Context: an optimization exercise on an open-source flow, tuned for small area. The choices shown serve that exercise and are no tape-out recipe. RTL that was checked went through simulation tests only; none was proved equivalent to the original. Not every run is shown, and edits may drop behaviour that the tests do not exercise. No functional check of the RTL was part of runs 3 to 7, 19 and 27.

File: flow/config.mk
export PLATFORM = sky130hd
export DESIGN_NAME = flash_bus
export DESIGN_NICKNAME = flash_bus
export VERILOG_FILES = /design/flow/design.v
export SDC_FILE = /design/flow/constraint.sdc
export NUM_CORES = 4
export LEC_CHECK = 0
export CAP_MARGIN = 20
export CORE_MARGIN = 2
export CORE_UTILIZATION = 40
export SLEW_MARGIN = 20
File: flow/constraint.sdc
create_clock -name core_clock -period 8.0 [get_ports {i_clk}]
set_input_delay 1.6000 -clock core_clock [delete_from_list [all_inputs] [get_ports {i_clk}]]
set_output_delay 1.6000 -clock core_clock [all_outputs]
set_load 0.01 [all_outputs]
File: flow/design.v
module flash_bus_controller (
	input 	i_clk,
	input 	i_rst,
	output 			o_busy,
	input 	[3:0] 		i_operation,
	input 	[1:0]		i_chip,
	input 	[14:0]		i_length,
	input 			i_start,
	input 	[159:0]		i_sb_addr,
	input 			i_startup_done,
        output  [13:0]          o_sample_count,
        output	[3:0] 		o_chip_ready,
	output	[3:0] 		o_chip_exists,
        input [15:0] i_adc_sample_fifo_data,
        input        i_adc_sample_fifo_almost_empty,
        input        i_adc_sample_fifo_empty,
        output       o_adc_sample_fifo_re,
        input        i_adc_sample_fifo_valid,
	output [12:0] o_wr_buffer_addr,
	input  [15:0] i_wr_buffer_data,
	output [12:0] o_rd_buffer_addr,
	output [15:0] o_rd_buffer_data,
	output	      o_rd_buffer_we,
	input 	[7:0] 		  i_bus_data,
	output	[7:0]	 	  o_bus_data,
	output		 	  o_bus_data_tri_n,
	output			  o_bus_we_n,
	output			  o_bus_re_n,
	output [3:0]		  o_bus_ces_n,
	output			  o_bus_cle,
	output			  o_bus_ale
);
	localparam	CMD_READID		= 8'h90;
	localparam	CMD_RESET		= 8'hFF;
	localparam	CMD_BLOCKERASE0		= 8'h60;
	localparam	CMD_BLOCKERASE1		= 8'hD0;
	localparam	CMD_WRITEPAGE0		= 8'h80;
	localparam	CMD_WRITEPAGE1		= 8'h10;
	localparam	CMD_READ_MODE		= 8'h00;
	localparam	CMD_READPAGE0		= 8'h00;
	localparam	CMD_READPAGE1		= 8'h30;
	localparam 	CMD_READ_PARAMPAGE	= 8'hEC;
	localparam 	CMD_STATUS		= 8'h70;
	localparam 	CMD_SETFEATURES		= 8'hEF;
	localparam OP_READSTATUS 		= 0;
	localparam OP_JUSTREADSTATUS 		= 1;
	localparam OP_RESET 			= 2;
	localparam OP_SET_TIMING_MODE		= 3;
	localparam OP_STARTREAD 		= 4;
	localparam OP_COMPLETEREAD 		= 5;
	localparam OP_PROGRAM 			= 6;
	localparam OP_ERASE 			= 7;
	localparam OP_READID 			= 8;
	localparam OP_READPARAM 		= 9;
	localparam OP_CHECK_EXISTS      	= 10;
	localparam OP_READ_ADC_SAMPLES      	= 11;
	localparam DELAY_tWP 			= 2;
	localparam DELAY_tRP 			= 2;
        localparam DELAY_STATE_SEND_COMMAND 	= 6;
        localparam DELAY_STATE_SEND_ADDRESS 	= 6;
        localparam DELAY_STATE_READ_DATA 	= 6;
        localparam DELAY_STATE_WRITE_DATA 	= 6;
        localparam DELAY_STATE_WHR 		= 8;
        localparam DELAY_STATE_ADL 		= 9;
        localparam DELAY_STATE_RHW 		= 13;
        localparam DELAY_STATE_WB 		= 13;
	localparam DIR_OUT = 0;
	localparam DIR_IN  = 1;
        localparam STATE_RESET              = 0;
        localparam STATE_STARTUP_0          = 1;
        localparam STATE_STARTUP_1          = 2;
        localparam STATE_IDLE               = 3;
        localparam STATE_SEND_COMMAND_0     = 4;
        localparam STATE_SEND_ADDRESS       = 5;
        localparam STATE_SEND_COMMAND_1     = 6;
        localparam STATE_READ_STATUS        = 7;
        localparam STATE_DELAY_ADL          = 8;
        localparam STATE_DELAY_WHR          = 9;
        localparam STATE_DELAY_RHW          = 10;
        localparam STATE_DELAY_WB           = 11;
        localparam STATE_WRITE_DATA         = 12;
        localparam STATE_READ_DATA          = 13;
        localparam STATE_READ_ADC_SAMPLES_0 = 14;
        localparam STATE_READ_ADC_SAMPLES_1 = 15;
	reg [3:0] state_reg, state_next;
	reg [3:0] delay_reg;
	reg [3:0] chip_ready_reg, chip_ready_next;
	reg [3:0] chip_exists_reg, chip_exists_next;
	reg [3:0] op_reg, op_next;
	reg [1:0] chip_reg, chip_next;
	reg [7:0] bus_data_in_reg;
	reg	  bus_dir_reg, bus_dir_next;
	reg [7:0] bus_data_out_reg, bus_data_out_next;
	reg	  bus_we_n_reg, bus_we_n_next;
	reg	  bus_re_n_reg, bus_re_n_next;
	reg [3:0] bus_ces_n_reg, bus_ces_n_next;
	reg	  bus_cle_reg, bus_cle_next;
	reg	  bus_ale_reg, bus_ale_next;
        reg adc_sample_fifo_re_reg, adc_sample_fifo_re_next;
        reg [13:0] wr_buffer_addr_reg, wr_buffer_addr_next;
        reg [12:0] rd_buffer_addr_reg, rd_buffer_addr_next;
        reg [15:0] rd_buffer_data_reg, rd_buffer_data_next;
        reg        rd_buffer_we_reg, rd_buffer_we_next;
	reg [14:0] byte_count_reg, byte_count_next;
	reg [13:0] sample_count_reg, sample_count_next;
	reg [2:0]  addr_bytes_reg, addr_bytes_next;
        reg [1:0] chip_counter_reg, chip_counter_next;
        reg [1:0] startup_op_reg, startup_op_next;
        reg       reading_status_reg, reading_status_next;
        wire [3:0] chip_decode_n = ~(4'h1 << chip_reg);
	reg delay_done;
	always @* begin
		case (state_reg)
			STATE_SEND_COMMAND_0, STATE_SEND_COMMAND_1: delay_done = (delay_reg == DELAY_STATE_SEND_COMMAND-1);
			STATE_SEND_ADDRESS:                         delay_done = (delay_reg == DELAY_STATE_SEND_ADDRESS-1);
			STATE_READ_STATUS, STATE_READ_DATA:         delay_done = (delay_reg == DELAY_STATE_READ_DATA-1);
			STATE_DELAY_WHR:                            delay_done = (delay_reg == DELAY_STATE_WHR-1);
			STATE_DELAY_ADL:                            delay_done = (delay_reg == DELAY_STATE_ADL-1);
			STATE_DELAY_RHW:                            delay_done = (delay_reg == DELAY_STATE_RHW-1);
			STATE_DELAY_WB:                             delay_done = (delay_reg == DELAY_STATE_WB-1);
			STATE_WRITE_DATA:                           delay_done = (delay_reg == DELAY_STATE_WRITE_DATA-1);
			default:                                    delay_done = 1'b1;
		endcase
	end
	wire [39:0] op_addr = i_sb_addr[40*chip_reg +: 40];
	reg  [7:0]  addr_byte;
	always @* begin
		case (addr_bytes_reg)
			3'd5:    addr_byte = op_addr[7:0];
			3'd4:    addr_byte = op_addr[15:8];
			3'd3:    addr_byte = op_addr[23:16];
			3'd2:    addr_byte = op_addr[31:24];
			default: addr_byte = op_addr[39:32];
		endcase
	end
	always @(posedge i_clk or posedge i_rst) begin
		if (i_rst) begin
			state_reg <= STATE_RESET;
			delay_reg <= 0;
                        chip_ready_reg <= 0;
                        chip_exists_reg <= 0;
			op_reg <= 0;
			chip_reg <= 0;
			byte_count_reg <= 0;
			sample_count_reg <= 0;
			addr_bytes_reg <= 0;
			bus_data_in_reg <= 0;
			bus_dir_reg <= DIR_OUT;
			bus_data_out_reg <= 0;
			bus_we_n_reg <= 1;
			bus_re_n_reg <= 1;
			bus_ces_n_reg <= 0;
			bus_cle_reg <= 0;
			bus_ale_reg <= 0;
		        adc_sample_fifo_re_reg <= 0;
                        wr_buffer_addr_reg <= 0;
		        rd_buffer_addr_reg <= 0;
		        rd_buffer_data_reg <= 0;
		        rd_buffer_we_reg <= 0;
                        chip_counter_reg <= 0;
                        startup_op_reg <= 0;
                        reading_status_reg <= 0;
                end else begin
			state_reg <= state_next;
			delay_reg <= (state_reg == STATE_RESET || state_reg == STATE_STARTUP_0 || state_reg == STATE_STARTUP_1 ||
			              state_reg == STATE_IDLE || state_reg == STATE_READ_ADC_SAMPLES_0 ||
			              state_reg == STATE_READ_ADC_SAMPLES_1 || delay_done) ? 4'd0 : delay_reg + 4'd1;
                        chip_ready_reg <= chip_ready_next;
                        chip_exists_reg <= chip_exists_next;
			op_reg <= op_next;
			chip_reg <= chip_next;
			byte_count_reg <= byte_count_next;
			sample_count_reg <= sample_count_next;
			addr_bytes_reg <= addr_bytes_next;
			bus_data_in_reg <= i_bus_data;
			bus_data_out_reg <= bus_data_out_next;
			bus_dir_reg <= bus_dir_next;
			bus_we_n_reg <= bus_we_n_next;
			bus_re_n_reg <= bus_re_n_next;
			bus_ces_n_reg <= bus_ces_n_next;
			bus_cle_reg <= bus_cle_next;
			bus_ale_reg <= bus_ale_next;
		        adc_sample_fifo_re_reg <= adc_sample_fifo_re_next;
		        wr_buffer_addr_reg <= wr_buffer_addr_next;
		        rd_buffer_addr_reg <= rd_buffer_addr_next;
		        rd_buffer_data_reg <= rd_buffer_data_next;
		        rd_buffer_we_reg <= rd_buffer_we_next;
                        chip_counter_reg <= chip_counter_next;
                        startup_op_reg <= startup_op_next;
                        reading_status_reg <= reading_status_next;
                end
	end
	assign o_busy = (state_reg != STATE_IDLE);
	always @* begin
		state_next = state_reg;
                chip_ready_next = chip_ready_reg;
                chip_exists_next = chip_exists_reg;
                op_next = op_reg;
		chip_next = chip_reg;
                byte_count_next = byte_count_reg;
                sample_count_next = sample_count_reg;
		addr_bytes_next = addr_bytes_reg;
                adc_sample_fifo_re_next = 1'b0;
                wr_buffer_addr_next = wr_buffer_addr_reg;
                rd_buffer_addr_next[2:0] = (rd_buffer_we_reg) ? rd_buffer_addr_reg[2:0] - 3'd1 : rd_buffer_addr_reg[2:0];
                rd_buffer_addr_next[12:3] = (rd_buffer_we_reg && (rd_buffer_addr_reg[2:0] == 3'd0)) ? rd_buffer_addr_reg[12:3] + 10'd1 : rd_buffer_addr_reg[12:3];
		rd_buffer_data_next[15:8] = (!byte_count_reg[0]) ? bus_data_in_reg : rd_buffer_data_reg[15:8];
		rd_buffer_data_next[7:0] = (byte_count_reg[0]) ? bus_data_in_reg : rd_buffer_data_reg[7:0];
		rd_buffer_we_next = 1'b0;
                chip_counter_next = chip_counter_reg;
                startup_op_next = startup_op_reg;
                reading_status_next = reading_status_reg;
		case (state_reg)
                        STATE_RESET: begin
                            if (i_startup_done) begin
                                chip_ready_next = 4'hF;
                                chip_exists_next = 0;
                                chip_counter_next = 0;
                                startup_op_next = 0;
                                state_next = STATE_STARTUP_0;
                            end
			end
                        STATE_STARTUP_0: begin
                            if (startup_op_reg == 2'd3) begin
                                state_next = STATE_IDLE;
                            end else if (chip_ready_reg[chip_counter_reg]) begin
                                reading_status_next = 0;
                                state_next = STATE_STARTUP_1;
                            end else begin
                                reading_status_next = 1;
                                chip_next = chip_counter_reg;
                                op_next = (reading_status_reg) ? OP_JUSTREADSTATUS : OP_READSTATUS;
                                state_next = (reading_status_reg) ? STATE_READ_STATUS : STATE_SEND_COMMAND_0;
                            end
                        end
                        STATE_STARTUP_1: begin
                            op_next = (startup_op_reg == 2'd0) ? OP_RESET           :
                                      (startup_op_reg == 2'd1) ? OP_SET_TIMING_MODE : OP_CHECK_EXISTS;
                            chip_next = chip_counter_reg;
                            chip_counter_next = chip_counter_reg + 1;
                            startup_op_next = (chip_counter_reg == 2'd3) ? startup_op_reg + 2'd1 : startup_op_reg;
                            state_next = STATE_SEND_COMMAND_0;
                        end
			STATE_IDLE: begin
                            op_next = i_operation;
                            chip_next = i_chip;
                            rd_buffer_addr_next = 13'd7;
                            wr_buffer_addr_next = 14'd15;
                            if (i_start) begin
                                byte_count_next = i_length;
                                state_next = (i_operation == OP_JUSTREADSTATUS)   ? STATE_READ_STATUS        :
                                             (i_operation == OP_READ_ADC_SAMPLES) ? STATE_READ_ADC_SAMPLES_0 : STATE_SEND_COMMAND_0;
                            end
			end
                        STATE_SEND_COMMAND_0: begin
                            addr_bytes_next = (op_reg == OP_SET_TIMING_MODE) ? 3'd1 :
                                              (op_reg == OP_READID)          ? 3'd1 :
                                              (op_reg == OP_CHECK_EXISTS)    ? 3'd1 :
                                              (op_reg == OP_ERASE)           ? 3'd3 :
                                              (op_reg == OP_READPARAM)       ? 3'd1 : 3'd5;
                            if (op_reg == OP_RESET)
                                chip_ready_next[chip_reg] = 1'b0;
                            if (delay_done) begin
                                state_next = (op_reg == OP_READSTATUS)   ? STATE_DELAY_WHR    :
                                             (op_reg == OP_RESET)        ? STATE_DELAY_WB     :
                                             (op_reg == OP_COMPLETEREAD) ? STATE_DELAY_WHR    : STATE_SEND_ADDRESS;
                            end
                        end
                        STATE_SEND_ADDRESS: begin
                            if (op_reg == OP_READPARAM)
                                chip_ready_next[chip_reg] = 1'b0;
                            if (delay_done) begin
				if (addr_bytes_reg == 3'd1) begin
                                    state_next = (op_reg == OP_PROGRAM)         ? STATE_DELAY_ADL :
                                                 (op_reg == OP_SET_TIMING_MODE) ? STATE_DELAY_ADL :
                                                 (op_reg == OP_READPARAM)       ? STATE_DELAY_WB  :
                                                 (op_reg == OP_READID)          ? STATE_DELAY_WHR :
                                                 (op_reg == OP_CHECK_EXISTS)    ? STATE_DELAY_WHR : STATE_SEND_COMMAND_1;
				end else begin
                                    addr_bytes_next = addr_bytes_reg - 3'd1;
				end
                            end
			end
                        STATE_SEND_COMMAND_1: begin
                            if ((op_reg == OP_ERASE) || (op_reg == OP_STARTREAD))
                                chip_ready_next[chip_reg] = 1'b0;
                            if (delay_done) begin
                               state_next = (op_reg == OP_ERASE)     ? STATE_DELAY_WB :
                                            (op_reg == OP_PROGRAM)   ? STATE_DELAY_WB :
                                            (op_reg == OP_STARTREAD) ? STATE_DELAY_WB : STATE_IDLE;
                            end
                        end
                        STATE_DELAY_WHR: begin
                            if ((op_reg == OP_READID) || (op_reg == OP_CHECK_EXISTS))
                                byte_count_next = 15'd6;
                            if (delay_done) begin
                                state_next = (op_reg == OP_READSTATUS)   ? STATE_READ_STATUS :
                                             (op_reg == OP_READID)       ? STATE_READ_DATA   :
                                             (op_reg == OP_CHECK_EXISTS) ? STATE_READ_DATA   :
                                             (op_reg == OP_COMPLETEREAD) ? STATE_READ_DATA   : STATE_IDLE;
                            end
                        end
			STATE_READ_STATUS: begin
                            if (delay_done) begin
                                chip_ready_next[chip_reg] = bus_data_in_reg[6];
                                state_next = STATE_DELAY_RHW;
                            end
			end
                        STATE_DELAY_ADL: begin
                            if (delay_done) begin
                                wr_buffer_addr_next[3:0] = wr_buffer_addr_reg[3:0] - 4'd1;
                                wr_buffer_addr_next[13:4] = (wr_buffer_addr_reg[3:0] == 4'd0) ? wr_buffer_addr_reg[13:4] + 10'd1 : wr_buffer_addr_reg[13:4];
                                state_next = STATE_WRITE_DATA;
                                if (op_reg == OP_SET_TIMING_MODE)
                                    byte_count_next = 15'd4;
                            end
                        end
                        STATE_DELAY_RHW, STATE_DELAY_WB: begin
                            if (delay_done)
                                state_next = (startup_op_reg != 2'd3) ? STATE_STARTUP_0 : STATE_IDLE;
                        end
                        STATE_WRITE_DATA: begin
                            chip_ready_next[chip_reg] = 1'b0;
                            if (delay_done) begin
                                wr_buffer_addr_next[3:0] = wr_buffer_addr_reg[3:0] - 4'd1;
                                wr_buffer_addr_next[13:4] = (wr_buffer_addr_reg[3:0] == 4'd0) ? wr_buffer_addr_reg[13:4] + 10'd1 : wr_buffer_addr_reg[13:4];
                                byte_count_next = byte_count_reg - 15'd1;
                                if (byte_count_reg == 15'd1) begin
                                    state_next = (op_reg == OP_PROGRAM)         ? STATE_SEND_COMMAND_1 :
                                                 (op_reg == OP_SET_TIMING_MODE) ? STATE_DELAY_WB       : STATE_IDLE;
                                end
                            end
                        end
			STATE_READ_DATA: begin
                            if (delay_done) begin
                                rd_buffer_we_next = (op_reg == OP_CHECK_EXISTS) ? 1'b0 : byte_count_reg[0];
                                if (((op_reg == OP_READID) || (op_reg == OP_CHECK_EXISTS)) && (byte_count_reg == 15'd5) && (bus_data_in_reg != 8'd0))
                                    chip_exists_next[chip_reg] = 1'b1;
                                byte_count_next = byte_count_reg - 15'd1;
                                if (byte_count_reg == 15'd1)
                                    state_next = STATE_DELAY_RHW;
                            end
                        end
			STATE_READ_ADC_SAMPLES_0: begin
                            if (i_adc_sample_fifo_empty) begin
                                sample_count_next = 0;
                                state_next = STATE_READ_ADC_SAMPLES_1;
                            end else if (adc_sample_fifo_re_reg && i_adc_sample_fifo_valid) begin
                                rd_buffer_data_next = i_adc_sample_fifo_data;
                                rd_buffer_we_next = 1'b1;
                                sample_count_next = sample_count_reg + 14'd1;
                                if (i_adc_sample_fifo_almost_empty)
                                    state_next = STATE_READ_ADC_SAMPLES_1;
                                else
                                    adc_sample_fifo_re_next = 1'b1;
                            end else begin
                                sample_count_next = 0;
                                adc_sample_fifo_re_next = 1'b1;
                            end
                        end
			STATE_READ_ADC_SAMPLES_1: begin
                            rd_buffer_data_next = 16'hFFFF;
                            rd_buffer_we_next = 1'b1;
                            sample_count_next = sample_count_reg + 14'd1;
                            state_next = STATE_IDLE;
                        end
			default: ;
		endcase
	end
        wire [7:0] wr_buffer_data_out_byte = (byte_count_reg[0]) ? i_wr_buffer_data[7:0] : i_wr_buffer_data[15:8];
        always @* begin
	    case (state_reg)
                STATE_RESET, STATE_STARTUP_0, STATE_STARTUP_1, STATE_IDLE, STATE_DELAY_WB, STATE_DELAY_RHW, STATE_READ_ADC_SAMPLES_0, STATE_READ_ADC_SAMPLES_1: begin
                    bus_dir_next = DIR_IN;
                    bus_data_out_next = 8'h0;
                    bus_we_n_next = 1;
                    bus_re_n_next = 1;
                    bus_ces_n_next = 4'hF;
                    bus_cle_next = 0;
                    bus_ale_next = 0;
                end
                STATE_SEND_COMMAND_0: begin
                    bus_dir_next = DIR_OUT;
                    bus_data_out_next = (op_reg == OP_READSTATUS)      ? CMD_STATUS         :
                                        (op_reg == OP_RESET)           ? CMD_RESET          :
                                        (op_reg == OP_READID)          ? CMD_READID         :
                                        (op_reg == OP_CHECK_EXISTS)    ? CMD_READID         :
                                        (op_reg == OP_READPARAM)       ? CMD_READ_PARAMPAGE :
                                        (op_reg == OP_PROGRAM)         ? CMD_WRITEPAGE0     :
                                        (op_reg == OP_STARTREAD)       ? CMD_READPAGE0      :
                                        (op_reg == OP_COMPLETEREAD)    ? CMD_READ_MODE      :
                                        (op_reg == OP_ERASE)           ? CMD_BLOCKERASE0    :
                                        (op_reg == OP_SET_TIMING_MODE) ? CMD_SETFEATURES    : 8'h00;
                    bus_we_n_next = (delay_reg < DELAY_tWP) ? 0 : 1;
                    bus_re_n_next = 1;
                    bus_ces_n_next = chip_decode_n;
                    bus_cle_next = 1;
                    bus_ale_next = 0;
                end
                STATE_SEND_COMMAND_1: begin
                    bus_dir_next = DIR_OUT;
                    bus_data_out_next = (op_reg == OP_STARTREAD)    ? CMD_READPAGE1   :
                                        (op_reg == OP_PROGRAM)      ? CMD_WRITEPAGE1  :
                                        (op_reg == OP_ERASE)        ? CMD_BLOCKERASE1 : 8'h00;
                    bus_we_n_next = (delay_reg < DELAY_tWP) ? 0 : 1;
                    bus_re_n_next = 1;
                    bus_ces_n_next = chip_decode_n;
                    bus_cle_next = 1;
                    bus_ale_next = 0;
                end
                STATE_SEND_ADDRESS: begin
                    bus_dir_next = DIR_OUT;
                    bus_data_out_next = (op_reg == OP_SET_TIMING_MODE) ? 8'h01 :
                                        ((op_reg == OP_READID) || (op_reg == OP_CHECK_EXISTS) || (op_reg == OP_READPARAM)) ? 8'h00 :
                                        addr_byte;
                    bus_we_n_next = (delay_reg < DELAY_tWP) ? 0 : 1;
                    bus_re_n_next = 1;
                    bus_ces_n_next = chip_decode_n;
                    bus_cle_next = 0;
                    bus_ale_next = 1;
                end
                STATE_READ_STATUS, STATE_READ_DATA: begin
                    bus_dir_next = DIR_IN;
                    bus_data_out_next = 8'h00;
                    bus_we_n_next = 1;
                    bus_re_n_next = (delay_reg < DELAY_tRP) ? 0 : 1;
                    bus_ces_n_next = chip_decode_n;
                    bus_cle_next = 0;
                    bus_ale_next = 0;
                end
                STATE_WRITE_DATA: begin
                    bus_dir_next = DIR_OUT;
                    bus_data_out_next = (op_reg == OP_SET_TIMING_MODE) ? ((byte_count_reg == 15'd4) ? 8'h04 : 8'h00) : wr_buffer_data_out_byte;
                    bus_we_n_next = (delay_reg < DELAY_tWP) ? 0 : 1;
                    bus_re_n_next = 1;
                    bus_ces_n_next = chip_decode_n;
                    bus_cle_next = 0;
                    bus_ale_next = 0;
                end
                default: begin
                    bus_dir_next = DIR_IN;
                    bus_data_out_next = 8'h0;
                    bus_we_n_next = 1;
                    bus_re_n_next = 1;
                    bus_ces_n_next = chip_decode_n;
                    bus_cle_next = 0;
                    bus_ale_next = 0;
                end
            endcase
        end
	assign o_sample_count = sample_count_reg;
        assign o_adc_sample_fifo_re = adc_sample_fifo_re_reg;
        assign o_bus_data 	= bus_data_out_reg;
	assign o_bus_data_tri_n = bus_dir_reg;
	assign o_bus_we_n 	= bus_we_n_reg;
	assign o_bus_re_n 	= bus_re_n_reg;
	assign o_bus_ces_n 	= bus_ces_n_reg;
	assign o_bus_cle 	= bus_cle_reg;
	assign o_bus_ale 	= bus_ale_reg;
        assign o_chip_ready = chip_ready_reg;
        assign o_chip_exists = chip_exists_reg;
        assign o_wr_buffer_addr = wr_buffer_addr_reg[13:1];
        assign o_rd_buffer_addr = rd_buffer_addr_reg;
        assign o_rd_buffer_data = rd_buffer_data_reg;
        assign o_rd_buffer_we = rd_buffer_we_reg;
endmodule
module flash_bus_sm (
	input 	i_clk,
	input 	i_rst,
        input i_recording_en,
        output o_top_bus_active,
        input i_disp_cmd_req,
        output o_disp_cmd_ack,
        input [71:0] i_disp_cmd_data,
        output o_disp_rsp_req,
        input i_disp_rsp_ack,
        input i_disp_rsp_listening,
        output [25:0] o_disp_rsp_data,
        output [3:0] o_disp_chip_active,
        output o_disp_wr_buffer_rsvd,
        output o_disp_rd_buffer_rsvd,
	output	[31:0]	o_cyclecount_sum,
	input	    	i_cyclecount_reset,
	input	[7:0]	i_cyclecount_start,
	input	[7:0]	i_cyclecount_end,
        output o_adc_master_record,
	input 			i_ctrl_busy,
	output reg [3:0]	o_ctrl_operation,
	output     [1:0]	o_ctrl_chip,
	output     [14:0]	o_ctrl_length,
	output reg		o_ctrl_start,
	output     [159:0]	o_sb_addr,
	output			o_startup_done,
	input      [13:0]	i_sample_count,
	input      [3:0]	i_ctrl_chip_ready
);
	localparam OP_READSTATUS 		= 0;
	localparam OP_JUSTREADSTATUS 		= 1;
	localparam OP_RESET 			= 2;
	localparam OP_SET_TIMING_MODE		= 3;
	localparam OP_STARTREAD 		= 4;
	localparam OP_COMPLETEREAD 		= 5;
	localparam OP_PROGRAM 			= 6;
	localparam OP_ERASE 			= 7;
	localparam OP_READID 			= 8;
	localparam OP_READPARAM 		= 9;
	localparam OP_READ_ADC_SAMPLES		= 11;
	localparam CS_READ_START_PENDING = 1;
	localparam CS_READ_DATA_PENDING  = 2;
	localparam CS_READ_DATA_DONE	 = 3;
	localparam CS_WRITE_DATA_PENDING = 4;
	localparam CS_WRITE_DATA_ONBUS   = 5;
	localparam CS_WRITE_DATA_DONE    = 6;
	localparam CS_ERASE_PENDING      = 7;
	localparam CS_ERASE_ONBUS        = 8;
	localparam CS_ERASE_DONE         = 9;
	localparam CS_READID_0           = 10;
	localparam CS_READID_1           = 11;
	localparam CS_READPARAM_0        = 12;
	localparam CS_READPARAM_1        = 13;
	localparam CS_READPARAM_2        = 14;
	localparam CS_SETTIMINGMODE_0    = 15;
	localparam CS_SETTIMINGMODE_1    = 16;
	localparam CS_RESET_0            = 17;
	localparam CS_RESET_1            = 18;
	localparam CS_GET_ADC_SAMPLES_0  = 19;
	localparam CS_GET_ADC_SAMPLES_1  = 20;
	localparam STATE_IDLE 		      = 0;
	localparam STATE_NEW_RQST_0	      = 1;
	localparam STATE_GET_NEXT_OP_0 	      = 2;
	localparam STATE_GET_NEXT_OP_1 	      = 3;
        localparam STATE_WAIT_FOR_CONTROLLER  = 5;
        localparam STATE_CHECK_FOR_CHIP_READY = 6;
	localparam STATE_DO_BUS_OP	      = 7;
	localparam STATE_NEW_RSLT_0	      = 8;
	localparam STATE_NEW_RSLT_1	      = 9;
	localparam STATE_SWITCH_CHIPS	      = 10;
	reg [3:0]  state_reg;
	reg [31:0] sys_cycle_count_reg;
	reg [31:0] op_cycle_count_reg;
	reg        recording_reg;
	reg        new_cmd_ack_reg;
	reg        new_rsp_req_reg;
	reg [17:0] new_rsp_data_reg;
	reg [3:0]  chip_active_reg;
	reg        wr_buffer_rsvd_reg;
	reg        rd_buffer_rsvd_reg;
	reg [1:0]  curr_chip_reg;
	reg [1:0]  new_chip_reg;
	reg        new_rd_reg, new_wr_reg;
	reg [39:0] sb_addr  [0:3];
	reg [7:0]  sb_tag   [0:3];
	reg [9:0]  sb_len   [0:3];
	reg [4:0]  sb_state [0:3];
	reg [3:0]  sb_srs;
	reg [31:0] sb_cc    [0:3];
	reg [3:0]  sb_cc_valid;		 
	reg [31:0] cc_s0, cc_s1, cc_s2;
	reg [2:0]  cc_zero;			 
	wire [1:0] c = curr_chip_reg;
	wire [7:0] rd_tag   = sb_tag[c];
	wire [9:0] rd_len   = sb_len[c];
	wire [4:0] rd_state = sb_state[c];
	wire       rd_srs   = sb_srs[c];
	wire [1:0]  cc_addr = (state_reg == STATE_NEW_RQST_0) ? new_chip_reg : c;
	wire [31:0] cc_rd   = sb_cc_valid[cc_addr] ? sb_cc[cc_addr] : 32'd0;
	wire [31:0] cc_new  = cc_zero[2] ? 32'd0 : cc_s2;
	wire [2:0] new_op   = i_disp_cmd_data[48:46];
	wire [1:0] new_chip = i_disp_cmd_data[41:40];
	reg  [4:0] new_state;
	always @* begin
		case (new_op)
			3'd0: new_state = CS_WRITE_DATA_PENDING;
			3'd1: new_state = CS_READ_START_PENDING;
			3'd2: new_state = CS_ERASE_PENDING;
			3'd3: new_state = CS_READID_0;
			3'd4: new_state = CS_READPARAM_0;
			3'd5: new_state = CS_RESET_0;
			3'd6: new_state = CS_SETTIMINGMODE_0;
			default: new_state = CS_GET_ADC_SAMPLES_0;
		endcase
	end
	wire st_adc   = (rd_state == CS_GET_ADC_SAMPLES_0) || (rd_state == CS_GET_ADC_SAMPLES_1);
	wire st_prog  = (rd_state == CS_WRITE_DATA_PENDING) || (rd_state == CS_WRITE_DATA_ONBUS) || (rd_state == CS_WRITE_DATA_DONE);
	wire st_rdbuf = (rd_state == CS_READ_START_PENDING) || (rd_state == CS_READ_DATA_PENDING) || (rd_state == CS_READ_DATA_DONE) ||
	                (rd_state == CS_READID_0) || (rd_state == CS_READID_1) ||
	                (rd_state == CS_READPARAM_0) || (rd_state == CS_READPARAM_1) || (rd_state == CS_READPARAM_2) || st_adc;
	reg st_send, st_onbus, st_done;
	reg [3:0] st_op;
	always @* begin
		st_send = 1'b0; st_onbus = 1'b0; st_done = 1'b0; st_op = 4'd0;
		case (rd_state)
			CS_READ_START_PENDING: begin st_send = 1'b1; st_op = OP_STARTREAD; end
			CS_READ_DATA_PENDING:  begin st_send = 1'b1; st_op = OP_COMPLETEREAD; end
			CS_WRITE_DATA_PENDING: begin st_send = 1'b1; st_op = OP_PROGRAM; end
			CS_ERASE_PENDING:      begin st_send = 1'b1; st_op = OP_ERASE; end
			CS_READID_0:           begin st_send = 1'b1; st_op = OP_READID; end
			CS_READPARAM_0:        begin st_send = 1'b1; st_op = OP_READPARAM; end
			CS_READPARAM_1:        begin st_send = 1'b1; st_op = OP_COMPLETEREAD; end
			CS_SETTIMINGMODE_0:    begin st_send = 1'b1; st_op = OP_SET_TIMING_MODE; end
			CS_RESET_0:            begin st_send = 1'b1; st_op = OP_RESET; end
			CS_GET_ADC_SAMPLES_0:  begin st_send = 1'b1; st_op = OP_READ_ADC_SAMPLES; end
			CS_WRITE_DATA_ONBUS, CS_ERASE_ONBUS: st_onbus = 1'b1;
			CS_READ_DATA_DONE, CS_WRITE_DATA_DONE, CS_ERASE_DONE, CS_READID_1, CS_READPARAM_2,
			CS_SETTIMINGMODE_1, CS_RESET_1, CS_GET_ADC_SAMPLES_1: st_done = 1'b1;
			default: ;
		endcase
	end
	wire in_idle  = (state_reg == STATE_IDLE);
	wire in_nq    = (state_reg == STATE_NEW_RQST_0);
	wire in_do    = (state_reg == STATE_DO_BUS_OP);
	wire in_check = (state_reg == STATE_CHECK_FOR_CHIP_READY);
	wire chip_rdy = i_ctrl_chip_ready[c];
	wire cs_match = (i_cyclecount_start[4:0] != 5'd0) && (i_cyclecount_start[4:0] == rd_state);
	wire ce_match = (i_cyclecount_end[4:0] != 5'd0) && (i_cyclecount_end[4:0] == rd_state);
	wire we_new   = in_idle && i_disp_cmd_req;
	wire we_state = in_do && (st_send || st_onbus);
	wire we_srs   = in_check && !chip_rdy;
	wire we_cc_do = we_state && cs_match;
	integer k;
	always @(posedge i_clk) begin
		for (k = 0; k < 4; k = k + 1) begin
			if (we_new && new_chip == k) begin
				sb_addr[k] <= i_disp_cmd_data[39:0];
				sb_tag[k]  <= i_disp_cmd_data[71:64];
				sb_len[k]  <= i_disp_cmd_data[63:54];
			end
			if (we_new && new_chip == k)
				sb_state[k] <= new_state;
			else if (we_state && c == k)
				sb_state[k] <= rd_state + 5'd1;
			if (we_new && new_chip == k)
				sb_srs[k] <= 1'b0;
			else if (we_srs && c == k)
				sb_srs[k] <= 1'b1;
			if (in_nq && new_chip_reg == k)
				sb_cc[k] <= cc_new;
			else if (we_cc_do && c == k)
				sb_cc[k] <= sys_cycle_count_reg;
		end
		cc_s0 <= cc_rd;
		cc_s1 <= cc_s0;
		cc_s2 <= cc_s1;
	end
	always @(posedge i_clk or posedge i_rst) begin
		if (i_rst) begin
			sb_cc_valid <= 4'd0;
			cc_zero <= 3'b111;
		end else begin
			cc_zero <= {cc_zero[1:0], 1'b0};
			for (k = 0; k < 4; k = k + 1)
				if ((in_nq && new_chip_reg == k) || (we_cc_do && c == k))
					sb_cc_valid[k] <= 1'b1;
		end
	end
	always @(posedge i_clk or posedge i_rst) begin
		if (i_rst) begin
			state_reg <= STATE_IDLE;
			sys_cycle_count_reg <= 0;
			op_cycle_count_reg <= 0;
			recording_reg <= 0;
			new_cmd_ack_reg <= 0;
			new_rsp_req_reg <= 0;
			new_rsp_data_reg <= 0;
			chip_active_reg <= 0;
			wr_buffer_rsvd_reg <= 0;
			rd_buffer_rsvd_reg <= 0;
			curr_chip_reg <= 0;
			new_chip_reg <= 0;
			new_rd_reg <= 0;
			new_wr_reg <= 0;
		end else begin
			sys_cycle_count_reg <= sys_cycle_count_reg + 32'd1;
			new_cmd_ack_reg <= 1'b0;
			if (!i_recording_en)
				recording_reg <= 1'b0;
			if (i_cyclecount_reset)
				op_cycle_count_reg <= 0;
			case (state_reg)
				STATE_IDLE: begin
					new_chip_reg <= new_chip;
					new_rd_reg <= (new_op == 3'd1) || (new_op == 3'd3) || (new_op == 3'd4) || (new_op == 3'd7);
					new_wr_reg <= (new_op == 3'd0);
					if (i_disp_cmd_req) begin
						new_cmd_ack_reg <= 1'b1;
						state_reg <= STATE_NEW_RQST_0;
					end else if (chip_active_reg[c]) begin
						state_reg <= STATE_GET_NEXT_OP_0;
					end else begin
						curr_chip_reg <= c + 2'd1;
					end
				end
				STATE_NEW_RQST_0: begin
					chip_active_reg[new_chip_reg] <= 1'b1;
					if (new_rd_reg) rd_buffer_rsvd_reg <= 1'b1;
					if (new_wr_reg) wr_buffer_rsvd_reg <= 1'b1;
					state_reg <= STATE_IDLE;
				end
				STATE_GET_NEXT_OP_0: state_reg <= STATE_GET_NEXT_OP_1;
				STATE_GET_NEXT_OP_1: state_reg <= STATE_WAIT_FOR_CONTROLLER;
				STATE_WAIT_FOR_CONTROLLER: begin
					if (!i_ctrl_busy)
						state_reg <= st_adc ? STATE_DO_BUS_OP : STATE_CHECK_FOR_CHIP_READY;
				end
				STATE_CHECK_FOR_CHIP_READY: begin
					state_reg <= chip_rdy ? STATE_DO_BUS_OP : STATE_SWITCH_CHIPS;
				end
				STATE_DO_BUS_OP: begin
					if (i_cyclecount_start[4:0] == 5'd0)
						recording_reg <= 1'b0;
					else if (cs_match && i_recording_en)
						recording_reg <= 1'b1;
					if (i_cyclecount_end[4:0] == 5'd0)
						recording_reg <= 1'b0;
					else if (ce_match) begin
						op_cycle_count_reg <= op_cycle_count_reg + (sys_cycle_count_reg - cc_rd);
						recording_reg <= 1'b0;
					end
					if (st_send || st_onbus)
						state_reg <= STATE_SWITCH_CHIPS;
					else if (st_done)
						state_reg <= STATE_NEW_RSLT_0;
				end
				STATE_SWITCH_CHIPS: begin
					curr_chip_reg <= c + 2'd1;
					state_reg <= STATE_IDLE;
				end
				STATE_NEW_RSLT_0: begin
					new_rsp_req_reg <= 1'b1;
					if (st_adc)
						new_rsp_data_reg <= {rd_tag, i_sample_count[13:4] + {9'd0, (i_sample_count[3:0] != 4'd0)}};
					else
						new_rsp_data_reg <= {rd_tag, rd_len};
					state_reg <= STATE_NEW_RSLT_1;
				end
				STATE_NEW_RSLT_1: begin
					if (i_disp_rsp_ack) begin
						chip_active_reg[c] <= 1'b0;
						if (st_rdbuf) rd_buffer_rsvd_reg <= 1'b0;
						if (st_prog) wr_buffer_rsvd_reg <= 1'b0;
						new_rsp_req_reg <= 1'b0;
						state_reg <= STATE_SWITCH_CHIPS;
					end
				end
				default: ;
			endcase
		end
	end
	always @* begin
		o_ctrl_operation = 4'd0;
		o_ctrl_start = 1'b0;
		if (in_check && !chip_rdy) begin
			o_ctrl_operation = rd_srs ? OP_JUSTREADSTATUS : OP_READSTATUS;
			o_ctrl_start = 1'b1;
		end else if (in_do && st_send) begin
			o_ctrl_operation = st_op;
			o_ctrl_start = 1'b1;
		end
	end
	assign o_ctrl_chip = c;
	assign o_ctrl_length = {rd_len, 5'd0};
	assign o_sb_addr = {sb_addr[3], sb_addr[2], sb_addr[1], sb_addr[0]};
	assign o_startup_done = (sys_cycle_count_reg == 32'd124999);
	assign o_cyclecount_sum = op_cycle_count_reg;
        assign o_disp_cmd_ack = new_cmd_ack_reg;
        assign o_disp_rsp_req = new_rsp_req_reg;
        assign o_disp_rsp_data = i_disp_rsp_listening ? {new_rsp_data_reg, 8'd0} : 26'd0;
        assign o_disp_chip_active = chip_active_reg;
        assign o_disp_wr_buffer_rsvd = wr_buffer_rsvd_reg;
        assign o_disp_rd_buffer_rsvd = rd_buffer_rsvd_reg;
        assign o_top_bus_active = |chip_active_reg;
        assign o_adc_master_record = recording_reg;
endmodule
module flash_bus #(
	parameter NUM_OF_CHIPS 			= 4,
	parameter CMD_FIFO_DATA_WIDTH 	= 72,
	parameter WR_FIFO_DATA_WIDTH 	= 128,
	parameter RD_FIFO_DATA_WIDTH 	= 136,
	parameter RSLT_FIFO_DATA_WIDTH 	= 26,
	parameter PERIOD 				= 8,
	parameter PAGE_SIZE_WIDTH		= 15
 )
 (
	input 	i_clk,
	input 	i_rst,
        output o_top_bus_active,
        input i_recording_en,
        input i_disp_cmd_req,
        output o_disp_cmd_ack,
        input [CMD_FIFO_DATA_WIDTH-1:0] i_disp_cmd_data,
        output o_disp_rsp_req,
        input i_disp_rsp_ack,
        input i_disp_rsp_listening,
        output [RSLT_FIFO_DATA_WIDTH-1:0] o_disp_rsp_data,
        output [NUM_OF_CHIPS-1:0] o_disp_chip_active,
        output o_disp_wr_buffer_rsvd,
        output o_disp_rd_buffer_rsvd,
        input [15:0] i_adc_sample_fifo_data,
        input        i_adc_sample_fifo_almost_empty,
        input        i_adc_sample_fifo_empty,
        output       o_adc_sample_fifo_re,
        input        i_adc_sample_fifo_valid,
        output [12:0] o_wr_buffer_addr,
        input  [15:0] i_wr_buffer_data,
        output [12:0] o_rd_buffer_addr,
        output [15:0] o_rd_buffer_data,
        output        o_rd_buffer_we,
	output	[0:31]						o_cyclecount_sum,
	input								i_cyclecount_reset,
	input	[0:7]						i_cyclecount_start,
	input	[0:7]						i_cyclecount_end,
        output o_adc_master_record,
	input 	[7:0] 						i_bus_data,
	output 	[7:0]	 					o_bus_data,
	output		 						o_bus_data_tri_n,
	output 								o_bus_we_n,
	output 								o_bus_re_n,
	output [NUM_OF_CHIPS-1:0] 					o_bus_ces_n,
	output 								o_bus_cle,
	output 								o_bus_ale,
        output [NUM_OF_CHIPS-1:0] o_chip_exists
 );
	wire		ctrl_busy;
	wire [3:0]	ctrl_operation;
	wire [1:0]	ctrl_chip;
	wire [14:0]	ctrl_length;
	wire		ctrl_start;
	wire [13:0]	ctrl_sample_count;
	wire [159:0]	sb_addr;
	wire		startup_done;
	wire [3:0]	chip_ready;
	flash_bus_sm busSM (
		.i_clk(i_clk),
		.i_rst(i_rst),
                .o_top_bus_active(o_top_bus_active),
                .i_recording_en(i_recording_en),
                .i_disp_cmd_req(i_disp_cmd_req),
                .o_disp_cmd_ack(o_disp_cmd_ack),
                .i_disp_cmd_data(i_disp_cmd_data),
                .o_disp_rsp_req(o_disp_rsp_req),
                .i_disp_rsp_ack(i_disp_rsp_ack),
                .i_disp_rsp_listening(i_disp_rsp_listening),
                .o_disp_rsp_data(o_disp_rsp_data),
                .o_disp_chip_active(o_disp_chip_active),
                .o_disp_wr_buffer_rsvd(o_disp_wr_buffer_rsvd),
                .o_disp_rd_buffer_rsvd(o_disp_rd_buffer_rsvd),
		.o_cyclecount_sum(o_cyclecount_sum),
		.i_cyclecount_reset(i_cyclecount_reset),
		.i_cyclecount_start(i_cyclecount_start),
		.i_cyclecount_end(i_cyclecount_end),
                .o_adc_master_record(o_adc_master_record),
		.i_ctrl_busy(ctrl_busy),
		.o_ctrl_operation(ctrl_operation),
		.o_ctrl_chip(ctrl_chip),
		.o_ctrl_length(ctrl_length),
		.o_ctrl_start(ctrl_start),
		.o_sb_addr(sb_addr),
		.o_startup_done(startup_done),
                .i_sample_count(ctrl_sample_count),
		.i_ctrl_chip_ready(chip_ready)
	);
	flash_bus_controller busController (
		.i_clk(i_clk),
		.i_rst(i_rst),
		.o_busy(ctrl_busy),
		.i_operation(ctrl_operation),
		.i_chip(ctrl_chip),
		.i_length(ctrl_length),
		.i_start(ctrl_start),
		.i_sb_addr(sb_addr),
		.i_startup_done(startup_done),
		.o_sample_count(ctrl_sample_count),
		.o_chip_ready(chip_ready),
		.o_chip_exists(o_chip_exists),
                .i_adc_sample_fifo_data(i_adc_sample_fifo_data),
                .i_adc_sample_fifo_almost_empty(i_adc_sample_fifo_almost_empty),
                .i_adc_sample_fifo_empty(i_adc_sample_fifo_empty),
                .o_adc_sample_fifo_re(o_adc_sample_fifo_re),
                .i_adc_sample_fifo_valid(i_adc_sample_fifo_valid),
		.o_wr_buffer_addr(o_wr_buffer_addr),
		.i_wr_buffer_data(i_wr_buffer_data),
		.o_rd_buffer_addr(o_rd_buffer_addr),
		.o_rd_buffer_data(o_rd_buffer_data),
		.o_rd_buffer_we(o_rd_buffer_we),
		.i_bus_data(i_bus_data),
		.o_bus_data(o_bus_data),
		.o_bus_data_tri_n(o_bus_data_tri_n),
		.o_bus_we_n(o_bus_we_n),
		.o_bus_re_n(o_bus_re_n),
		.o_bus_ces_n(o_bus_ces_n),
		.o_bus_cle(o_bus_cle),
		.o_bus_ale(o_bus_ale)
	);
endmodule
File: flow/run.sh
#!/bin/bash
# synth_recipe.tcl (not shown) runs the flow's synth.tcl, then flattens the netlist and writes it again
# the make line also repeats each setting of config.mk as NAME=value (left out here)
make -C /OpenROAD-flow-scripts/flow DESIGN_CONFIG=/design/flow/config.mk WORK_HOME=/design/flow/orfs CLKGATE_MAP_FILE= SYNTH_SCRIPT=/design/flow/synth_recipe.tcl finish
Figure 1. Clock distribution (run 1).
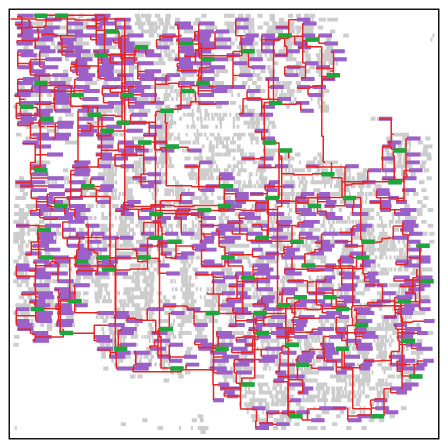
[green] clock-net drivers | count: 81
[red] clock wires | length: 9,290 µm
[purple] flip-flops | count: 717
routed clock nets: 82
flops lie: all over the die

Figure 2. Routing congestion (run 1).
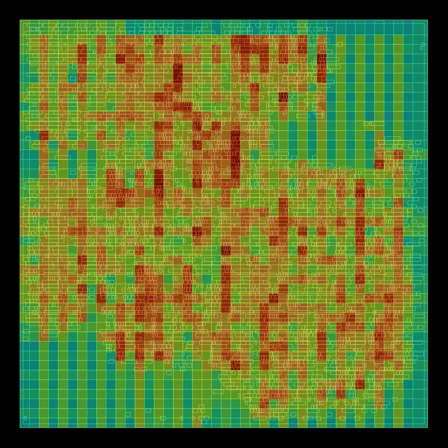
routed length per instance: 20.50 µm
total global-route track usage: 0.2023
met3 Track Usage GR: 0.03502
GRT busiest layer: met2

Figure 3. Wiring heat map (run 1).
The bar under the picture is 100 µm long. 29 x 29 tiles, from dark purple (low) to yellow (high), scaled to the fullest tile. Values are wire area over tile area, all layers added.
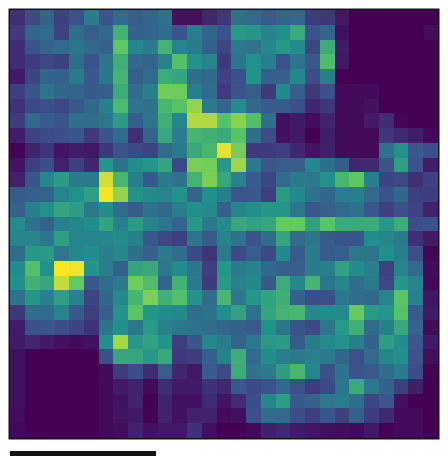
tiles over half the peak: 18%
mean over tiles: 0.16
nearly empty tiles: 10%
emptiest ninth of the die: upper right

==> results.toml, run 1 <==
[finish]
multi_input_area_um2 = 12820
finish.utilization = 0.4775
mostFrequentLayoutCell = "edfxtp_1"
final_nets = 3388
largestRegisters = "busSM.sb_addr (160), busSM.sb_cc (128), busSM.sb_len (40)"
layout-drive-gt1-share = 0.09688

[sta]
maxSlewViolCount = 0
timing.fmax_mhz = 152.0

[worst_setup_path]
timing.rr.start = "busSM.state_reg[0]"
crit_chain = "nor4b_4 > nor2_1 > a21oi_4 > buf_4 > mux4_2 > nor2b_1 > fa_1 > inv_1 > fa_1 > a211oi_1 > o21ai_0 > o2111ai_1 > a211oi_1 > o21ai_0 > o21ai_0 > a211oi_1 > mux2i_1 > nand2_1"
endpoint = "busSM.op_cycle_count_reg[28]"
r2r-end = "busSM.op_cycle_count_reg[28]"
r2r_setup_slack_ns = 1.42
crit_family = "compound AO/OA/AOI/OAI gates"
worst-path-buf-inv = 2

[floorplan]
core_area_um2 = 83290
start_util = 0.4026
die_y_um = 293.6
io_pins = 271
rows = 106

[clocking]
cts_tree = "yes"
ctsRootBufferMaster = "clkbuf_16"
postCtsSetupBuffers = 0
clk_pin_slew_ns = 0.06

[logic_synthesis]
synth_xor_area_frac = 0.03003
postSynthAreaPerCell_um2 = 11.36
yosysTopAreaCell = "edfxtp_1"
synthMuxAreaShare = 0.06425
synth_area_leaders = "edfxtp_1, dfrtp_1, dfxtp_1"
ys.flop_type = "edfxtp_1"
syn-cell-area_um2 = 33540
synth-compound-area-share = 0.1108
synthCells = 2953
ys.warnings.count = 7
ys_seq_elements = 717
synth_top_area_share = 0.3403
synth-adder-area-share = 0.04723

[place]
portBuffers = 247
place_congestion = 0.8641

[grt]
antenna_found_initial = 6
grt_pass1_vias = 23377
overflow = 0
grt_first_pass_wirelength_um = 136300

[job]
maxCapViolCount = 0

[drt]
via_per_inst = 5.440
drtPass1Iterations = 6

[outcome]
status = "finished clean"

[worst_hold_path]
min_path_type = "reg2reg"
==> run 1: how the worst min path moves through the flow <==
stage	slack, ns	depth (start not counted)	start	end
after floorplan	0.31	0	busSM.cc_s0[0]	busSM.cc_s1[0]
after global placement	0.31	0	busSM.cc_s1[20]	busSM.cc_s2[20]
after detailed placement	0.31	0	busSM.cc_s0[14]	busSM.cc_s1[14]
after CTS	0.30	0	busSM.cc_s1[21]	busSM.cc_s2[21]
after global routing	0.31	0	busSM.cc_s1[30]	busSM.cc_s2[30]
final	0.30	0	busSM.cc_s1[30]	busSM.cc_s2[30]
==> run 1: metrics by stage <==
step / std cells / hold slack [ns] / setup slack, ns / area [µm²]
final: 4291 / 0.2984 / 1.422 / 39770
after floorplan: 2961 / 0.3096 / 2.675 / 33570
after detailed placement: 4137 / 0.3121 / 1.448 / 36930
after global placement: 4137 / 0.3112 / 1.463 / 36930
after global routing: 4291 / 0.3104 / 0.9322 / 39770
after CTS: 4288 / 0.2990 / 1.410 / 39700
==> run 1: synth_stat cells (74+ instances only) <==
master      n
a21oi_1   136
dfrtp_1   232
mux4_2     74
ha_1       77
nor2_1    178
edfxtp_1  380
o21ai_0   269
nand2_1   362
nand3_1    99
inv_1     170
dfxtp_1   100
clkbuf_1  136
==> run 1: metal layers <==
metal | global-route usage | routed length [µm] | up-vias
met1 | 0.2720 | 37830 | 11532
met4 | 0.06234 | 2448 | 8
li1 | - | - | 10870
met2 | 0.3345 | 42360 | 769
met3 | 0.03502 | 5266 | 165
met5 | 0 | 55 | -
==> run 1: cell families (layout without fill, tap and decap cells) <==
group                      Yosys count  after routing
and+or+nand+nor                    910            910
muxes                              122            122
xor gates and xnor gates           115            115
adders and majority gates          108            108
other                                1             10
AOI/OAI and AO/OA                  618            618
DFF                                717            717
buffers and inverters              362            611
==> run 1: final cells by class <==
type,count,area share
multi-input cells,1882,0.3224
inverters,174,0.01655
repair buffers,286,0.07066
well taps,1080,0.03398
flip-flops and latches,717,0.4866
clock buffers,102,0.05524
clock inverters,49,0.01457
diodes,1,0.00006292
==> run 1 -> run 2 <==
--- a/flow/config.mk
+++ b/flow/config.mk
@@ -9,3 +9,5 @@
 export CORE_MARGIN = 2
 export CORE_UTILIZATION = 40
+export CTS_BUF_LIST = sky130_fd_sc_hd__clkbuf_4
+export CTS_CLUSTER_SIZE = 30
 export SLEW_MARGIN = 20
==> run 2 against run 1 <==
  * Die area is the same
  * Highest routed layer unchanged
  * Flip-flop and latch count stayed put
  * Final area down 0.42%
  * Via count up 2.8%
  * Non-clock buffer count did not move
  * Routed wire length rose by 1.0%
  * Worst hold slack improved by 0.011 ns
  * Critical endpoint unchanged
  * Sequential share of layout area rose by 0.21 points
  * Critical path depth unchanged
  * Synthesized cell count stayed put
  * Critical path type unchanged
==> results.toml, run 2 <==
[sta]
maxSlewViolCount = 0
timing.fmax_mhz = 150.9

[finish]
largestRegisters = "busSM.sb_addr (160), busSM.sb_cc (128), busSM.sb_len (40)"
mostFrequentLayoutCell = "edfxtp_1"

[grt]
overflow = 0
track_usage = 0.2061
grt_first_pass_wirelength_um = 137700
grt_pass1_vias = 24324

[floorplan]
core_area_um2 = 83290
rows = 106
die_y_um = 293.6
io_pins = 271
start_util = 0.4026

[worst_setup_path]
worst-path-buf-inv = 2
crit_family = "compound AO/OA/AOI/OAI gates"
crit_chain = "nor4b_4 > nor2_1 > a21oi_4 > buf_4 > mux4_2 > nor2b_1 > fa_1 > inv_1 > fa_1 > a211oi_1 > o21ai_0 > o2111ai_1 > a211oi_1 > o21ai_0 > o21ai_0 > a211oi_1 > mux2i_1 > nand2_1"

[clocking]
clk_pin_slew_ns = 0.07
cts_tree = "yes"
ctsRootBufferMaster = "clkbuf_4"
postCtsSetupBuffers = 0

[logic_synthesis]
syn-cell-area_um2 = 33540
synth_most_common_cell = "edfxtp_1"
synthCells = 2953
ys_seq_elements = 717
ys.flop_type = "edfxtp_1"
ys.warnings.count = 7
synth_area_leaders = "edfxtp_1, dfrtp_1, dfxtp_1"

[outcome]
status = "finished clean"

[drt]
drtPass1Iterations = 7

[job]
maxCapViolCount = 0

[place]
portBuffers = 247

[worst_hold_path]
min_path_type = "reg2reg"
run 2: final cells by class:
class / count / share of cell area
inverter: 174 / 0.01662
timing repair buffer: 286 / 0.07077
antenna: 4 / 0.0002527
multi-input combinational: 1882 / 0.3237
clock inverter: 60 / 0.01052
sequential: 717 / 0.4886
clock buffer: 292 / 0.05535
tap: 1080 / 0.03412
run 2: cell families (layout without fill, tap and decap cells):
logic type,count (synthesis),after routing,share of synthesized area
mux,122,122,0.06425
compound gates,618,618,0.1108
fa+ha+maj,108,108,0.04723
simple gates,910,910,0.1268
flops,717,717,0.5770
xor+xnor,115,115,0.03003
other cells,1,13,0.0001118
buf+inv,362,812,0.04376
run 2: final timing paths:
path                                     from                            to  slack [ns]
setup reg to reg           busSM.state_reg[0]  busSM.op_cycle_count_reg[28]        1.38
min in group asynchronous               i_rst  busSM.op_cycle_count_reg[15]        1.06
hold / removal                busSM.cc_s0[10]               busSM.cc_s1[10]        0.31
max in group asynchronous               i_rst  busSM.op_cycle_count_reg[27]        5.49
setup / recovery           busSM.state_reg[0]  busSM.op_cycle_count_reg[28]        1.38
hold reg to reg               busSM.cc_s0[10]               busSM.cc_s1[10]        0.31
run 2: through the flow:
step | util | area, µm² | hold WS (ns) | instances | setup WS, ns
floorplan | - | 33570 | 0.3096 | 2961 | 2.675
global placement | 0.4434 | 36930 | 0.3112 | 4137 | 1.463
detailed placement | 0.4434 | 36930 | 0.3121 | 4137 | 1.448
CTS | 0.4747 | 39540 | 0.2904 | 4489 | 1.414
global route | 0.4755 | 39600 | 0.2959 | 4495 | 0.9394
finish | 0.4755 | 39600 | 0.3095 | 4495 | 1.375
run 2: metal layers:
layer / track usage / vias to the layer above / wire (µm)
met5: 0 / - / 57
met4: 0.07889 / 8 / 2152
met3: 0.04531 / 160 / 5954
met2: 0.3373 / 867 / 43160
met1: 0.2679 / 11736 / 37540
li1: - / 11228 / -
Figure 4. Clock distribution (run 2).
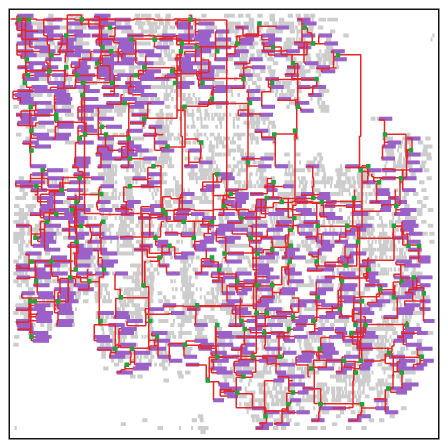
[red] clock wires | length: 10,400 µm
[green] clock-net drivers | count: 187
[purple] flip-flops | count: 717
routed clock nets: 188
flops lie: all over the die

Figure 5. Wiring by layer (run 2).
Two of the layers only.
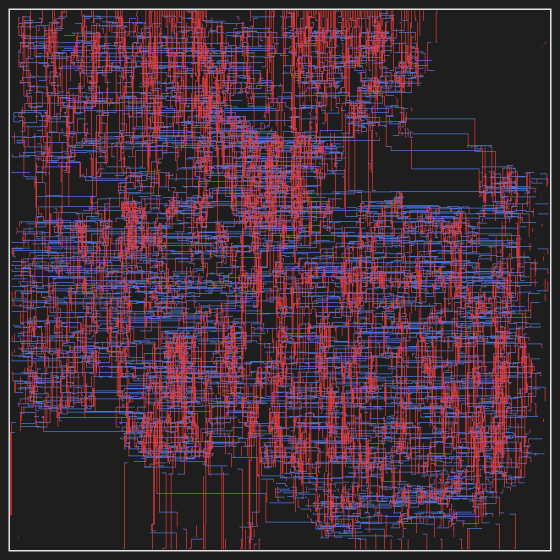
| colour | layer | wire length |
|---|---|---|
| blue | M1 | 37.5 mm |
| red | M2 | 43.2 mm |

Figure 6. Wiring heat map (run 2).
The bar under the picture is 100 µm long. 29 x 29 tiles, from dark purple (low) to yellow (high), scaled to the fullest tile. Values are wire area over tile area, all layers added.
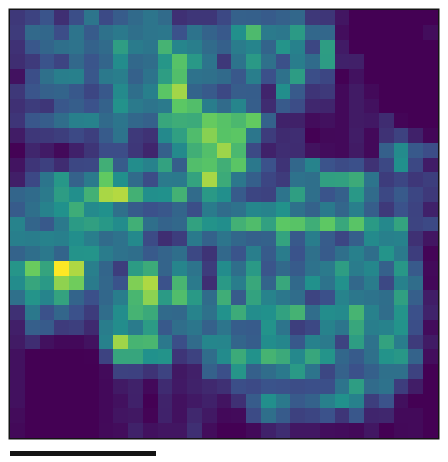
tiles over half the peak: 18%
emptiest ninth of the die: upper right
mean over tiles: 0.17

==> run 2 -> run 3 <==
--- a/flow/design.v
+++ b/flow/design.v
@@ -556,6 +556,10 @@
 	reg [31:0] sb_cc    [0:3];
 	reg [3:0]  sb_cc_valid;		 
-	reg [31:0] cc_s0, cc_s1, cc_s2;
-	reg [2:0]  cc_zero;			 
+	reg [31:0] cc_pend;		 
+	reg [1:0]  cc_pend_chip;
+	reg [2:0]  nq_age;		 
+	reg [2:0]  do_age;		 
+	reg [1:0]  do_chip;
+	reg [1:0]  rd_a0, rd_a1, rd_a2;	 
 	wire [1:0] c = curr_chip_reg;
 	wire [7:0] rd_tag   = sb_tag[c];
@@ -563,7 +567,9 @@
 	wire [4:0] rd_state = sb_state[c];
 	wire       rd_srs   = sb_srs[c];
-	wire [1:0]  cc_addr = (state_reg == STATE_NEW_RQST_0) ? new_chip_reg : c;
-	wire [31:0] cc_rd   = sb_cc_valid[cc_addr] ? sb_cc[cc_addr] : 32'd0;
-	wire [31:0] cc_new  = cc_zero[2] ? 32'd0 : cc_s2;
+	wire        nq_state  = (state_reg == STATE_NEW_RQST_0);
+	wire [1:0]  cc_addr   = nq_state ? rd_a2 : c;
+	wire [31:0] cc_rd     = sb_cc_valid[cc_addr] ? sb_cc[cc_addr] : 32'd0;
+	wire        nq_commit = nq_age[2] | (nq_age[1] & nq_state);
+	wire        do_commit = do_age[2];
 	wire [2:0] new_op   = i_disp_cmd_data[48:46];
 	wire [1:0] new_chip = i_disp_cmd_data[41:40];
@@ -634,21 +640,29 @@
 			else if (we_srs && c == k)
 				sb_srs[k] <= 1'b1;
-			if (in_nq && new_chip_reg == k)
-				sb_cc[k] <= cc_new;
-			else if (we_cc_do && c == k)
-				sb_cc[k] <= sys_cycle_count_reg;
+			if (nq_commit && cc_pend_chip == k)
+				sb_cc[k] <= cc_pend;
+			else if (do_commit && do_chip == k)
+				sb_cc[k] <= sys_cycle_count_reg - 32'd3;
 		end
-		cc_s0 <= cc_rd;
-		cc_s1 <= cc_s0;
-		cc_s2 <= cc_s1;
+		if (in_nq) begin
+			cc_pend <= cc_rd;
+			cc_pend_chip <= new_chip_reg;
+		end
+		if (we_cc_do)
+			do_chip <= c;
+		rd_a0 <= in_nq ? new_chip_reg : c;
+		rd_a1 <= rd_a0;
+		rd_a2 <= rd_a1;
 	end
 	always @(posedge i_clk or posedge i_rst) begin
 		if (i_rst) begin
 			sb_cc_valid <= 4'd0;
-			cc_zero <= 3'b111;
+			nq_age <= 3'd0;
+			do_age <= 3'd0;
 		end else begin
-			cc_zero <= {cc_zero[1:0], 1'b0};
+			nq_age <= {nq_age[1] & ~in_nq, nq_age[0] & ~in_nq, in_nq};
+			do_age <= {do_age[1:0], we_cc_do};
 			for (k = 0; k < 4; k = k + 1)
-				if ((in_nq && new_chip_reg == k) || (we_cc_do && c == k))
+				if ((nq_commit && cc_pend_chip == k) || (do_commit && do_chip == k))
 					sb_cc_valid[k] <= 1'b1;
 		end
--- a/flow/config.mk
+++ b/flow/config.mk
@@ -9,5 +9,3 @@
 export CORE_MARGIN = 2
 export CORE_UTILIZATION = 40
-export CTS_BUF_LIST = sky130_fd_sc_hd__clkbuf_4
-export CTS_CLUSTER_SIZE = 30
 export SLEW_MARGIN = 20
==> run 3 against run 2 <==
  * Die area decreased by 1.4%
  * Non-clock buffer count grew 4
  * Via count is 3.4% lower
  * Maximum frequency up 3.1%
  * Global-route usage decreased by 0.19 points
  * Largest cell class unchanged
  * Utilization hardly changed
  * Sequential share of layout area decreased by 0.89 points
  * Routed wire length is 1.3% lower
  * Critical path type unchanged
==> results.toml, run 3 <==
[floorplan]
die_y_um = 291.5
io_pins = 271
core_area_um2 = 81980
rows = 105
start_util = 0.4034

[grt]
antenna_found_initial = 2
overflow = 0
grtUsageMet1 = 0.2596
grt.busiest_layer = "met2"

[logic_synthesis]
synth-compound-area-share = 0.1072
synth_top_family_by_area = "simple AND/OR/NAND/NOR gates"
postSynthAreaPerCell_um2 = 11.47
ys_seq_elements = 666
synth_most_common_cell = "edfxtp_1"
synth_area_leaders = "edfxtp_1, dfrtp_1, mux4_2"
syn-cell-area_um2 = 33070
yosysTopAreaCell = "edfxtp_1"

[sta]
maxSlewViolCount = 0

[worst_hold_path]
min_path_type = "reg2reg"

[finish]
fin_cells = 4227
mostFrequentLayoutCell = "edfxtp_1"
layout-drive-gt1-share = 0.09601
largestRegisters = "busSM.sb_addr (160), busSM.sb_cc (128), busSM.sb_len (40)"

[worst_setup_path]
r2r_setup_slack_ns = 1.57
crit_path_start = "busSM.state_reg[1]"
endpoint = "busSM.op_cycle_count_reg[31]"

[clocking]
cts_tree = "yes"
postCtsSetupBuffers = 0

[job]
maxCapViolCount = 0

[outcome]
status = "finished clean"

[drt]
drtPass1Iterations = 6
met1_length_um = 36360

[place]
pre_cts_slack_ns = 1.615
run 3: changes by cell type in the layout (fill, tap and decap cells not counted), moves of 30 or more:
cell       before  now
nor2_1        176  329
o21ai_0       269  142
dfxtp_1       100   10
nand3_1        98   58
a21oi_1       136  233
nor2b_1        50   20
clkbuf_4      292    0
edfxtp_1      380  416
nand2_1       356  215
clkbuf_16       0   76
and2_1         29   60
nand2b_1       51   13
nand3b_1        3   37
run 3: critical path, stage by stage (launching register included):
cell and delay [ns]:
dfrtp_1 0.50, nor2_1 0.29, nand2_1 0.19, inv_2 0.14
buf_4 0.63, a21oi_4 0.12, buf_4 0.35, mux4_2 0.35
and2_1 0.21, fa_1 0.51, inv_1 0.07, ha_1 0.32
a211oi_1 0.28, o21ai_0 0.20, a21oi_1 0.50, a21o_1 0.24
a31oi_1 0.23, a211oi_1 0.42, o31ai_1 0.14, xor2_1 0.38
o211ai_1 0.13, o31ai_1 0.09
run 3: cell type report:
cell class | instances | area, µm²
Antenna cell | 1 | 2.502
Clock buffer | 103 | 2053
Clock inverter | 36 | 370.4
Fill cell | 7355 | 43000
Inverter | 176 | 669.4
Multi-Input combinational cell | 1885 | 13060
Sequential cell | 666 | 18700
Tap cell | 1070 | 1339
Timing Repair Buffer | 290 | 2788
run 3: worst min path at each step:
stage,start,to,cells after the start
after global routing,busSM.rd_a0[1],busSM.rd_a1[1],0
after floorplan,busSM.rd_a0[0],busSM.rd_a1[0],0
final,busSM.rd_a0[1],busSM.rd_a1[1],0
after global placement,busSM.rd_a1[1],busSM.rd_a2[1],0
after CTS,busSM.rd_a1[0],busSM.rd_a2[0],0
after detailed placement,busSM.rd_a1[0],busSM.rd_a2[0],0
run 3: cell families after synthesis:
logic type | count (synthesis)
and+or+nand+nor | 889
DFF | 666
AOI/OAI and AO/OA | 594
buffers and inverters | 339
muxes | 144
xor gates and xnor gates | 142
adders and majority gates | 108
other | 1
run 3: per-stage QoR:
stage	hold slack, ns	utilization
floorplan	0.3096	-
global placement	0.3116	0.4459
detailed placement	0.3121	0.4460
CTS	0.3254	0.4755
global route	0.3306	0.4755
finish	0.3244	0.4755
Figure 7. Clock distribution (run 3).
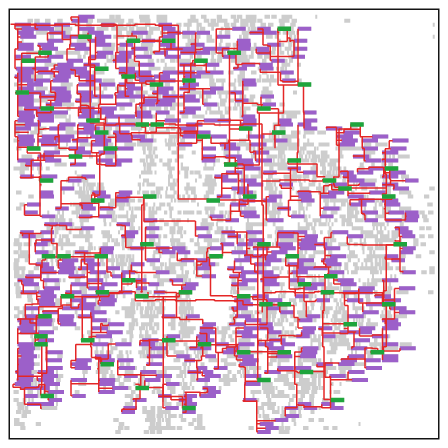
[purple] flip-flops | count: 666
[red] clock wires | length: 8,730 µm
[green] clock-net drivers | count: 75
flops lie: all over the die

Figure 8. Wiring by layer (run 3).
Two of the layers only.
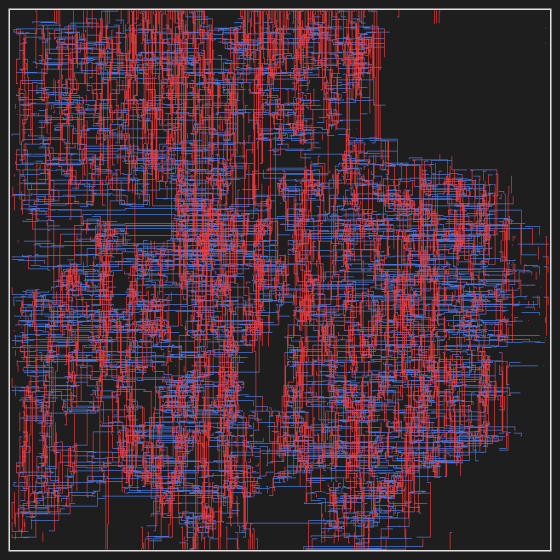
| colour | layer | wire length |
|---|---|---|
| red | M2 | 44.6 mm |
| blue | M1 | 36.4 mm |

Figure 9. Routing congestion (run 3).
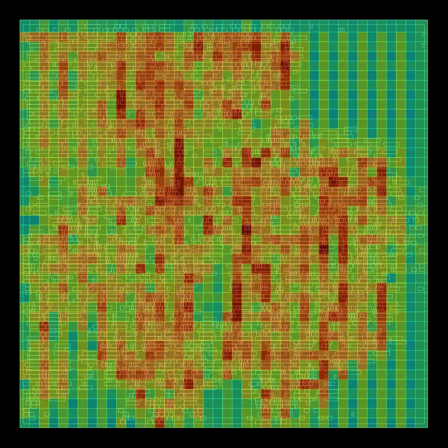
met3 Track Usage GR: 0.03296
GR Util met2: 0.3595
routed length per instance: 20.75 µm
total global-route track usage: 0.2042

==> run 3 -> run 4 <==
==> flow/flow/run.sh (new file) <==
#!/bin/bash
# Layout flow: the standard flow (standard synthesis, floorplan, power grid,
# placement, CTS, routing) with two changes that only affect buffering:
#  - the input and output ports get sky130_fd_sc_hd__buf_1 port buffers instead
#    of the default clkdlybuf4s50_1;
#  - clock tree synthesis uses clkbuf_4/clkbuf_8 and inserts no dummy loads.
# The full make output goes to flow_make.log in the work folder; each ORFS
# step also keeps its own log under orfs/logs/.
set -euo pipefail
bash standard.sh \
  "BUFFER_PORTS_ARGS=-buffer_cell sky130_fd_sc_hd__buf_1" \
  "CTS_ARGS=-sink_clustering_enable -repair_clock_nets -dont_use_dummy_load -buf_list {sky130_fd_sc_hd__clkbuf_4 sky130_fd_sc_hd__clkbuf_8}" \
  finish > flow_make.log 2>&1
==> flow/standard.sh (new file) <==
#!/bin/bash
# synth_recipe.tcl (not shown) runs the flow's synth.tcl, then flattens the netlist and writes it again
# the make line also repeats each setting of config.mk as NAME=value (left out here)
make -C /OpenROAD-flow-scripts/flow DESIGN_CONFIG=/design/flow/config.mk WORK_HOME=/design/flow/orfs CLKGATE_MAP_FILE= SYNTH_SCRIPT=/design/flow/synth_recipe.tcl "${@:-finish}"
removed: flow/run.sh
==> run 4 against run 3 <==
  * Still clean on timing, DRC and antenna
  * Worst setup slack got worse by 0.12 ns
  * Non-clock buffer count fell by 4
  * Flip-flop and latch count did not move
  * Via count fell by 2.0%
  * Maximum frequency fell by 1.8%
  * Routed wire length fell by 2.9%
  * Count of clock-buffer cells in the layout rose by 11
  * Critical path depth fell by 2
  * Critical path type unchanged
  * Register-to-register slack got worse by 0.12 ns
==> results.toml, run 4 <==
[outcome]
status = "finished clean"

[finish]
final_nets = 3375
layout-drive-gt1-share = 0.09946
largestRegisters = "busSM.sb_addr (160), busSM.sb_cc (128), busSM.sb_len (40)"

[drt]
wl_per_cell_um = 20.30
drtPass1Iterations = 5
antenna_left = 0
via_per_inst = 5.408

[grt]
track_usage = 0.1999
overflow = 0
grt_first_pass_wirelength_um = 132200
antenna_found_initial = 2
grt_pass1_vias = 22561

[logic_synthesis]
yosysTopAreaCell = "edfxtp_1"
synthCells = 2883
ys.flop_type = "edfxtp_1"
synth_common_cells = "edfxtp_1, nor2_1, dfrtp_1"
ys.warnings.count = 7
syn-cell-area_um2 = 33070
synth_area_leaders = "edfxtp_1, dfrtp_1, mux4_2"
synth_top_area_share = 0.3777
postSynthAreaPerCell_um2 = 11.47
synth_most_common_cell = "edfxtp_1"

[floorplan]
start_util = 0.4034
io_pins = 271
rows = 105
die_y_um = 291.5
die_w_um = 291.5

[worst_hold_path]
min_from = "busSM.rd_a0[1]"
min_to = "busSM.rd_a1[1]"
min_path_type = "reg2reg"
hold_depth = 0

[place]
dp_cells = 4083
portBuffers = 247
place_congestion = 0.8558
pre_cts_slack_ns = 1.439

[clocking]
clk_pin_slew_ns = 0.05
cts_tree = "yes"
ctsRootBufferMaster = "clkbuf_8"
postCtsSetupBuffers = 0

[worst_setup_path]
slowest_stage = "mux4_2"
r2r_setup_slack_ns = 1.45
crit_family = "compound AO/OA/AOI/OAI gates"
slowest_delay_ns = 0.78
timing.rr.start = "busSM.state_reg[1]"
worst-path-buf-inv = 2
r2r-end = "busSM.op_cycle_count_reg[31]"
critPathLaunchType = "register"

[sta]
timing.fmax_mhz = 152.7
maxSlewViolCount = 0
worst_slack_ns = 1.453
skew_ns = 0.1298

[job]
maxCapViolCount = 0
## run 4: area by class of cell
| class | count | area (µm²) |
|---|---|---|
| Antenna cell | 1 | 2.502 |
| Clock buffer | 114 | 1569 |
| Fill cell | 7764 | 45360 |
| Inverter | 176 | 669.4 |
| Multi-Input combinational cell | 1885 | 13110 |
| Sequential cell | 666 | 18700 |
| Tap cell | 1070 | 1339 |
| Timing Repair Buffer | 286 | 1232 |
## run 4: cell families after synthesis
kind of cell,Yosys count,synth area share
xor+xnor,142,0.03761
simple gates,889,0.1266
buf+inv,339,0.04192
flops,666,0.5655
fa+ha+maj,108,0.04790
compound gates,594,0.1072
mux,144,0.07317
other cells,1,0.0001134
## run 4: worst max path at each step
stage                        from                      endpoint  slack, ns
2_1_floorplan  busSM.state_reg[1]  busSM.op_cycle_count_reg[16]       2.79
6_report       busSM.state_reg[1]  busSM.op_cycle_count_reg[31]       1.45
5_1_grt        busSM.state_reg[1]  busSM.op_cycle_count_reg[31]       1.02
3_3_place_gp   busSM.state_reg[1]  busSM.op_cycle_count_reg[31]       1.50
4_1_cts        busSM.state_reg[1]  busSM.op_cycle_count_reg[31]       1.35
3_5_place_dp   busSM.state_reg[1]  busSM.op_cycle_count_reg[31]       1.44
## run 4: layer usage
layer / share of wire / vias up / global-route usage
met2: 0.50 / 602 / 0.3399
met4: 0.023 / 0 / 0.05595
met1: 0.43 / 11195 / 0.2669
li1: - / 10760 / -
met5: 0 / - / 0
met3: 0.054 / 146 / 0.02908
## run 4: per-stage QoR
step	area [µm²]	hold WS, ns	util
6_report	36620	0.3248	0.4467
4_1_cts	36620	0.3281	0.4467
3_3_place_gp	35050	0.3115	0.4276
3_5_place_dp	35050	0.3121	0.4276
2_1_floorplan	33100	0.3096	-
5_1_grt	36620	0.3374	0.4467
Figure 10. Clock distribution (run 4).
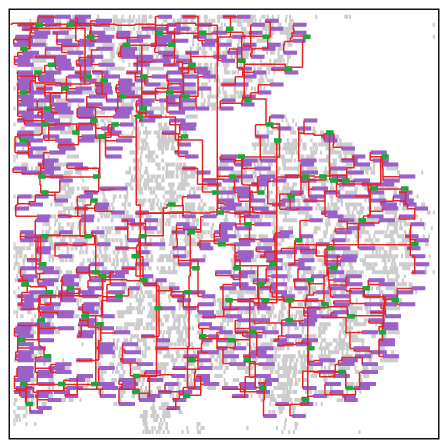
[purple] flip-flops | count: 666
[red] clock wires | length: 9,130 µm
[green] clock-net drivers | count: 114
routed clock nets: 115

Figure 11. Cells coloured by class (run 4).
The bar under the picture is 100 µm long. Fill, decap, tap and diode cells in grey.
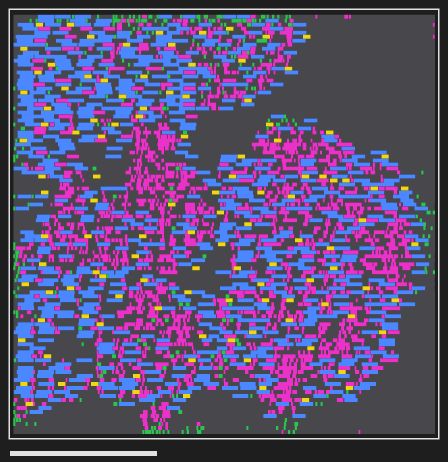
| colour | class | cells | share of their area |
|---|---|---|---|
| blue | registers | 666 | 53% |
| yellow | clock-net drivers | 114 | 4.4% |
| green | remaining buffers and delay cells | 286 | 3.5% |
| magenta | remaining logic cells | 2,061 | 39% |

Figure 12. Wiring by layer (run 4).
Two of the layers only.
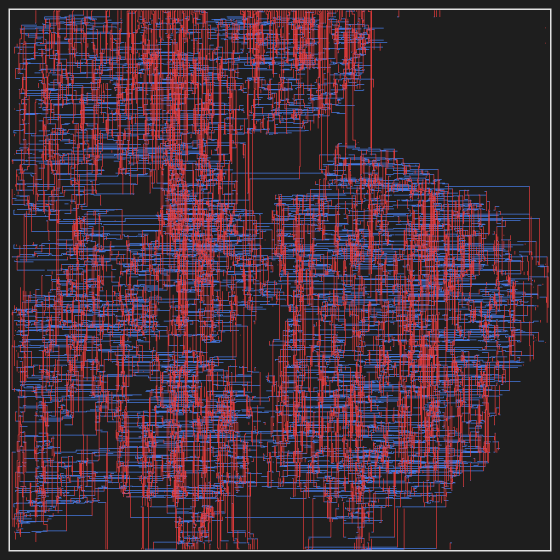
| colour | layer | wire length |
|---|---|---|
| blue | M1 | 36.4 mm |
| red | M2 | 42.2 mm |

==> run 4 -> run 5 <==
--- a/flow/design.v
+++ b/flow/design.v
@@ -123,15 +123,23 @@
 		endcase
 	end
-	wire [39:0] op_addr = i_sb_addr[40*chip_reg +: 40];
-	reg  [7:0]  addr_byte;
+	wire [3:0] addr_chip_sel = 4'h1 << chip_reg;
+	reg  [4:0] addr_byte_sel;
 	always @* begin
 		case (addr_bytes_reg)
-			3'd5:    addr_byte = op_addr[7:0];
-			3'd4:    addr_byte = op_addr[15:8];
-			3'd3:    addr_byte = op_addr[23:16];
-			3'd2:    addr_byte = op_addr[31:24];
-			default: addr_byte = op_addr[39:32];
+			3'd5:    addr_byte_sel = 5'b00001;
+			3'd4:    addr_byte_sel = 5'b00010;
+			3'd3:    addr_byte_sel = 5'b00100;
+			3'd2:    addr_byte_sel = 5'b01000;
+			default: addr_byte_sel = 5'b10000;
 		endcase
 	end
+	reg  [7:0] addr_byte;
+	integer ci, bi;
+	always @* begin
+		addr_byte = 8'd0;
+		for (ci = 0; ci < 4; ci = ci + 1)
+			for (bi = 0; bi < 5; bi = bi + 1)
+				addr_byte = addr_byte | ({8{addr_chip_sel[ci] & addr_byte_sel[bi]}} & i_sb_addr[40*ci + 8*bi +: 8]);
+	end
 	always @(posedge i_clk or posedge i_rst) begin
 		if (i_rst) begin
@@ -558,7 +566,5 @@
 	reg [31:0] cc_pend;		 
 	reg [1:0]  cc_pend_chip;
-	reg [2:0]  nq_age;		 
-	reg [2:0]  do_age;		 
-	reg [1:0]  do_chip;
+	reg [2:0]  cc_age;		 
 	reg [1:0]  rd_a0, rd_a1, rd_a2;	 
 	wire [1:0] c = curr_chip_reg;
@@ -570,6 +576,4 @@
 	wire [1:0]  cc_addr   = nq_state ? rd_a2 : c;
 	wire [31:0] cc_rd     = sb_cc_valid[cc_addr] ? sb_cc[cc_addr] : 32'd0;
-	wire        nq_commit = nq_age[2] | (nq_age[1] & nq_state);
-	wire        do_commit = do_age[2];
 	wire [2:0] new_op   = i_disp_cmd_data[48:46];
 	wire [1:0] new_chip = i_disp_cmd_data[41:40];
@@ -624,4 +628,6 @@
 	wire we_srs   = in_check && !chip_rdy;
 	wire we_cc_do = we_state && cs_match;
+	wire cc_load   = in_nq | we_cc_do;	 
+	wire cc_commit = cc_age[2] | (cc_age[1] & cc_load);
 	integer k;
 	always @(posedge i_clk) begin
@@ -640,15 +646,11 @@
 			else if (we_srs && c == k)
 				sb_srs[k] <= 1'b1;
-			if (nq_commit && cc_pend_chip == k)
+			if (cc_commit && cc_pend_chip == k)
 				sb_cc[k] <= cc_pend;
-			else if (do_commit && do_chip == k)
-				sb_cc[k] <= sys_cycle_count_reg - 32'd3;
 		end
-		if (in_nq) begin
-			cc_pend <= cc_rd;
-			cc_pend_chip <= new_chip_reg;
+		if (cc_load) begin
+			cc_pend <= in_nq ? cc_rd : sys_cycle_count_reg;
+			cc_pend_chip <= in_nq ? new_chip_reg : c;
 		end
-		if (we_cc_do)
-			do_chip <= c;
 		rd_a0 <= in_nq ? new_chip_reg : c;
 		rd_a1 <= rd_a0;
@@ -658,11 +660,9 @@
 		if (i_rst) begin
 			sb_cc_valid <= 4'd0;
-			nq_age <= 3'd0;
-			do_age <= 3'd0;
+			cc_age <= 3'd0;
 		end else begin
-			nq_age <= {nq_age[1] & ~in_nq, nq_age[0] & ~in_nq, in_nq};
-			do_age <= {do_age[1:0], we_cc_do};
+			cc_age <= {cc_age[1] & ~cc_load, cc_age[0] & ~cc_load, cc_load};
 			for (k = 0; k < 4; k = k + 1)
-				if ((nq_commit && cc_pend_chip == k) || (do_commit && do_chip == k))
+				if (cc_commit && cc_pend_chip == k)
 					sb_cc_valid[k] <= 1'b1;
 		end
==> flow/flow/run.sh (replaced) <==
#!/bin/bash
# Layout flow: the standard flow (standard synthesis netlist structure and
# registers, floorplan, power grid, placement, CTS, routing) with changes that
# only affect how the combinational logic is mapped and buffered:
#  - ABC maps the combinational logic with an area-oriented script
#    (flow/abc_area.script) instead of ORFS's delay-oriented one; the
#    registers Yosys creates are the same;
#  - the input and output ports get sky130_fd_sc_hd__buf_1 port buffers
#    instead of the default clkdlybuf4s50_1;
#  - clock tree synthesis uses smaller clock buffers and no dummy loads.
# The full make output goes to flow_make.log in the work folder; each ORFS step
# also keeps its own log under orfs/logs/.
set -euo pipefail
WORK=$(pwd)
SCRIPTS="$WORK/orfs_scripts"
rm -rf "$SCRIPTS"
cp -r "$FLOW_HOME/scripts" "$SCRIPTS"
if [[ -f flow/abc_area.script ]]; then
  cp flow/abc_area.script "$SCRIPTS/abc_speed.script"
fi
bash standard.sh \
  "SCRIPTS_DIR=$SCRIPTS" \
  "BUFFER_PORTS_ARGS=-buffer_cell sky130_fd_sc_hd__buf_1" \
  "CTS_ARGS=-sink_clustering_enable -repair_clock_nets -dont_use_dummy_load -buf_list sky130_fd_sc_hd__clkbuf_4" \
  finish > flow_make.log 2>&1
==> flow/flow/abc_area.script (new file) <==
&get -n
&st
&dch
&nf
&st
&syn2
&if -g -K 6
&synch2
&nf
&st
&syn2
&if -g -K 6
&synch2
&nf
&st
&dch -f
&nf -p -a
&put
topo
dnsize -c
==> run 5 against run 4 <==
  * Synthesized cell count down 9.7%
  * Cell count down 4.1%
  * Clock skew up 0.023 ns
  * Critical path type unchanged
  * Utilization up 0.91 points
  * Worst hold slack worse by 0.0041 ns
  * Sequential share of layout area up 3.6 points
  * Maximum frequency down 8.5%
==> results.toml, run 5 <==
[outcome]
status = "finished clean"

[logic_synthesis]
syn-cell-area_um2 = 30220
ys_seq_elements = 661
ys.warnings.count = 7
synthCells = 2602
synth_top_area_share = 0.4113
yosysTopAreaCell = "edfxtp_1"
synth_area_leaders = "edfxtp_1, dfrtp_1, a21oi_1"
postSynthAreaPerCell_um2 = 11.62

[sta]
hold_ws_ns = 0.3207
maxSlewViolCount = 0

[finish]
mostFrequentLayoutCell = "edfxtp_1"
largestRegisters = "busSM.sb_addr (160), busSM.sb_cc (128), busSM.sb_len (40)"
fill_cells = 6999

[floorplan]
rows = 100
core_area_um2 = 74570
die_y_um = 278.9
die_w_um = 278.9

[grt]
grt.busiest_layer = "met2"
overflow = 0
grt_pass1_vias = 22822
grt_first_pass_wirelength_um = 127500

[clocking]
clk_pin_slew_ns = 0.06

[place]
pre_cts_slack_ns = 0.9396
portBuffers = 247

[drt]
antenna_left = 0
-- run 5: cell types whose count changed after synthesis, moves of 60 or more --
| cell | delta |
|---|---|
| and2_1 | -60 |
| clkinv_1 | +164 |
| inv_1 | -171 |
| nor2_1 | -62 |
| clkbuf_1 | -105 |
| mux4_2 | -69 |
-- run 5: cells by family (layout without fill, tap and decap cells) --
family,count (synthesis),count (layout),synth area share
mux,39,39,0.01511
other cells,1,12,0.0001241
flops,661,661,0.6143
compound gates,670,670,0.1386
buf+inv,186,631,0.02571
xor+xnor,91,91,0.02637
simple gates,848,848,0.1283
fa+ha+maj,106,106,0.05158
-- run 5: worst max-delay path: stages (launching register included) --
cell,delay [ns]
dfrtp_1,0.55
or2_0,0.40
nor3b_2,0.75
nand2_1,0.15
nand2_1,0.13
buf_4,0.57
o21ai_0,0.17
nor2_1,0.13
o21a_1,0.18
fa_1,0.43
clkinv_1,0.06
ha_1,0.26
a21o_1,0.20
o211ai_1,0.24
a32oi_1,0.23
a31o_1,0.29
a211o_1,0.35
a221o_1,0.39
a21bo_1,0.26
a41oi_1,0.43
nor3b_1,0.12
or4_1,0.52
nand4_1,0.11
and2_0,0.12
-- run 5: final timing paths --
path / startpoint / to / slack [ns] / depth (start not counted)
hold reg to reg: busSM.rd_a0[1] / busSM.rd_a1[1] / 0.32 / 0
max in group asynchronous: i_rst / busController.wr_buffer_addr_reg[5] / 5.60 / 3
setup reg to reg: busSM.state_reg[1] / busSM.op_cycle_count_reg[30] / 0.84 / 23
setup / recovery: busSM.state_reg[1] / busSM.op_cycle_count_reg[30] / 0.84 / 23
hold / removal: busSM.rd_a0[1] / busSM.rd_a1[1] / 0.32 / 0
min in group asynchronous: i_rst / busSM.new_chip_reg[0] / 0.80 / 2
-- run 5: layout make-up --
type                       instances  area (µm²)  share of cell area
antenna                            4       10.01           0.0002945
clock buffer                     178        1336             0.03931
inverter                         165       628.1             0.01848
multi-input combinational       1762       11000              0.3235
sequential                       661       18570              0.5462
tap                              969        1212             0.03567
timing repair buffer             288        1242             0.03655
-- run 5: metrics by stage --
step	instance area (µm²)	setup TNS, ns	cells
floorplan	30260	-3.325	2609
global placement	32630	0	3844
detailed placement	32630	0	3844
CTS	33960	0	4022
global route	33990	0	4026
finish	33990	0	4027
Figure 13. Wiring by layer (run 5).
Two of the layers only.
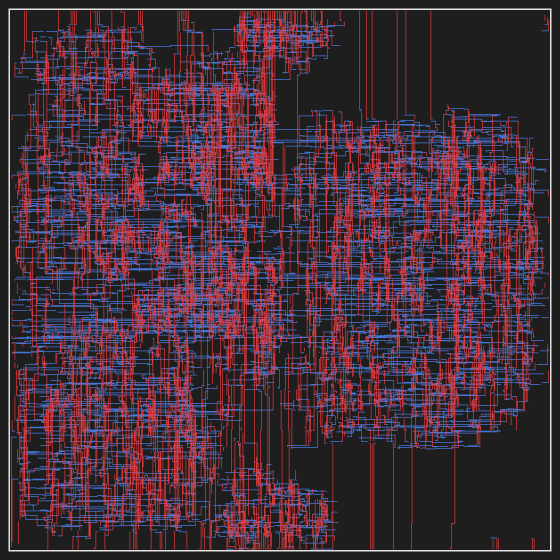
Via Count: 22,528
total global-route track usage: 0.2117
routed length per instance: 20.34 µm
final wirelength: 81,900 µm

Figure 14. Routing congestion (run 5).
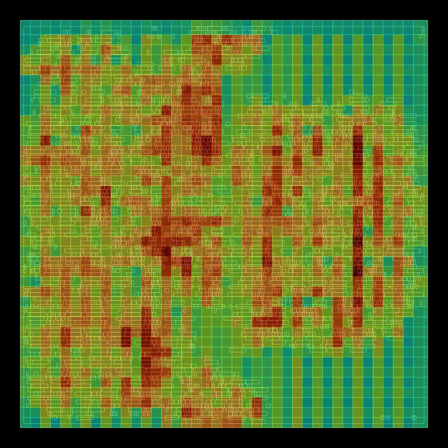
fin util: 0.4558
met3 Track Usage GR: 0.04811
GR Util met2: 0.3519
met1 usage: 0.2668

Figure 15. Clock distribution (run 5).
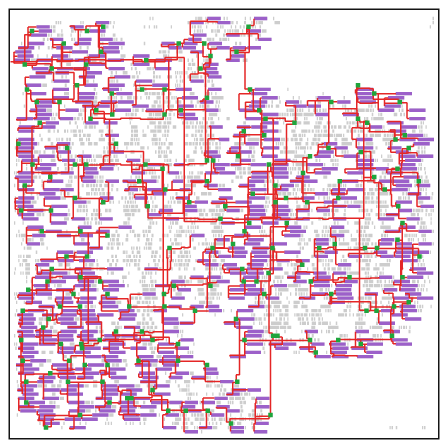
Clock Latency Late Sink: 1.09 ns
Final Skew: 0.1526 ns

==> run 5 -> run 6 <==
--- a/flow/design.v
+++ b/flow/design.v
@@ -142,15 +142,23 @@
 				addr_byte = addr_byte | ({8{addr_chip_sel[ci] & addr_byte_sel[bi]}} & i_sb_addr[40*ci + 8*bi +: 8]);
 	end
+	always @(posedge i_clk) begin
+		delay_reg <= (state_reg == STATE_RESET || state_reg == STATE_STARTUP_0 || state_reg == STATE_STARTUP_1 ||
+		              state_reg == STATE_IDLE || state_reg == STATE_READ_ADC_SAMPLES_0 ||
+		              state_reg == STATE_READ_ADC_SAMPLES_1 || delay_done) ? 4'd0 : delay_reg + 4'd1;
+		chip_ready_reg <= chip_ready_next;
+		op_reg <= op_next;
+		chip_reg <= chip_next;
+		byte_count_reg[14:1] <= byte_count_next[14:1];
+		sample_count_reg <= sample_count_next;
+		addr_bytes_reg <= addr_bytes_next;
+		chip_counter_reg <= chip_counter_next;
+		startup_op_reg <= startup_op_next;
+		reading_status_reg <= reading_status_next;
+	end
 	always @(posedge i_clk or posedge i_rst) begin
 		if (i_rst) begin
 			state_reg <= STATE_RESET;
-			delay_reg <= 0;
-                        chip_ready_reg <= 0;
-                        chip_exists_reg <= 0;
-			op_reg <= 0;
-			chip_reg <= 0;
-			byte_count_reg <= 0;
-			sample_count_reg <= 0;
-			addr_bytes_reg <= 0;
+			chip_exists_reg <= 0;
+			byte_count_reg[0] <= 1'b0;
 			bus_data_in_reg <= 0;
 			bus_dir_reg <= DIR_OUT;
@@ -161,24 +169,13 @@
 			bus_cle_reg <= 0;
 			bus_ale_reg <= 0;
-		        adc_sample_fifo_re_reg <= 0;
-                        wr_buffer_addr_reg <= 0;
-		        rd_buffer_addr_reg <= 0;
-		        rd_buffer_data_reg <= 0;
-		        rd_buffer_we_reg <= 0;
-                        chip_counter_reg <= 0;
-                        startup_op_reg <= 0;
-                        reading_status_reg <= 0;
-                end else begin
+			adc_sample_fifo_re_reg <= 0;
+			wr_buffer_addr_reg <= 0;
+			rd_buffer_addr_reg <= 0;
+			rd_buffer_data_reg <= 0;
+			rd_buffer_we_reg <= 0;
+		end else begin
 			state_reg <= state_next;
-			delay_reg <= (state_reg == STATE_RESET || state_reg == STATE_STARTUP_0 || state_reg == STATE_STARTUP_1 ||
-			              state_reg == STATE_IDLE || state_reg == STATE_READ_ADC_SAMPLES_0 ||
-			              state_reg == STATE_READ_ADC_SAMPLES_1 || delay_done) ? 4'd0 : delay_reg + 4'd1;
-                        chip_ready_reg <= chip_ready_next;
-                        chip_exists_reg <= chip_exists_next;
-			op_reg <= op_next;
-			chip_reg <= chip_next;
-			byte_count_reg <= byte_count_next;
-			sample_count_reg <= sample_count_next;
-			addr_bytes_reg <= addr_bytes_next;
+			chip_exists_reg <= chip_exists_next;
+			byte_count_reg[0] <= byte_count_next[0];
 			bus_data_in_reg <= i_bus_data;
 			bus_data_out_reg <= bus_data_out_next;
@@ -189,13 +186,10 @@
 			bus_cle_reg <= bus_cle_next;
 			bus_ale_reg <= bus_ale_next;
-		        adc_sample_fifo_re_reg <= adc_sample_fifo_re_next;
-		        wr_buffer_addr_reg <= wr_buffer_addr_next;
-		        rd_buffer_addr_reg <= rd_buffer_addr_next;
-		        rd_buffer_data_reg <= rd_buffer_data_next;
-		        rd_buffer_we_reg <= rd_buffer_we_next;
-                        chip_counter_reg <= chip_counter_next;
-                        startup_op_reg <= startup_op_next;
-                        reading_status_reg <= reading_status_next;
-                end
+			adc_sample_fifo_re_reg <= adc_sample_fifo_re_next;
+			wr_buffer_addr_reg <= wr_buffer_addr_next;
+			rd_buffer_addr_reg <= rd_buffer_addr_next;
+			rd_buffer_data_reg <= rd_buffer_data_next;
+			rd_buffer_we_reg <= rd_buffer_we_next;
+		end
 	end
 	assign o_busy = (state_reg != STATE_IDLE);
@@ -653,4 +647,9 @@
 			cc_pend_chip <= in_nq ? new_chip_reg : c;
 		end
+		if (in_idle) begin
+			new_chip_reg <= new_chip;
+			new_rd_reg <= (new_op == 3'd1) || (new_op == 3'd3) || (new_op == 3'd4) || (new_op == 3'd7);
+			new_wr_reg <= (new_op == 3'd0);
+		end
 		rd_a0 <= in_nq ? new_chip_reg : c;
 		rd_a1 <= rd_a0;
@@ -681,7 +680,4 @@
 			rd_buffer_rsvd_reg <= 0;
 			curr_chip_reg <= 0;
-			new_chip_reg <= 0;
-			new_rd_reg <= 0;
-			new_wr_reg <= 0;
 		end else begin
 			sys_cycle_count_reg <= sys_cycle_count_reg + 32'd1;
@@ -693,7 +689,4 @@
 			case (state_reg)
 				STATE_IDLE: begin
-					new_chip_reg <= new_chip;
-					new_rd_reg <= (new_op == 3'd1) || (new_op == 3'd3) || (new_op == 3'd4) || (new_op == 3'd7);
-					new_wr_reg <= (new_op == 3'd0);
 					if (i_disp_cmd_req) begin
 						new_cmd_ack_reg <= 1'b1;
--- a/flow/flow/run.sh
+++ b/flow/flow/run.sh
@@ -22,4 +22,4 @@
   "SCRIPTS_DIR=$SCRIPTS" \
   "BUFFER_PORTS_ARGS=-buffer_cell sky130_fd_sc_hd__buf_1" \
-  "CTS_ARGS=-sink_clustering_enable -repair_clock_nets -dont_use_dummy_load -buf_list sky130_fd_sc_hd__clkbuf_4" \
+  "CTS_ARGS=-sink_clustering_enable -repair_clock_nets -dont_use_dummy_load -sink_clustering_size 18 -sink_clustering_max_diameter 45 -buf_list sky130_fd_sc_hd__clkbuf_8" \
   finish > flow_make.log 2>&1
==> flow/flow/abc_area.script (replaced) <==
strash
&get -n
&deepsyn -T 20
&put
dch -f
amap
==> run 6 against run 5 <==
  * The layout now fails its checks (negative setup slack)
  * First-iteration DRC count is 9.7% lower
  * Synthesized cell count is 6.1% lower
  * Worst setup slack worse by 1.2 ns
  * Count of clock-buffer cells in the layout is 83 lower
  * Area after synthesis is 3.3% lower
  * Via count is 6.0% lower
  * Largest cell class unchanged
==> results.toml, run 6 <==
[drt]
drtPass1Iterations = 6
antenna_left = 0
met2RoutedLength_um = 39990
drt-total-wl_um = 79950
top_layer_used = "met5"
met1_length_um = 32680

[logic_synthesis]
synth_most_common_cell = "edfxtp_1"
synthCells = 2444
postSynthAreaPerCell_um2 = 11.96
yosysTopAreaCell = "edfxtp_1"
synth-simple-area-share = 0.09255
synthMuxAreaShare = 0
ys.warnings.count = 7
syn-cell-area_um2 = 29230
synth_top_area_share = 0.4767
ys_seq_elements = 661

[clocking]
ctsRootBufferMaster = "clkbuf_8"

[worst_setup_path]
critPathLaunchType = "register"
timing.rr.start = "busSM.state_reg[2]"
r2r_cells = 59
slowest_stage = "fa_1"
cp_common_cell = "nor2_2"

[outcome]
violatedChecks = "negative setup slack"
status = "failed layout checks"

[finish]
mostFrequentLayoutCell = "edfxtp_1"

[sta]
worst_slack_ns = -0.3320
setup_violations = 1
maxSlewViolCount = 0

[floorplan]
start_util = 0.4020
die_y_um = 274.3

[place]
portBuffers = 247
place_congestion = 0.8914

[grt]
antenna_found_initial = 4

[job]
maxCapViolCount = 0
[run 6: cell count changes in the layout (fill, tap and decap cells not counted), sizes merged, moves of 50 or more]
cell / before / now
a22oi: 16 / 83
o21ai: 182 / 101
clkbuf: 178 / 95
dfrtp: 235 / 181
clkinv: 162 / 378
a21oi: 238 / 124
xnor2: 61 / 0
nand2: 259 / 158
edfxtp: 414 / 464
buf: 288 / 374
[run 6: kinds of logic after synthesis]
logic type	after synthesis
flip-flops	661
AO/OA/AOI/OAI	644
AND/OR/NAND/NOR	622
buffers and inverters	409
adder cells (fa/ha/maj)	107
other	1
[run 6: stage by stage]
step	instance area (µm²)	hold slack (ns)	std cells
detailed placement	32090	0.3223	3738
floorplan	29280	0.3096	2451
global route	33870	0.3202	3860
CTS	33490	0.3094	3838
global placement	32090	0.3131	3738
finish	33870	0.3130	3860
[run 6: worst min path at each step]
stage                    from              to  slack (ns)  cells past startpoint
2_1_floorplan  busSM.rd_a0[0]  busSM.rd_a1[0]        0.31                      0
3_3_place_gp   busSM.rd_a1[1]  busSM.rd_a2[1]        0.31                      0
3_5_place_dp   busSM.rd_a0[1]  busSM.rd_a1[1]        0.32                      0
4_1_cts        busSM.rd_a1[0]  busSM.rd_a2[0]        0.31                      0
5_1_grt        busSM.rd_a1[0]  busSM.rd_a2[0]        0.32                      0
6_report       busSM.rd_a0[1]  busSM.rd_a1[1]        0.31                      0
[run 6: area by class of cell]
class                           count  area [µm²]
Clock buffer                       95        1308
Fill cell                        6672       38840
Timing Repair Buffer              374        1892
Multi-Input combinational cell   1381        9203
Tap cell                          959        1200
Inverter                          388        1471
Antenna cell                        2       5.005
Sequential cell                   661       18800
[run 6: timing repair]
item | in CTS | in global routing
gates cloned | 0 | 0
hold buffers | 0 | 0
setup endpoints to repair | 5 | 9
pin swaps | 14 | 35
buffers inserted | 5 | 20
gates resized for setup | 23 | 61
hold endpoints to repair | 0 | 0
Figure 16. Clock distribution (run 6).
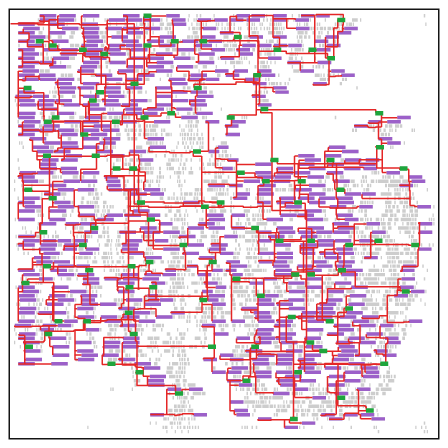
[red] clock wires | length: 8,450 µm
[purple] flip-flops | count: 661
[green] clock-net drivers | count: 95
routed clock nets: 96
flops lie: all over the die

Figure 17. Cells coloured by class (run 6).
The bar under the picture is 100 µm long. Fill, decap, tap and diode cells in grey.
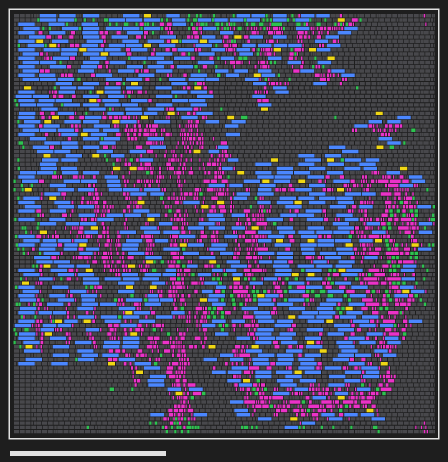
Rows: 99
Design Area, Final: 33,870 µm²
core area: 72,710 µm²

Figure 18. Routing congestion (run 6).
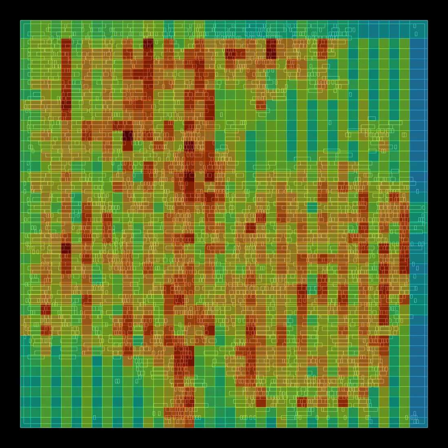
fin util: 0.4659
met3 Track Usage GR: 0.04195
routed length per instance: 20.71 µm
met1 usage: 0.2623
GR Util met2: 0.3583

==> run 6 -> run 7 <==
--- a/flow/flow/run.sh
+++ b/flow/flow/run.sh
@@ -22,4 +22,4 @@
   "SCRIPTS_DIR=$SCRIPTS" \
   "BUFFER_PORTS_ARGS=-buffer_cell sky130_fd_sc_hd__buf_1" \
-  "CTS_ARGS=-sink_clustering_enable -repair_clock_nets -dont_use_dummy_load -sink_clustering_size 18 -sink_clustering_max_diameter 45 -buf_list sky130_fd_sc_hd__clkbuf_8" \
+  "CTS_ARGS=-sink_clustering_enable -repair_clock_nets -dont_use_dummy_load -sink_clustering_size 14 -sink_clustering_max_diameter 60 -buf_list sky130_fd_sc_hd__clkbuf_8" \
   finish > flow_make.log 2>&1
==> run 7 against run 6 <==
  * The layout still fails its checks (negative setup slack)
  * Flip-flop and latch count stayed put
  * Maximum frequency is 0.19% lower
  * Area after synthesis stayed put
  * First-iteration DRC count is 5.6% higher
  * Synthesized cell count stayed put
  * Count of clock-buffer cells in the layout is 29 lower
  * Cell count is 0.75% lower
  * Clock skew is 0.016 ns lower
==> results.toml, run 7 <==
[clocking]
clk_latency_ns = 0.70
cts_tree = "yes"
ctsRootBufferMaster = "clkbuf_8"

[sta]
hold_ws_ns = 0.3413
setup_violations = 1
worst_slack_ns = -0.3478
maxSlewViolCount = 0
skew_ns = 0.1075

[logic_synthesis]
synth_top_area_share = 0.4767
ys_seq_elements = 661
synth_common_cells = "edfxtp_1, clkinv_1, nor2_1"
syn-cell-area_um2 = 29230

[floorplan]
start_util = 0.4020
io_pins = 271

[place]
dp_cells = 3738
place_congestion = 0.8914

[job]
maxCapViolCount = 0

[drt]
drt-total-wl_um = 79840

[outcome]
violatedChecks = "negative setup slack"
status = "failed layout checks"

[finish]
layout-drive-gt1-share = 0.09686
final_nets = 3117
final_cell_area_um2 = 33480

[worst_setup_path]
slowest_delay_ns = 0.58
-- run 7: layer usage --
layer / global-route usage / routed length (µm)
met1: 0.2638 / 32580
met2: 0.3574 / 40190
met3: 0.03879 / 4660
met4: 0.07265 / 2383
met5: 0 / 26
-- run 7: worst paths after layout --
check,from,to,slack [ns]
hold reg to reg,busSM.rd_a0[1],busSM.rd_a1[1],0.34
setup / recovery,busSM.state_reg[2],busSM.op_cycle_count_reg[31],-0.35
min in group asynchronous,i_rst,busController.bus_data_in_reg[3],1.05
max in group asynchronous,i_rst,busSM.op_cycle_count_reg[8],5.62
setup reg to reg,busSM.state_reg[2],busSM.op_cycle_count_reg[31],-0.35
hold / removal,busSM.rd_a0[1],busSM.rd_a1[1],0.34
-- run 7: layout make-up --
class | count | area (µm²)
Fill cell | 6683 | 39230
Sequential cell | 661 | 18800
Multi-Input combinational cell | 1381 | 9206
Timing Repair Buffer | 374 | 1896
Inverter | 388 | 1471
Tap cell | 959 | 1200
Clock buffer | 66 | 908.4
Antenna cell | 2 | 5.005
-- run 7: timing repair --
item                                    CTS  global route
endpoints found under the setup margin    5             9
resized for setup                        23            62
cloned                                    0             0
hold buffers                              0             0
pin swaps                                14            36
setup buffers                             5            20
-- run 7: through the flow --
step	util	TNS, ns
after detailed placement	0.4414	-1.663
after CTS	0.4550	-0.4988
final	0.4605	-0.3478
after global placement	0.4413	-1.146
after floorplan	-	-0.4598
after global routing	0.4605	-1.394
-- run 7: cells by family (layout without fill, tap and decap cells) --
logic type               after synthesis  after routing  share of synthesized area
AO/OA/AOI/OAI                        644            644                     0.1553
adder cells (fa/ha/maj)              107            107                    0.05376
buffers and inverters                409            828                    0.05522
flip-flops                           661            661                     0.6430
other                                  1             10                  0.0001283
AND/OR/NAND/NOR                      622            622                    0.09255
-- run 7: worst max-delay path, delay by kind of cell, from the launching register on --
| family | cells | cell delay, ns |
|---|---|---|
| buf+inv | 3 | 0.26 |
| compound gates | 20 | 3.21 |
| fa+ha+maj | 2 | 0.79 |
| simple gates | 34 | 3.53 |
| flops | 1 | 0.40 |
Figure 19. Routing congestion (run 7).
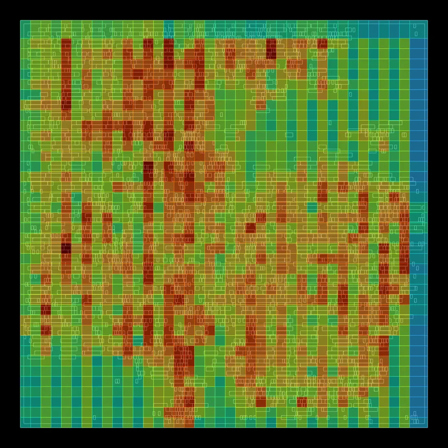
total global-route track usage: 0.2082
fin util: 0.4605
GR Util met2: 0.3574
met3 Track Usage GR: 0.03879

Figure 20. Cells coloured by class (run 7).
The bar under the picture is 100 µm long. Fill, decap, tap and diode cells in grey.
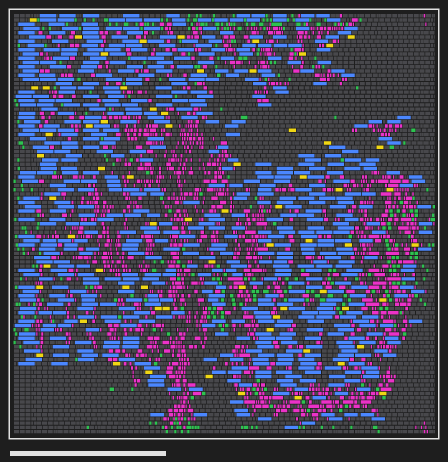
| colour | class | cells | share of their area |
|---|---|---|---|
| blue | registers | 661 | 58% |
| yellow | clock-net drivers | 66 | 2.8% |
| green | remaining buffers and delay cells | 374 | 5.9% |
| magenta | remaining logic cells | 1,769 | 33% |

Figure 21. Wiring heat map (run 7).
The bar under the picture is 100 µm long. 27 x 27 tiles, from dark purple (low) to yellow (high), scaled to the fullest tile. Values are wire area over tile area, all layers added.
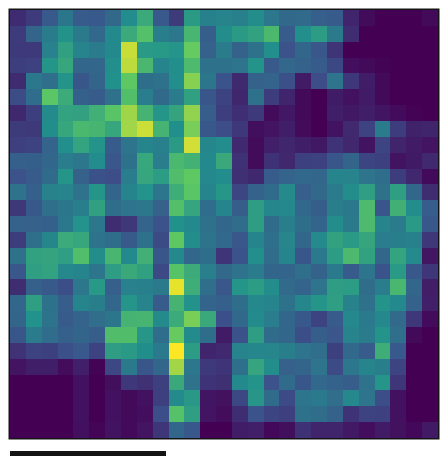
mean over tiles: 0.17
tiles over half the peak: 20%
nearly empty tiles: 8.6%

==> run 7 -> run 8 <==
--- a/flow/design.v
+++ b/flow/design.v
@@ -55,4 +55,30 @@
 	localparam OP_CHECK_EXISTS      	= 10;
 	localparam OP_READ_ADC_SAMPLES      	= 11;
+	function [31:0] rinc;
+		input [31:0] a;
+		input        cin;
+		integer i;
+		reg c;
+		begin
+			c = cin;
+			for (i = 0; i < 32; i = i + 1) begin
+				rinc[i] = a[i] ^ c;
+				c = c & a[i];
+			end
+		end
+	endfunction
+	function [31:0] rdec;
+		input [31:0] a;
+		input        bin;
+		integer i;
+		reg c;
+		begin
+			c = bin;
+			for (i = 0; i < 32; i = i + 1) begin
+				rdec[i] = a[i] ^ c;
+				c = c & ~a[i];
+			end
+		end
+	endfunction
 	localparam DELAY_tWP 			= 2;
 	localparam DELAY_tRP 			= 2;
@@ -194,4 +220,10 @@
 	end
 	assign o_busy = (state_reg != STATE_IDLE);
+	wire [31:0] rdec32_rd = rdec({29'd0, rd_buffer_addr_reg[2:0]}, 1'b1);
+	wire [31:0] rinc32_rd = rinc({22'd0, rd_buffer_addr_reg[12:3]}, 1'b1);
+	wire [31:0] rdec32_wr = rdec({28'd0, wr_buffer_addr_reg[3:0]}, 1'b1);
+	wire [31:0] rinc32_wr = rinc({22'd0, wr_buffer_addr_reg[13:4]}, 1'b1);
+	wire [31:0] rdec32_bc = rdec({17'd0, byte_count_reg}, 1'b1);
+	wire [31:0] rinc32_sc = rinc({18'd0, sample_count_reg}, 1'b1);
 	always @* begin
 		state_next = state_reg;
@@ -205,6 +237,6 @@
                 adc_sample_fifo_re_next = 1'b0;
                 wr_buffer_addr_next = wr_buffer_addr_reg;
-                rd_buffer_addr_next[2:0] = (rd_buffer_we_reg) ? rd_buffer_addr_reg[2:0] - 3'd1 : rd_buffer_addr_reg[2:0];
-                rd_buffer_addr_next[12:3] = (rd_buffer_we_reg && (rd_buffer_addr_reg[2:0] == 3'd0)) ? rd_buffer_addr_reg[12:3] + 10'd1 : rd_buffer_addr_reg[12:3];
+                rd_buffer_addr_next[2:0] = (rd_buffer_we_reg) ? rdec32_rd[2:0] : rd_buffer_addr_reg[2:0];
+                rd_buffer_addr_next[12:3] = (rd_buffer_we_reg && (rd_buffer_addr_reg[2:0] == 3'd0)) ? rinc32_rd[9:0] : rd_buffer_addr_reg[12:3];
 		rd_buffer_data_next[15:8] = (!byte_count_reg[0]) ? bus_data_in_reg : rd_buffer_data_reg[15:8];
 		rd_buffer_data_next[7:0] = (byte_count_reg[0]) ? bus_data_in_reg : rd_buffer_data_reg[7:0];
@@ -311,6 +343,6 @@
                         STATE_DELAY_ADL: begin
                             if (delay_done) begin
-                                wr_buffer_addr_next[3:0] = wr_buffer_addr_reg[3:0] - 4'd1;
-                                wr_buffer_addr_next[13:4] = (wr_buffer_addr_reg[3:0] == 4'd0) ? wr_buffer_addr_reg[13:4] + 10'd1 : wr_buffer_addr_reg[13:4];
+                                wr_buffer_addr_next[3:0] = rdec32_wr[3:0];
+                                wr_buffer_addr_next[13:4] = (wr_buffer_addr_reg[3:0] == 4'd0) ? rinc32_wr[9:0] : wr_buffer_addr_reg[13:4];
                                 state_next = STATE_WRITE_DATA;
                                 if (op_reg == OP_SET_TIMING_MODE)
@@ -325,7 +357,7 @@
                             chip_ready_next[chip_reg] = 1'b0;
                             if (delay_done) begin
-                                wr_buffer_addr_next[3:0] = wr_buffer_addr_reg[3:0] - 4'd1;
-                                wr_buffer_addr_next[13:4] = (wr_buffer_addr_reg[3:0] == 4'd0) ? wr_buffer_addr_reg[13:4] + 10'd1 : wr_buffer_addr_reg[13:4];
-                                byte_count_next = byte_count_reg - 15'd1;
+                                wr_buffer_addr_next[3:0] = rdec32_wr[3:0];
+                                wr_buffer_addr_next[13:4] = (wr_buffer_addr_reg[3:0] == 4'd0) ? rinc32_wr[9:0] : wr_buffer_addr_reg[13:4];
+                                byte_count_next = rdec32_bc[14:0];
                                 if (byte_count_reg == 15'd1) begin
                                     state_next = (op_reg == OP_PROGRAM)         ? STATE_SEND_COMMAND_1 :
@@ -339,5 +371,5 @@
                                 if (((op_reg == OP_READID) || (op_reg == OP_CHECK_EXISTS)) && (byte_count_reg == 15'd5) && (bus_data_in_reg != 8'd0))
                                     chip_exists_next[chip_reg] = 1'b1;
-                                byte_count_next = byte_count_reg - 15'd1;
+                                byte_count_next = rdec32_bc[14:0];
                                 if (byte_count_reg == 15'd1)
                                     state_next = STATE_DELAY_RHW;
@@ -351,5 +383,5 @@
                                 rd_buffer_data_next = i_adc_sample_fifo_data;
                                 rd_buffer_we_next = 1'b1;
-                                sample_count_next = sample_count_reg + 14'd1;
+                                sample_count_next = rinc32_sc[13:0];
                                 if (i_adc_sample_fifo_almost_empty)
                                     state_next = STATE_READ_ADC_SAMPLES_1;
@@ -364,5 +396,5 @@
                             rd_buffer_data_next = 16'hFFFF;
                             rd_buffer_we_next = 1'b1;
-                            sample_count_next = sample_count_reg + 14'd1;
+                            sample_count_next = rinc32_sc[13:0];
                             state_next = STATE_IDLE;
                         end
@@ -508,4 +540,30 @@
 	localparam OP_READPARAM 		= 9;
 	localparam OP_READ_ADC_SAMPLES		= 11;
+	function [31:0] rinc;
+		input [31:0] a;
+		input        cin;
+		integer i;
+		reg c;
+		begin
+			c = cin;
+			for (i = 0; i < 32; i = i + 1) begin
+				rinc[i] = a[i] ^ c;
+				c = c & a[i];
+			end
+		end
+	endfunction
+	function [31:0] rdec;
+		input [31:0] a;
+		input        bin;
+		integer i;
+		reg c;
+		begin
+			c = bin;
+			for (i = 0; i < 32; i = i + 1) begin
+				rdec[i] = a[i] ^ c;
+				c = c & ~a[i];
+			end
+		end
+	endfunction
 	localparam CS_READ_START_PENDING = 1;
 	localparam CS_READ_DATA_PENDING  = 2;
@@ -568,5 +626,5 @@
 	wire       rd_srs   = sb_srs[c];
 	wire        nq_state  = (state_reg == STATE_NEW_RQST_0);
-	wire [1:0]  cc_addr   = nq_state ? rd_a2 : c;
+	reg  [1:0]  cc_addr;		 
 	wire [31:0] cc_rd     = sb_cc_valid[cc_addr] ? sb_cc[cc_addr] : 32'd0;
 	wire [2:0] new_op   = i_disp_cmd_data[48:46];
@@ -652,4 +710,5 @@
 			new_wr_reg <= (new_op == 3'd0);
 		end
+		cc_addr <= we_new ? rd_a1 : c;
 		rd_a0 <= in_nq ? new_chip_reg : c;
 		rd_a1 <= rd_a0;
@@ -667,4 +726,6 @@
 		end
 	end
+	wire [31:0] adc_units_w = rinc({22'd0, i_sample_count[13:4]}, (i_sample_count[3:0] != 4'd0));
+	wire [9:0]  adc_units = adc_units_w[9:0];
 	always @(posedge i_clk or posedge i_rst) begin
 		if (i_rst) begin
@@ -681,5 +742,5 @@
 			curr_chip_reg <= 0;
 		end else begin
-			sys_cycle_count_reg <= sys_cycle_count_reg + 32'd1;
+			sys_cycle_count_reg <= rinc(sys_cycle_count_reg, 1'b1);
 			new_cmd_ack_reg <= 1'b0;
 			if (!i_recording_en)
@@ -736,5 +797,5 @@
 					new_rsp_req_reg <= 1'b1;
 					if (st_adc)
-						new_rsp_data_reg <= {rd_tag, i_sample_count[13:4] + {9'd0, (i_sample_count[3:0] != 4'd0)}};
+						new_rsp_data_reg <= {rd_tag, adc_units};
 					else
 						new_rsp_data_reg <= {rd_tag, rd_len};
--- a/flow/flow/run.sh
+++ b/flow/flow/run.sh
@@ -22,4 +22,4 @@
   "SCRIPTS_DIR=$SCRIPTS" \
   "BUFFER_PORTS_ARGS=-buffer_cell sky130_fd_sc_hd__buf_1" \
-  "CTS_ARGS=-sink_clustering_enable -repair_clock_nets -dont_use_dummy_load -sink_clustering_size 14 -sink_clustering_max_diameter 60 -buf_list sky130_fd_sc_hd__clkbuf_8" \
+  "CTS_ARGS=-sink_clustering_enable -repair_clock_nets -dont_use_dummy_load -sink_clustering_size 16 -sink_clustering_max_diameter 50 -buf_list sky130_fd_sc_hd__clkbuf_8" \
   finish > flow_make.log 2>&1
==> run 8 against run 7 <==
  * Now clean on timing, DRC and antenna
  * Highest routed layer is now met4
  * Worst hold slack got worse by 0.029 ns
  * Worst setup slack improved by 0.73 ns
  * Clock skew down 0.014 ns
  * Count of clock-buffer cells in the layout rose by 10
  * Die area grew 0.19%
  * Flip-flop and latch count unchanged
==> results.toml, run 8 <==
[outcome]
status = "finished clean"

[finish]
layout-drive-gt1-share = 0.05649
seq_area_um2 = 18800
mostFrequentLayoutCell = "edfxtp_1"
final_cell_area_um2 = 32760
multi_input_area_um2 = 8991

[logic_synthesis]
synth_area_leaders = "edfxtp_1, dfrtp_1, ha_1"
synth_common_cells = "edfxtp_1, clkinv_1, nor2_1"
ys_seq_elements = 661
ys.warnings.count = 7
synth_most_common_cell = "edfxtp_1"
postSynthAreaPerCell_um2 = 12.60

[floorplan]
start_util = 0.4028
rows = 99
io_pins = 271
die_w_um = 274.6

[drt]
drtPass1Iterations = 7
antenna_left = 0

[job]
maxCapViolCount = 0

[worst_hold_path]
min_from = "busSM.rd_a0[0]"

[grt]
overflow = 0
grt_first_pass_wirelength_um = 115800
antenna_found_initial = 2

[clocking]
cts_tree = "yes"
clk_pin_slew_ns = 0.08
ctsRootBufferMaster = "clkbuf_8"

[sta]
maxSlewViolCount = 0
worst_slack_ns = 0.3836
setup_violations = 0
timing.fmax_mhz = 131.3

[place]
pre_cts_slack_ns = -0.1851
place_congestion = 0.9152

[worst_setup_path]
timing.rr.start = "busSM.sb_cc_valid[3]"
==> run 8: cell types whose count changed in the layout (fill, tap and decap cells not counted), moves of 32 or more <==
cell / change
ha_1: +75
buf_4: -84
o22ai_1: +33
nand2_1: -72
nor3_1: -42
nor2_1: -32
a22oi_1: -43
==> run 8: per-stage QoR <==
stage            util  cells   TNS, ns  hold WS [ns]
3_3_place_gp   0.4344   3549         0        0.3105
4_1_cts        0.4490   3626         0        0.3076
3_5_place_dp   0.4344   3549   -0.1851        0.3121
6_report       0.4506   3635         0        0.3126
5_1_grt        0.4505   3633  -0.07531        0.3176
2_1_floorplan       -   2331    -2.547        0.3096
==> run 8: timing repair <==
| item | in CTS | in global routing |
|---|---|---|
| setup buffers | 1 | 6 |
| hold endpoints to repair | 0 | 0 |
| cloned | 0 | 0 |
| hold buffers | 0 | 0 |
| setup endpoints to repair | 1 | 3 |
| pin swaps | 1 | 7 |
| gates resized for setup | 2 | 21 |
==> run 8: cell families after synthesis <==
group,count (synthesis),share of synthesized area
AOI/OAI and AO/OA,577,0.1411
adders and majority gates,178,0.08400
DFF,661,0.6418
other,1,0.0001280
and+or+nand+nor,492,0.07707
buffers and inverters,415,0.05588
==> run 8: layer usage <==
layer  part of all wire  GRT usage  up-vias  wire, µm
li1                   -          -     9241         -
met1               0.41     0.2526     9931     31380
met2               0.49     0.3448      669     37280
met3              0.059    0.03291      163      4477
met4              0.034    0.07308        0      2579
met5                  0          0        -         0
==> run 8: critical path, delay by kind of cell (launching register included) <==
kind | cells | cell delay (ns)
AOI/OAI and AO/OA | 19 | 3.54
and+or+nand+nor | 28 | 2.57
adders and majority gates | 2 | 0.86
DFF | 1 | 0.37
buffers and inverters | 2 | 0.14
==> run 8: final cells by class <==
type,count,area share
multi-input cells,1255,0.2745
flip-flops and latches,661,0.5738
well taps,959,0.03663
clock buffers,76,0.03193
repair buffers,287,0.03758
inverters,394,0.04537
diodes,3,0.0002292
Figure 22. Routing congestion (run 8).
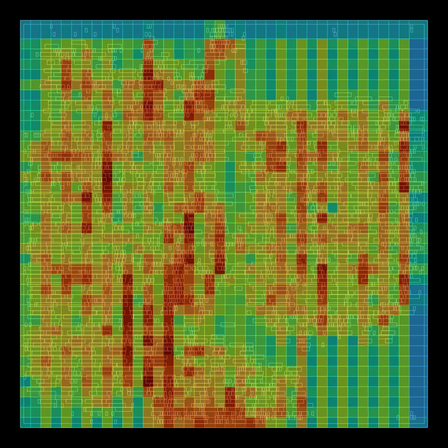
GR Util met2: 0.3448
total global-route track usage: 0.1995
met3 Track Usage GR: 0.03291
met1 usage: 0.2526

Figure 23. Wiring heat map (run 8).
The bar under the picture is 100 µm long. 27 x 27 tiles, from dark purple (low) to yellow (high), scaled to the fullest tile. Values are wire area over tile area, all layers added.
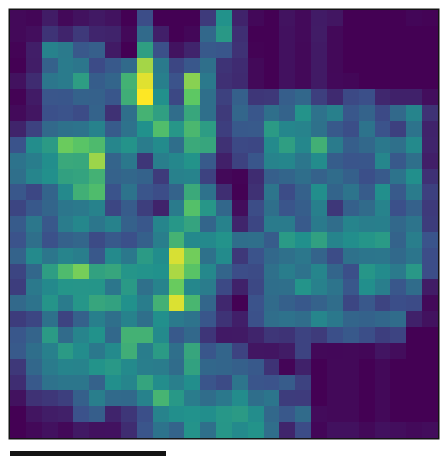
routed length per instance: 20.83 µm
Via Count: 20,004
final wirelength: 75,720 µm

Figure 24. Clock distribution (run 8).
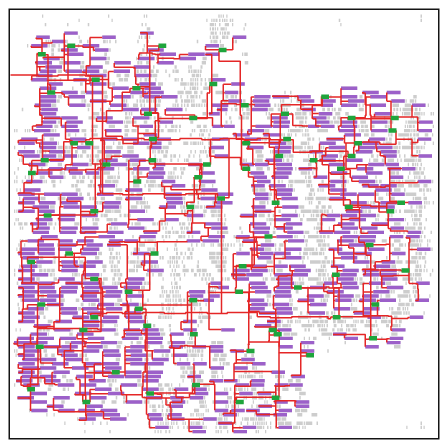
[red] clock wires | length: 7,950 µm
[green] clock-net drivers | count: 76
[purple] flip-flops | count: 661
flops lie: all over the die
routed clock nets: 77

==> run 8 -> run 9 <==
--- a/flow/flow/run.sh
+++ b/flow/flow/run.sh
@@ -22,4 +22,4 @@
   "SCRIPTS_DIR=$SCRIPTS" \
   "BUFFER_PORTS_ARGS=-buffer_cell sky130_fd_sc_hd__buf_1" \
-  "CTS_ARGS=-sink_clustering_enable -repair_clock_nets -dont_use_dummy_load -sink_clustering_size 16 -sink_clustering_max_diameter 50 -buf_list sky130_fd_sc_hd__clkbuf_8" \
+  "CTS_ARGS=-sink_clustering_enable -repair_clock_nets -dont_use_dummy_load -sink_clustering_size 14 -sink_clustering_max_diameter 60 -buf_list sky130_fd_sc_hd__clkbuf_8" \
   finish > flow_make.log 2>&1
==> run 9 against run 8 <==
  * Worst setup slack got worse by 0.065 ns
  * Utilization is 0.34 points lower
  * Cell count shrank 0.50%
  * Global-route usage shrank 0.16 points
  * Critical path type unchanged
  * Largest cell class unchanged
  * Highest routed layer unchanged
==> results.toml, run 9 <==
[place]
place_congestion = 0.9152
portBuffers = 247

[sta]
worst_slack_ns = 0.3188
maxSlewViolCount = 0
hold_ws_ns = 0.3229
skew_ns = 0.1432
timing.fmax_mhz = 130.2

[logic_synthesis]
yosysTopAreaCell = "edfxtp_1"
synth_top_area_share = 0.4758
syn-cell-area_um2 = 29290
synth_area_leaders = "edfxtp_1, dfrtp_1, ha_1"
synthCells = 2324
synth_common_cells = "edfxtp_1, clkinv_1, nor2_1"
ys_seq_elements = 661
postSynthAreaPerCell_um2 = 12.60
ys.flop_type = "edfxtp_1"
ys.warnings.count = 7

[grt]
grt_first_pass_wirelength_um = 115200
grt_pass1_vias = 20359
antenna_found_initial = 2

[outcome]
status = "finished clean"

[finish]
mostFrequentLayoutCell = "edfxtp_1"
largestRegisters = "busSM.sb_addr (160), busSM.sb_cc (128), busSM.sb_len (40)"
layout-drive-gt1-share = 0.05045

[worst_setup_path]
endpoint = "busSM.op_cycle_count_reg[31]"
slowest_stage = "fa_1"
slowest_delay_ns = 0.52
r2r_setup_slack_ns = 0.32
critPathLaunchType = "register"

[drt]
drtPass1Iterations = 9
via_per_inst = 5.494
antenna_left = 0

[floorplan]
io_pins = 271
start_util = 0.4028
rows = 99
core_area_um2 = 72710

[clocking]
clk_latency_ns = 0.76
ctsRootBufferMaster = "clkbuf_8"
clk_pin_slew_ns = 0.09

[worst_hold_path]
min_path_type = "reg2reg"

[job]
maxCapViolCount = 0
==> run 9: cell count changes in the layout (fill, tap and decap cells not counted), sizes merged <==
cell,change
diode,-1
clkbuf,-18
buf,+1
==> run 9: per-layer routing <==
layer	global-route usage	share of wire	vias to the layer above
li1	-	-	9210
met1	0.2543	0.42	9887
met2	0.3429	0.49	625
met3	0.02819	0.055	150
met4	0.06894	0.034	0
met5	0	0	-
==> run 9: cell type report <==
type	instances	area [µm²]	area share
diodes	2	5.005	0.0001539
clock buffers	58	798.3	0.02455
inverters	394	1486	0.04572
multi-input cells	1255	8987	0.2764
flip-flops and latches	661	18800	0.5782
well taps	959	1200	0.03690
repair buffers	288	1239	0.03810
==> run 9: cell families after synthesis <==
family,Yosys count,synth area share
adders and majority gates,178,0.08400
AOI/OAI and AO/OA,577,0.1411
buffers and inverters,415,0.05588
DFF,661,0.6418
and+or+nand+nor,492,0.07707
other,1,0.0001280
==> run 9: worst max-delay path: cells and delay by family, from the launching register on <==
kind	cells	cell delay, ns
and+or+nand+nor	28	2.69
DFF	1	0.36
AOI/OAI and AO/OA	19	3.48
adders and majority gates	2	0.83
buffers and inverters	3	0.21
==> run 9: stage by stage <==
| stage | area (µm²) | std cells | utilization |
|---|---|---|---|
| after global routing | 32510 | 3616 | 0.4471 |
| after CTS | 32400 | 3608 | 0.4456 |
| after detailed placement | 31590 | 3549 | 0.4344 |
| final | 32510 | 3617 | 0.4472 |
| after global placement | 31590 | 3549 | 0.4344 |
| after floorplan | 29310 | 2331 | - |
==> run 9: worst min path at each step <==
stage,slack (ns),depth (start not counted),endpoint,from
CTS,0.32,0,busSM.rd_a1[0],busSM.rd_a0[0]
detailed placement,0.31,0,busSM.rd_a1[0],busSM.rd_a0[0]
finish,0.32,0,busSM.rd_a1[1],busSM.rd_a0[1]
global route,0.32,0,busSM.rd_a1[1],busSM.rd_a0[1]
floorplan,0.31,0,busSM.rd_a1[0],busSM.rd_a0[0]
global placement,0.31,0,busSM.rd_a1[1],busSM.rd_a0[1]
==> run 9: repair_timing <==
item / 4_1_cts / 5_1_grt
gates resized for setup: 2 / 20
hold buffers: 0 / 0
hold endpoints to repair: 0 / 0
setup endpoints to repair: 1 / 3
pin swaps: 1 / 6
buffers inserted: 1 / 7
Figure 25. Clock distribution (run 9).
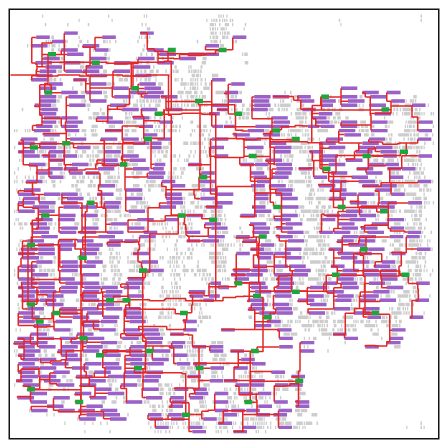
[purple] flip-flops | count: 661
[green] clock-net drivers | count: 58
[red] clock wires | length: 7,860 µm
flops lie: all over the die

Figure 26. Wiring by layer (run 9).
Two of the layers only.
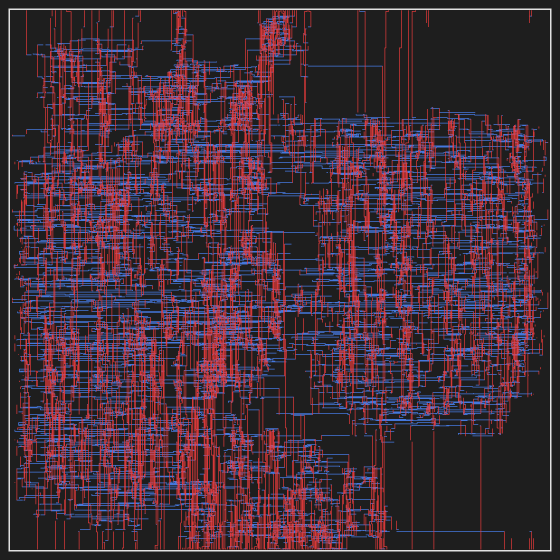
total global-route track usage: 0.1980
Via Count: 19,872
routed length per instance: 20.86 µm
final wirelength: 75,450 µm

Figure 27. Cells coloured by class (run 9).
The bar under the picture is 100 µm long. Fill, decap, tap and diode cells in grey.
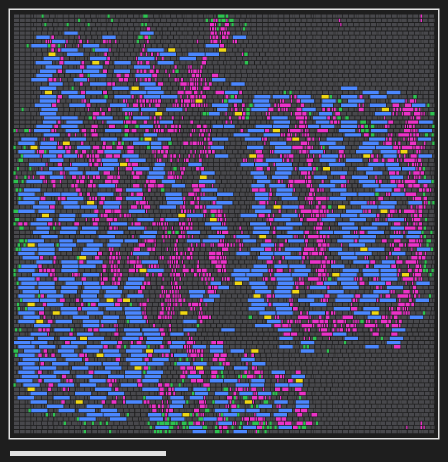
Seq/total area: 0.5782
fin util: 0.4472
Design Area, Final: 32,510 µm²

==> run 9 -> run 10 <==
--- a/flow/config.mk
+++ b/flow/config.mk
@@ -9,3 +9,4 @@
 export CORE_MARGIN = 2
 export CORE_UTILIZATION = 40
+export SETUP_SLACK_MARGIN = 0.4
 export SLEW_MARGIN = 20
==> run 10 against run 9 <==
  * Via count up 0.57%
  * Sequential share of layout area is 0.62 points lower
  * Clock skew rose by 0.0026 ns
  * Utilization up 0.49 points
  * Still clean on timing, DRC and antenna
  * Routed wire length rose by 0.70%
  * Register-to-register slack improved by 0.04 ns
==> results.toml, run 10 <==
[drt]
via_per_inst = 5.484
wl_per_cell_um = 20.85

[finish]
diodes = 2
multi_input_area_um2 = 9101
seq_cells = 661
mostFrequentLayoutCell = "edfxtp_1"
largestRegisters = "busSM.sb_addr (160), busSM.sb_cc (128), busSM.sb_len (40)"
seq_share = 0.5719
clk_share = 0.02429
final-nonclk-buf-share = 0.04500
seq_area_um2 = 18800
signal_buffers = 315
layout-drive-gt1-share = 0.06858
multi_input_cells = 1255
largest_cell_class = "sequential cells"

[floorplan]
rows = 99
tap_cells = 959
die_y_um = 274.6
io_pins = 271

[logic_synthesis]
synth_common_cells = "edfxtp_1, clkinv_1, nor2_1"
synthCells = 2324
synth_top_area_share = 0.4758
ys_seq_elements = 661
syn-cell-area_um2 = 29290

[clocking]
cts_tree = "yes"
cts-hold-fix-buffers = 0
ctsRootBufferMaster = "clkbuf_8"

[outcome]
status = "finished clean"

[worst_setup_path]
crit_path_start = "busSM.cc_addr[1]"
critPathLaunchType = "register"
timing.rr.start = "busSM.cc_addr[1]"
cp_common_cell = "nor2_2"
worst-path-buf-inv = 4
slowest_stage = "fa_1"

[sta]
hold_ws_ns = 0.3247
setup_violations = 0
maxSlewViolCount = 0
skew_ns = 0.1458
timing.fmax_mhz = 131.0

[grt]
track_usage = 0.1988
overflow = 0
antenna_found_initial = 2

[job]
maxCapViolCount = 0

[worst_hold_path]
min_from = "busSM.rd_a0[1]"
run 10: cell count changes in the layout (fill, tap and decap cells not counted), sizes merged:
cell / delta
clkinv: -7
inv: +7
buf: +27
run 10: per-stage QoR:
step / area (µm²) / utilization / instances / setup slack [ns]
6_report: 32870 / 0.4520 / 3644 / 0.3636
3_3_place_gp: 31590 / 0.4344 / 3549 / 0.1384
2_1_floorplan: 29310 / - / 2331 / -0.1308
4_1_cts: 32600 / 0.4484 / 3628 / 0.3958
3_5_place_dp: 31590 / 0.4344 / 3549 / -0.1851
5_1_grt: 32870 / 0.4520 / 3643 / 0.06239
run 10: per-layer routing:
| metal | track usage | vias to the layer above | wire length (µm) |
|---|---|---|---|
| met2 | 0.3444 | 639 | 37440 |
| met5 | 0 | - | 0 |
| met3 | 0.02819 | 162 | 4230 |
| met1 | 0.2547 | 9902 | 31570 |
| met4 | 0.07094 | 0 | 2737 |
| li1 | - | 9282 | - |
run 10: path summary, 6_finish.rpt:
| path | to | slack, ns | cells after the start |
|---|---|---|---|
| worst max-delay path | busSM.op_cycle_count_reg[31] | 0.36 | 53 |
| min in group asynchronous | busController.state_reg[0] | 0.96 | 2 |
| worst min register to register | busSM.rd_a1[1] | 0.32 | 0 |
| max in group asynchronous | busController.rd_buffer_addr_reg[3] | 5.76 | 3 |
| worst max register to register | busSM.op_cycle_count_reg[31] | 0.36 | 53 |
| worst min-delay path | busSM.rd_a1[1] | 0.32 | 0 |
run 10: worst register-to-register path, delay by kind of cell (launching register included):
family	cells	cell delay, ns
flops	1	0.36
buf+inv	4	0.28
simple gates	29	2.89
fa+ha+maj	2	0.78
compound gates	18	3.17
run 10: cell families (layout without fill, tap and decap cells):
kind of cell	count (synthesis)	count (layout)	synth area share
DFF	661	661	0.6418
AOI/OAI and AO/OA	577	577	0.1411
and+or+nand+nor	492	492	0.07707
buffers and inverters	415	767	0.05588
adders and majority gates	178	178	0.08400
other	1	10	0.0001280
run 10: timing repair:
| action | in CTS | in global routing |
|---|---|---|
| endpoints found under the setup margin | 2 | 5 |
| resized for setup | 19 | 43 |
| buffers inserted | 21 | 14 |
| pin swaps | 8 | 25 |
Figure 28. Wiring heat map (run 10).
The bar under the picture is 100 µm long. 27 x 27 tiles, from dark purple (low) to yellow (high), scaled to the fullest tile. Values are wire area over tile area, all layers added.
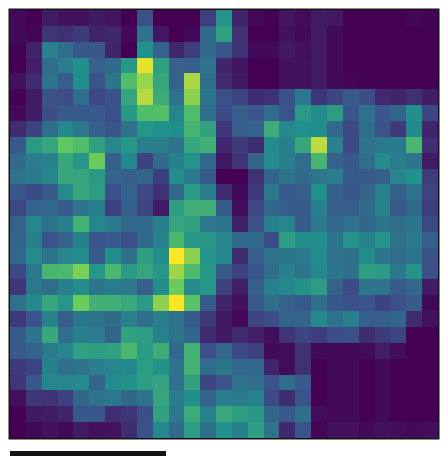
mean over tiles: 0.16
nearly empty tiles: 10%
emptiest ninth of the die: lower right

Figure 29. Wiring by layer (run 10).
Two of the layers only.
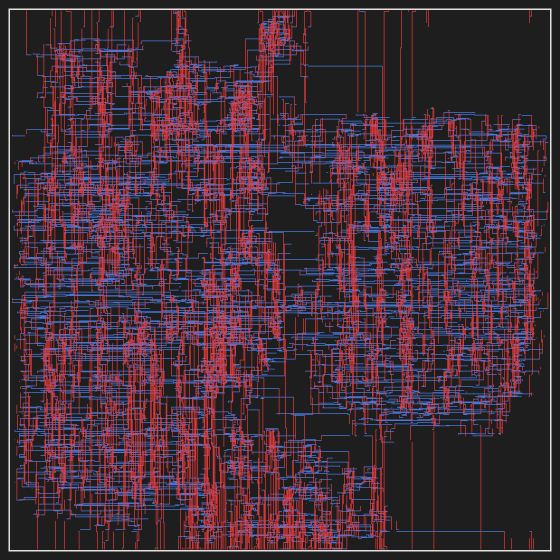
| colour | layer | wire length |
|---|---|---|
| red | M2 | 37.4 mm |
| blue | M1 | 31.6 mm |

Figure 30. Clock distribution (run 10).
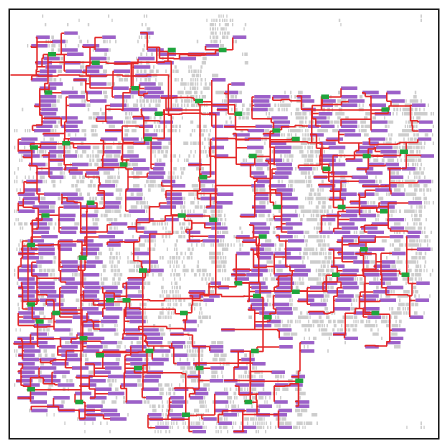
[red] clock wires | length: 7,860 µm
[green] clock-net drivers | count: 58
[purple] flip-flops | count: 661
routed clock nets: 59

==> run 10 -> run 11 <==
==> flow/flow/abc_area.script (replaced) <==
strash
dc2
dch -f
amap
strash
dc2
dch -f
amap
topo
dnsize -c
--- a/flow/config.mk
+++ b/flow/config.mk
@@ -9,4 +9,3 @@
 export CORE_MARGIN = 2
 export CORE_UTILIZATION = 40
-export SETUP_SLACK_MARGIN = 0.4
 export SLEW_MARGIN = 20
==> run 11 against run 10 <==
  * Register-to-register slack got worse by 0.05 ns
  * Die area rose by 0.53%
  * Worst setup slack got worse by 0.050 ns
  * Global-route usage barely moved
  * Maximum frequency fell by 0.65%
  * Via count rose by 2.1%
==> results.toml, run 11 <==
[outcome]
status = "finished clean"

[grt]
grt_pass1_vias = 20566
grtUsageMet1 = 0.2605
overflow = 0

[clocking]
clk_pin_slew_ns = 0.09
cts_tree = "yes"
ctsRootBufferMaster = "clkbuf_8"

[floorplan]
io_pins = 271

[job]
maxCapViolCount = 0

[place]
dp_cells = 3651

[worst_setup_path]
slowest_delay_ns = 0.49
cp_common_cell = "nor2_2"
slowest_stage = "fa_1"

[drt]
met2RoutedLength_um = 38140
via_per_inst = 5.496
met1_length_um = 32570
drtPass1Iterations = 5
wl_met3_um = 3672

[logic_synthesis]
ys.flop_type = "edfxtp_1"
syn-cell-area_um2 = 29440
synth_common_cells = "edfxtp_1, clkinv_1, nor2_1"
synth_area_leaders = "edfxtp_1, dfrtp_1, ha_1"
synth_top_area_share = 0.4732
postSynthAreaPerCell_um2 = 12.32
yosysTopAreaCell = "edfxtp_1"
synthCells = 2390
ys.warnings.count = 7
synth_most_common_cell = "edfxtp_1"

[finish]
final_nets = 3070
mostFrequentLayoutCell = "edfxtp_1"
largestRegisters = "busSM.sb_addr (160), busSM.sb_cc (128), busSM.sb_len (40)"

[sta]
setup_violations = 0
totalNegativeSetupSlack_ns = 0
run 11: cell count changes after synthesis, sizes merged, moves of 25 or more:
cell,change
nand2,+108
clkinv,-85
nor2,+46
o21ai,+43
a221o,-31
nand3,-25
run 11: kinds of logic (layout without fill, tap and decap cells):
kind of cell,count (synthesis),in the layout,share of synthesized area
buffers and inverters,330,685,0.04475
adder cells (fa/ha/maj),178,178,0.08355
AND/OR/NAND/NOR,641,641,0.09600
other,1,9,0.0001274
AO/OA/AOI/OAI,579,579,0.1372
flip-flops,661,661,0.6384
run 11: what timing repair did:
item                       CTS  global route
pin swaps                    0             9
gates resized for setup     12            45
setup endpoints to repair    2             4
gates cloned                 0             0
buffers inserted             0             4
run 11: cell type report:
| cell class | count | area, µm² |
|---|---|---|
| Inverter | 309 | 1180 |
| Clock buffer | 57 | 784.5 |
| Antenna cell | 1 | 2.502 |
| Multi-Input combinational cell | 1406 | 9607 |
| Sequential cell | 661 | 18800 |
| Fill cell | 6704 | 39890 |
| Timing Repair Buffer | 319 | 1488 |
| Tap cell | 959 | 1200 |
run 11: critical path, delay by kind of cell, from the launching register on:
family / cells / cell delay [ns]
AND/OR/NAND/NOR: 28 / 2.54
AO/OA/AOI/OAI: 20 / 3.59
adder cells (fa/ha/maj): 2 / 0.72
buffers and inverters: 5 / 0.30
flip-flops: 1 / 0.41
run 11: worst paths after layout:
check | from | end | slack, ns | depth (start not counted)
worst max register to register | busSM.cc_addr[0] | busSM.op_cycle_count_reg[31] | 0.31 | 55
worst min register to register | busSM.rd_a0[1] | busSM.rd_a1[1] | 0.34 | 0
worst max-delay path | busSM.cc_addr[0] | busSM.op_cycle_count_reg[31] | 0.31 | 55
min in group asynchronous | i_rst | busSM.op_cycle_count_reg[11] | 1.11 | 2
worst min-delay path | busSM.rd_a0[1] | busSM.rd_a1[1] | 0.34 | 0
max in group asynchronous | i_rst | busController.state_reg[2] | 5.31 | 3
run 11: through the flow:
stage	hold slack, ns	setup WS (ns)	area, µm²
detailed placement	0.3193	-0.2679	32060
global route	0.3460	-0.2800	33060
floorplan	0.3096	-0.1057	29500
CTS	0.3437	0.0004841	32880
global placement	0.3164	-0.1861	32050
finish	0.3406	0.3133	33060
Figure 31. Cells coloured by class (run 11).
The bar under the picture is 100 µm long. Fill, decap, tap and diode cells in grey.
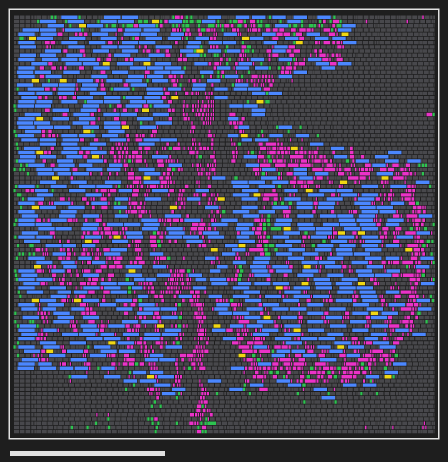
| colour | class | cells | share of their area |
|---|---|---|---|
| green | remaining buffers and delay cells | 319 | 4.7% |
| magenta | remaining logic cells | 1,715 | 34% |
| blue | registers | 661 | 59% |
| yellow | clock-net drivers | 57 | 2.5% |

Figure 32. Routing congestion (run 11).
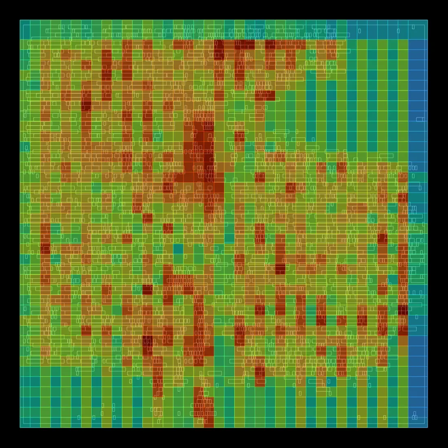
routed length per instance: 20.60 µm
total global-route track usage: 0.1987
fin util: 0.4532

Figure 33. Clock distribution (run 11).
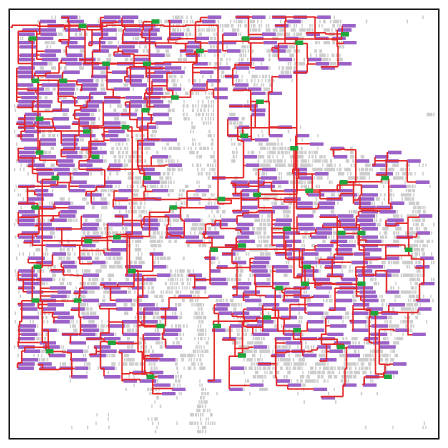
Final Skew: 0.1129 ns
Clock Latency Late Sink: 0.70 ns

==> run 11 -> run 12 <==
--- a/flow/config.mk
+++ b/flow/config.mk
@@ -9,3 +9,4 @@
 export CORE_MARGIN = 2
 export CORE_UTILIZATION = 40
+export SETUP_SLACK_MARGIN = 0.3
 export SLEW_MARGIN = 20
==> run 12 against run 11 <==
  * Critical path type unchanged
  * Sequential share of layout area down 0.24 points
  * Die area unchanged
  * Clock skew rose by 0.023 ns
  * Still clean
  * Flip-flop and latch count unchanged
  * Cell count rose by 0.32%
==> results.toml, run 12 <==
[clocking]
clk_latency_ns = 0.74
htree_levels = 2
clk_pin_slew_ns = 0.09
ctsRootBufferMaster = "clkbuf_8"
cts_tree = "yes"
clock_path_buffers = 3

[grt]
grt_pass1_vias = 20526
grt_first_pass_wirelength_um = 118700
overflow = 0
antenna_found_initial = 6
track_usage = 0.2025

[sta]
hold_ws_ns = 0.3358
setup_violations = 0
skew_ns = 0.1354
timing.fmax_mhz = 132.2
maxSlewViolCount = 0

[finish]
mostFrequentLayoutCell = "edfxtp_1"
largestRegisters = "busSM.sb_addr (160), busSM.sb_cc (128), busSM.sb_len (40)"
final_nets = 3077
layout-drive-gt1-share = 0.07394

[drt]
wl_per_cell_um = 21.00
top_layer_used = "met4"
drt-total-wl_um = 78190
drtPass1Iterations = 6
met1_length_um = 32480
wl_met3_um = 4507
via_per_inst = 5.508
antenna_left = 0
met2RoutedLength_um = 39030
num_vias = 20510

[worst_hold_path]
min_path_type = "reg2reg"
hold_depth = 0

[worst_setup_path]
cp_num_cells = 54
crit_family = "compound AO/OA/AOI/OAI gates"
cp_common_cell = "nor2_2"
critPathLaunchType = "register"
slowest_stage = "fa_1"
r2r_cells = 54

[logic_synthesis]
ys.flop_type = "edfxtp_1"
synth_area_leaders = "edfxtp_1, dfrtp_1, ha_1"
synthCells = 2390
postSynthAreaPerCell_um2 = 12.32
synth_most_common_cell = "edfxtp_1"
ys_seq_elements = 661

[job]
maxCapViolCount = 0

[place]
portBuffers = 247

[outcome]
status = "finished clean"

[floorplan]
die_w_um = 275.3
start_util = 0.4036
die_y_um = 275.3
io_pins = 271

[power]
run 12: timing repair:
action                                  4_1_cts  5_1_grt
setup buffers                                 1        8
endpoints found under the setup margin        4        5
gates cloned                                  0        0
hold buffers                                  0        0
gates resized for setup                      25       45
pin swaps                                     7       11
run 12: per-layer routing:
layer,global-route usage,vias to the layer above
met5,0,-
met4,0.06230,0
met3,0.03219,127
met2,0.3454,670
met1,0.2659,10174
li1,-,9539
run 12: metrics by stage:
stage / cell area, µm² / setup WS [ns] / std cells
after floorplan: 29510 / -0.1011 / 2397
after global placement: 32050 / -0.07403 / 3650
after detailed placement: 32050 / -0.1517 / 3650
after CTS: 32950 / 0.3081 / 3709
after global routing: 33200 / -0.09995 / 3722
final: 33200 / 0.4373 / 3724
run 12: final timing paths:
kind                                  start                                  end  slack, ns
max reg2reg                busSM.cc_addr[1]         busSM.op_cycle_count_reg[31]       0.44
max                        busSM.cc_addr[1]         busSM.op_cycle_count_reg[31]       0.44
max in group asynchronous             i_rst                  busSM.recording_reg       5.57
min reg2reg                  busSM.rd_a0[0]                       busSM.rd_a1[0]       0.34
min in group asynchronous             i_rst  busController.rd_buffer_data_reg[4]       1.05
min                          busSM.rd_a0[0]                       busSM.rd_a1[0]       0.34
run 12: cell type report:
| type | instances | area (µm²) |
|---|---|---|
| multi-input combinational | 1406 | 9637 |
| tap | 959 | 1200 |
| clock buffer | 58 | 798.3 |
| sequential | 661 | 18800 |
| antenna | 6 | 15.01 |
| inverter | 309 | 1185 |
| fill | 6646 | 39760 |
| timing repair buffer | 325 | 1564 |
run 12: cell families (layout without fill, tap and decap cells):
family | count (synthesis) | count (layout) | share of synthesized area
buf+inv | 330 | 692 | 0.04475
fa+ha+maj | 178 | 178 | 0.08355
other cells | 1 | 14 | 0.0001274
flops | 661 | 661 | 0.6384
simple gates | 641 | 641 | 0.09600
compound gates | 579 | 579 | 0.1372
Figure 34. Clock distribution (run 12).
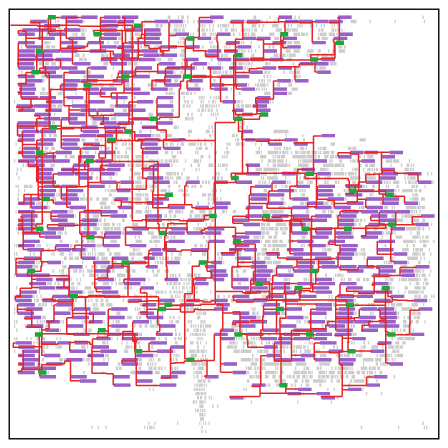
[green] clock-net drivers | count: 58
[red] clock wires | length: 8,200 µm
[purple] flip-flops | count: 661
routed clock nets: 59
flops lie: all over the die

Figure 35. Wiring heat map (run 12).
The bar under the picture is 100 µm long. 28 x 28 tiles, from dark purple (low) to yellow (high), scaled to the fullest tile. Values are wire area over tile area, all layers added.
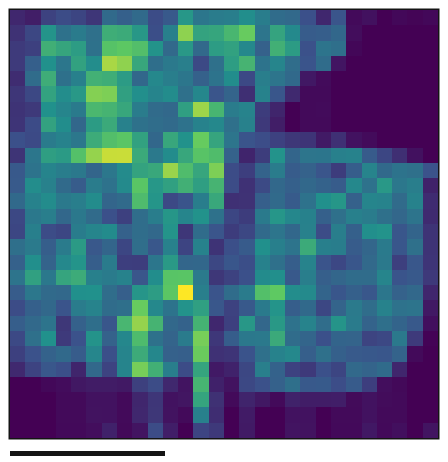
tiles over half the peak: 16%
nearly empty tiles: 11%
mean over tiles: 0.16
emptiest ninth of the die: upper right
fullest tile: 0.54

Figure 36. Cells coloured by class (run 12).
The bar under the picture is 100 µm long. Fill, decap, tap and diode cells in grey.
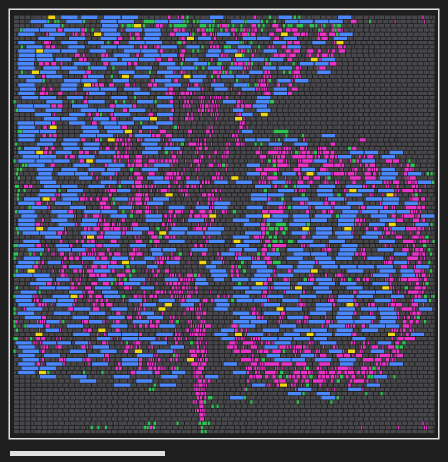
fin util: 0.4551
core area: 72,960 µm²
Design Area, Final: 33,200 µm²

==> run 12 -> run 13 <==
--- a/flow/config.mk
+++ b/flow/config.mk
@@ -8,5 +8,5 @@
 export CAP_MARGIN = 20
 export CORE_MARGIN = 2
-export CORE_UTILIZATION = 40
+export CORE_UTILIZATION = 55
 export SETUP_SLACK_MARGIN = 0.3
 export SLEW_MARGIN = 20
==> run 13 against run 12 <==
  * Still clean on timing, DRC and antenna
  * Cell count decreased by 7.2%
  * Die area fell by 27%
  * Final area is 1.0% lower
  * Clock skew decreased by 0.065 ns
  * Area after synthesis is the same
==> results.toml, run 13 <==
[sta]
worst_slack_ns = 0.3095
totalNegativeSetupSlack_ns = 0

[drt]
drt-total-wl_um = 73630
drtPass1Iterations = 6

[grt]
overflow = 0
grt_first_pass_wirelength_um = 114500

[logic_synthesis]
synth-simple-area-share = 0.09600
synth-compound-area-share = 0.1372
synthCells = 2390
ys.warnings.count = 7
synth_common_cells = "edfxtp_1, clkinv_1, nor2_1"
synth_top_family_by_area = "compound AO/OA/AOI/OAI gates"
syn-cell-area_um2 = 29440

[finish]
layout-drive-gt1-share = 0.07520

[worst_hold_path]
min_path_type = "reg2reg"

[worst_setup_path]
r2r_setup_slack_ns = 0.31
slowest_delay_ns = 0.50
slowest_stage = "fa_1"

[clocking]
htree_levels = 2
clk_pin_slew_ns = 0.08
ctsRootBufferMaster = "clkbuf_8"
cts-hold-fix-buffers = 0
cts_tree = "yes"

[place]
portBuffers = 247
dp_cells = 3383

[outcome]
status = "finished clean"

[job]
maxCapViolCount = 0
run 13: cell counts after synthesis:
Identical to the previous run, type by type.
run 13: worst paths after layout:
path	start	endpoint	depth (start not counted)
hold / removal	busSM.rd_a0[1]	busSM.rd_a1[1]	0
setup reg to reg	busSM.cc_addr[0]	busSM.op_cycle_count_reg[31]	55
setup / recovery	busSM.cc_addr[0]	busSM.op_cycle_count_reg[31]	55
min in group asynchronous	i_rst	busController.rd_buffer_addr_reg[7]	2
max in group asynchronous	i_rst	busController.bus_cle_reg	3
hold reg to reg	busSM.rd_a0[1]	busSM.rd_a1[1]	0
run 13: cell families (layout without fill, tap and decap cells):
logic type | count (synthesis) | count (layout)
other | 1 | 9
AO/OA/AOI/OAI | 579 | 579
AND/OR/NAND/NOR | 641 | 641
adder cells (fa/ha/maj) | 178 | 178
buffers and inverters | 330 | 699
flip-flops | 661 | 661
run 13: per-stage QoR:
stage / cell area [µm²] / utilization
finish: 32850 / 0.6227
global route: 32850 / 0.6227
CTS: 32650 / 0.6188
detailed placement: 31740 / 0.6016
global placement: 31740 / 0.6016
floorplan: 29510 / -
run 13: cell type report:
cell class                      count  area share
Inverter                          309     0.03622
Tap cell                          688     0.02620
Clock buffer                       57     0.02388
Antenna cell                        1  0.00007617
Sequential cell                   661      0.5723
Timing Repair Buffer              333     0.04859
Multi-Input combinational cell   1406      0.2927
run 13: worst max-delay path, delay by kind of cell (launching register included):
family	cells	cell delay, ns
adder cells (fa/ha/maj)	2	0.71
AO/OA/AOI/OAI	20	3.54
flip-flops	1	0.39
AND/OR/NAND/NOR	28	2.51
buffers and inverters	5	0.40
run 13: repair_timing:
| action | CTS | global route |
|---|---|---|
| pin swaps | 6 | 15 |
| setup buffers | 2 | 12 |
| endpoints found under the setup margin | 4 | 5 |
| resized for setup | 29 | 35 |
run 13: routing by layer:
layer / wire, µm / track usage / share of wire
met1: 30770 / 0.3465 / 0.42
met2: 37550 / 0.4655 / 0.51
met3: 3527 / 0.03342 / 0.048
met4: 1757 / 0.07257 / 0.024
met5: 13 / 0 / 0.00018
Figure 37. Wiring heat map (run 13).
The bar under the picture is 50 µm long. 24 x 24 tiles, from dark purple (low) to yellow (high), scaled to the fullest tile. Values are wire area over tile area, all layers added.
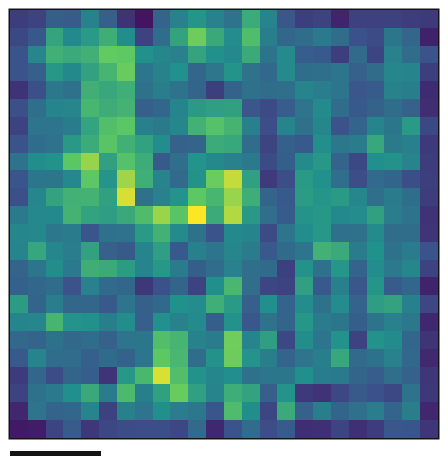
fullest tile: 0.51
tiles over half the peak: 25%
mean over tiles: 0.21

Figure 38. Cells coloured by class (run 13).
The bar under the picture is 50 µm long. Fill, decap, tap and diode cells in grey.
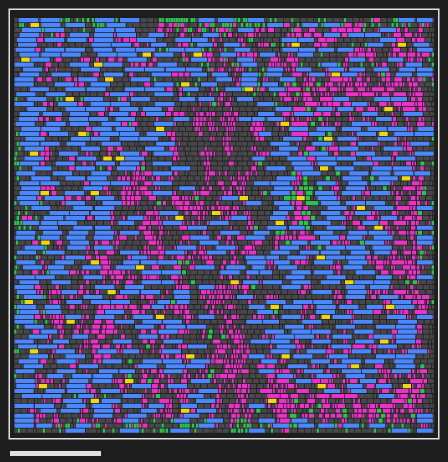
| colour | class | cells | share of their area |
|---|---|---|---|
| magenta | remaining logic cells | 1,715 | 34% |
| yellow | clock-net drivers | 57 | 2.5% |
| blue | registers | 661 | 59% |
| green | remaining buffers and delay cells | 333 | 5.0% |

Figure 39. Clock distribution (run 13).
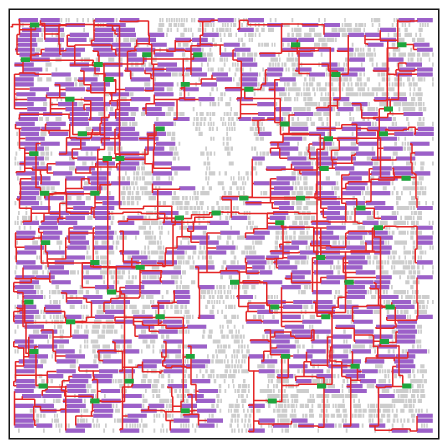
Clock Latency Late Sink: 0.68 ns

==> run 13 -> run 14 <==
--- a/flow/config.mk
+++ b/flow/config.mk
@@ -8,5 +8,6 @@
 export CAP_MARGIN = 20
 export CORE_MARGIN = 2
-export CORE_UTILIZATION = 55
+export CORE_UTILIZATION = 65
+export PLACE_DENSITY = 0.75
 export SETUP_SLACK_MARGIN = 0.3
 export SLEW_MARGIN = 20
==> run 14 against run 13 <==
  * Still clean on timing, DRC and antenna
  * Final area is 0.81% lower
  * Utilization is 11 points higher
  * Count of clock-buffer cells in the layout is 1 lower
  * Critical path type unchanged
  * Highest routed layer is now met4
==> results.toml, run 14 <==
[outcome]
status = "finished clean"

[worst_setup_path]
slowest_delay_ns = 0.42
worst-path-buf-inv = 8
critPathLaunchType = "register"
cp_common_cell = "nor2_2"
slowest_stage = "fa_1"

[logic_synthesis]
ys_seq_elements = 661
synth_most_common_cell = "edfxtp_1"
synth_common_cells = "edfxtp_1, clkinv_1, nor2_1"
yosysTopAreaCell = "edfxtp_1"
synth_area_leaders = "edfxtp_1, dfrtp_1, ha_1"
synth_top_area_share = 0.4732
synthCells = 2390

[clocking]
cts-hold-fix-buffers = 0
cts_tree = "yes"
clock_path_buffers = 3
clk_pin_slew_ns = 0.09
htree_levels = 2

[place]
pre_cts_slack_ns = -0.4375

[job]
maxCapViolCount = 0

[floorplan]
core_area_um2 = 44510
start_util = 0.6615
die_y_um = 216.8
rows = 77

[sta]
maxSlewViolCount = 0

[finish]
final_nets = 3072

[worst_hold_path]
min_path_type = "reg2reg"
## run 14: cell counts after synthesis
Identical to the previous run, type by type.
## run 14: area by class of cell
type	instances	area, µm²	share of cell area
flip-flops and latches	661	18800	0.5770
multi-input cells	1406	9575	0.2938
repair buffers	322	1505	0.04619
inverters	309	1187	0.03644
clock buffers	56	770.7	0.02365
well taps	592	740.7	0.02273
diodes	2	5.005	0.0001536
## run 14: per-layer routing
metal / GRT usage / routed length, µm / vias to the layer above
met2: 0.5370 / 36930 / 928
met5: 0 / 0 / -
met3: 0.03578 / 5071 / 164
met1: 0.4165 / 28580 / 10182
li1: - / - / 9533
met4: 0.1251 / 2622 / 0
## run 14: per-stage QoR
step / area (µm²) / util / TNS (ns)
floorplan: 29510 / - / -0.9984
global placement: 31570 / 0.7092 / 0
detailed placement: 31570 / 0.7092 / -0.6754
CTS: 32470 / 0.7296 / 0
global route: 32580 / 0.7320 / -0.2354
finish: 32590 / 0.7321 / 0
## run 14: path summary, 6_finish.rpt
check,slack (ns),endpoint,cells past startpoint,startpoint
worst max-delay path,0.24,busSM.op_cycle_count_reg[31],57,busSM.cc_addr[0]
worst min-delay path,0.33,busSM.rd_a1[1],0,busSM.rd_a0[1]
worst max register to register,0.24,busSM.op_cycle_count_reg[31],57,busSM.cc_addr[0]
worst min register to register,0.33,busSM.rd_a1[1],0,busSM.rd_a0[1]
max in group asynchronous,5.66,busSM.chip_active_reg[0],3,i_rst
min in group asynchronous,0.99,busController.rd_buffer_addr_reg[9],2,i_rst
## run 14: cells by family after synthesis
kind of cell    Yosys count  share of synthesized area
compound gates          579                     0.1372
fa+ha+maj               178                    0.08355
buf+inv                 330                    0.04475
flops                   661                     0.6384
simple gates            641                    0.09600
other cells               1                  0.0001274
## run 14: what timing repair did
action | 4_1_cts | 5_1_grt
buffers inserted | 4 | 5
pin swaps | 7 | 8
resized for setup | 28 | 26
setup endpoints to repair | 4 | 4
cloned | 0 | 0
Figure 40. Cells coloured by class (run 14).
The bar under the picture is 50 µm long. Fill, decap, tap and diode cells in grey.
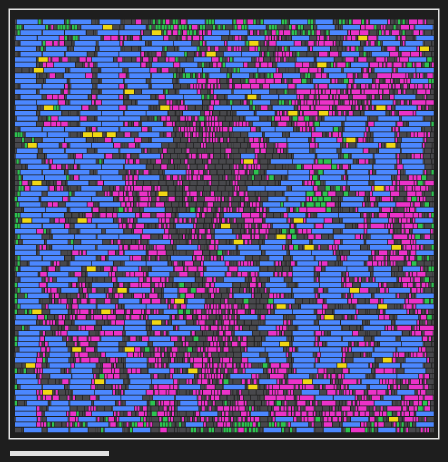
| colour | class | cells | share of their area |
|---|---|---|---|
| magenta | remaining logic cells | 1,715 | 34% |
| yellow | clock-net drivers | 56 | 2.4% |
| blue | registers | 661 | 59% |
| green | remaining buffers and delay cells | 322 | 4.7% |

Figure 41. Wiring heat map (run 14).
The bar under the picture is 50 µm long. 22 x 22 tiles, from dark purple (low) to yellow (high), scaled to the fullest tile. Values are wire area over tile area, all layers added.
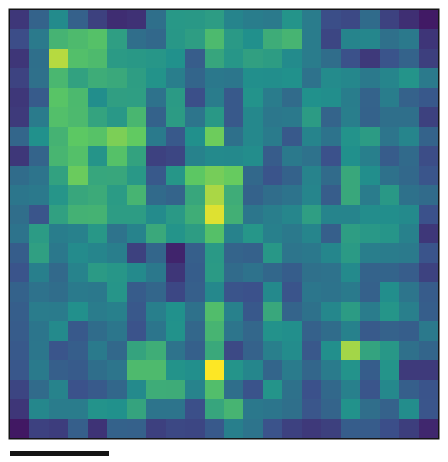
routed length per instance: 21.87 µm
total global-route track usage: 0.3142
Via Count: 20,807
final wirelength: 73,210 µm

Figure 42. Clock distribution (run 14).
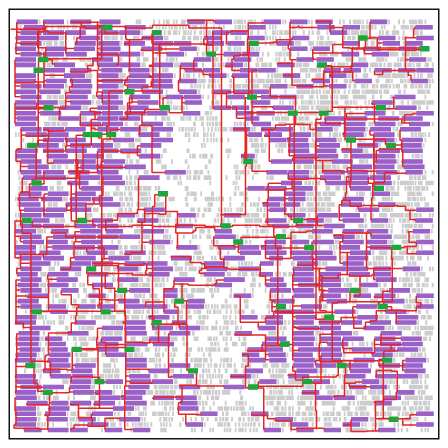
[red] clock wires | length: 7,180 µm
[green] clock-net drivers | count: 56
[purple] flip-flops | count: 661
flops lie: all over the die

==> run 14 -> run 15 <==
==> flow/flow/abc_area.script (replaced) <==
strash
&get -n
&deepsyn -J 30 -T 300
&put
dch -f
amap
--- a/flow/config.mk
+++ b/flow/config.mk
@@ -10,4 +10,4 @@
 export CORE_UTILIZATION = 65
 export PLACE_DENSITY = 0.75
-export SETUP_SLACK_MARGIN = 0.3
+export SETUP_SLACK_MARGIN = 0.4
 export SLEW_MARGIN = 20
==> run 15 against run 14 <==
  * Still clean on timing, DRC and antenna
  * First-iteration DRC count fell by 7.8%
  * Routed wire length decreased by 6.5%
  * Count of clock-buffer cells in the layout down 1
  * Final area is 2.0% lower
  * Register-to-register slack got worse by 0.04 ns
  * Via count decreased by 4.4%
==> results.toml, run 15 <==
[outcome]
status = "finished clean"

[worst_setup_path]
r2r-end = "busSM.op_cycle_count_reg[31]"
worst-path-buf-inv = 3
slowest_delay_ns = 0.55
timing.rr.start = "busSM.cc_addr[1]"
critPathLaunchType = "register"

[clocking]
clock_path_buffers = 3
clk_latency_ns = 0.67
ctsRootBufferMaster = "clkbuf_8"
postCtsSetupBuffers = 3

[sta]
timing.fmax_mhz = 128.2
maxSlewViolCount = 0

[drt]
drtPass1Iterations = 6
wl_per_cell_um = 21.52

[logic_synthesis]
ys.flop_type = "edfxtp_1"
synth_common_cells = "edfxtp_1, clkinv_1, nor2_1"
postSynthAreaPerCell_um2 = 12.93
synth_most_common_cell = "edfxtp_1"
synth_top_area_share = 0.4793
yosysTopAreaCell = "edfxtp_1"

[grt]
grt_util_met3 = 0.04468
overflow = 0
grt.busiest_layer = "met2"
grtUsageMet1 = 0.4006

[worst_hold_path]
min_from = "busSM.rd_a0[1]"
min_path_type = "reg2reg"

[place]
place_congestion = 0.8939

[finish]
largestRegisters = "busSM.sb_addr (160), busSM.sb_cc (128), busSM.sb_len (40)"

[floorplan]
die_y_um = 215.5
die_w_um = 215.5
core_area_um2 = 44220
-- run 15: cell types whose count changed after synthesis, sizes merged, moves of 14 or more --
| cell | change |
|---|---|
| a311oi | -15 |
| o22ai | -21 |
| nor2 | -47 |
| a221oi | -14 |
| a22o | +32 |
| o32ai | -19 |
| a21oi | +21 |
| nand2 | -104 |
| o21ai | -39 |
| a221o | +41 |
-- run 15: how the worst max path moves through the flow --
stage                           startpoint                           end  slack, ns  cells past startpoint
after global placement    busSM.cc_addr[1]  busSM.op_cycle_count_reg[31]       0.05                     53
after detailed placement  busSM.cc_addr[1]  busSM.op_cycle_count_reg[31]      -0.18                     53
after global routing      busSM.cc_addr[1]  busSM.op_cycle_count_reg[31]      -0.27                     53
final                     busSM.cc_addr[1]  busSM.op_cycle_count_reg[31]       0.20                     53
after floorplan             i_disp_cmd_req          busSM.sb_state[0][0]     -0.002                      4
after CTS                 busSM.cc_addr[1]  busSM.op_cycle_count_reg[31]       0.24                     53
-- run 15: through the flow --
stage                TNS, ns  std cells  instance area (µm²)  hold slack (ns)
detailed placement   -0.1784       3107                30910           0.3171
global route         -0.3135       3179                31940           0.3504
floorplan           -0.02167       2256                29100           0.3096
global placement           0       3107                30910           0.3142
CTS                        0       3165                31720           0.3396
finish                     0       3179                31940           0.3428
-- run 15: layout make-up --
| type | instances | area [µm²] | area share |
|---|---|---|---|
| clock buffer | 55 | 757.0 | 0.02370 |
| multi-input combinational | 1265 | 9169 | 0.2871 |
| timing repair buffer | 297 | 1306 | 0.04090 |
| tap | 592 | 740.7 | 0.02319 |
| inverter | 309 | 1167 | 0.03655 |
| sequential | 661 | 18800 | 0.5886 |
-- run 15: layer usage --
metal,vias to the layer above,wire [µm]
li1,9033,-
met1,9835,27700
met2,870,33650
met3,152,4873
met4,0,2196
met5,-,0
-- run 15: cells by family after synthesis --
logic type	Yosys count	synth area share
buf+inv	330	0.04532
other cells	1	0.0001290
simple gates	517	0.08290
xor+xnor	1	0.0003014
compound gates	561	0.1401
fa+ha+maj	178	0.08462
flops	661	0.6466
Figure 43. Cells coloured by class (run 15).
The bar under the picture is 50 µm long. Fill, decap, tap and diode cells in grey.
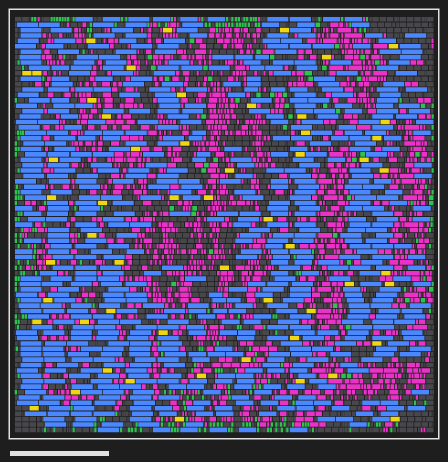
| colour | class | cells | share of their area |
|---|---|---|---|
| green | remaining buffers and delay cells | 297 | 4.2% |
| magenta | remaining logic cells | 1,574 | 33% |
| blue | registers | 661 | 60% |
| yellow | clock-net drivers | 55 | 2.4% |

Figure 44. Clock distribution (run 15).
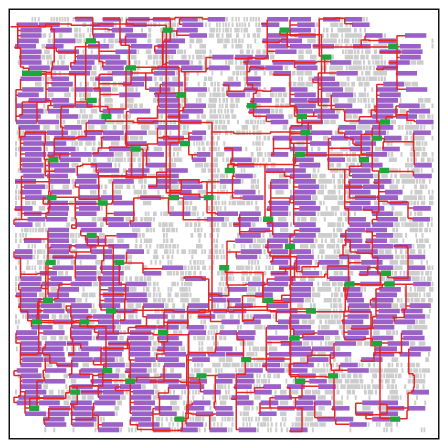
[red] clock wires | length: 6,760 µm
[green] clock-net drivers | count: 55
[purple] flip-flops | count: 661
flops lie: all over the die

Figure 45. Wiring by layer (run 15).
Two of the layers only.
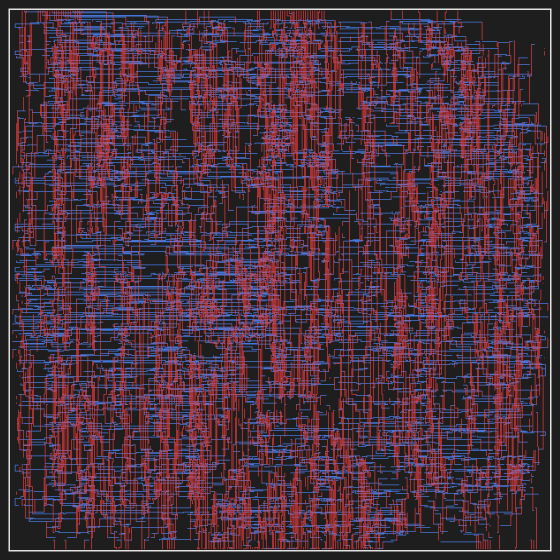
Via Count: 19,890
final wirelength: 68,430 µm
total global-route track usage: 0.2961

==> run 15 -> run 16 <==
--- a/flow/config.mk
+++ b/flow/config.mk
@@ -8,6 +8,5 @@
 export CAP_MARGIN = 20
 export CORE_MARGIN = 2
-export CORE_UTILIZATION = 65
-export PLACE_DENSITY = 0.75
+export CORE_UTILIZATION = 40
 export SETUP_SLACK_MARGIN = 0.4
 export SLEW_MARGIN = 20
==> run 16 against run 15 <==
  * Still clean
  * Count of clock-buffer cells in the layout grew 3
  * Via count shrank 0.30%
  * Cell count grew 12%
  * Non-clock buffer count grew 9
  * Global-route usage shrank 9.5 points
  * Worst hold slack lost 0.012 ns
  * Critical path type unchanged
  * Critical endpoint unchanged
==> results.toml, run 16 <==
[worst_setup_path]
crit_path_start = "busSM.cc_addr[1]"
cp_num_cells = 53
cp_common_cell = "nor2_2"
worst-path-buf-inv = 3
timing.rr.start = "busSM.cc_addr[1]"
r2r_setup_slack_ns = 0.23

[grt]
overflow = 0
antenna_found_initial = 6
grt_first_pass_wirelength_um = 115800

[finish]
fill_cells = 6559
largestRegisters = "busSM.sb_addr (160), busSM.sb_cc (128), busSM.sb_len (40)"
layout-drive-gt1-share = 0.06887
mostFrequentLayoutCell = "edfxtp_1"
final_nets = 2917

[floorplan]
die_w_um = 273.6
io_pins = 271
core_area_um2 = 71730
rows = 98
start_util = 0.4053

[worst_hold_path]
hold_depth = 0
min_from = "busSM.rd_a0[0]"

[drt]
drtPass1Iterations = 17
antenna_left = 0
drt-total-wl_um = 76250

[logic_synthesis]
synth_common_cells = "edfxtp_1, clkinv_1, nor2_1"
synth_top_area_share = 0.4793
ys_seq_elements = 661
postSynthAreaPerCell_um2 = 12.93

[clocking]
cts-hold-fix-buffers = 0
htree_levels = 2
clock_path_buffers = 3
post_cts_resize_count = 16
postCtsSetupBuffers = 1
clk_pin_slew_ns = 0.08

[sta]
timing.fmax_mhz = 128.7
setup_violations = 0
maxSlewViolCount = 0

[place]
portBuffers = 247

[outcome]
status = "finished clean"
run 16: how the worst max path moves through the flow:
stage,endpoint,slack [ns]
2_1_floorplan,busSM.sb_state[0][0],-0.002
3_3_place_gp,busSM.op_cycle_count_reg[31],0.01
3_5_place_dp,busSM.op_cycle_count_reg[31],-0.05
4_1_cts,busSM.op_cycle_count_reg[31],0.37
5_1_grt,busSM.op_cycle_count_reg[31],-0.18
6_report,busSM.op_cycle_count_reg[31],0.23
run 16: routing by layer:
metal / wire length, µm / track usage / part of all wire
met5: 35 / 0 / 0.00046
met4: 2251 / 0.06097 / 0.030
met3: 4811 / 0.03763 / 0.063
met2: 37910 / 0.3480 / 0.50
met1: 31240 / 0.2559 / 0.41
run 16: worst reg2reg max path, delay by kind of cell (launching register included):
kind,cells,cell delay (ns)
simple gates,28,2.67
buf+inv,3,0.13
flops,1,0.35
fa+ha+maj,2,0.78
compound gates,20,3.73
run 16: cells by family (layout without fill, tap and decap cells):
logic type | Yosys count | after routing | synth area share
adder cells (fa/ha/maj) | 178 | 178 | 0.08462
other | 1 | 9 | 0.0001290
AO/OA/AOI/OAI | 561 | 561 | 0.1401
flip-flops | 661 | 661 | 0.6466
AND/OR/NAND/NOR | 517 | 517 | 0.08290
buffers and inverters | 330 | 673 | 0.04532
XOR/XNOR | 1 | 1 | 0.0003014
run 16: through the flow:
stage	instances	worst slack, ns	utilization	area (µm²)
floorplan	2256	-0.001638	-	29100
global route	3550	-0.1819	0.4538	32550
finish	3550	0.2301	0.4538	32550
global placement	3473	0.01317	0.4381	31430
CTS	3532	0.3674	0.4499	32270
detailed placement	3473	-0.04662	0.4381	31430
run 16: cell type report:
type / instances / area (µm²) / share of cell area
well taps: 950 / 1189 / 0.03652
repair buffers: 306 / 1403 / 0.04309
clock buffers: 58 / 798.3 / 0.02453
multi-input cells: 1265 / 9191 / 0.2824
flip-flops and latches: 661 / 18800 / 0.5775
diodes: 1 / 2.502 / 0.00007688
inverters: 309 / 1167 / 0.03587
Figure 46. Wiring heat map (run 16).
The bar under the picture is 100 µm long. 27 x 27 tiles, from dark purple (low) to yellow (high), scaled to the fullest tile. Values are wire area over tile area, all layers added.
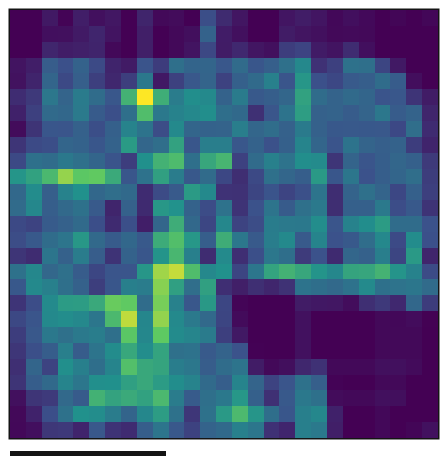
routed length per instance: 21.48 µm
Via Count: 19,831
total global-route track usage: 0.2012

Figure 47. Cells coloured by class (run 16).
The bar under the picture is 100 µm long. Fill, decap, tap and diode cells in grey.
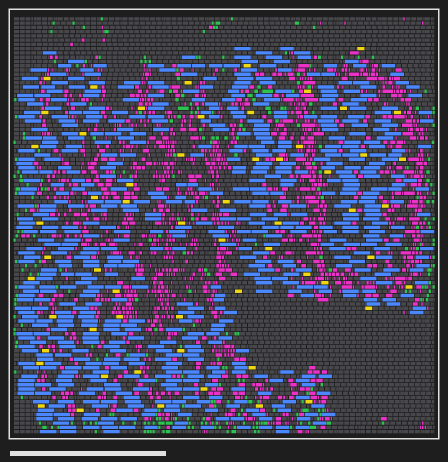
| colour | class | cells | share of their area |
|---|---|---|---|
| blue | registers | 661 | 60% |
| yellow | clock-net drivers | 58 | 2.5% |
| magenta | remaining logic cells | 1,574 | 33% |
| green | remaining buffers and delay cells | 306 | 4.5% |

Figure 48. Wiring by layer (run 16).
Two of the layers only.
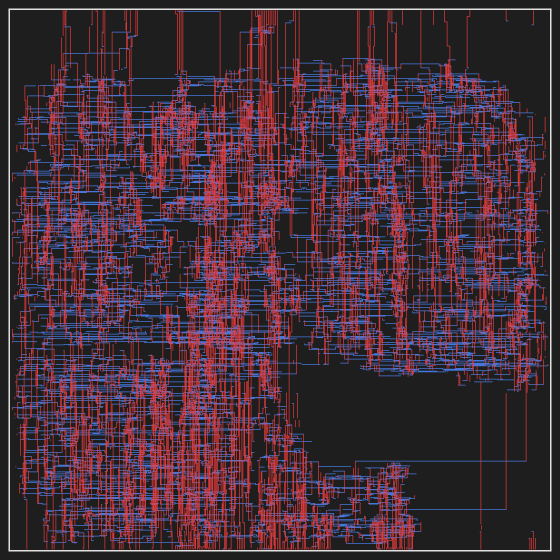
| colour | layer | wire length |
|---|---|---|
| red | M2 | 37.9 mm |
| blue | M1 | 31.2 mm |

==> run 16 -> run 17 <==
--- a/flow/flow/run.sh
+++ b/flow/flow/run.sh
@@ -22,4 +22,4 @@
   "SCRIPTS_DIR=$SCRIPTS" \
   "BUFFER_PORTS_ARGS=-buffer_cell sky130_fd_sc_hd__buf_1" \
-  "CTS_ARGS=-sink_clustering_enable -repair_clock_nets -dont_use_dummy_load -sink_clustering_size 14 -sink_clustering_max_diameter 60 -buf_list sky130_fd_sc_hd__clkbuf_8" \
+  "CTS_ARGS=-sink_clustering_enable -repair_clock_nets -dont_use_dummy_load -sink_clustering_size 18 -sink_clustering_max_diameter 70 -buf_list sky130_fd_sc_hd__clkbuf_8" \
   finish > flow_make.log 2>&1
==> flow/flow/abc_area.script (replaced) <==
strash
&get -n
&deepsyn -T 20
&put
dch -f
amap
--- a/flow/config.mk
+++ b/flow/config.mk
@@ -9,4 +9,3 @@
 export CORE_MARGIN = 2
 export CORE_UTILIZATION = 40
-export SETUP_SLACK_MARGIN = 0.4
 export SLEW_MARGIN = 20
==> run 17 against run 16 <==
  * Still clean on timing, DRC and antenna
  * Flip-flop and latch count unchanged
  * Worst hold slack hardly changed
  * Clock skew is 0.0010 ns lower
  * Final area decreased by 0.53%
  * Maximum frequency rose by 1.4%
  * Critical endpoint unchanged
  * Highest routed layer is now met4
==> results.toml, run 17 <==
[outcome]
status = "finished clean"

[floorplan]
start_util = 0.4028
rows = 99
die_w_um = 274.6

[clocking]
cts_tree = "yes"
clk_pin_slew_ns = 0.11
clk_latency_ns = 0.71
htree_levels = 2
clock_path_buffers = 3
ctsRootBufferMaster = "clkbuf_8"

[finish]
multi_input_area_um2 = 8991
fill_cells = 6649
largestRegisters = "busSM.sb_addr (160), busSM.sb_cc (128), busSM.sb_len (40)"
mostFrequentLayoutCell = "edfxtp_1"
layout-drive-gt1-share = 0.04686
fin_cells = 3606

[logic_synthesis]
synth_top_area_share = 0.4758
synthCells = 2324
synth-compound-area-share = 0.1411
synth_xor_area_frac = 0
ys.flop_type = "edfxtp_1"
synth_area_leaders = "edfxtp_1, dfrtp_1, ha_1"
synth_top_family_by_area = "compound AO/OA/AOI/OAI gates"
synth_most_common_cell = "edfxtp_1"
synth_common_cells = "edfxtp_1, clkinv_1, nor2_1"

[worst_hold_path]
min_path_type = "reg2reg"

[worst_setup_path]
r2r_setup_slack_ns = 0.34
cp_num_cells = 53
crit_family = "compound AO/OA/AOI/OAI gates"
r2r-end = "busSM.op_cycle_count_reg[31]"
timing.rr.start = "busSM.cc_addr[1]"
crit_path_start = "busSM.cc_addr[1]"
slowest_stage = "fa_1"

[grt]
antenna_found_initial = 1
overflow = 0
grt_pass1_vias = 20291

[place]
dpl-instance-area_um2 = 31590

[sta]
maxSlewViolCount = 0
timing.fmax_mhz = 130.6

[drt]
num_vias = 19897
via_per_inst = 5.518
## run 17: worst min-delay path by stage
stage | startpoint | endpoint | slack (ns) | cells past startpoint
floorplan | busSM.rd_a0[0] | busSM.rd_a1[0] | 0.31 | 0
global placement | busSM.rd_a0[1] | busSM.rd_a1[1] | 0.31 | 0
detailed placement | busSM.rd_a0[0] | busSM.rd_a1[0] | 0.31 | 0
CTS | busSM.rd_a0[0] | busSM.rd_a1[0] | 0.33 | 0
global route | busSM.rd_a0[1] | busSM.rd_a1[1] | 0.34 | 0
finish | busSM.rd_a0[0] | busSM.rd_a1[0] | 0.33 | 0
## run 17: logic make-up after synthesis
kind of cell,count (synthesis)
buf+inv,415
simple gates,492
compound gates,577
other cells,1
flops,661
fa+ha+maj,178
## run 17: timing repair
| action | CTS | global route |
|---|---|---|
| setup buffers | 1 | 7 |
| setup endpoints to repair | 1 | 4 |
| pin swaps | 1 | 7 |
| hold endpoints to repair | 0 | 0 |
| gates resized for setup | 2 | 21 |
| gates cloned | 0 | 0 |
## run 17: routing by layer
| metal | up-vias | part of all wire | GRT usage |
|---|---|---|---|
| met2 | 614 | 0.50 | 0.3459 |
| met5 | - | 0 | 0 |
| li1 | 9177 | - | - |
| met4 | 0 | 0.029 | 0.06207 |
| met1 | 9977 | 0.42 | 0.2535 |
| met3 | 129 | 0.056 | 0.02680 |
## run 17: layout make-up
cell class / count / area share
Antenna cell: 1 / 0.00007729
Clock buffer: 48 / 0.02040
Inverter: 394 / 0.04591
Multi-Input combinational cell: 1255 / 0.2777
Sequential cell: 661 / 0.5806
Tap cell: 959 / 0.03706
Timing Repair Buffer: 288 / 0.03826
## run 17: metrics by stage
stage | hold WS (ns) | setup slack [ns]
2_1_floorplan | 0.3096 | -0.1308
3_3_place_gp | 0.3105 | 0.1384
3_5_place_dp | 0.3121 | -0.1851
4_1_cts | 0.3251 | 0.005499
5_1_grt | 0.3370 | -0.08642
6_report | 0.3306 | 0.3407
Figure 49. Wiring heat map (run 17).
The bar under the picture is 100 µm long. 27 x 27 tiles, from dark purple (low) to yellow (high), scaled to the fullest tile. Values are wire area over tile area, all layers added.
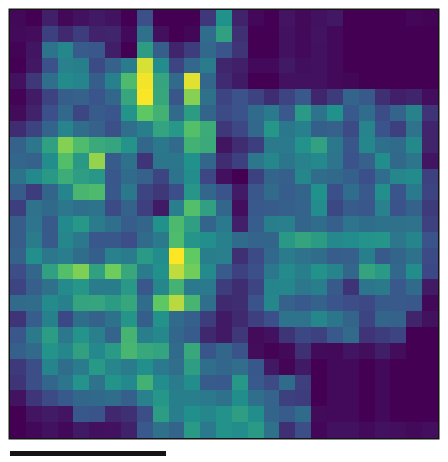
final wirelength: 75,330 µm
routed length per instance: 20.89 µm

Figure 50. Cells coloured by class (run 17).
The bar under the picture is 100 µm long. Fill, decap, tap and diode cells in grey.
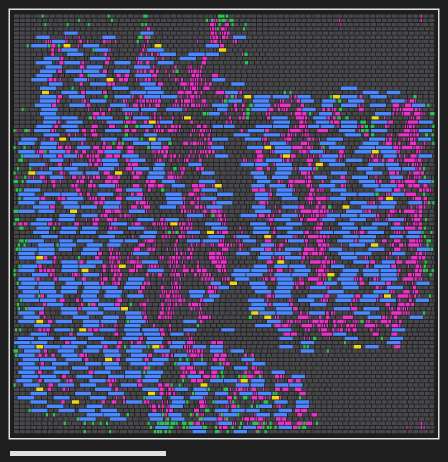
fin util: 0.4453
Design Area, Final: 32,380 µm²

Figure 51. Routing congestion (run 17).
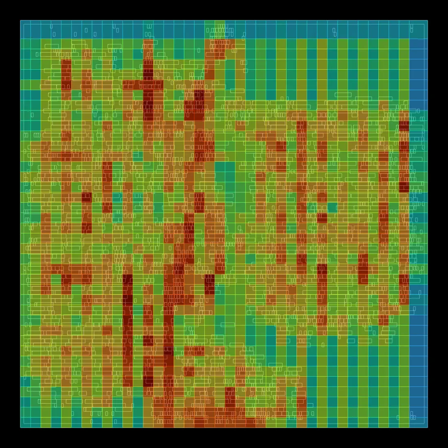
met3 Track Usage GR: 0.02680
GR Util met2: 0.3459
total global-route track usage: 0.1974

==> run 17 -> run 18 <==
--- a/flow/flow/run.sh
+++ b/flow/flow/run.sh
@@ -22,4 +22,4 @@
   "SCRIPTS_DIR=$SCRIPTS" \
   "BUFFER_PORTS_ARGS=-buffer_cell sky130_fd_sc_hd__buf_1" \
-  "CTS_ARGS=-sink_clustering_enable -repair_clock_nets -dont_use_dummy_load -sink_clustering_size 18 -sink_clustering_max_diameter 70 -buf_list sky130_fd_sc_hd__clkbuf_8" \
+  "CTS_ARGS=-sink_clustering_enable -repair_clock_nets -dont_use_dummy_load -sink_clustering_size 28 -sink_clustering_max_diameter 70 -buf_list sky130_fd_sc_hd__clkbuf_16" \
   finish > flow_make.log 2>&1
==> flow/flow/abc_area.script (replaced) <==
strash
dc2
dch -f
amap
strash
dc2
dch -f
amap
topo
dnsize -c
--- a/flow/config.mk
+++ b/flow/config.mk
@@ -9,3 +9,4 @@
 export CORE_MARGIN = 2
 export CORE_UTILIZATION = 40
+export SETUP_SLACK_MARGIN = 0.3
 export SLEW_MARGIN = 20
==> run 18 against run 17 <==
  * Still clean on timing, DRC and antenna
  * Final area is 3.4% higher
  * Count of clock-buffer cells in the layout is 7 lower
  * Worst setup slack better by 0.087 ns
  * Global-route usage is 0.40 points higher
  * Flip-flop and latch count stayed put
  * Register-to-register slack better by 0.09 ns
  * First-iteration DRC count is 13% higher
  * Non-clock buffer count is 40 higher
  * Worst hold slack better by 0.0038 ns
  * Clock skew is 0.0093 ns lower
  * Highest routed layer unchanged
==> results.toml, run 18 <==
[finish]
layout-drive-gt1-share = 0.07031
finish.utilization = 0.4587
largestRegisters = "busSM.sb_addr (160), busSM.sb_cc (128), busSM.sb_len (40)"
final_cell_area_um2 = 33460
mostFrequentLayoutCell = "edfxtp_1"
final_nets = 3063

[grt]
grt_pass1_vias = 20375
grt_first_pass_wirelength_um = 118000
overflow = 0

[sta]
setup_violations = 0
timing.fmax_mhz = 132.1
maxSlewViolCount = 0

[floorplan]
die_w_um = 275.3
core_area_um2 = 72960
rows = 99
die_y_um = 275.3
start_util = 0.4036

[clocking]
clk_pin_slew_ns = 0.09
cts-hold-fix-buffers = 0
cts_tree = "yes"
ctsRootBufferMaster = "clkbuf_16"
clk_latency_ns = 0.61
htree_levels = 2
clock_path_buffers = 3

[logic_synthesis]
postSynthAreaPerCell_um2 = 12.32
synth_area_leaders = "edfxtp_1, dfrtp_1, ha_1"
synthCells = 2390
synth_common_cells = "edfxtp_1, clkinv_1, nor2_1"
synth_top_area_share = 0.4732

[worst_setup_path]
slowest_delay_ns = 0.51
r2r_cells = 55
crit_path_start = "busSM.cc_addr[0]"
critPathLaunchType = "register"

[worst_hold_path]
min_from = "busSM.rd_a0[0]"

[drt]
antenna_left = 0
via_per_inst = 5.502

[outcome]
status = "finished clean"

[job]
maxCapViolCount = 0

[place]
place_congestion = 0.8632
portBuffers = 247
dpl-instance-area_um2 = 32050
## run 18: cell type report
type,instances,area [µm²]
multi-input cells,1406,9651
clock buffers,41,1026
well taps,959,1200
inverters,309,1185
diodes,4,10.01
flip-flops and latches,661,18800
fillers,6621,39490
repair buffers,328,1590
## run 18: cell families after synthesis
kind of cell,Yosys count,synth area share
AOI/OAI and AO/OA,579,0.1372
buffers and inverters,330,0.04475
adders and majority gates,178,0.08355
other,1,0.0001274
and+or+nand+nor,641,0.09600
DFF,661,0.6384
## run 18: worst max-delay path, delay by kind of cell, from the launching register on
family / cells / cell delay, ns
adder cells (fa/ha/maj): 2 / 0.72
AO/OA/AOI/OAI: 20 / 3.53
AND/OR/NAND/NOR: 28 / 2.41
buffers and inverters: 5 / 0.33
flip-flops: 1 / 0.40
## run 18: layer usage
metal	global-route usage	vias to the layer above	routed length (µm)
met5	0	-	0
li1	-	9519	-
met3	0.02827	112	3997
met4	0.05761	0	1938
met2	0.3471	600	39220
met1	0.2654	10170	32510
## run 18: path summary, 6_finish.rpt
check,endpoint,slack (ns)
worst min register to register,busSM.rd_a1[0],0.33
worst max register to register,busSM.op_cycle_count_reg[31],0.43
worst max-delay path,busSM.op_cycle_count_reg[31],0.43
max in group asynchronous,busSM.recording_reg,5.50
worst min-delay path,busSM.rd_a1[0],0.33
min in group asynchronous,busController.bus_data_in_reg[3],1.13
## run 18: stage by stage
step,hold WS [ns],std cells,setup WS (ns)
after floorplan,0.3096,2397,-0.1011
after global placement,0.3161,3650,-0.07403
after detailed placement,0.3160,3650,-0.1517
after CTS,0.3384,3692,0.3115
after global routing,0.3527,3706,-0.1080
final,0.3343,3708,0.4280
## run 18: what timing repair did
action / in CTS / in global routing
setup buffers: 1 / 11
endpoints found under the setup margin: 4 / 5
hold endpoints to repair: 0 / 0
resized for setup: 27 / 48
pin swaps: 8 / 12
Figure 52. Clock distribution (run 18).
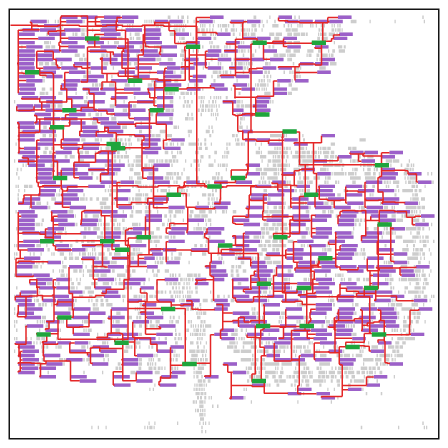
[purple] flip-flops | count: 661
[red] clock wires | length: 7,580 µm
[green] clock-net drivers | count: 41
flops lie: all over the die

Figure 53. Wiring by layer (run 18).
Two of the layers only.
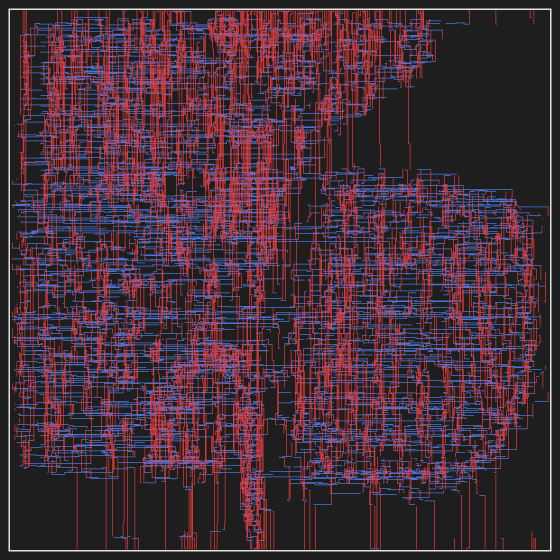
routed length per instance: 20.95 µm
Via Count: 20,401
total global-route track usage: 0.2013
final wirelength: 77,670 µm

Figure 54. Cells coloured by class (run 18).
The bar under the picture is 100 µm long. Fill, decap, tap and diode cells in grey.
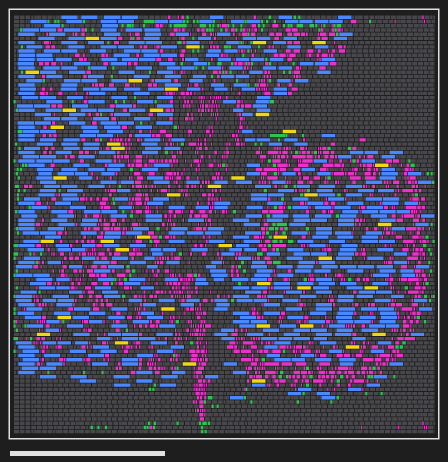
| colour | class | cells | share of their area |
|---|---|---|---|
| yellow | clock-net drivers | 41 | 3.2% |
| green | remaining buffers and delay cells | 328 | 4.9% |
| magenta | remaining logic cells | 1,715 | 34% |
| blue | registers | 661 | 58% |

==> run 18 -> run 19 <==
--- a/flow/design.v
+++ b/flow/design.v
@@ -627,4 +627,5 @@
 	wire        nq_state  = (state_reg == STATE_NEW_RQST_0);
 	reg  [1:0]  cc_addr;		 
+	reg  [31:0] cc_diff;
 	wire [31:0] cc_rd     = sb_cc_valid[cc_addr] ? sb_cc[cc_addr] : 32'd0;
 	wire [2:0] new_op   = i_disp_cmd_data[48:46];
@@ -711,4 +712,5 @@
 		end
 		cc_addr <= we_new ? rd_a1 : c;
+		cc_diff <= sys_next - cc_rd;
 		rd_a0 <= in_nq ? new_chip_reg : c;
 		rd_a1 <= rd_a0;
@@ -728,4 +730,5 @@
 	wire [31:0] adc_units_w = rinc({22'd0, i_sample_count[13:4]}, (i_sample_count[3:0] != 4'd0));
 	wire [9:0]  adc_units = adc_units_w[9:0];
+	wire [31:0] sys_next = rinc(sys_cycle_count_reg, 1'b1);
 	always @(posedge i_clk or posedge i_rst) begin
 		if (i_rst) begin
@@ -742,5 +745,5 @@
 			curr_chip_reg <= 0;
 		end else begin
-			sys_cycle_count_reg <= rinc(sys_cycle_count_reg, 1'b1);
+			sys_cycle_count_reg <= sys_next;
 			new_cmd_ack_reg <= 1'b0;
 			if (!i_recording_en)
@@ -782,5 +785,5 @@
 						recording_reg <= 1'b0;
 					else if (ce_match) begin
-						op_cycle_count_reg <= op_cycle_count_reg + (sys_cycle_count_reg - cc_rd);
+						op_cycle_count_reg <= op_cycle_count_reg + cc_diff;
 						recording_reg <= 1'b0;
 					end
--- a/flow/flow/run.sh
+++ b/flow/flow/run.sh
@@ -22,4 +22,4 @@
   "SCRIPTS_DIR=$SCRIPTS" \
   "BUFFER_PORTS_ARGS=-buffer_cell sky130_fd_sc_hd__buf_1" \
-  "CTS_ARGS=-sink_clustering_enable -repair_clock_nets -dont_use_dummy_load -sink_clustering_size 28 -sink_clustering_max_diameter 70 -buf_list sky130_fd_sc_hd__clkbuf_16" \
+  "CTS_ARGS=-sink_clustering_enable -repair_clock_nets -dont_use_dummy_load -sink_clustering_size 14 -sink_clustering_max_diameter 60 -buf_list sky130_fd_sc_hd__clkbuf_8" \
   finish > flow_make.log 2>&1
==> flow/flow/abc_area.script (replaced) <==
strash
&get -n
&deepsyn -T 20
&put
dch -f
amap
--- a/flow/config.mk
+++ b/flow/config.mk
@@ -9,4 +9,3 @@
 export CORE_MARGIN = 2
 export CORE_UTILIZATION = 40
-export SETUP_SLACK_MARGIN = 0.3
 export SLEW_MARGIN = 20
==> run 19 against run 18 <==
  * Worst setup slack gained 0.054 ns
  * Highest routed layer is now met5
  * Critical endpoint is now busSM.cc_diff[31]
  * Count of clock-buffer cells in the layout grew 26
  * Utilization shrank 0.90 points
  * Die area grew 2.1%
  * Still clean on timing, DRC and antenna
==> results.toml, run 19 <==
[floorplan]
die_y_um = 278.2
start_util = 0.4041
io_pins = 271
core_area_um2 = 74450
rows = 100

[place]
pre_cts_slack_ns = 0.4932
place_congestion = 0.8765
portBuffers = 247

[logic_synthesis]
ys.warnings.count = 7
ys_seq_elements = 693
synthCells = 2409
postSynthAreaPerCell_um2 = 12.49
synth_most_common_cell = "edfxtp_1"
ys.flop_type = "edfxtp_1"
synth_top_area_share = 0.4632
synth_area_leaders = "edfxtp_1, dfrtp_1, ha_1"

[sta]
setup_violations = 0
skew_ns = 0.07584
totalNegativeSetupSlack_ns = 0
timing.fmax_mhz = 133.0
maxSlewViolCount = 0
worst_slack_ns = 0.4824

[finish]
final_nets = 3066
largestRegisters = "busSM.sb_addr (160), busSM.sb_cc (128), busSM.sb_len (40)"

[worst_setup_path]
crit_path_start = "busSM.sys_cycle_count_reg[0]"
slowest_delay_ns = 0.41
r2r_cells = 36
slowest_stage = "dfrtp_1"

[clocking]
ctsRootBufferMaster = "clkbuf_8"
postCtsSetupBuffers = 0
cts_tree = "yes"
clk_pin_slew_ns = 0.09
clock_path_buffers = 3
cts-hold-fix-buffers = 0
clk_latency_ns = 0.68
htree_levels = 3

[drt]
drt-total-wl_um = 78610
drtPass1Iterations = 5

[worst_hold_path]
min_from = "busSM.rd_a0[0]"
min_to = "busSM.rd_a1[0]"
hold_depth = 0

[outcome]
status = "finished clean"

[grt]
grt_first_pass_wirelength_um = 120100
overflow = 0
antenna_found_initial = 5
grt_pass1_vias = 20819

[job]
maxCapViolCount = 0
==> run 19: worst max-delay path: cells and delay by family, from the launching register on <==
| kind | cells | cell delay [ns] |
|---|---|---|
| AOI/OAI and AO/OA | 3 | 0.46 |
| adders and majority gates | 28 | 5.97 |
| DFF | 1 | 0.41 |
| and+or+nand+nor | 5 | 0.61 |
==> run 19: kinds of logic after synthesis <==
family / share of synthesized area
AO/OA/AOI/OAI: 0.1492
AND/OR/NAND/NOR: 0.08294
buffers and inverters: 0.04667
adder cells (fa/ha/maj): 0.07495
flip-flops: 0.6461
other: 0.0001247
==> run 19: routing by layer <==
metal  track usage  vias up  part of all wire
li1              -     9649                 -
met1        0.2526    10120              0.41
met2        0.3487      625              0.50
met3       0.03568      158             0.059
met4       0.07193        6             0.035
met5             0        -           0.00056
==> run 19: final cells by class <==
cell class | instances | area (µm²)
Sequential cell | 693 | 19440
Tap cell | 969 | 1212
Multi-Input combinational cell | 1370 | 9387
Fill cell | 6737 | 40970
Antenna cell | 1 | 2.502
Inverter | 332 | 1254
Timing Repair Buffer | 285 | 1262
Clock buffer | 67 | 922.1
==> run 19: worst max-delay path by stage <==
| stage | slack, ns | end |
|---|---|---|
| after CTS | 0.44 | busSM.cc_diff[31] |
| after floorplan | -0.09 | busSM.sb_state[2][0] |
| final | 0.48 | busSM.cc_diff[31] |
| after global placement | 0.52 | busSM.cc_diff[31] |
| after global routing | 0.0009 | busSM.cc_diff[30] |
| after detailed placement | 0.49 | busSM.cc_diff[31] |
==> run 19: per-stage QoR <==
stage               instance area, µm²  std cells  hold WS (ns)    util
floorplan                        30110       2416        0.3096       -
global placement                 32520       3649        0.3151  0.4368
detailed placement               32530       3649        0.3146  0.4369
CTS                              33450       3716        0.2936  0.4493
global route                     33480       3717        0.3097  0.4497
finish                           33480       3717        0.2970  0.4497
Figure 55. Wiring by layer (run 19).
Two of the layers only.
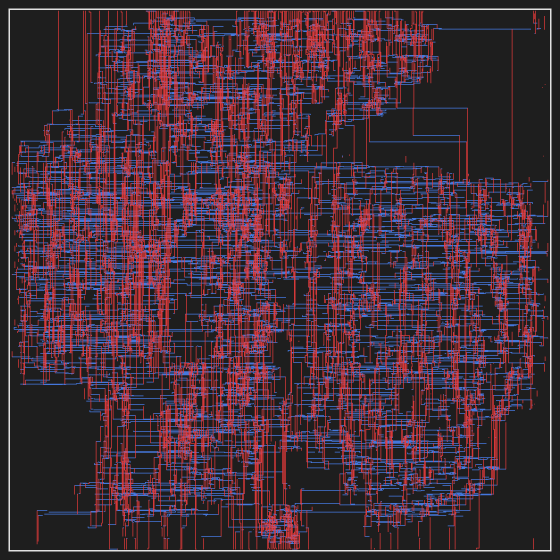
| colour | layer | wire length |
|---|---|---|
| red | M2 | 39.0 mm |
| blue | M1 | 32.3 mm |

Figure 56. Cells coloured by class (run 19).
The bar under the picture is 100 µm long. Fill, decap, tap and diode cells in grey.
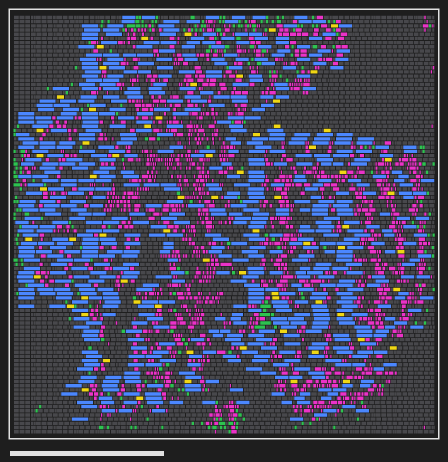
| colour | class | cells | share of their area |
|---|---|---|---|
| yellow | clock-net drivers | 67 | 2.9% |
| green | remaining buffers and delay cells | 285 | 3.9% |
| magenta | remaining logic cells | 1,702 | 33% |
| blue | registers | 693 | 60% |

Figure 57. Routing congestion (run 19).
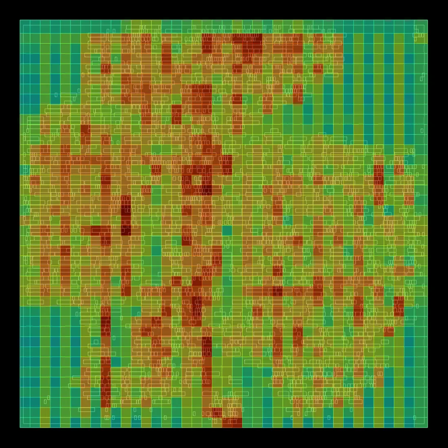
routed length per instance: 21.15 µm
met3 Track Usage GR: 0.03568
total global-route track usage: 0.2012
GR Util met2: 0.3487
met1 usage: 0.2526

==> run 19 -> run 20 <==
--- a/flow/design.v
+++ b/flow/design.v
@@ -9,5 +9,5 @@
 	input 	[159:0]		i_sb_addr,
 	input 			i_startup_done,
-        output  [13:0]          o_sample_count,
+        output  [13:0]          o_sample_count,  
         output	[3:0] 		o_chip_ready,
 	output	[3:0] 		o_chip_exists,
@@ -225,5 +225,7 @@
 	wire [31:0] rinc32_wr = rinc({22'd0, wr_buffer_addr_reg[13:4]}, 1'b1);
 	wire [31:0] rdec32_bc = rdec({17'd0, byte_count_reg}, 1'b1);
-	wire [31:0] rinc32_sc = rinc({18'd0, sample_count_reg}, 1'b1);
+	wire [31:0] rinc32_sl = rinc({28'd0, sample_count_reg[3:0]}, 1'b1);
+	wire [31:0] rinc32_su = rinc({22'd0, sample_count_reg[13:4]}, (sample_count_reg[3:0] == 4'd0));
+	wire [13:0] sample_count_inc = {rinc32_su[9:0], rinc32_sl[3:0]};
 	always @* begin
 		state_next = state_reg;
@@ -383,5 +385,5 @@
                                 rd_buffer_data_next = i_adc_sample_fifo_data;
                                 rd_buffer_we_next = 1'b1;
-                                sample_count_next = rinc32_sc[13:0];
+                                sample_count_next = sample_count_inc;
                                 if (i_adc_sample_fifo_almost_empty)
                                     state_next = STATE_READ_ADC_SAMPLES_1;
@@ -396,5 +398,5 @@
                             rd_buffer_data_next = 16'hFFFF;
                             rd_buffer_we_next = 1'b1;
-                            sample_count_next = rinc32_sc[13:0];
+                            sample_count_next = sample_count_inc;
                             state_next = STATE_IDLE;
                         end
@@ -627,5 +629,4 @@
 	wire        nq_state  = (state_reg == STATE_NEW_RQST_0);
 	reg  [1:0]  cc_addr;		 
-	reg  [31:0] cc_diff;
 	wire [31:0] cc_rd     = sb_cc_valid[cc_addr] ? sb_cc[cc_addr] : 32'd0;
 	wire [2:0] new_op   = i_disp_cmd_data[48:46];
@@ -712,5 +713,4 @@
 		end
 		cc_addr <= we_new ? rd_a1 : c;
-		cc_diff <= sys_next - cc_rd;
 		rd_a0 <= in_nq ? new_chip_reg : c;
 		rd_a1 <= rd_a0;
@@ -728,7 +728,5 @@
 		end
 	end
-	wire [31:0] adc_units_w = rinc({22'd0, i_sample_count[13:4]}, (i_sample_count[3:0] != 4'd0));
-	wire [9:0]  adc_units = adc_units_w[9:0];
-	wire [31:0] sys_next = rinc(sys_cycle_count_reg, 1'b1);
+	wire [9:0]  adc_units = i_sample_count[13:4];	 
 	always @(posedge i_clk or posedge i_rst) begin
 		if (i_rst) begin
@@ -745,5 +743,5 @@
 			curr_chip_reg <= 0;
 		end else begin
-			sys_cycle_count_reg <= sys_next;
+			sys_cycle_count_reg <= rinc(sys_cycle_count_reg, 1'b1);
 			new_cmd_ack_reg <= 1'b0;
 			if (!i_recording_en)
@@ -785,5 +783,5 @@
 						recording_reg <= 1'b0;
 					else if (ce_match) begin
-						op_cycle_count_reg <= op_cycle_count_reg + cc_diff;
+						op_cycle_count_reg <= op_cycle_count_reg + (sys_cycle_count_reg - cc_rd);
 						recording_reg <= 1'b0;
 					end
==> flow/flow/abc_area.script (replaced) <==
strash
&get -n
&deepsyn -J 30 -T 300
&dch -f
&nf -p
&put
--- a/flow/config.mk
+++ b/flow/config.mk
@@ -8,4 +8,6 @@
 export CAP_MARGIN = 20
 export CORE_MARGIN = 2
-export CORE_UTILIZATION = 40
+export CORE_UTILIZATION = 65
+export PLACE_DENSITY = 0.75
+export SETUP_SLACK_MARGIN = 0.4
 export SLEW_MARGIN = 20
==> run 20 against run 19 <==
  * Clock skew shrank 0.030 ns
  * Final area shrank 5.7%
  * Flip-flop and latch count shrank 32
  * Area after synthesis shrank 4.4%
  * Cell count shrank 15%
  * Routed wire length shrank 13%
  * Largest cell class unchanged
==> results.toml, run 20 <==
[worst_setup_path]
slowest_stage = "fa_1"
timing.rr.start = "busSM.sb_cc_valid[3]"
r2r_setup_slack_ns = 0.76

[clocking]
cts-hold-fix-buffers = 0
clock_path_buffers = 3
htree_levels = 2
cts_tree = "yes"
ctsRootBufferMaster = "clkbuf_8"
clk_latency_ns = 0.68

[logic_synthesis]
synthCells = 2222
synth_most_common_cell = "edfxtp_1"
postSynthAreaPerCell_um2 = 12.95
synth_common_cells = "edfxtp_1, nand2_1, clkinv_1"
ys.warnings.count = 7
yosysTopAreaCell = "edfxtp_1"

[outcome]
status = "finished clean"

[floorplan]
rows = 77
io_pins = 271
start_util = 0.6548

[place]
dp_cells = 3090
portBuffers = 247

[finish]
largestRegisters = "busSM.sb_addr (160), busSM.sb_cc (128), busSM.sb_len (40)"
layout-drive-gt1-share = 0.05425
mostFrequentLayoutCell = "edfxtp_1"
fin_cells = 3158
final_nets = 2870

[grt]
track_usage = 0.2979
grt_pass1_vias = 19381

[job]
maxCapViolCount = 0

[sta]
timing.fmax_mhz = 138.0
skew_ns = 0.04554

[drt]
num_vias = 19558
via_per_inst = 6.193

[worst_hold_path]
hold_depth = 0
min_to = "busSM.rd_a1[1]"
==> run 20: timing repair <==
item                       in CTS  in global routing
resized for setup              10                 27
pin swaps                       7                 14
buffers inserted                3                  7
setup endpoints to repair       3                  5
==> run 20: layer usage <==
layer,up-vias,part of all wire,global-route usage
met3,166,0.081,0.04411
met5,-,0,0
li1,8952,-,-
met2,863,0.49,0.5024
met4,0,0.033,0.1095
met1,9577,0.39,0.3987
==> run 20: kinds of logic (layout without fill, tap and decap cells) <==
kind of cell	count (synthesis)	after routing	share of synthesized area
multiplexers	13	13	0.005698
adder cells (fa/ha/maj)	168	168	0.08117
AO/OA/AOI/OAI	500	500	0.1196
other	1	12	0.0001304
flip-flops	661	661	0.6534
buffers and inverters	221	554	0.03158
XOR/XNOR	25	25	0.007612
AND/OR/NAND/NOR	633	633	0.1008
==> run 20: worst max-delay path: cells and delay by family, from the launching register on <==
kind | cells | cell delay, ns
AO/OA/AOI/OAI | 32 | 5.24
adder cells (fa/ha/maj) | 2 | 0.86
AND/OR/NAND/NOR | 3 | 0.59
flip-flops | 1 | 0.38
buffers and inverters | 1 | 0.08
==> run 20: worst max path at each step <==
stage	start	end	slack (ns)
6_report	busSM.sb_cc_valid[3]	busSM.op_cycle_count_reg[31]	0.76
5_1_grt	busSM.sb_cc_valid[3]	busSM.op_cycle_count_reg[30]	0.29
4_1_cts	busSM.sb_cc_valid[3]	busSM.op_cycle_count_reg[30]	0.36
3_5_place_dp	busSM.cc_addr[1]	busSM.op_cycle_count_reg[30]	-0.05
3_3_place_gp	busSM.cc_addr[1]	busSM.op_cycle_count_reg[30]	0.17
2_1_floorplan	busSM.cc_addr[1]	busSM.op_cycle_count_reg[30]	0.62
==> run 20: through the flow <==
step	worst slack, ns	TNS (ns)	cell area (µm²)
2_1_floorplan	0.6154	0	28800
3_3_place_gp	0.1726	0	30690
3_5_place_dp	-0.04548	-0.04548	30690
4_1_cts	0.3618	0	31460
5_1_grt	0.2916	0	31550
6_report	0.7558	0	31560
==> run 20: cell type report <==
type / count / area (µm²)
Tap cell: 592 / 740.7
Timing Repair Buffer: 300 / 1325
Clock buffer: 54 / 743.2
Antenna cell: 4 / 10.01
Inverter: 200 / 758.2
Sequential cell: 661 / 18800
Fill cell: 3087 / 12370
Multi-Input combinational cell: 1347 / 9186
Figure 58. Routing congestion (run 20).
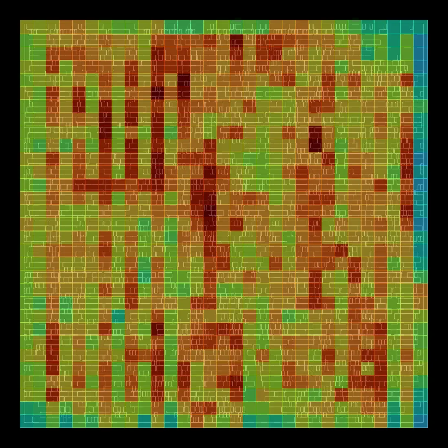
fin util: 0.7184
met1 usage: 0.3987
GR Util met2: 0.5024

Figure 59. Clock distribution (run 20).
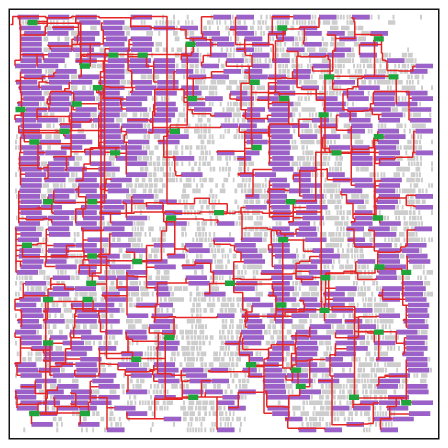
[green] clock-net drivers | count: 54
[purple] flip-flops | count: 661
[red] clock wires | length: 6,950 µm
flops lie: all over the die

Figure 60. Wiring by layer (run 20).
Two of the layers only.
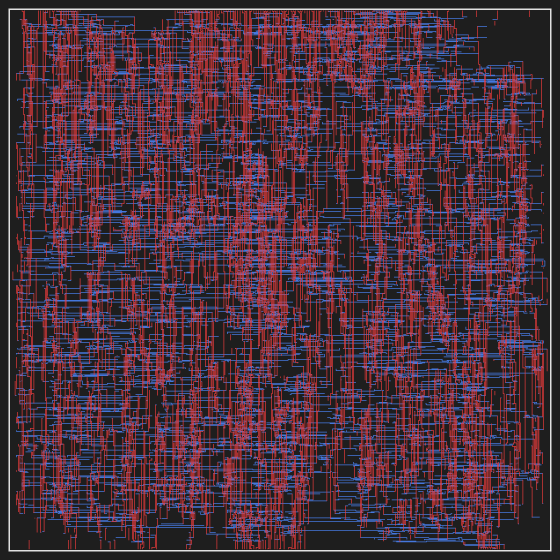
| colour | layer | wire length |
|---|---|---|
| blue | M1 | 26.8 mm |
| red | M2 | 33.8 mm |

==> run 20 -> run 21 <==
==> flow/flow/abc_area.script (replaced) <==
strash
&get -n
&deepsyn -J 30 -T 300
&put
dch -f
amap
==> run 21 against run 20 <==
  * Flip-flop and latch count stayed put
  * Cell count rose by 0.38%
  * Worst hold slack got worse by 0.0077 ns
  * Sequential share of layout area fell by 0.41 points
  * Final area increased by 0.69%
  * Count of clock-buffer cells in the layout is 1 higher
  * Area after synthesis up 0.41%
  * Global-route usage grew 0.61 points
  * Routed wire length rose by 2.4%
  * Critical path type unchanged
  * Critical endpoint unchanged
==> results.toml, run 21 <==
[outcome]
status = "finished clean"

[worst_setup_path]
critPathLaunchType = "register"
slowest_delay_ns = 0.55
slowest_stage = "fa_1"
crit_path_start = "busSM.sb_cc_valid[3]"
r2r_setup_slack_ns = 0.33
cp_common_cell = "nor2_1"
r2r_cells = 52
endpoint = "busSM.op_cycle_count_reg[31]"
timing.rr.start = "busSM.sb_cc_valid[3]"

[logic_synthesis]
synth-adder-area-share = 0.08083
synth_common_cells = "edfxtp_1, clkinv_1, nor2_1"
synth-compound-area-share = 0.1436
yosysTopAreaCell = "edfxtp_1"
synth-simple-area-share = 0.07702
ys_seq_elements = 661
synthCells = 2236
synth_xor_area_frac = 0
ys.flop_type = "edfxtp_1"
synthMuxAreaShare = 0

[sta]
hold_ws_ns = 0.3288
timing.fmax_mhz = 130.3
setup_violations = 0
maxSlewViolCount = 0
skew_ns = 0.07750

[floorplan]
die_w_um = 214.8
start_util = 0.6560
core_area_um2 = 44030

[worst_hold_path]
hold_depth = 0
min_path_type = "reg2reg"

[finish]
finish.utilization = 0.7218
largestRegisters = "busSM.sb_addr (160), busSM.sb_cc (128), busSM.sb_len (40)"
fill_cells = 3072
layout-drive-gt1-share = 0.05745

[drt]
wl_per_cell_um = 22.12
via_per_inst = 6.253
antenna_left = 0
num_vias = 19822

[job]
maxCapViolCount = 0

[grt]
grt_first_pass_wirelength_um = 109200
overflow = 0
grt_pass1_vias = 20095
antenna_found_initial = 1
track_usage = 0.3040

[place]
portBuffers = 247
place_congestion = 0.9455

[clocking]
cts_tree = "yes"
clock_path_buffers = 3
## run 21: metrics by stage
| stage | worst slack [ns] | setup TNS (ns) | instance area (µm²) | cells |
|---|---|---|---|---|
| 3_3_place_gp | 0.4495 | 0 | 30720 | 3093 |
| 6_report | 0.3251 | 0 | 31780 | 3170 |
| 2_1_floorplan | -0.1296 | -1.326 | 28910 | 2243 |
| 3_5_place_dp | 0.2306 | 0 | 30730 | 3094 |
| 5_1_grt | -0.2033 | -0.2033 | 31780 | 3169 |
| 4_1_cts | 0.4051 | 0 | 31520 | 3150 |
## run 21: timing repair
item	in CTS	in global routing
endpoints found under the setup margin	2	4
hold endpoints to repair	0	0
cloned	0	2
resized for setup	11	30
pin swaps	2	21
setup buffers	1	16
## run 21: layout make-up
| type | count | area [µm²] | area share |
|---|---|---|---|
| antenna | 2 | 5.005 | 0.0001575 |
| clock buffer | 55 | 757.0 | 0.02382 |
| inverter | 325 | 1230 | 0.03870 |
| multi-input combinational | 1236 | 8872 | 0.2792 |
| sequential | 661 | 18800 | 0.5915 |
| tap | 592 | 740.7 | 0.02331 |
| timing repair buffer | 299 | 1378 | 0.04335 |
## run 21: how the worst min path moves through the flow
stage / from / slack, ns / end
floorplan: busSM.rd_a0[0] / 0.31 / busSM.rd_a1[0]
global placement: busSM.rd_a0[1] / 0.31 / busSM.rd_a1[1]
detailed placement: busSM.rd_a0[1] / 0.32 / busSM.rd_a1[1]
CTS: busSM.rd_a0[1] / 0.33 / busSM.rd_a1[1]
global route: busSM.rd_a0[1] / 0.34 / busSM.rd_a1[1]
finish: busSM.rd_a0[1] / 0.33 / busSM.rd_a1[1]
## run 21: metal layers
metal  track usage  share of wire
met2        0.5268           0.51
met4       0.09977          0.030
met3       0.04713          0.067
met1        0.3964           0.39
met5             0              0
## run 21: worst max-delay path, delay by kind of cell, from the launching register on
kind                       cells  cell delay (ns)
AOI/OAI and AO/OA             20             3.57
buffers and inverters          1             0.06
adders and majority gates      2             0.78
DFF                            1             0.39
and+or+nand+nor               29             2.69
Figure 61. Clock distribution (run 21).
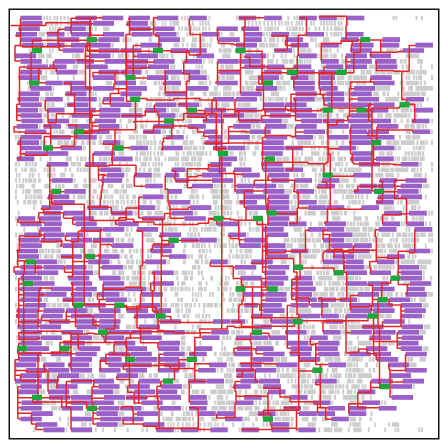
Clock Latency Late Sink: 0.70 ns

Figure 62. Cells coloured by class (run 21).
The bar under the picture is 50 µm long. Fill, decap, tap and diode cells in grey.
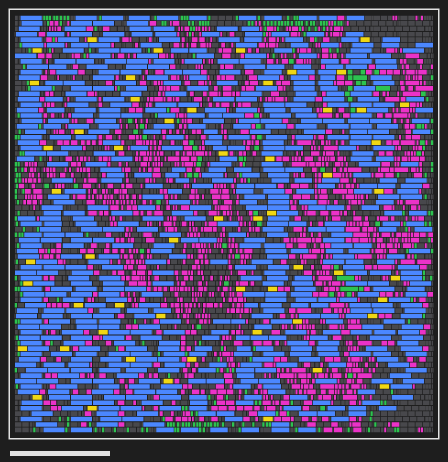
Seq/total area: 0.5915
Design Area, Final: 31,780 µm²

Figure 63. Wiring heat map (run 21).
The bar under the picture is 50 µm long. 21 x 21 tiles, from dark purple (low) to yellow (high), scaled to the fullest tile. Values are wire area over tile area, all layers added.
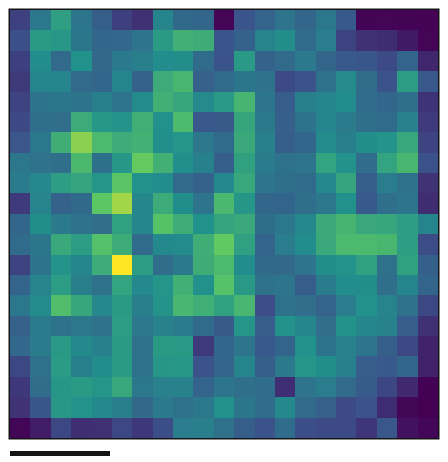
nearly empty tiles: 2.5%
fullest tile: 0.61
tiles over half the peak: 27%

==> run 21 -> run 22 <==
==> flow/flow/abc_area.script (replaced) <==
strash
&get -n
&deepsyn -J 30 -T 300
&dch -f
&nf -p -R 1000
&put
--- a/flow/config.mk
+++ b/flow/config.mk
@@ -10,4 +10,4 @@
 export CORE_UTILIZATION = 65
 export PLACE_DENSITY = 0.75
-export SETUP_SLACK_MARGIN = 0.4
+export SETUP_SLACK_MARGIN = 0.2
 export SLEW_MARGIN = 20
==> run 22 against run 21 <==
  * Worst hold slack lost 0.019 ns
  * Final area shrank 0.30%
  * Highest routed layer unchanged
  * Routed wire length shrank 1.3%
  * Area after synthesis shrank 0.66%
  * Maximum frequency grew 1.7%
  * Worst setup slack gained 0.13 ns
  * Flip-flop and latch count is the same
  * Non-clock buffer count grew 12
==> results.toml, run 22 <==
[grt]
grt_util_met3 = 0.04865
antenna_found_initial = 2
overflow = 0

[finish]
largestRegisters = "busSM.sb_addr (160), busSM.sb_cc (128), busSM.sb_len (40)"
fin_cells = 3131
layout-drive-gt1-share = 0.06918

[place]
portBuffers = 247
dp_cells = 3064

[logic_synthesis]
synth_common_cells = "edfxtp_1, nand2_1, dfrtp_1"
synth_top_area_share = 0.4856
synth_most_common_cell = "edfxtp_1"
yosysTopAreaCell = "edfxtp_1"
synth_area_leaders = "edfxtp_1, dfrtp_1, ha_1"

[drt]
drt-total-wl_um = 69230
antenna_left = 0
via_per_inst = 6.242
drtPass1Iterations = 9

[sta]
setup_violations = 0
totalNegativeSetupSlack_ns = 0

[worst_hold_path]
min_path_type = "reg2reg"

[job]
maxCapViolCount = 0

[floorplan]
die_y_um = 214.1

[outcome]
status = "finished clean"

[worst_setup_path]
critPathLaunchType = "register"
slowest_delay_ns = 0.53

[clocking]
clock_path_buffers = 3
clk_pin_slew_ns = 0.09
## run 22: path summary, 6_finish.rpt
kind | start | endpoint | slack [ns] | cells after the start
max reg2reg | busSM.sb_cc_valid[1] | busSM.op_cycle_count_reg[30] | 0.45 | 49
max | busSM.sb_cc_valid[1] | busSM.op_cycle_count_reg[30] | 0.45 | 49
max in group asynchronous | i_rst | busSM.op_cycle_count_reg[26] | 5.77 | 3
min reg2reg | busSM.rd_a0[0] | busSM.rd_a1[0] | 0.31 | 0
min in group asynchronous | i_rst | busController.wr_buffer_addr_reg[7] | 1.05 | 2
min | busSM.rd_a0[0] | busSM.rd_a1[0] | 0.31 | 0
## run 22: final cells by class
type,count,area [µm²]
flip-flops and latches,661,18800
multi-input cells,1339,9306
well taps,585,732.0
clock buffers,55,757.0
repair buffers,311,1408
fillers,3003,11680
diodes,2,5.005
inverters,178,679.4
## run 22: logic make-up (layout without fill, tap and decap cells)
group	Yosys count	in the layout	synth area share
compound gates	485	485	0.1173
mux	13	13	0.005713
fa+ha+maj	168	168	0.08137
other cells	1	10	0.0001307
xor+xnor	25	25	0.007631
simple gates	640	640	0.1040
buf+inv	199	544	0.02878
flops	661	661	0.6551
## run 22: through the flow
stage               hold slack (ns)  worst slack [ns]    util
finish                       0.3102            0.4516  0.7307
global route                 0.3226          -0.04952  0.7307
detailed placement           0.3164           -0.1966  0.7078
CTS                          0.3139            0.1907  0.7261
floorplan                    0.3096            0.2529       -
global placement             0.3122          -0.04295  0.7078
## run 22: what timing repair did
item,4_1_cts,5_1_grt
pin swaps,8,26
endpoints found under the setup margin,3,5
setup buffers,3,7
resized for setup,12,59
## run 22: routing by layer
layer / up-vias / part of all wire
met5: - / 0
met4: 0 / 0.028
met3: 141 / 0.090
met2: 958 / 0.49
met1: 9566 / 0.40
li1: 8880 / -
## run 22: critical path, delay by kind of cell (launching register included)
family	cells	cell delay (ns)
AOI/OAI and AO/OA	18	2.66
DFF	1	0.40
adders and majority gates	2	0.79
and+or+nand+nor	26	3.24
buffers and inverters	3	0.40
Figure 64. Wiring by layer (run 22).
Two of the layers only.
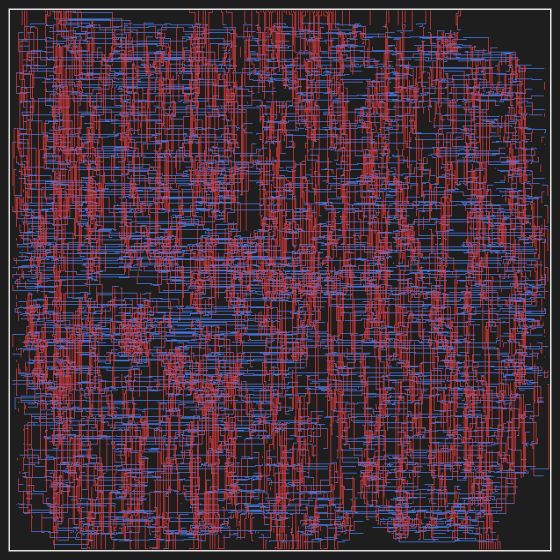
| colour | layer | wire length |
|---|---|---|
| blue | M1 | 27.4 mm |
| red | M2 | 33.7 mm |

Figure 65. Clock distribution (run 22).
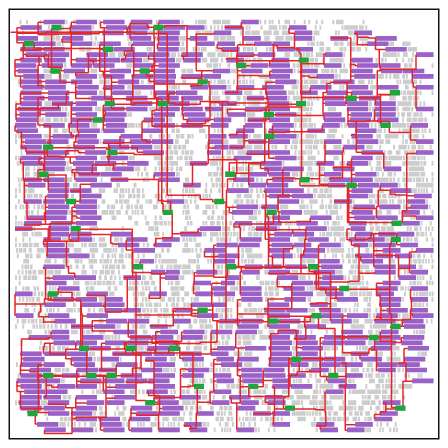
Final Skew: 0.05079 ns
Clock Latency Late Sink: 0.69 ns

Figure 66. Cells coloured by class (run 22).
The bar under the picture is 50 µm long. Fill, decap, tap and diode cells in grey.
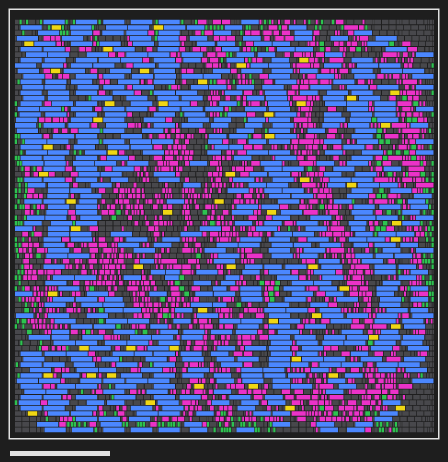
| colour | class | cells | share of their area |
|---|---|---|---|
| yellow | clock-net drivers | 55 | 2.4% |
| blue | registers | 661 | 61% |
| green | remaining buffers and delay cells | 311 | 4.5% |
| magenta | remaining logic cells | 1,517 | 32% |

==> run 22 -> run 23 <==
==> flow/flow/abc_area.script (replaced) <==
strash
&get -n
&deepsyn -J 30 -T 300
&dch -f
&nf -p
&put
==> run 23 against run 22 <==
  * Worst setup slack improved by 0.31 ns
  * First-iteration DRC count up 8.3%
  * Sequential share of layout area up 0.31 points
  * Worst hold slack improved by 0.025 ns
  * Cell count increased by 0.61%
  * Global-route usage down 0.12 points
==> results.toml, run 23 <==
[outcome]
status = "finished clean"

[logic_synthesis]
synth_most_common_cell = "edfxtp_1"
synth_common_cells = "edfxtp_1, nand2_1, clkinv_1"
synth_area_leaders = "edfxtp_1, dfrtp_1, ha_1"
ys.flop_type = "edfxtp_1"
synthCells = 2222
ys.warnings.count = 7
postSynthAreaPerCell_um2 = 12.95

[floorplan]
die_w_um = 214.4
io_pins = 271
core_area_um2 = 43930
start_util = 0.6548
rows = 77

[clocking]
clk_pin_slew_ns = 0.10
ctsRootBufferMaster = "clkbuf_8"
postCtsSetupBuffers = 2
cts-hold-fix-buffers = 0
htree_levels = 2

[drt]
top_layer_used = "met4"
antenna_left = 0
via_per_inst = 6.220
drtPass1Iterations = 9

[worst_setup_path]
r2r_cells = 39
slowest_stage = "fa_1"
crit_family = "compound AO/OA/AOI/OAI gates"
cp_num_cells = 39
worst-path-buf-inv = 1
slowest_delay_ns = 0.56
critPathLaunchType = "register"
r2r-end = "busSM.op_cycle_count_reg[31]"
cp_common_cell = "o21ai_0"
timing.rr.start = "busSM.sb_cc_valid[2]"

[sta]
timing.fmax_mhz = 138.1
setup_violations = 0
totalNegativeSetupSlack_ns = 0
worst_slack_ns = 0.7605

[worst_hold_path]
min_from = "busSM.rd_a0[0]"
min_to = "busSM.rd_a1[0]"
hold_depth = 0

[place]
dp_cells = 3086
pre_cts_slack_ns = 0.005747
place_congestion = 0.9462

[grt]
antenna_found_initial = 1
overflow = 0
grt_first_pass_wirelength_um = 106000

[finish]
fin_cells = 3150
mostFrequentLayoutCell = "edfxtp_1"
final_nets = 2865
==> run 23: changes by cell type in the layout (fill, tap and decap cells not counted), moves of 9 or more <==
cell      change
a21boi_1     +11
buf_4        -18
o21ai_2      -11
nor2_1        +9
o21ai_0      +17
clkinv_1     +24
and2_0       +11
nand2b_1     -14
and2_4       -11
o21a_1       -16
nand2_1      +15
==> run 23: layout make-up <==
type	count	area, µm²	area share
Sequential cell	661	18800	0.5964
Multi-Input combinational cell	1347	9176	0.2911
Timing Repair Buffer	293	1272	0.04037
Clock buffer	56	770.7	0.02445
Inverter	200	758.2	0.02406
Tap cell	592	740.7	0.02350
Antenna cell	1	2.502	0.00007940
==> run 23: worst max-delay path by stage <==
stage | start | endpoint
floorplan | busSM.curr_chip_reg[0] | busSM.sb_cc[0][0]
global placement | busSM.cc_addr[1] | busSM.op_cycle_count_reg[30]
detailed placement | busSM.sb_cc_valid[1] | busSM.op_cycle_count_reg[30]
CTS | busSM.sb_cc_valid[1] | busSM.op_cycle_count_reg[30]
global route | busSM.sb_cc_valid[2] | busSM.op_cycle_count_reg[31]
finish | busSM.sb_cc_valid[2] | busSM.op_cycle_count_reg[31]
==> run 23: per-layer routing <==
layer	track usage	vias up
met5	0	-
met4	0.1065	0
met3	0.04340	156
met2	0.5069	808
met1	0.3942	9700
li1	-	8930
==> run 23: kinds of logic (layout without fill, tap and decap cells) <==
| kind of cell | count (synthesis) | count (layout) | synth area share |
|---|---|---|---|
| mux | 13 | 13 | 0.005698 |
| simple gates | 633 | 633 | 0.1008 |
| other cells | 1 | 9 | 0.0001304 |
| fa+ha+maj | 168 | 168 | 0.08117 |
| compound gates | 500 | 500 | 0.1196 |
| xor+xnor | 25 | 25 | 0.007612 |
| flops | 661 | 661 | 0.6534 |
| buf+inv | 221 | 549 | 0.03158 |
==> run 23: stage by stage <==
step / utilization / cell area [µm²]
2_1_floorplan: - / 28800
3_3_place_gp: 0.6978 / 30660
3_5_place_dp: 0.6978 / 30660
4_1_cts: 0.7158 / 31450
5_1_grt: 0.7174 / 31520
6_report: 0.7174 / 31520
Figure 67. Clock distribution (run 23).
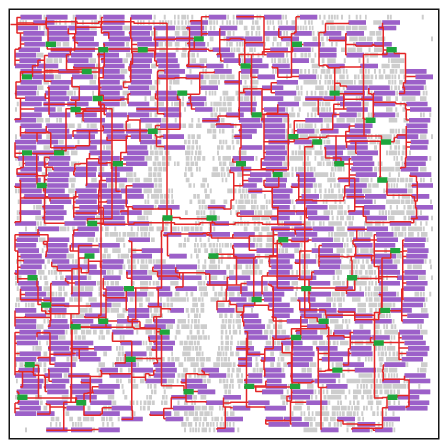
Final Skew: 0.05395 ns

Figure 68. Routing congestion (run 23).
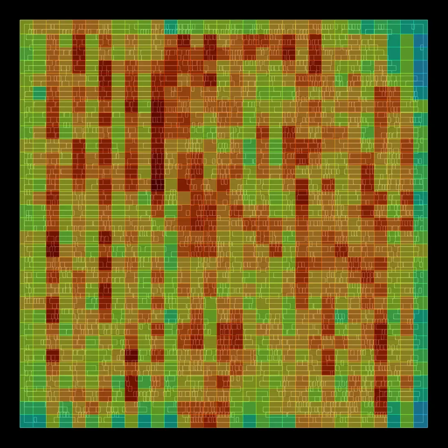
fin util: 0.7174
met1 usage: 0.3942
routed length per instance: 21.75 µm
total global-route track usage: 0.2973
met3 Track Usage GR: 0.04340

Figure 69. Cells coloured by class (run 23).
The bar under the picture is 50 µm long. Fill, decap, tap and diode cells in grey.
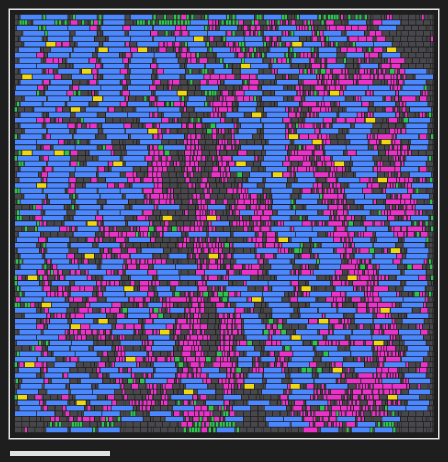
| colour | class | cells | share of their area |
|---|---|---|---|
| green | remaining buffers and delay cells | 293 | 4.1% |
| magenta | remaining logic cells | 1,547 | 32% |
| yellow | clock-net drivers | 56 | 2.5% |
| blue | registers | 661 | 61% |

==> run 23 -> run 24 <==
--- a/flow/flow/run.sh
+++ b/flow/flow/run.sh
@@ -22,4 +22,4 @@
   "SCRIPTS_DIR=$SCRIPTS" \
   "BUFFER_PORTS_ARGS=-buffer_cell sky130_fd_sc_hd__buf_1" \
-  "CTS_ARGS=-sink_clustering_enable -repair_clock_nets -dont_use_dummy_load -sink_clustering_size 14 -sink_clustering_max_diameter 60 -buf_list sky130_fd_sc_hd__clkbuf_8" \
+  "CTS_ARGS=-sink_clustering_enable -repair_clock_nets -dont_use_dummy_load -sink_clustering_size 10 -sink_clustering_max_diameter 40 -buf_list sky130_fd_sc_hd__clkbuf_4" \
   finish > flow_make.log 2>&1
==> run 24 against run 23 <==
  * Die area is the same
  * Utilization down 0.16 points
  * Clock skew grew 0.036 ns
  * Worst setup slack lost 0.062 ns
  * Non-clock buffer count grew 2
  * First-iteration DRC count increased by 1.7%
  * Global-route usage rose by 0.32 points
  * Register-to-register slack worse by 0.06 ns
  * Count of clock-buffer cells in the layout is 34 higher
  * Area after synthesis unchanged
  * Flip-flop and latch count unchanged
  * Largest cell class unchanged
  * Worst hold slack better by 0.0035 ns
==> results.toml, run 24 <==
[outcome]
status = "finished clean"

[place]
portBuffers = 247
dp_cells = 3086

[drt]
met1_length_um = 27000
via_per_inst = 6.175
drtPass1Iterations = 6

[sta]
skew_ns = 0.09024
totalNegativeSetupSlack_ns = 0

[worst_setup_path]
endpoint = "busSM.op_cycle_count_reg[31]"
worst-path-buf-inv = 1
cp_common_cell = "o21ai_0"
critPathLaunchType = "register"
r2r_cells = 39
slowest_delay_ns = 0.56

[worst_hold_path]
hold_depth = 0

[grt]
overflow = 0
track_usage = 0.3005
grt_first_pass_wirelength_um = 106900

[floorplan]
die_w_um = 214.4
start_util = 0.6548
die_y_um = 214.4

[logic_synthesis]
ys.warnings.count = 7
ys.flop_type = "edfxtp_1"
postSynthAreaPerCell_um2 = 12.95
yosysTopAreaCell = "edfxtp_1"
synth_most_common_cell = "edfxtp_1"
syn-cell-area_um2 = 28770

[clocking]
clk_pin_slew_ns = 0.10

[job]
maxCapViolCount = 0
-- run 24: cell counts after synthesis --
Identical to the previous run, type by type.
-- run 24: timing repair --
item                       4_1_cts  5_1_grt
pin swaps                        3       13
hold endpoints to repair         0        0
buffers inserted                 2        7
gates resized for setup          5       26
setup endpoints to repair        2        6
-- run 24: cells by family (layout without fill, tap and decap cells) --
group	count (synthesis)	in the layout	synth area share
fa+ha+maj	168	168	0.08117
xor+xnor	25	25	0.007612
buf+inv	221	585	0.03158
simple gates	633	633	0.1008
mux	13	13	0.005698
other cells	1	12	0.0001304
compound gates	500	500	0.1196
flops	661	661	0.6534
-- run 24: worst min-delay path by stage --
stage                     endpoint  slack [ns]
floorplan           busSM.rd_a1[0]        0.31
global placement    busSM.rd_a1[0]        0.31
detailed placement  busSM.rd_a1[0]        0.32
CTS                 busSM.rd_a1[0]        0.34
global route        busSM.rd_a1[1]        0.35
finish              busSM.rd_a1[0]        0.34
-- run 24: cell type report --
type                       instances  area [µm²]  area share
antenna                            4       10.01   0.0003183
clock buffer                      90       675.6     0.02148
inverter                         200       758.2     0.02411
multi-input combinational       1347        9181      0.2919
sequential                       661       18800      0.5977
tap                              592       740.7     0.02355
timing repair buffer             295        1287     0.04094
-- run 24: metal layers --
| layer | track usage | vias up |
|---|---|---|
| met4 | 0.1106 | 0 |
| met2 | 0.5039 | 849 |
| met1 | 0.3962 | 9653 |
| met5 | 0 | - |
| li1 | - | 9035 |
| met3 | 0.05645 | 154 |
-- run 24: stage by stage --
step                      worst slack [ns]    util  hold slack, ns
after floorplan                     0.3932       -          0.3096
after global placement              0.1667  0.6978          0.3126
after detailed placement          0.005747  0.6978          0.3153
after CTS                           0.1277  0.7137          0.3390
after global routing               0.06899  0.7158          0.3479
final                               0.6988  0.7159          0.3383
Figure 70. Clock distribution (run 24).
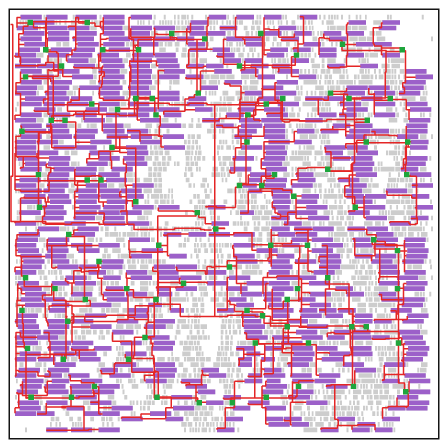
[green] clock-net drivers | count: 90
[red] clock wires | length: 7,030 µm
[purple] flip-flops | count: 661
routed clock nets: 91
flops lie: all over the die

Figure 71. Cells coloured by class (run 24).
The bar under the picture is 50 µm long. Fill, decap, tap and diode cells in grey.
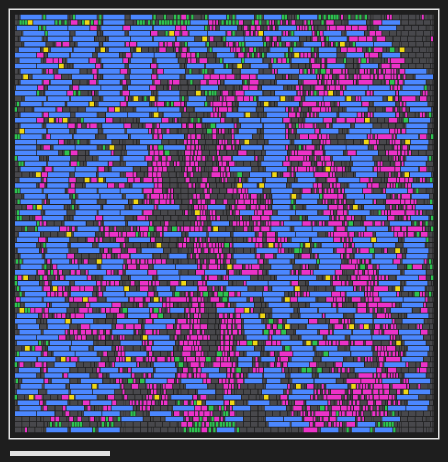
fin util: 0.7159
Design Area, Final: 31,450 µm²

Figure 72. Wiring heat map (run 24).
The bar under the picture is 50 µm long. 21 x 21 tiles, from dark purple (low) to yellow (high), scaled to the fullest tile. Values are wire area over tile area, all layers added.
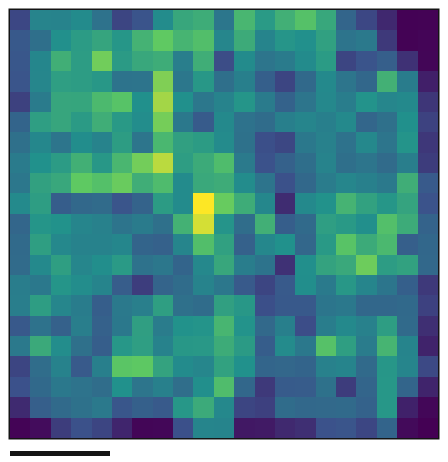
nearly empty tiles: 2.3%
mean over tiles: 0.25
fullest tile: 0.58
tiles over half the peak: 31%

==> run 24 -> run 25 <==
--- a/flow/flow/run.sh
+++ b/flow/flow/run.sh
@@ -22,4 +22,4 @@
   "SCRIPTS_DIR=$SCRIPTS" \
   "BUFFER_PORTS_ARGS=-buffer_cell sky130_fd_sc_hd__buf_1" \
-  "CTS_ARGS=-sink_clustering_enable -repair_clock_nets -dont_use_dummy_load -sink_clustering_size 10 -sink_clustering_max_diameter 40 -buf_list sky130_fd_sc_hd__clkbuf_4" \
+  "CTS_ARGS=-sink_clustering_enable -repair_clock_nets -dont_use_dummy_load -sink_clustering_size 16 -sink_clustering_max_diameter 60 -buf_list sky130_fd_sc_hd__clkbuf_8" \
   finish > flow_make.log 2>&1
==> run 25 against run 24 <==
  * Still clean on timing, DRC and antenna
  * Maximum frequency about the same
  * Critical path depth unchanged
  * Worst hold slack got worse by 0.0033 ns
  * Via count shrank 1.0%
  * Sequential share of layout area up 0.064 points
  * Final area about the same
==> results.toml, run 25 <==
[outcome]
status = "finished clean"

[clocking]
htree_levels = 2
cts_tree = "yes"
clk_pin_slew_ns = 0.10
clock_path_buffers = 3
clk_latency_ns = 0.68
ctsRootBufferMaster = "clkbuf_8"

[worst_setup_path]
crit_family = "compound AO/OA/AOI/OAI gates"
cp_common_cell = "o21ai_0"
critPathLaunchType = "register"
cp_num_cells = 39
r2r_cells = 39

[worst_hold_path]
hold_depth = 0
min_path_type = "reg2reg"

[sta]
maxSlewViolCount = 0
hold_ws_ns = 0.3350
timing.fmax_mhz = 136.9

[logic_synthesis]
ys_seq_elements = 661
synth_most_common_cell = "edfxtp_1"
syn-cell-area_um2 = 28770
ys.warnings.count = 7
synthCells = 2222
ys.flop_type = "edfxtp_1"
synth_common_cells = "edfxtp_1, nand2_1, clkinv_1"
yosysTopAreaCell = "edfxtp_1"

[finish]
multi_input_area_um2 = 9180
largestRegisters = "busSM.sb_addr (160), busSM.sb_cc (128), busSM.sb_len (40)"
mostFrequentLayoutCell = "edfxtp_1"
fill_cells = 3112
seq_area_um2 = 18800
layout-drive-gt1-share = 0.04825
final_nets = 2857

[job]
maxCapViolCount = 0

[grt]
grt.busiest_layer = "met2"
grt_first_pass_wirelength_um = 105800
grt_pass1_vias = 19414
grt_util_met3 = 0.04794
antenna_found_initial = 1

[floorplan]
die_y_um = 214.4
start_util = 0.6548
rows = 77
io_pins = 271
die_w_um = 214.4
core_area_um2 = 43930

[drt]
via_per_inst = 6.205
met1_length_um = 27060
met2RoutedLength_um = 33850
drtPass1Iterations = 9
-- run 25: path summary, 6_finish.rpt --
path	from	endpoint	slack (ns)
hold reg to reg	busSM.rd_a0[0]	busSM.rd_a1[0]	0.33
hold / removal	busSM.rd_a0[0]	busSM.rd_a1[0]	0.33
setup reg to reg	busSM.sb_cc_valid[2]	busSM.op_cycle_count_reg[31]	0.70
max in group asynchronous	i_rst	busSM.rd_buffer_rsvd_reg	5.46
min in group asynchronous	i_rst	busController.rd_buffer_addr_reg[0]	1.14
setup / recovery	busSM.sb_cc_valid[2]	busSM.op_cycle_count_reg[31]	0.70
-- run 25: cell families (layout without fill, tap and decap cells) --
| logic type | after synthesis | in the layout | share of synthesized area |
|---|---|---|---|
| XOR/XNOR | 25 | 25 | 0.007612 |
| multiplexers | 13 | 13 | 0.005698 |
| flip-flops | 661 | 661 | 0.6534 |
| buffers and inverters | 221 | 541 | 0.03158 |
| AND/OR/NAND/NOR | 633 | 633 | 0.1008 |
| other | 1 | 9 | 0.0001304 |
| AO/OA/AOI/OAI | 500 | 500 | 0.1196 |
| adder cells (fa/ha/maj) | 168 | 168 | 0.08117 |
-- run 25: cell type report --
cell class,instances,area share
clock buffers,49,0.02147
diodes,1,0.00007965
multi-input cells,1347,0.2922
repair buffers,292,0.04026
flip-flops and latches,661,0.5983
well taps,592,0.02358
inverters,200,0.02413
-- run 25: metrics by stage --
| stage | std cells | area (µm²) | setup slack [ns] | util |
|---|---|---|---|---|
| floorplan | 2229 | 28800 | 0.3932 | - |
| global placement | 3086 | 30660 | 0.1667 | 0.6978 |
| detailed placement | 3086 | 30660 | 0.005747 | 0.6978 |
| CTS | 3136 | 31340 | 0.2117 | 0.7135 |
| global route | 3141 | 31420 | 0.1370 | 0.7151 |
| finish | 3142 | 31420 | 0.6966 | 0.7151 |
-- run 25: repair_timing --
item	4_1_cts	5_1_grt
gates resized for setup	5	26
pin swaps	2	12
hold buffers	0	0
setup buffers	1	5
endpoints found under the setup margin	2	6
Figure 73. Wiring by layer (run 25).
Two of the layers only.
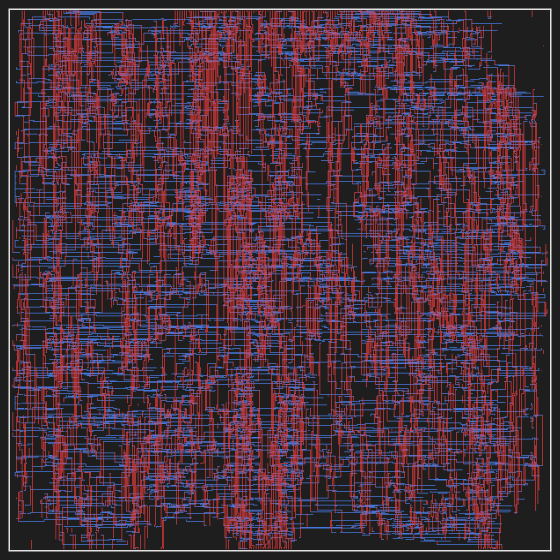
| colour | layer | wire length |
|---|---|---|
| red | M2 | 33.8 mm |
| blue | M1 | 27.1 mm |

Figure 74. Wiring heat map (run 25).
The bar under the picture is 50 µm long. 21 x 21 tiles, from dark purple (low) to yellow (high), scaled to the fullest tile. Values are wire area over tile area, all layers added.
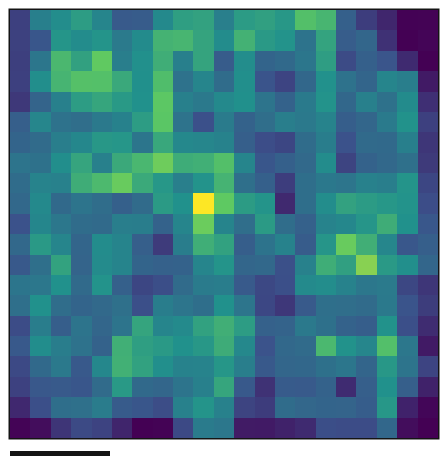
routed length per instance: 21.71 µm
final wirelength: 68,220 µm
Via Count: 19,495
total global-route track usage: 0.2964

Figure 75. Routing congestion (run 25).
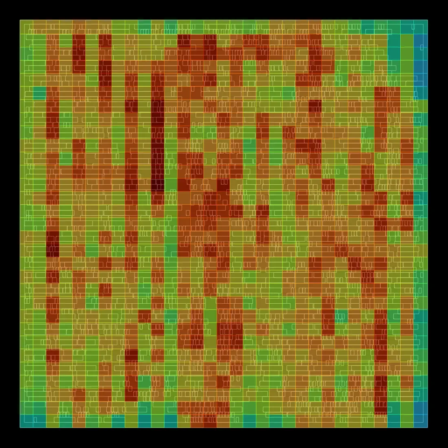
fin util: 0.7151
GR Util met2: 0.5045
met1 usage: 0.3947

==> run 25 -> run 26 <==
--- a/flow/config.mk
+++ b/flow/config.mk
@@ -8,6 +8,6 @@
 export CAP_MARGIN = 20
 export CORE_MARGIN = 2
-export CORE_UTILIZATION = 65
-export PLACE_DENSITY = 0.75
+export CORE_UTILIZATION = 75
+export PLACE_DENSITY = 0.85
 export SETUP_SLACK_MARGIN = 0.2
 export SLEW_MARGIN = 20
==> run 26 against run 25 <==
  * Area after synthesis unchanged
  * Final area shrank 0.38%
  * Routed wire length increased by 2.7%
  * Critical path type unchanged
  * Critical endpoint unchanged
  * Global-route usage grew 6.2 points
  * Via count rose by 2.9%
  * Die area fell by 13%
==> results.toml, run 26 <==
[drt]
antenna_left = 0
drtPass1Iterations = 8

[logic_synthesis]
ys_seq_elements = 661
synth_most_common_cell = "edfxtp_1"
postSynthAreaPerCell_um2 = 12.95
ys.flop_type = "edfxtp_1"
syn-cell-area_um2 = 28770
ys.warnings.count = 7

[grt]
grt_pass1_vias = 20308
overflow = 0

[clocking]
clk_latency_ns = 0.67
clk_pin_slew_ns = 0.10
ctsRootBufferMaster = "clkbuf_8"
htree_levels = 2
cts_tree = "yes"

[finish]
final_nets = 2854
final_cell_area_um2 = 31300

[place]
dp_cells = 3002
place_congestion = 0.9283

[worst_setup_path]
slowest_delay_ns = 0.57
critPathLaunchType = "register"
crit_path_start = "busSM.sb_cc_valid[3]"

[floorplan]
die_y_um = 199.8
core_area_um2 = 37760
rows = 71

[sta]
maxSlewViolCount = 0
skew_ns = 0.05040
timing.fmax_mhz = 134.0

[outcome]
status = "finished clean"

[worst_hold_path]
min_from = "busSM.rd_a0[1]"
## run 26: path summary, 6_finish.rpt
| kind | end | slack (ns) | cells after the start |
|---|---|---|---|
| max | busSM.op_cycle_count_reg[31] | 0.54 | 38 |
| min | busSM.rd_a1[1] | 0.33 | 0 |
| max reg2reg | busSM.op_cycle_count_reg[31] | 0.54 | 38 |
| min reg2reg | busSM.rd_a1[1] | 0.33 | 0 |
| max in group asynchronous | busSM.new_rsp_data_reg[14] | 5.39 | 3 |
| min in group asynchronous | busController.rd_buffer_addr_reg[8] | 1.12 | 2 |
## run 26: repair_timing
item                                    in CTS  in global routing
pin swaps                                    4                 13
buffers inserted                             1                  6
endpoints found under the setup margin       3                  5
resized for setup                            7                 28
## run 26: final cells by class
cell class / count / area, µm²
flip-flops and latches: 661 / 18800
multi-input cells: 1347 / 9189
fillers: 2071 / 6456
repair buffers: 290 / 1250
inverters: 200 / 762.0
clock buffers: 48 / 660.6
well taps: 511 / 639.4
## run 26: cells by family (layout without fill, tap and decap cells)
family	after synthesis	count (layout)	share of synthesized area
buffers and inverters	221	538	0.03158
flip-flops	661	661	0.6534
other	1	8	0.0001304
AND/OR/NAND/NOR	633	633	0.1008
AO/OA/AOI/OAI	500	500	0.1196
adder cells (fa/ha/maj)	168	168	0.08117
XOR/XNOR	25	25	0.007612
multiplexers	13	13	0.005698
## run 26: stage by stage
| stage | hold slack [ns] | setup slack (ns) |
|---|---|---|
| 2_1_floorplan | 0.3096 | 0.3932 |
| 3_3_place_gp | 0.3120 | 0.4052 |
| 3_5_place_dp | 0.3205 | -0.06419 |
| 4_1_cts | 0.3412 | 0.1620 |
| 5_1_grt | 0.3485 | 0.1150 |
| 6_report | 0.3350 | 0.5392 |
## run 26: worst max-delay path, delay by kind of cell, from the launching register on
family	cells	cell delay (ns)
AO/OA/AOI/OAI	32	5.44
buffers and inverters	1	0.08
AND/OR/NAND/NOR	3	0.61
adder cells (fa/ha/maj)	2	0.86
flip-flops	1	0.39
## run 26: per-layer routing
layer / share of wire / vias up / track usage
li1: - / 8916 / -
met1: 0.36 / 9692 / 0.4652
met2: 0.50 / 1221 / 0.6012
met3: 0.097 / 237 / 0.07224
met4: 0.041 / 2 / 0.1473
met5: 0.00019 / - / 0
Figure 76. Routing congestion (run 26).
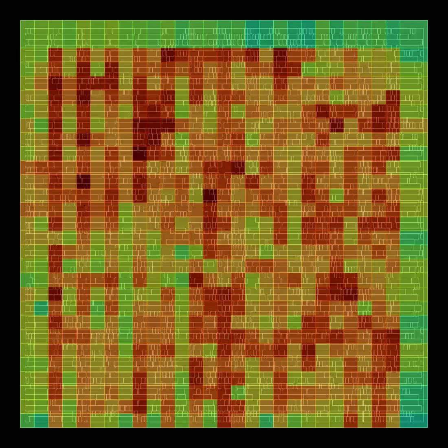
fin util: 0.8290
met1 usage: 0.4652
total global-route track usage: 0.3585
GR Util met2: 0.6012

Figure 77. Wiring by layer (run 26).
Two of the layers only.
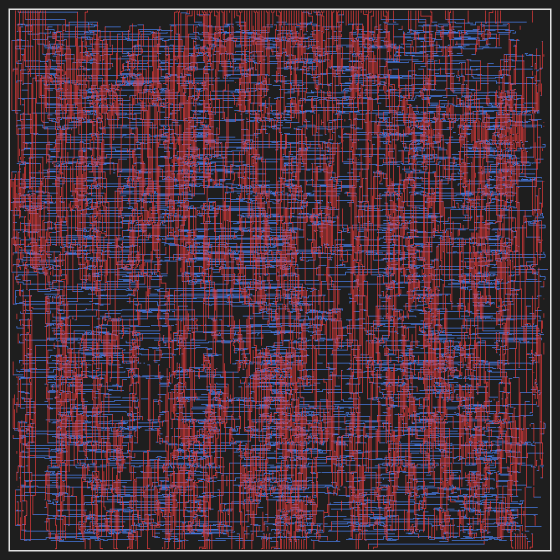
| colour | layer | wire length |
|---|---|---|
| blue | M1 | 25.2 mm |
| red | M2 | 35.2 mm |

Figure 78. Wiring heat map (run 26).
The bar under the picture is 50 µm long. 40 x 40 tiles, from dark purple (low) to yellow (high), scaled to the fullest tile. Values are wire area over tile area, all layers added.
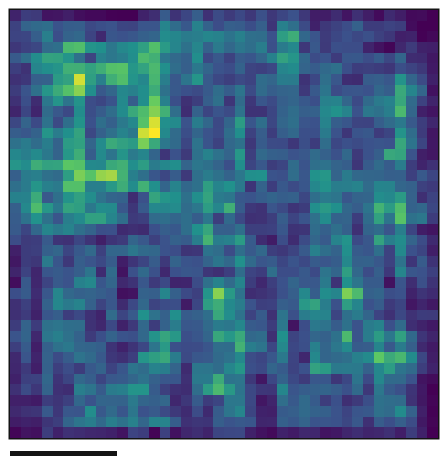
fullest tile: 0.96
mean over tiles: 0.30
nearly empty tiles: 0.90%

## Run 27: large edit since run 26, in outline
flow/design.v: 963 -> 1238 lines; modules unchanged: 0
  flash_bus_controller: edited, 502 -> 611 lines
  chip_scoreboard: new, 40 lines
  flash_bus_sm: edited, 340 -> 432 lines
  flash_bus: edited, 121 -> 155 lines
==> module chip_scoreboard as of run 27 <==
module chip_scoreboard (
    input            clka,
    input            rsta,
    input  [0:0]     wea,
    input  [1:0]     addra,
    input  [113:0]   dina,
    output [113:0]   douta
);
    reg [113:0] mem0, mem1, mem2, mem3;
    reg [113:0] rd_s0, rd_s1, rd_s2;
    always @(posedge clka or posedge rsta) begin
        if (rsta) begin
            mem0  <= 114'd0;
            mem1  <= 114'd0;
            mem2  <= 114'd0;
            mem3  <= 114'd0;
            rd_s0 <= 114'd0;
            rd_s1 <= 114'd0;
            rd_s2 <= 114'd0;
        end else begin
            if (wea[0]) begin
                case (addra)
                    2'd0: mem0 <= dina;
                    2'd1: mem1 <= dina;
                    2'd2: mem2 <= dina;
                    2'd3: mem3 <= dina;
                endcase
            end
            case (addra)
                2'd0: rd_s0 <= mem0;
                2'd1: rd_s0 <= mem1;
                2'd2: rd_s0 <= mem2;
                2'd3: rd_s0 <= mem3;
            endcase
            rd_s1 <= rd_s0;
            rd_s2 <= rd_s1;
        end
    end
    assign douta = rd_s2;
endmodule
==> flow/run.sh (new file) <==
#!/bin/bash
# synth_recipe.tcl (not shown) runs the flow's synth.tcl, then flattens the netlist and writes it again
# the make line also repeats each setting of config.mk as NAME=value (left out here)
make -C /OpenROAD-flow-scripts/flow DESIGN_CONFIG=/design/flow/config.mk WORK_HOME=/design/flow/orfs CLKGATE_MAP_FILE= SYNTH_SCRIPT=/design/flow/synth_recipe.tcl finish
--- a/flow/config.mk
+++ b/flow/config.mk
@@ -8,6 +8,4 @@
 export CAP_MARGIN = 20
 export CORE_MARGIN = 2
-export CORE_UTILIZATION = 75
-export PLACE_DENSITY = 0.85
-export SETUP_SLACK_MARGIN = 0.2
+export CORE_UTILIZATION = 40
 export SLEW_MARGIN = 20
removed: flow/flow/run.sh
removed: flow/flow/abc_area.script
removed: flow/standard.sh
==> run 27 against run 26 <==
  * Utilization shrank 36 points
  * Cell count grew 120%
  * Register-to-register slack gained 2.6 ns
  * Worst hold slack lost 0.0038 ns
  * Synthesized cell count grew 120%
  * First-iteration DRC count grew 14%
  * Flip-flop and latch count grew 481
  * Final area grew 83%
  * Still clean
  * Largest cell class unchanged
==> results.toml, run 27 <==
[outcome]
status = "finished clean"

[drt]
antenna_left = 0
top_layer_used = "met4"
met1_length_um = 57570

[logic_synthesis]
syn-cell-area_um2 = 49400
synthCells = 4834
synth_common_cells = "dfrtp_1, nand2_1, nor2_1"
postSynthAreaPerCell_um2 = 10.22

[clocking]
cts_tree = "yes"
clock_path_buffers = 3

[grt]
grt.busiest_layer = "met2"
grt_util_met3 = 0.02821
antenna_found_initial = 1
grt_pass1_vias = 33480
grt_first_pass_wirelength_um = 190900

[floorplan]
die_w_um = 355.4
start_util = 0.4043
die_y_um = 355.4

[sta]
skew_ns = 0.02627
timing.fmax_mhz = 197.6

[job]
maxCapViolCount = 0

[worst_setup_path]
crit_chain = "clkdlybuf4s50_1 > and2_1 > clkdlybuf4s50_1"
slowest_delay_ns = 1.06
critPathLaunchType = "input port"

[finish]
layout-drive-gt1-share = 0.07872
final_nets = 5197

[worst_hold_path]
min_from = "busSM.chip_scoreboard_inst.rd_s0[31]"
## run 27: cell count changes in the layout (fill, tap and decap cells not counted), moves of 109 or more
cell / change
edfxtp_1: -464
nand2_1: +469
a31oi_1: +109
inv_1: +178
clkbuf_16: +121
mux2i_1: +122
o21ai_0: +186
nor2_1: +312
dfrtp_1: +959
clkinv_1: -196
clkdlybuf4s50_1: +252
buf_1: -247
a21oi_1: +335
and2_1: +132
## run 27: final timing paths
kind | slack, ns | cells past startpoint | endpoint
max | 2.94 | 3 | o_disp_rsp_data[22]
min | 0.33 | 0 | busSM.chip_scoreboard_inst.rd_s1[31]
max reg2reg | 3.16 | 9 | busSM.chip_scoreboard_inst.rd_s0[68]
min reg2reg | 0.33 | 0 | busSM.chip_scoreboard_inst.rd_s1[31]
max in group asynchronous | 5.07 | 4 | busSM.cmd_addr_reg[35]
min in group asynchronous | 1.31 | 2 | busSM.chip_scoreboard_inst.mem3[30]
## run 27: through the flow
stage          cell area, µm²  instances  setup WS, ns    util  hold WS [ns]
2_1_floorplan           49430       4841        -9.363       -        0.3312
3_3_place_gp            53180       6458         2.955  0.4352        0.3310
3_5_place_dp            53220       6460         2.903  0.4356        0.3347
4_1_cts                 57280       6680         2.886  0.4687        0.3219
5_1_grt                 57320       6681         2.803  0.4690        0.3448
6_report                57320       6682         2.939  0.4691        0.3312
## run 27: layout make-up
type	count	area [µm²]	share of cell area
timing repair buffer	308	3113	0.05431
tap	1625	2033	0.03547
sequential	1142	28580	0.4986
inverter	180	679.4	0.01185
clock buffer	173	3533	0.06165
antenna	1	2.502	0.00004366
clock inverter	47	521.8	0.009103
multi-input combinational	3206	18850	0.3289
## run 27: logic make-up after synthesis
kind of cell,Yosys count,synth area share
and+or+nand+nor,1621,0.1447
other,1,0.00007591
buffers and inverters,493,0.04245
muxes,217,0.04719
adders and majority gates,101,0.03029
xor gates and xnor gates,121,0.02145
AOI/OAI and AO/OA,1138,0.1353
DFF,1142,0.5786
## run 27: critical path, delay by kind of cell
kind,cells,cell delay [ns]
simple gates,1,0.24
buf+inv,2,1.60
Figure 79. Wiring by layer (run 27).
Two of the layers only.
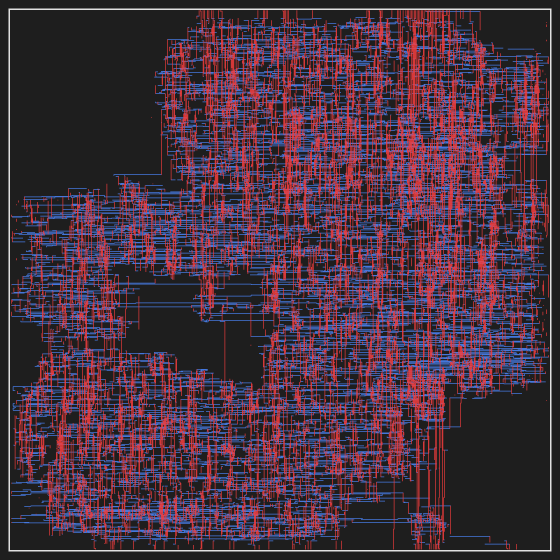
| colour | layer | wire length |
|---|---|---|
| blue | M1 | 57.6 mm |
| red | M2 | 53.8 mm |

Figure 80. Cells coloured by class (run 27).
The bar under the picture is 100 µm long. Fill, decap, tap and diode cells in grey.
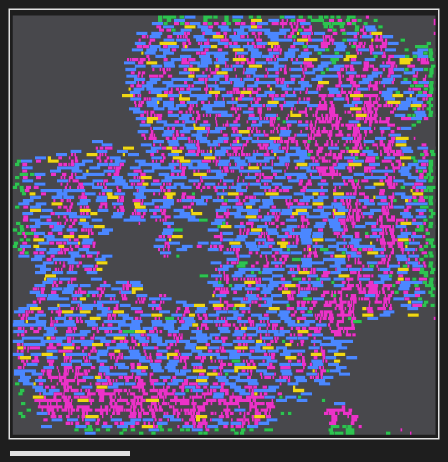
| colour | class | cells | share of their area |
|---|---|---|---|
| magenta | remaining logic cells | 3,386 | 35% |
| green | remaining buffers and delay cells | 308 | 5.6% |
| yellow | clock drivers and dummy loads | 220 | 7.3% |
| blue | registers | 1,142 | 52% |

Figure 81. Routing congestion (run 27).
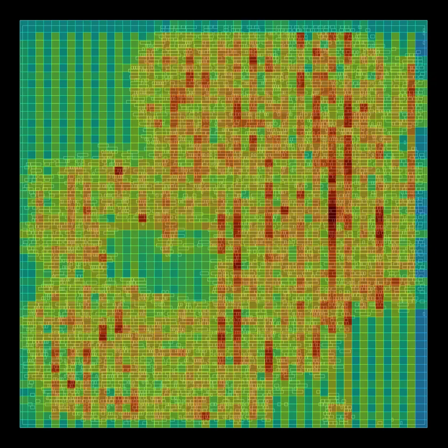
fin util: 0.4691
GR Util met2: 0.2901
total global-route track usage: 0.1883
met1 usage: 0.2771


==> screenshots <==
Cells coloured by class.
panel A
The bar under the picture is 100 µm long. Fill, decap, tap and diode cells in grey.
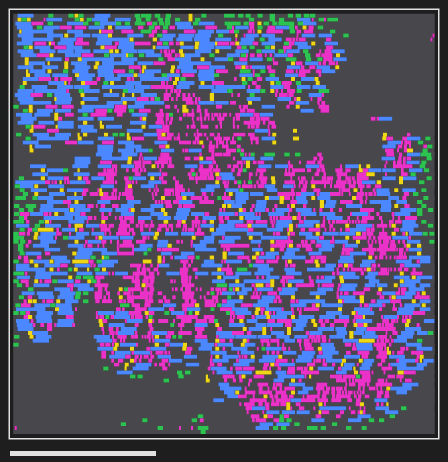
panel B
The bar under the picture is 50 µm long. Fill, decap, tap and diode cells in grey.
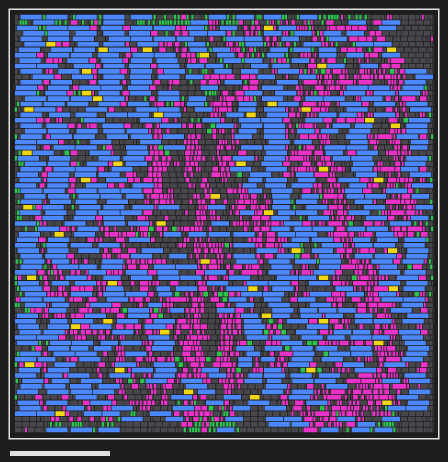
panel C
The bar under the picture is 100 µm long. Fill, decap, tap and diode cells in grey.
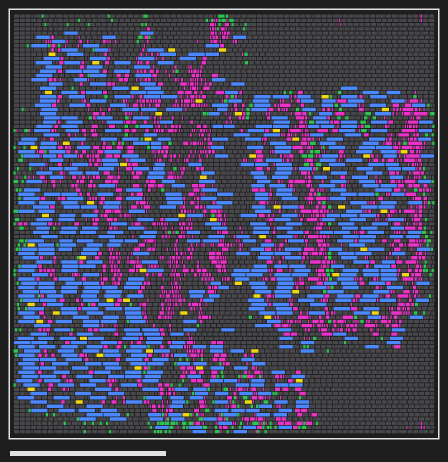
For run 25, see panel B.
For run 2, see panel A.
For run 10, see panel C.
- smallest die: panel B

re-timing with driven ports:
No port has a modelled driver above. Below, the same layouts with a new extraction and two added sets of constraints. Step 1, drivers: a clkbuf_16 drives i_clk and a buf_2 each remaining input, both assumed. Step 2, shift: input delay + t, output delay - t, t = (earliest + latest rising clock arrival at the registers) / 2. This alone moves slack from input paths to output paths. Three values: ideal, step 1, step 2; two values: the first two.
| run | shift t [ns] | setup slack, ns | pins driven straight from the clock port |
|---|---|---|---|
| run 1 | 0.693 | 1.422 / 1.422 / 1.422 | 1 |
| run 2 | 1.083 | 1.375 / 1.375 / 1.375 | 1 |
| run 3 | 0.682 | 1.573 / 1.573 / 1.573 | 1 |
| run 4 | 0.760 | 1.453 / 1.453 / 1.453 | 1 |
| run 5 | 1.066 | 0.841 / 0.841 / 0.841 | 1 |
| run 6 | 0.731 | -0.332 / -0.332 / -0.332 | 1 |
| run 7 | 0.698 | -0.348 / -0.348 / -0.348 | 1 |
| run 8 | 0.693 | 0.384 / 0.384 / 0.384 | 1 |
| run 9 | 0.748 | 0.319 / 0.319 / 0.319 | 1 |
| run 10 | 0.746 | 0.364 / 0.364 / 0.364 | 1 |
| run 11 | 0.712 | 0.313 / 0.313 / 0.313 | 1 |
| run 12 | 0.733 | 0.437 / 0.437 / 0.437 | 1 |
| run 13 | 0.709 | 0.310 / 0.310 / 0.310 | 1 |
| run 14 | 0.722 | 0.239 / 0.239 / 0.239 | 1 |
| run 15 | 0.703 | 0.202 / 0.202 / 0.202 | 1 |
| run 16 | 0.717 | 0.230 / 0.230 / 0.230 | 1 |
| run 17 | 0.706 | 0.341 / 0.341 / 0.341 | 1 |
| run 18 | 0.627 | 0.428 / 0.428 / 0.428 | 1 |
| run 19 | 0.688 | 0.482 / 0.482 / 0.482 | 1 |
| run 20 | 0.720 | 0.756 / 0.756 / 0.756 | 1 |
| run 21 | 0.720 | 0.325 / 0.325 / 0.325 | 1 |
| run 22 | 0.716 | 0.452 / 0.452 / 0.452 | 1 |
| run 23 | 0.715 | 0.761 / 0.761 / 0.761 | 1 |
| run 24 | 0.865 | 0.699 / 0.699 / 0.699 | 1 |
| run 25 | 0.706 | 0.697 / 0.697 / 0.697 | 1 |
| run 26 | 0.695 | 0.539 / 0.539 / 0.539 | 1 |
| run 27 | 0.788 | 2.939 / 2.915 / 2.915 | 1 |
For run 27, which loses most, drivers alone change the setup slack by -0.024 ns; drivers and shift together by -0.024 ns.
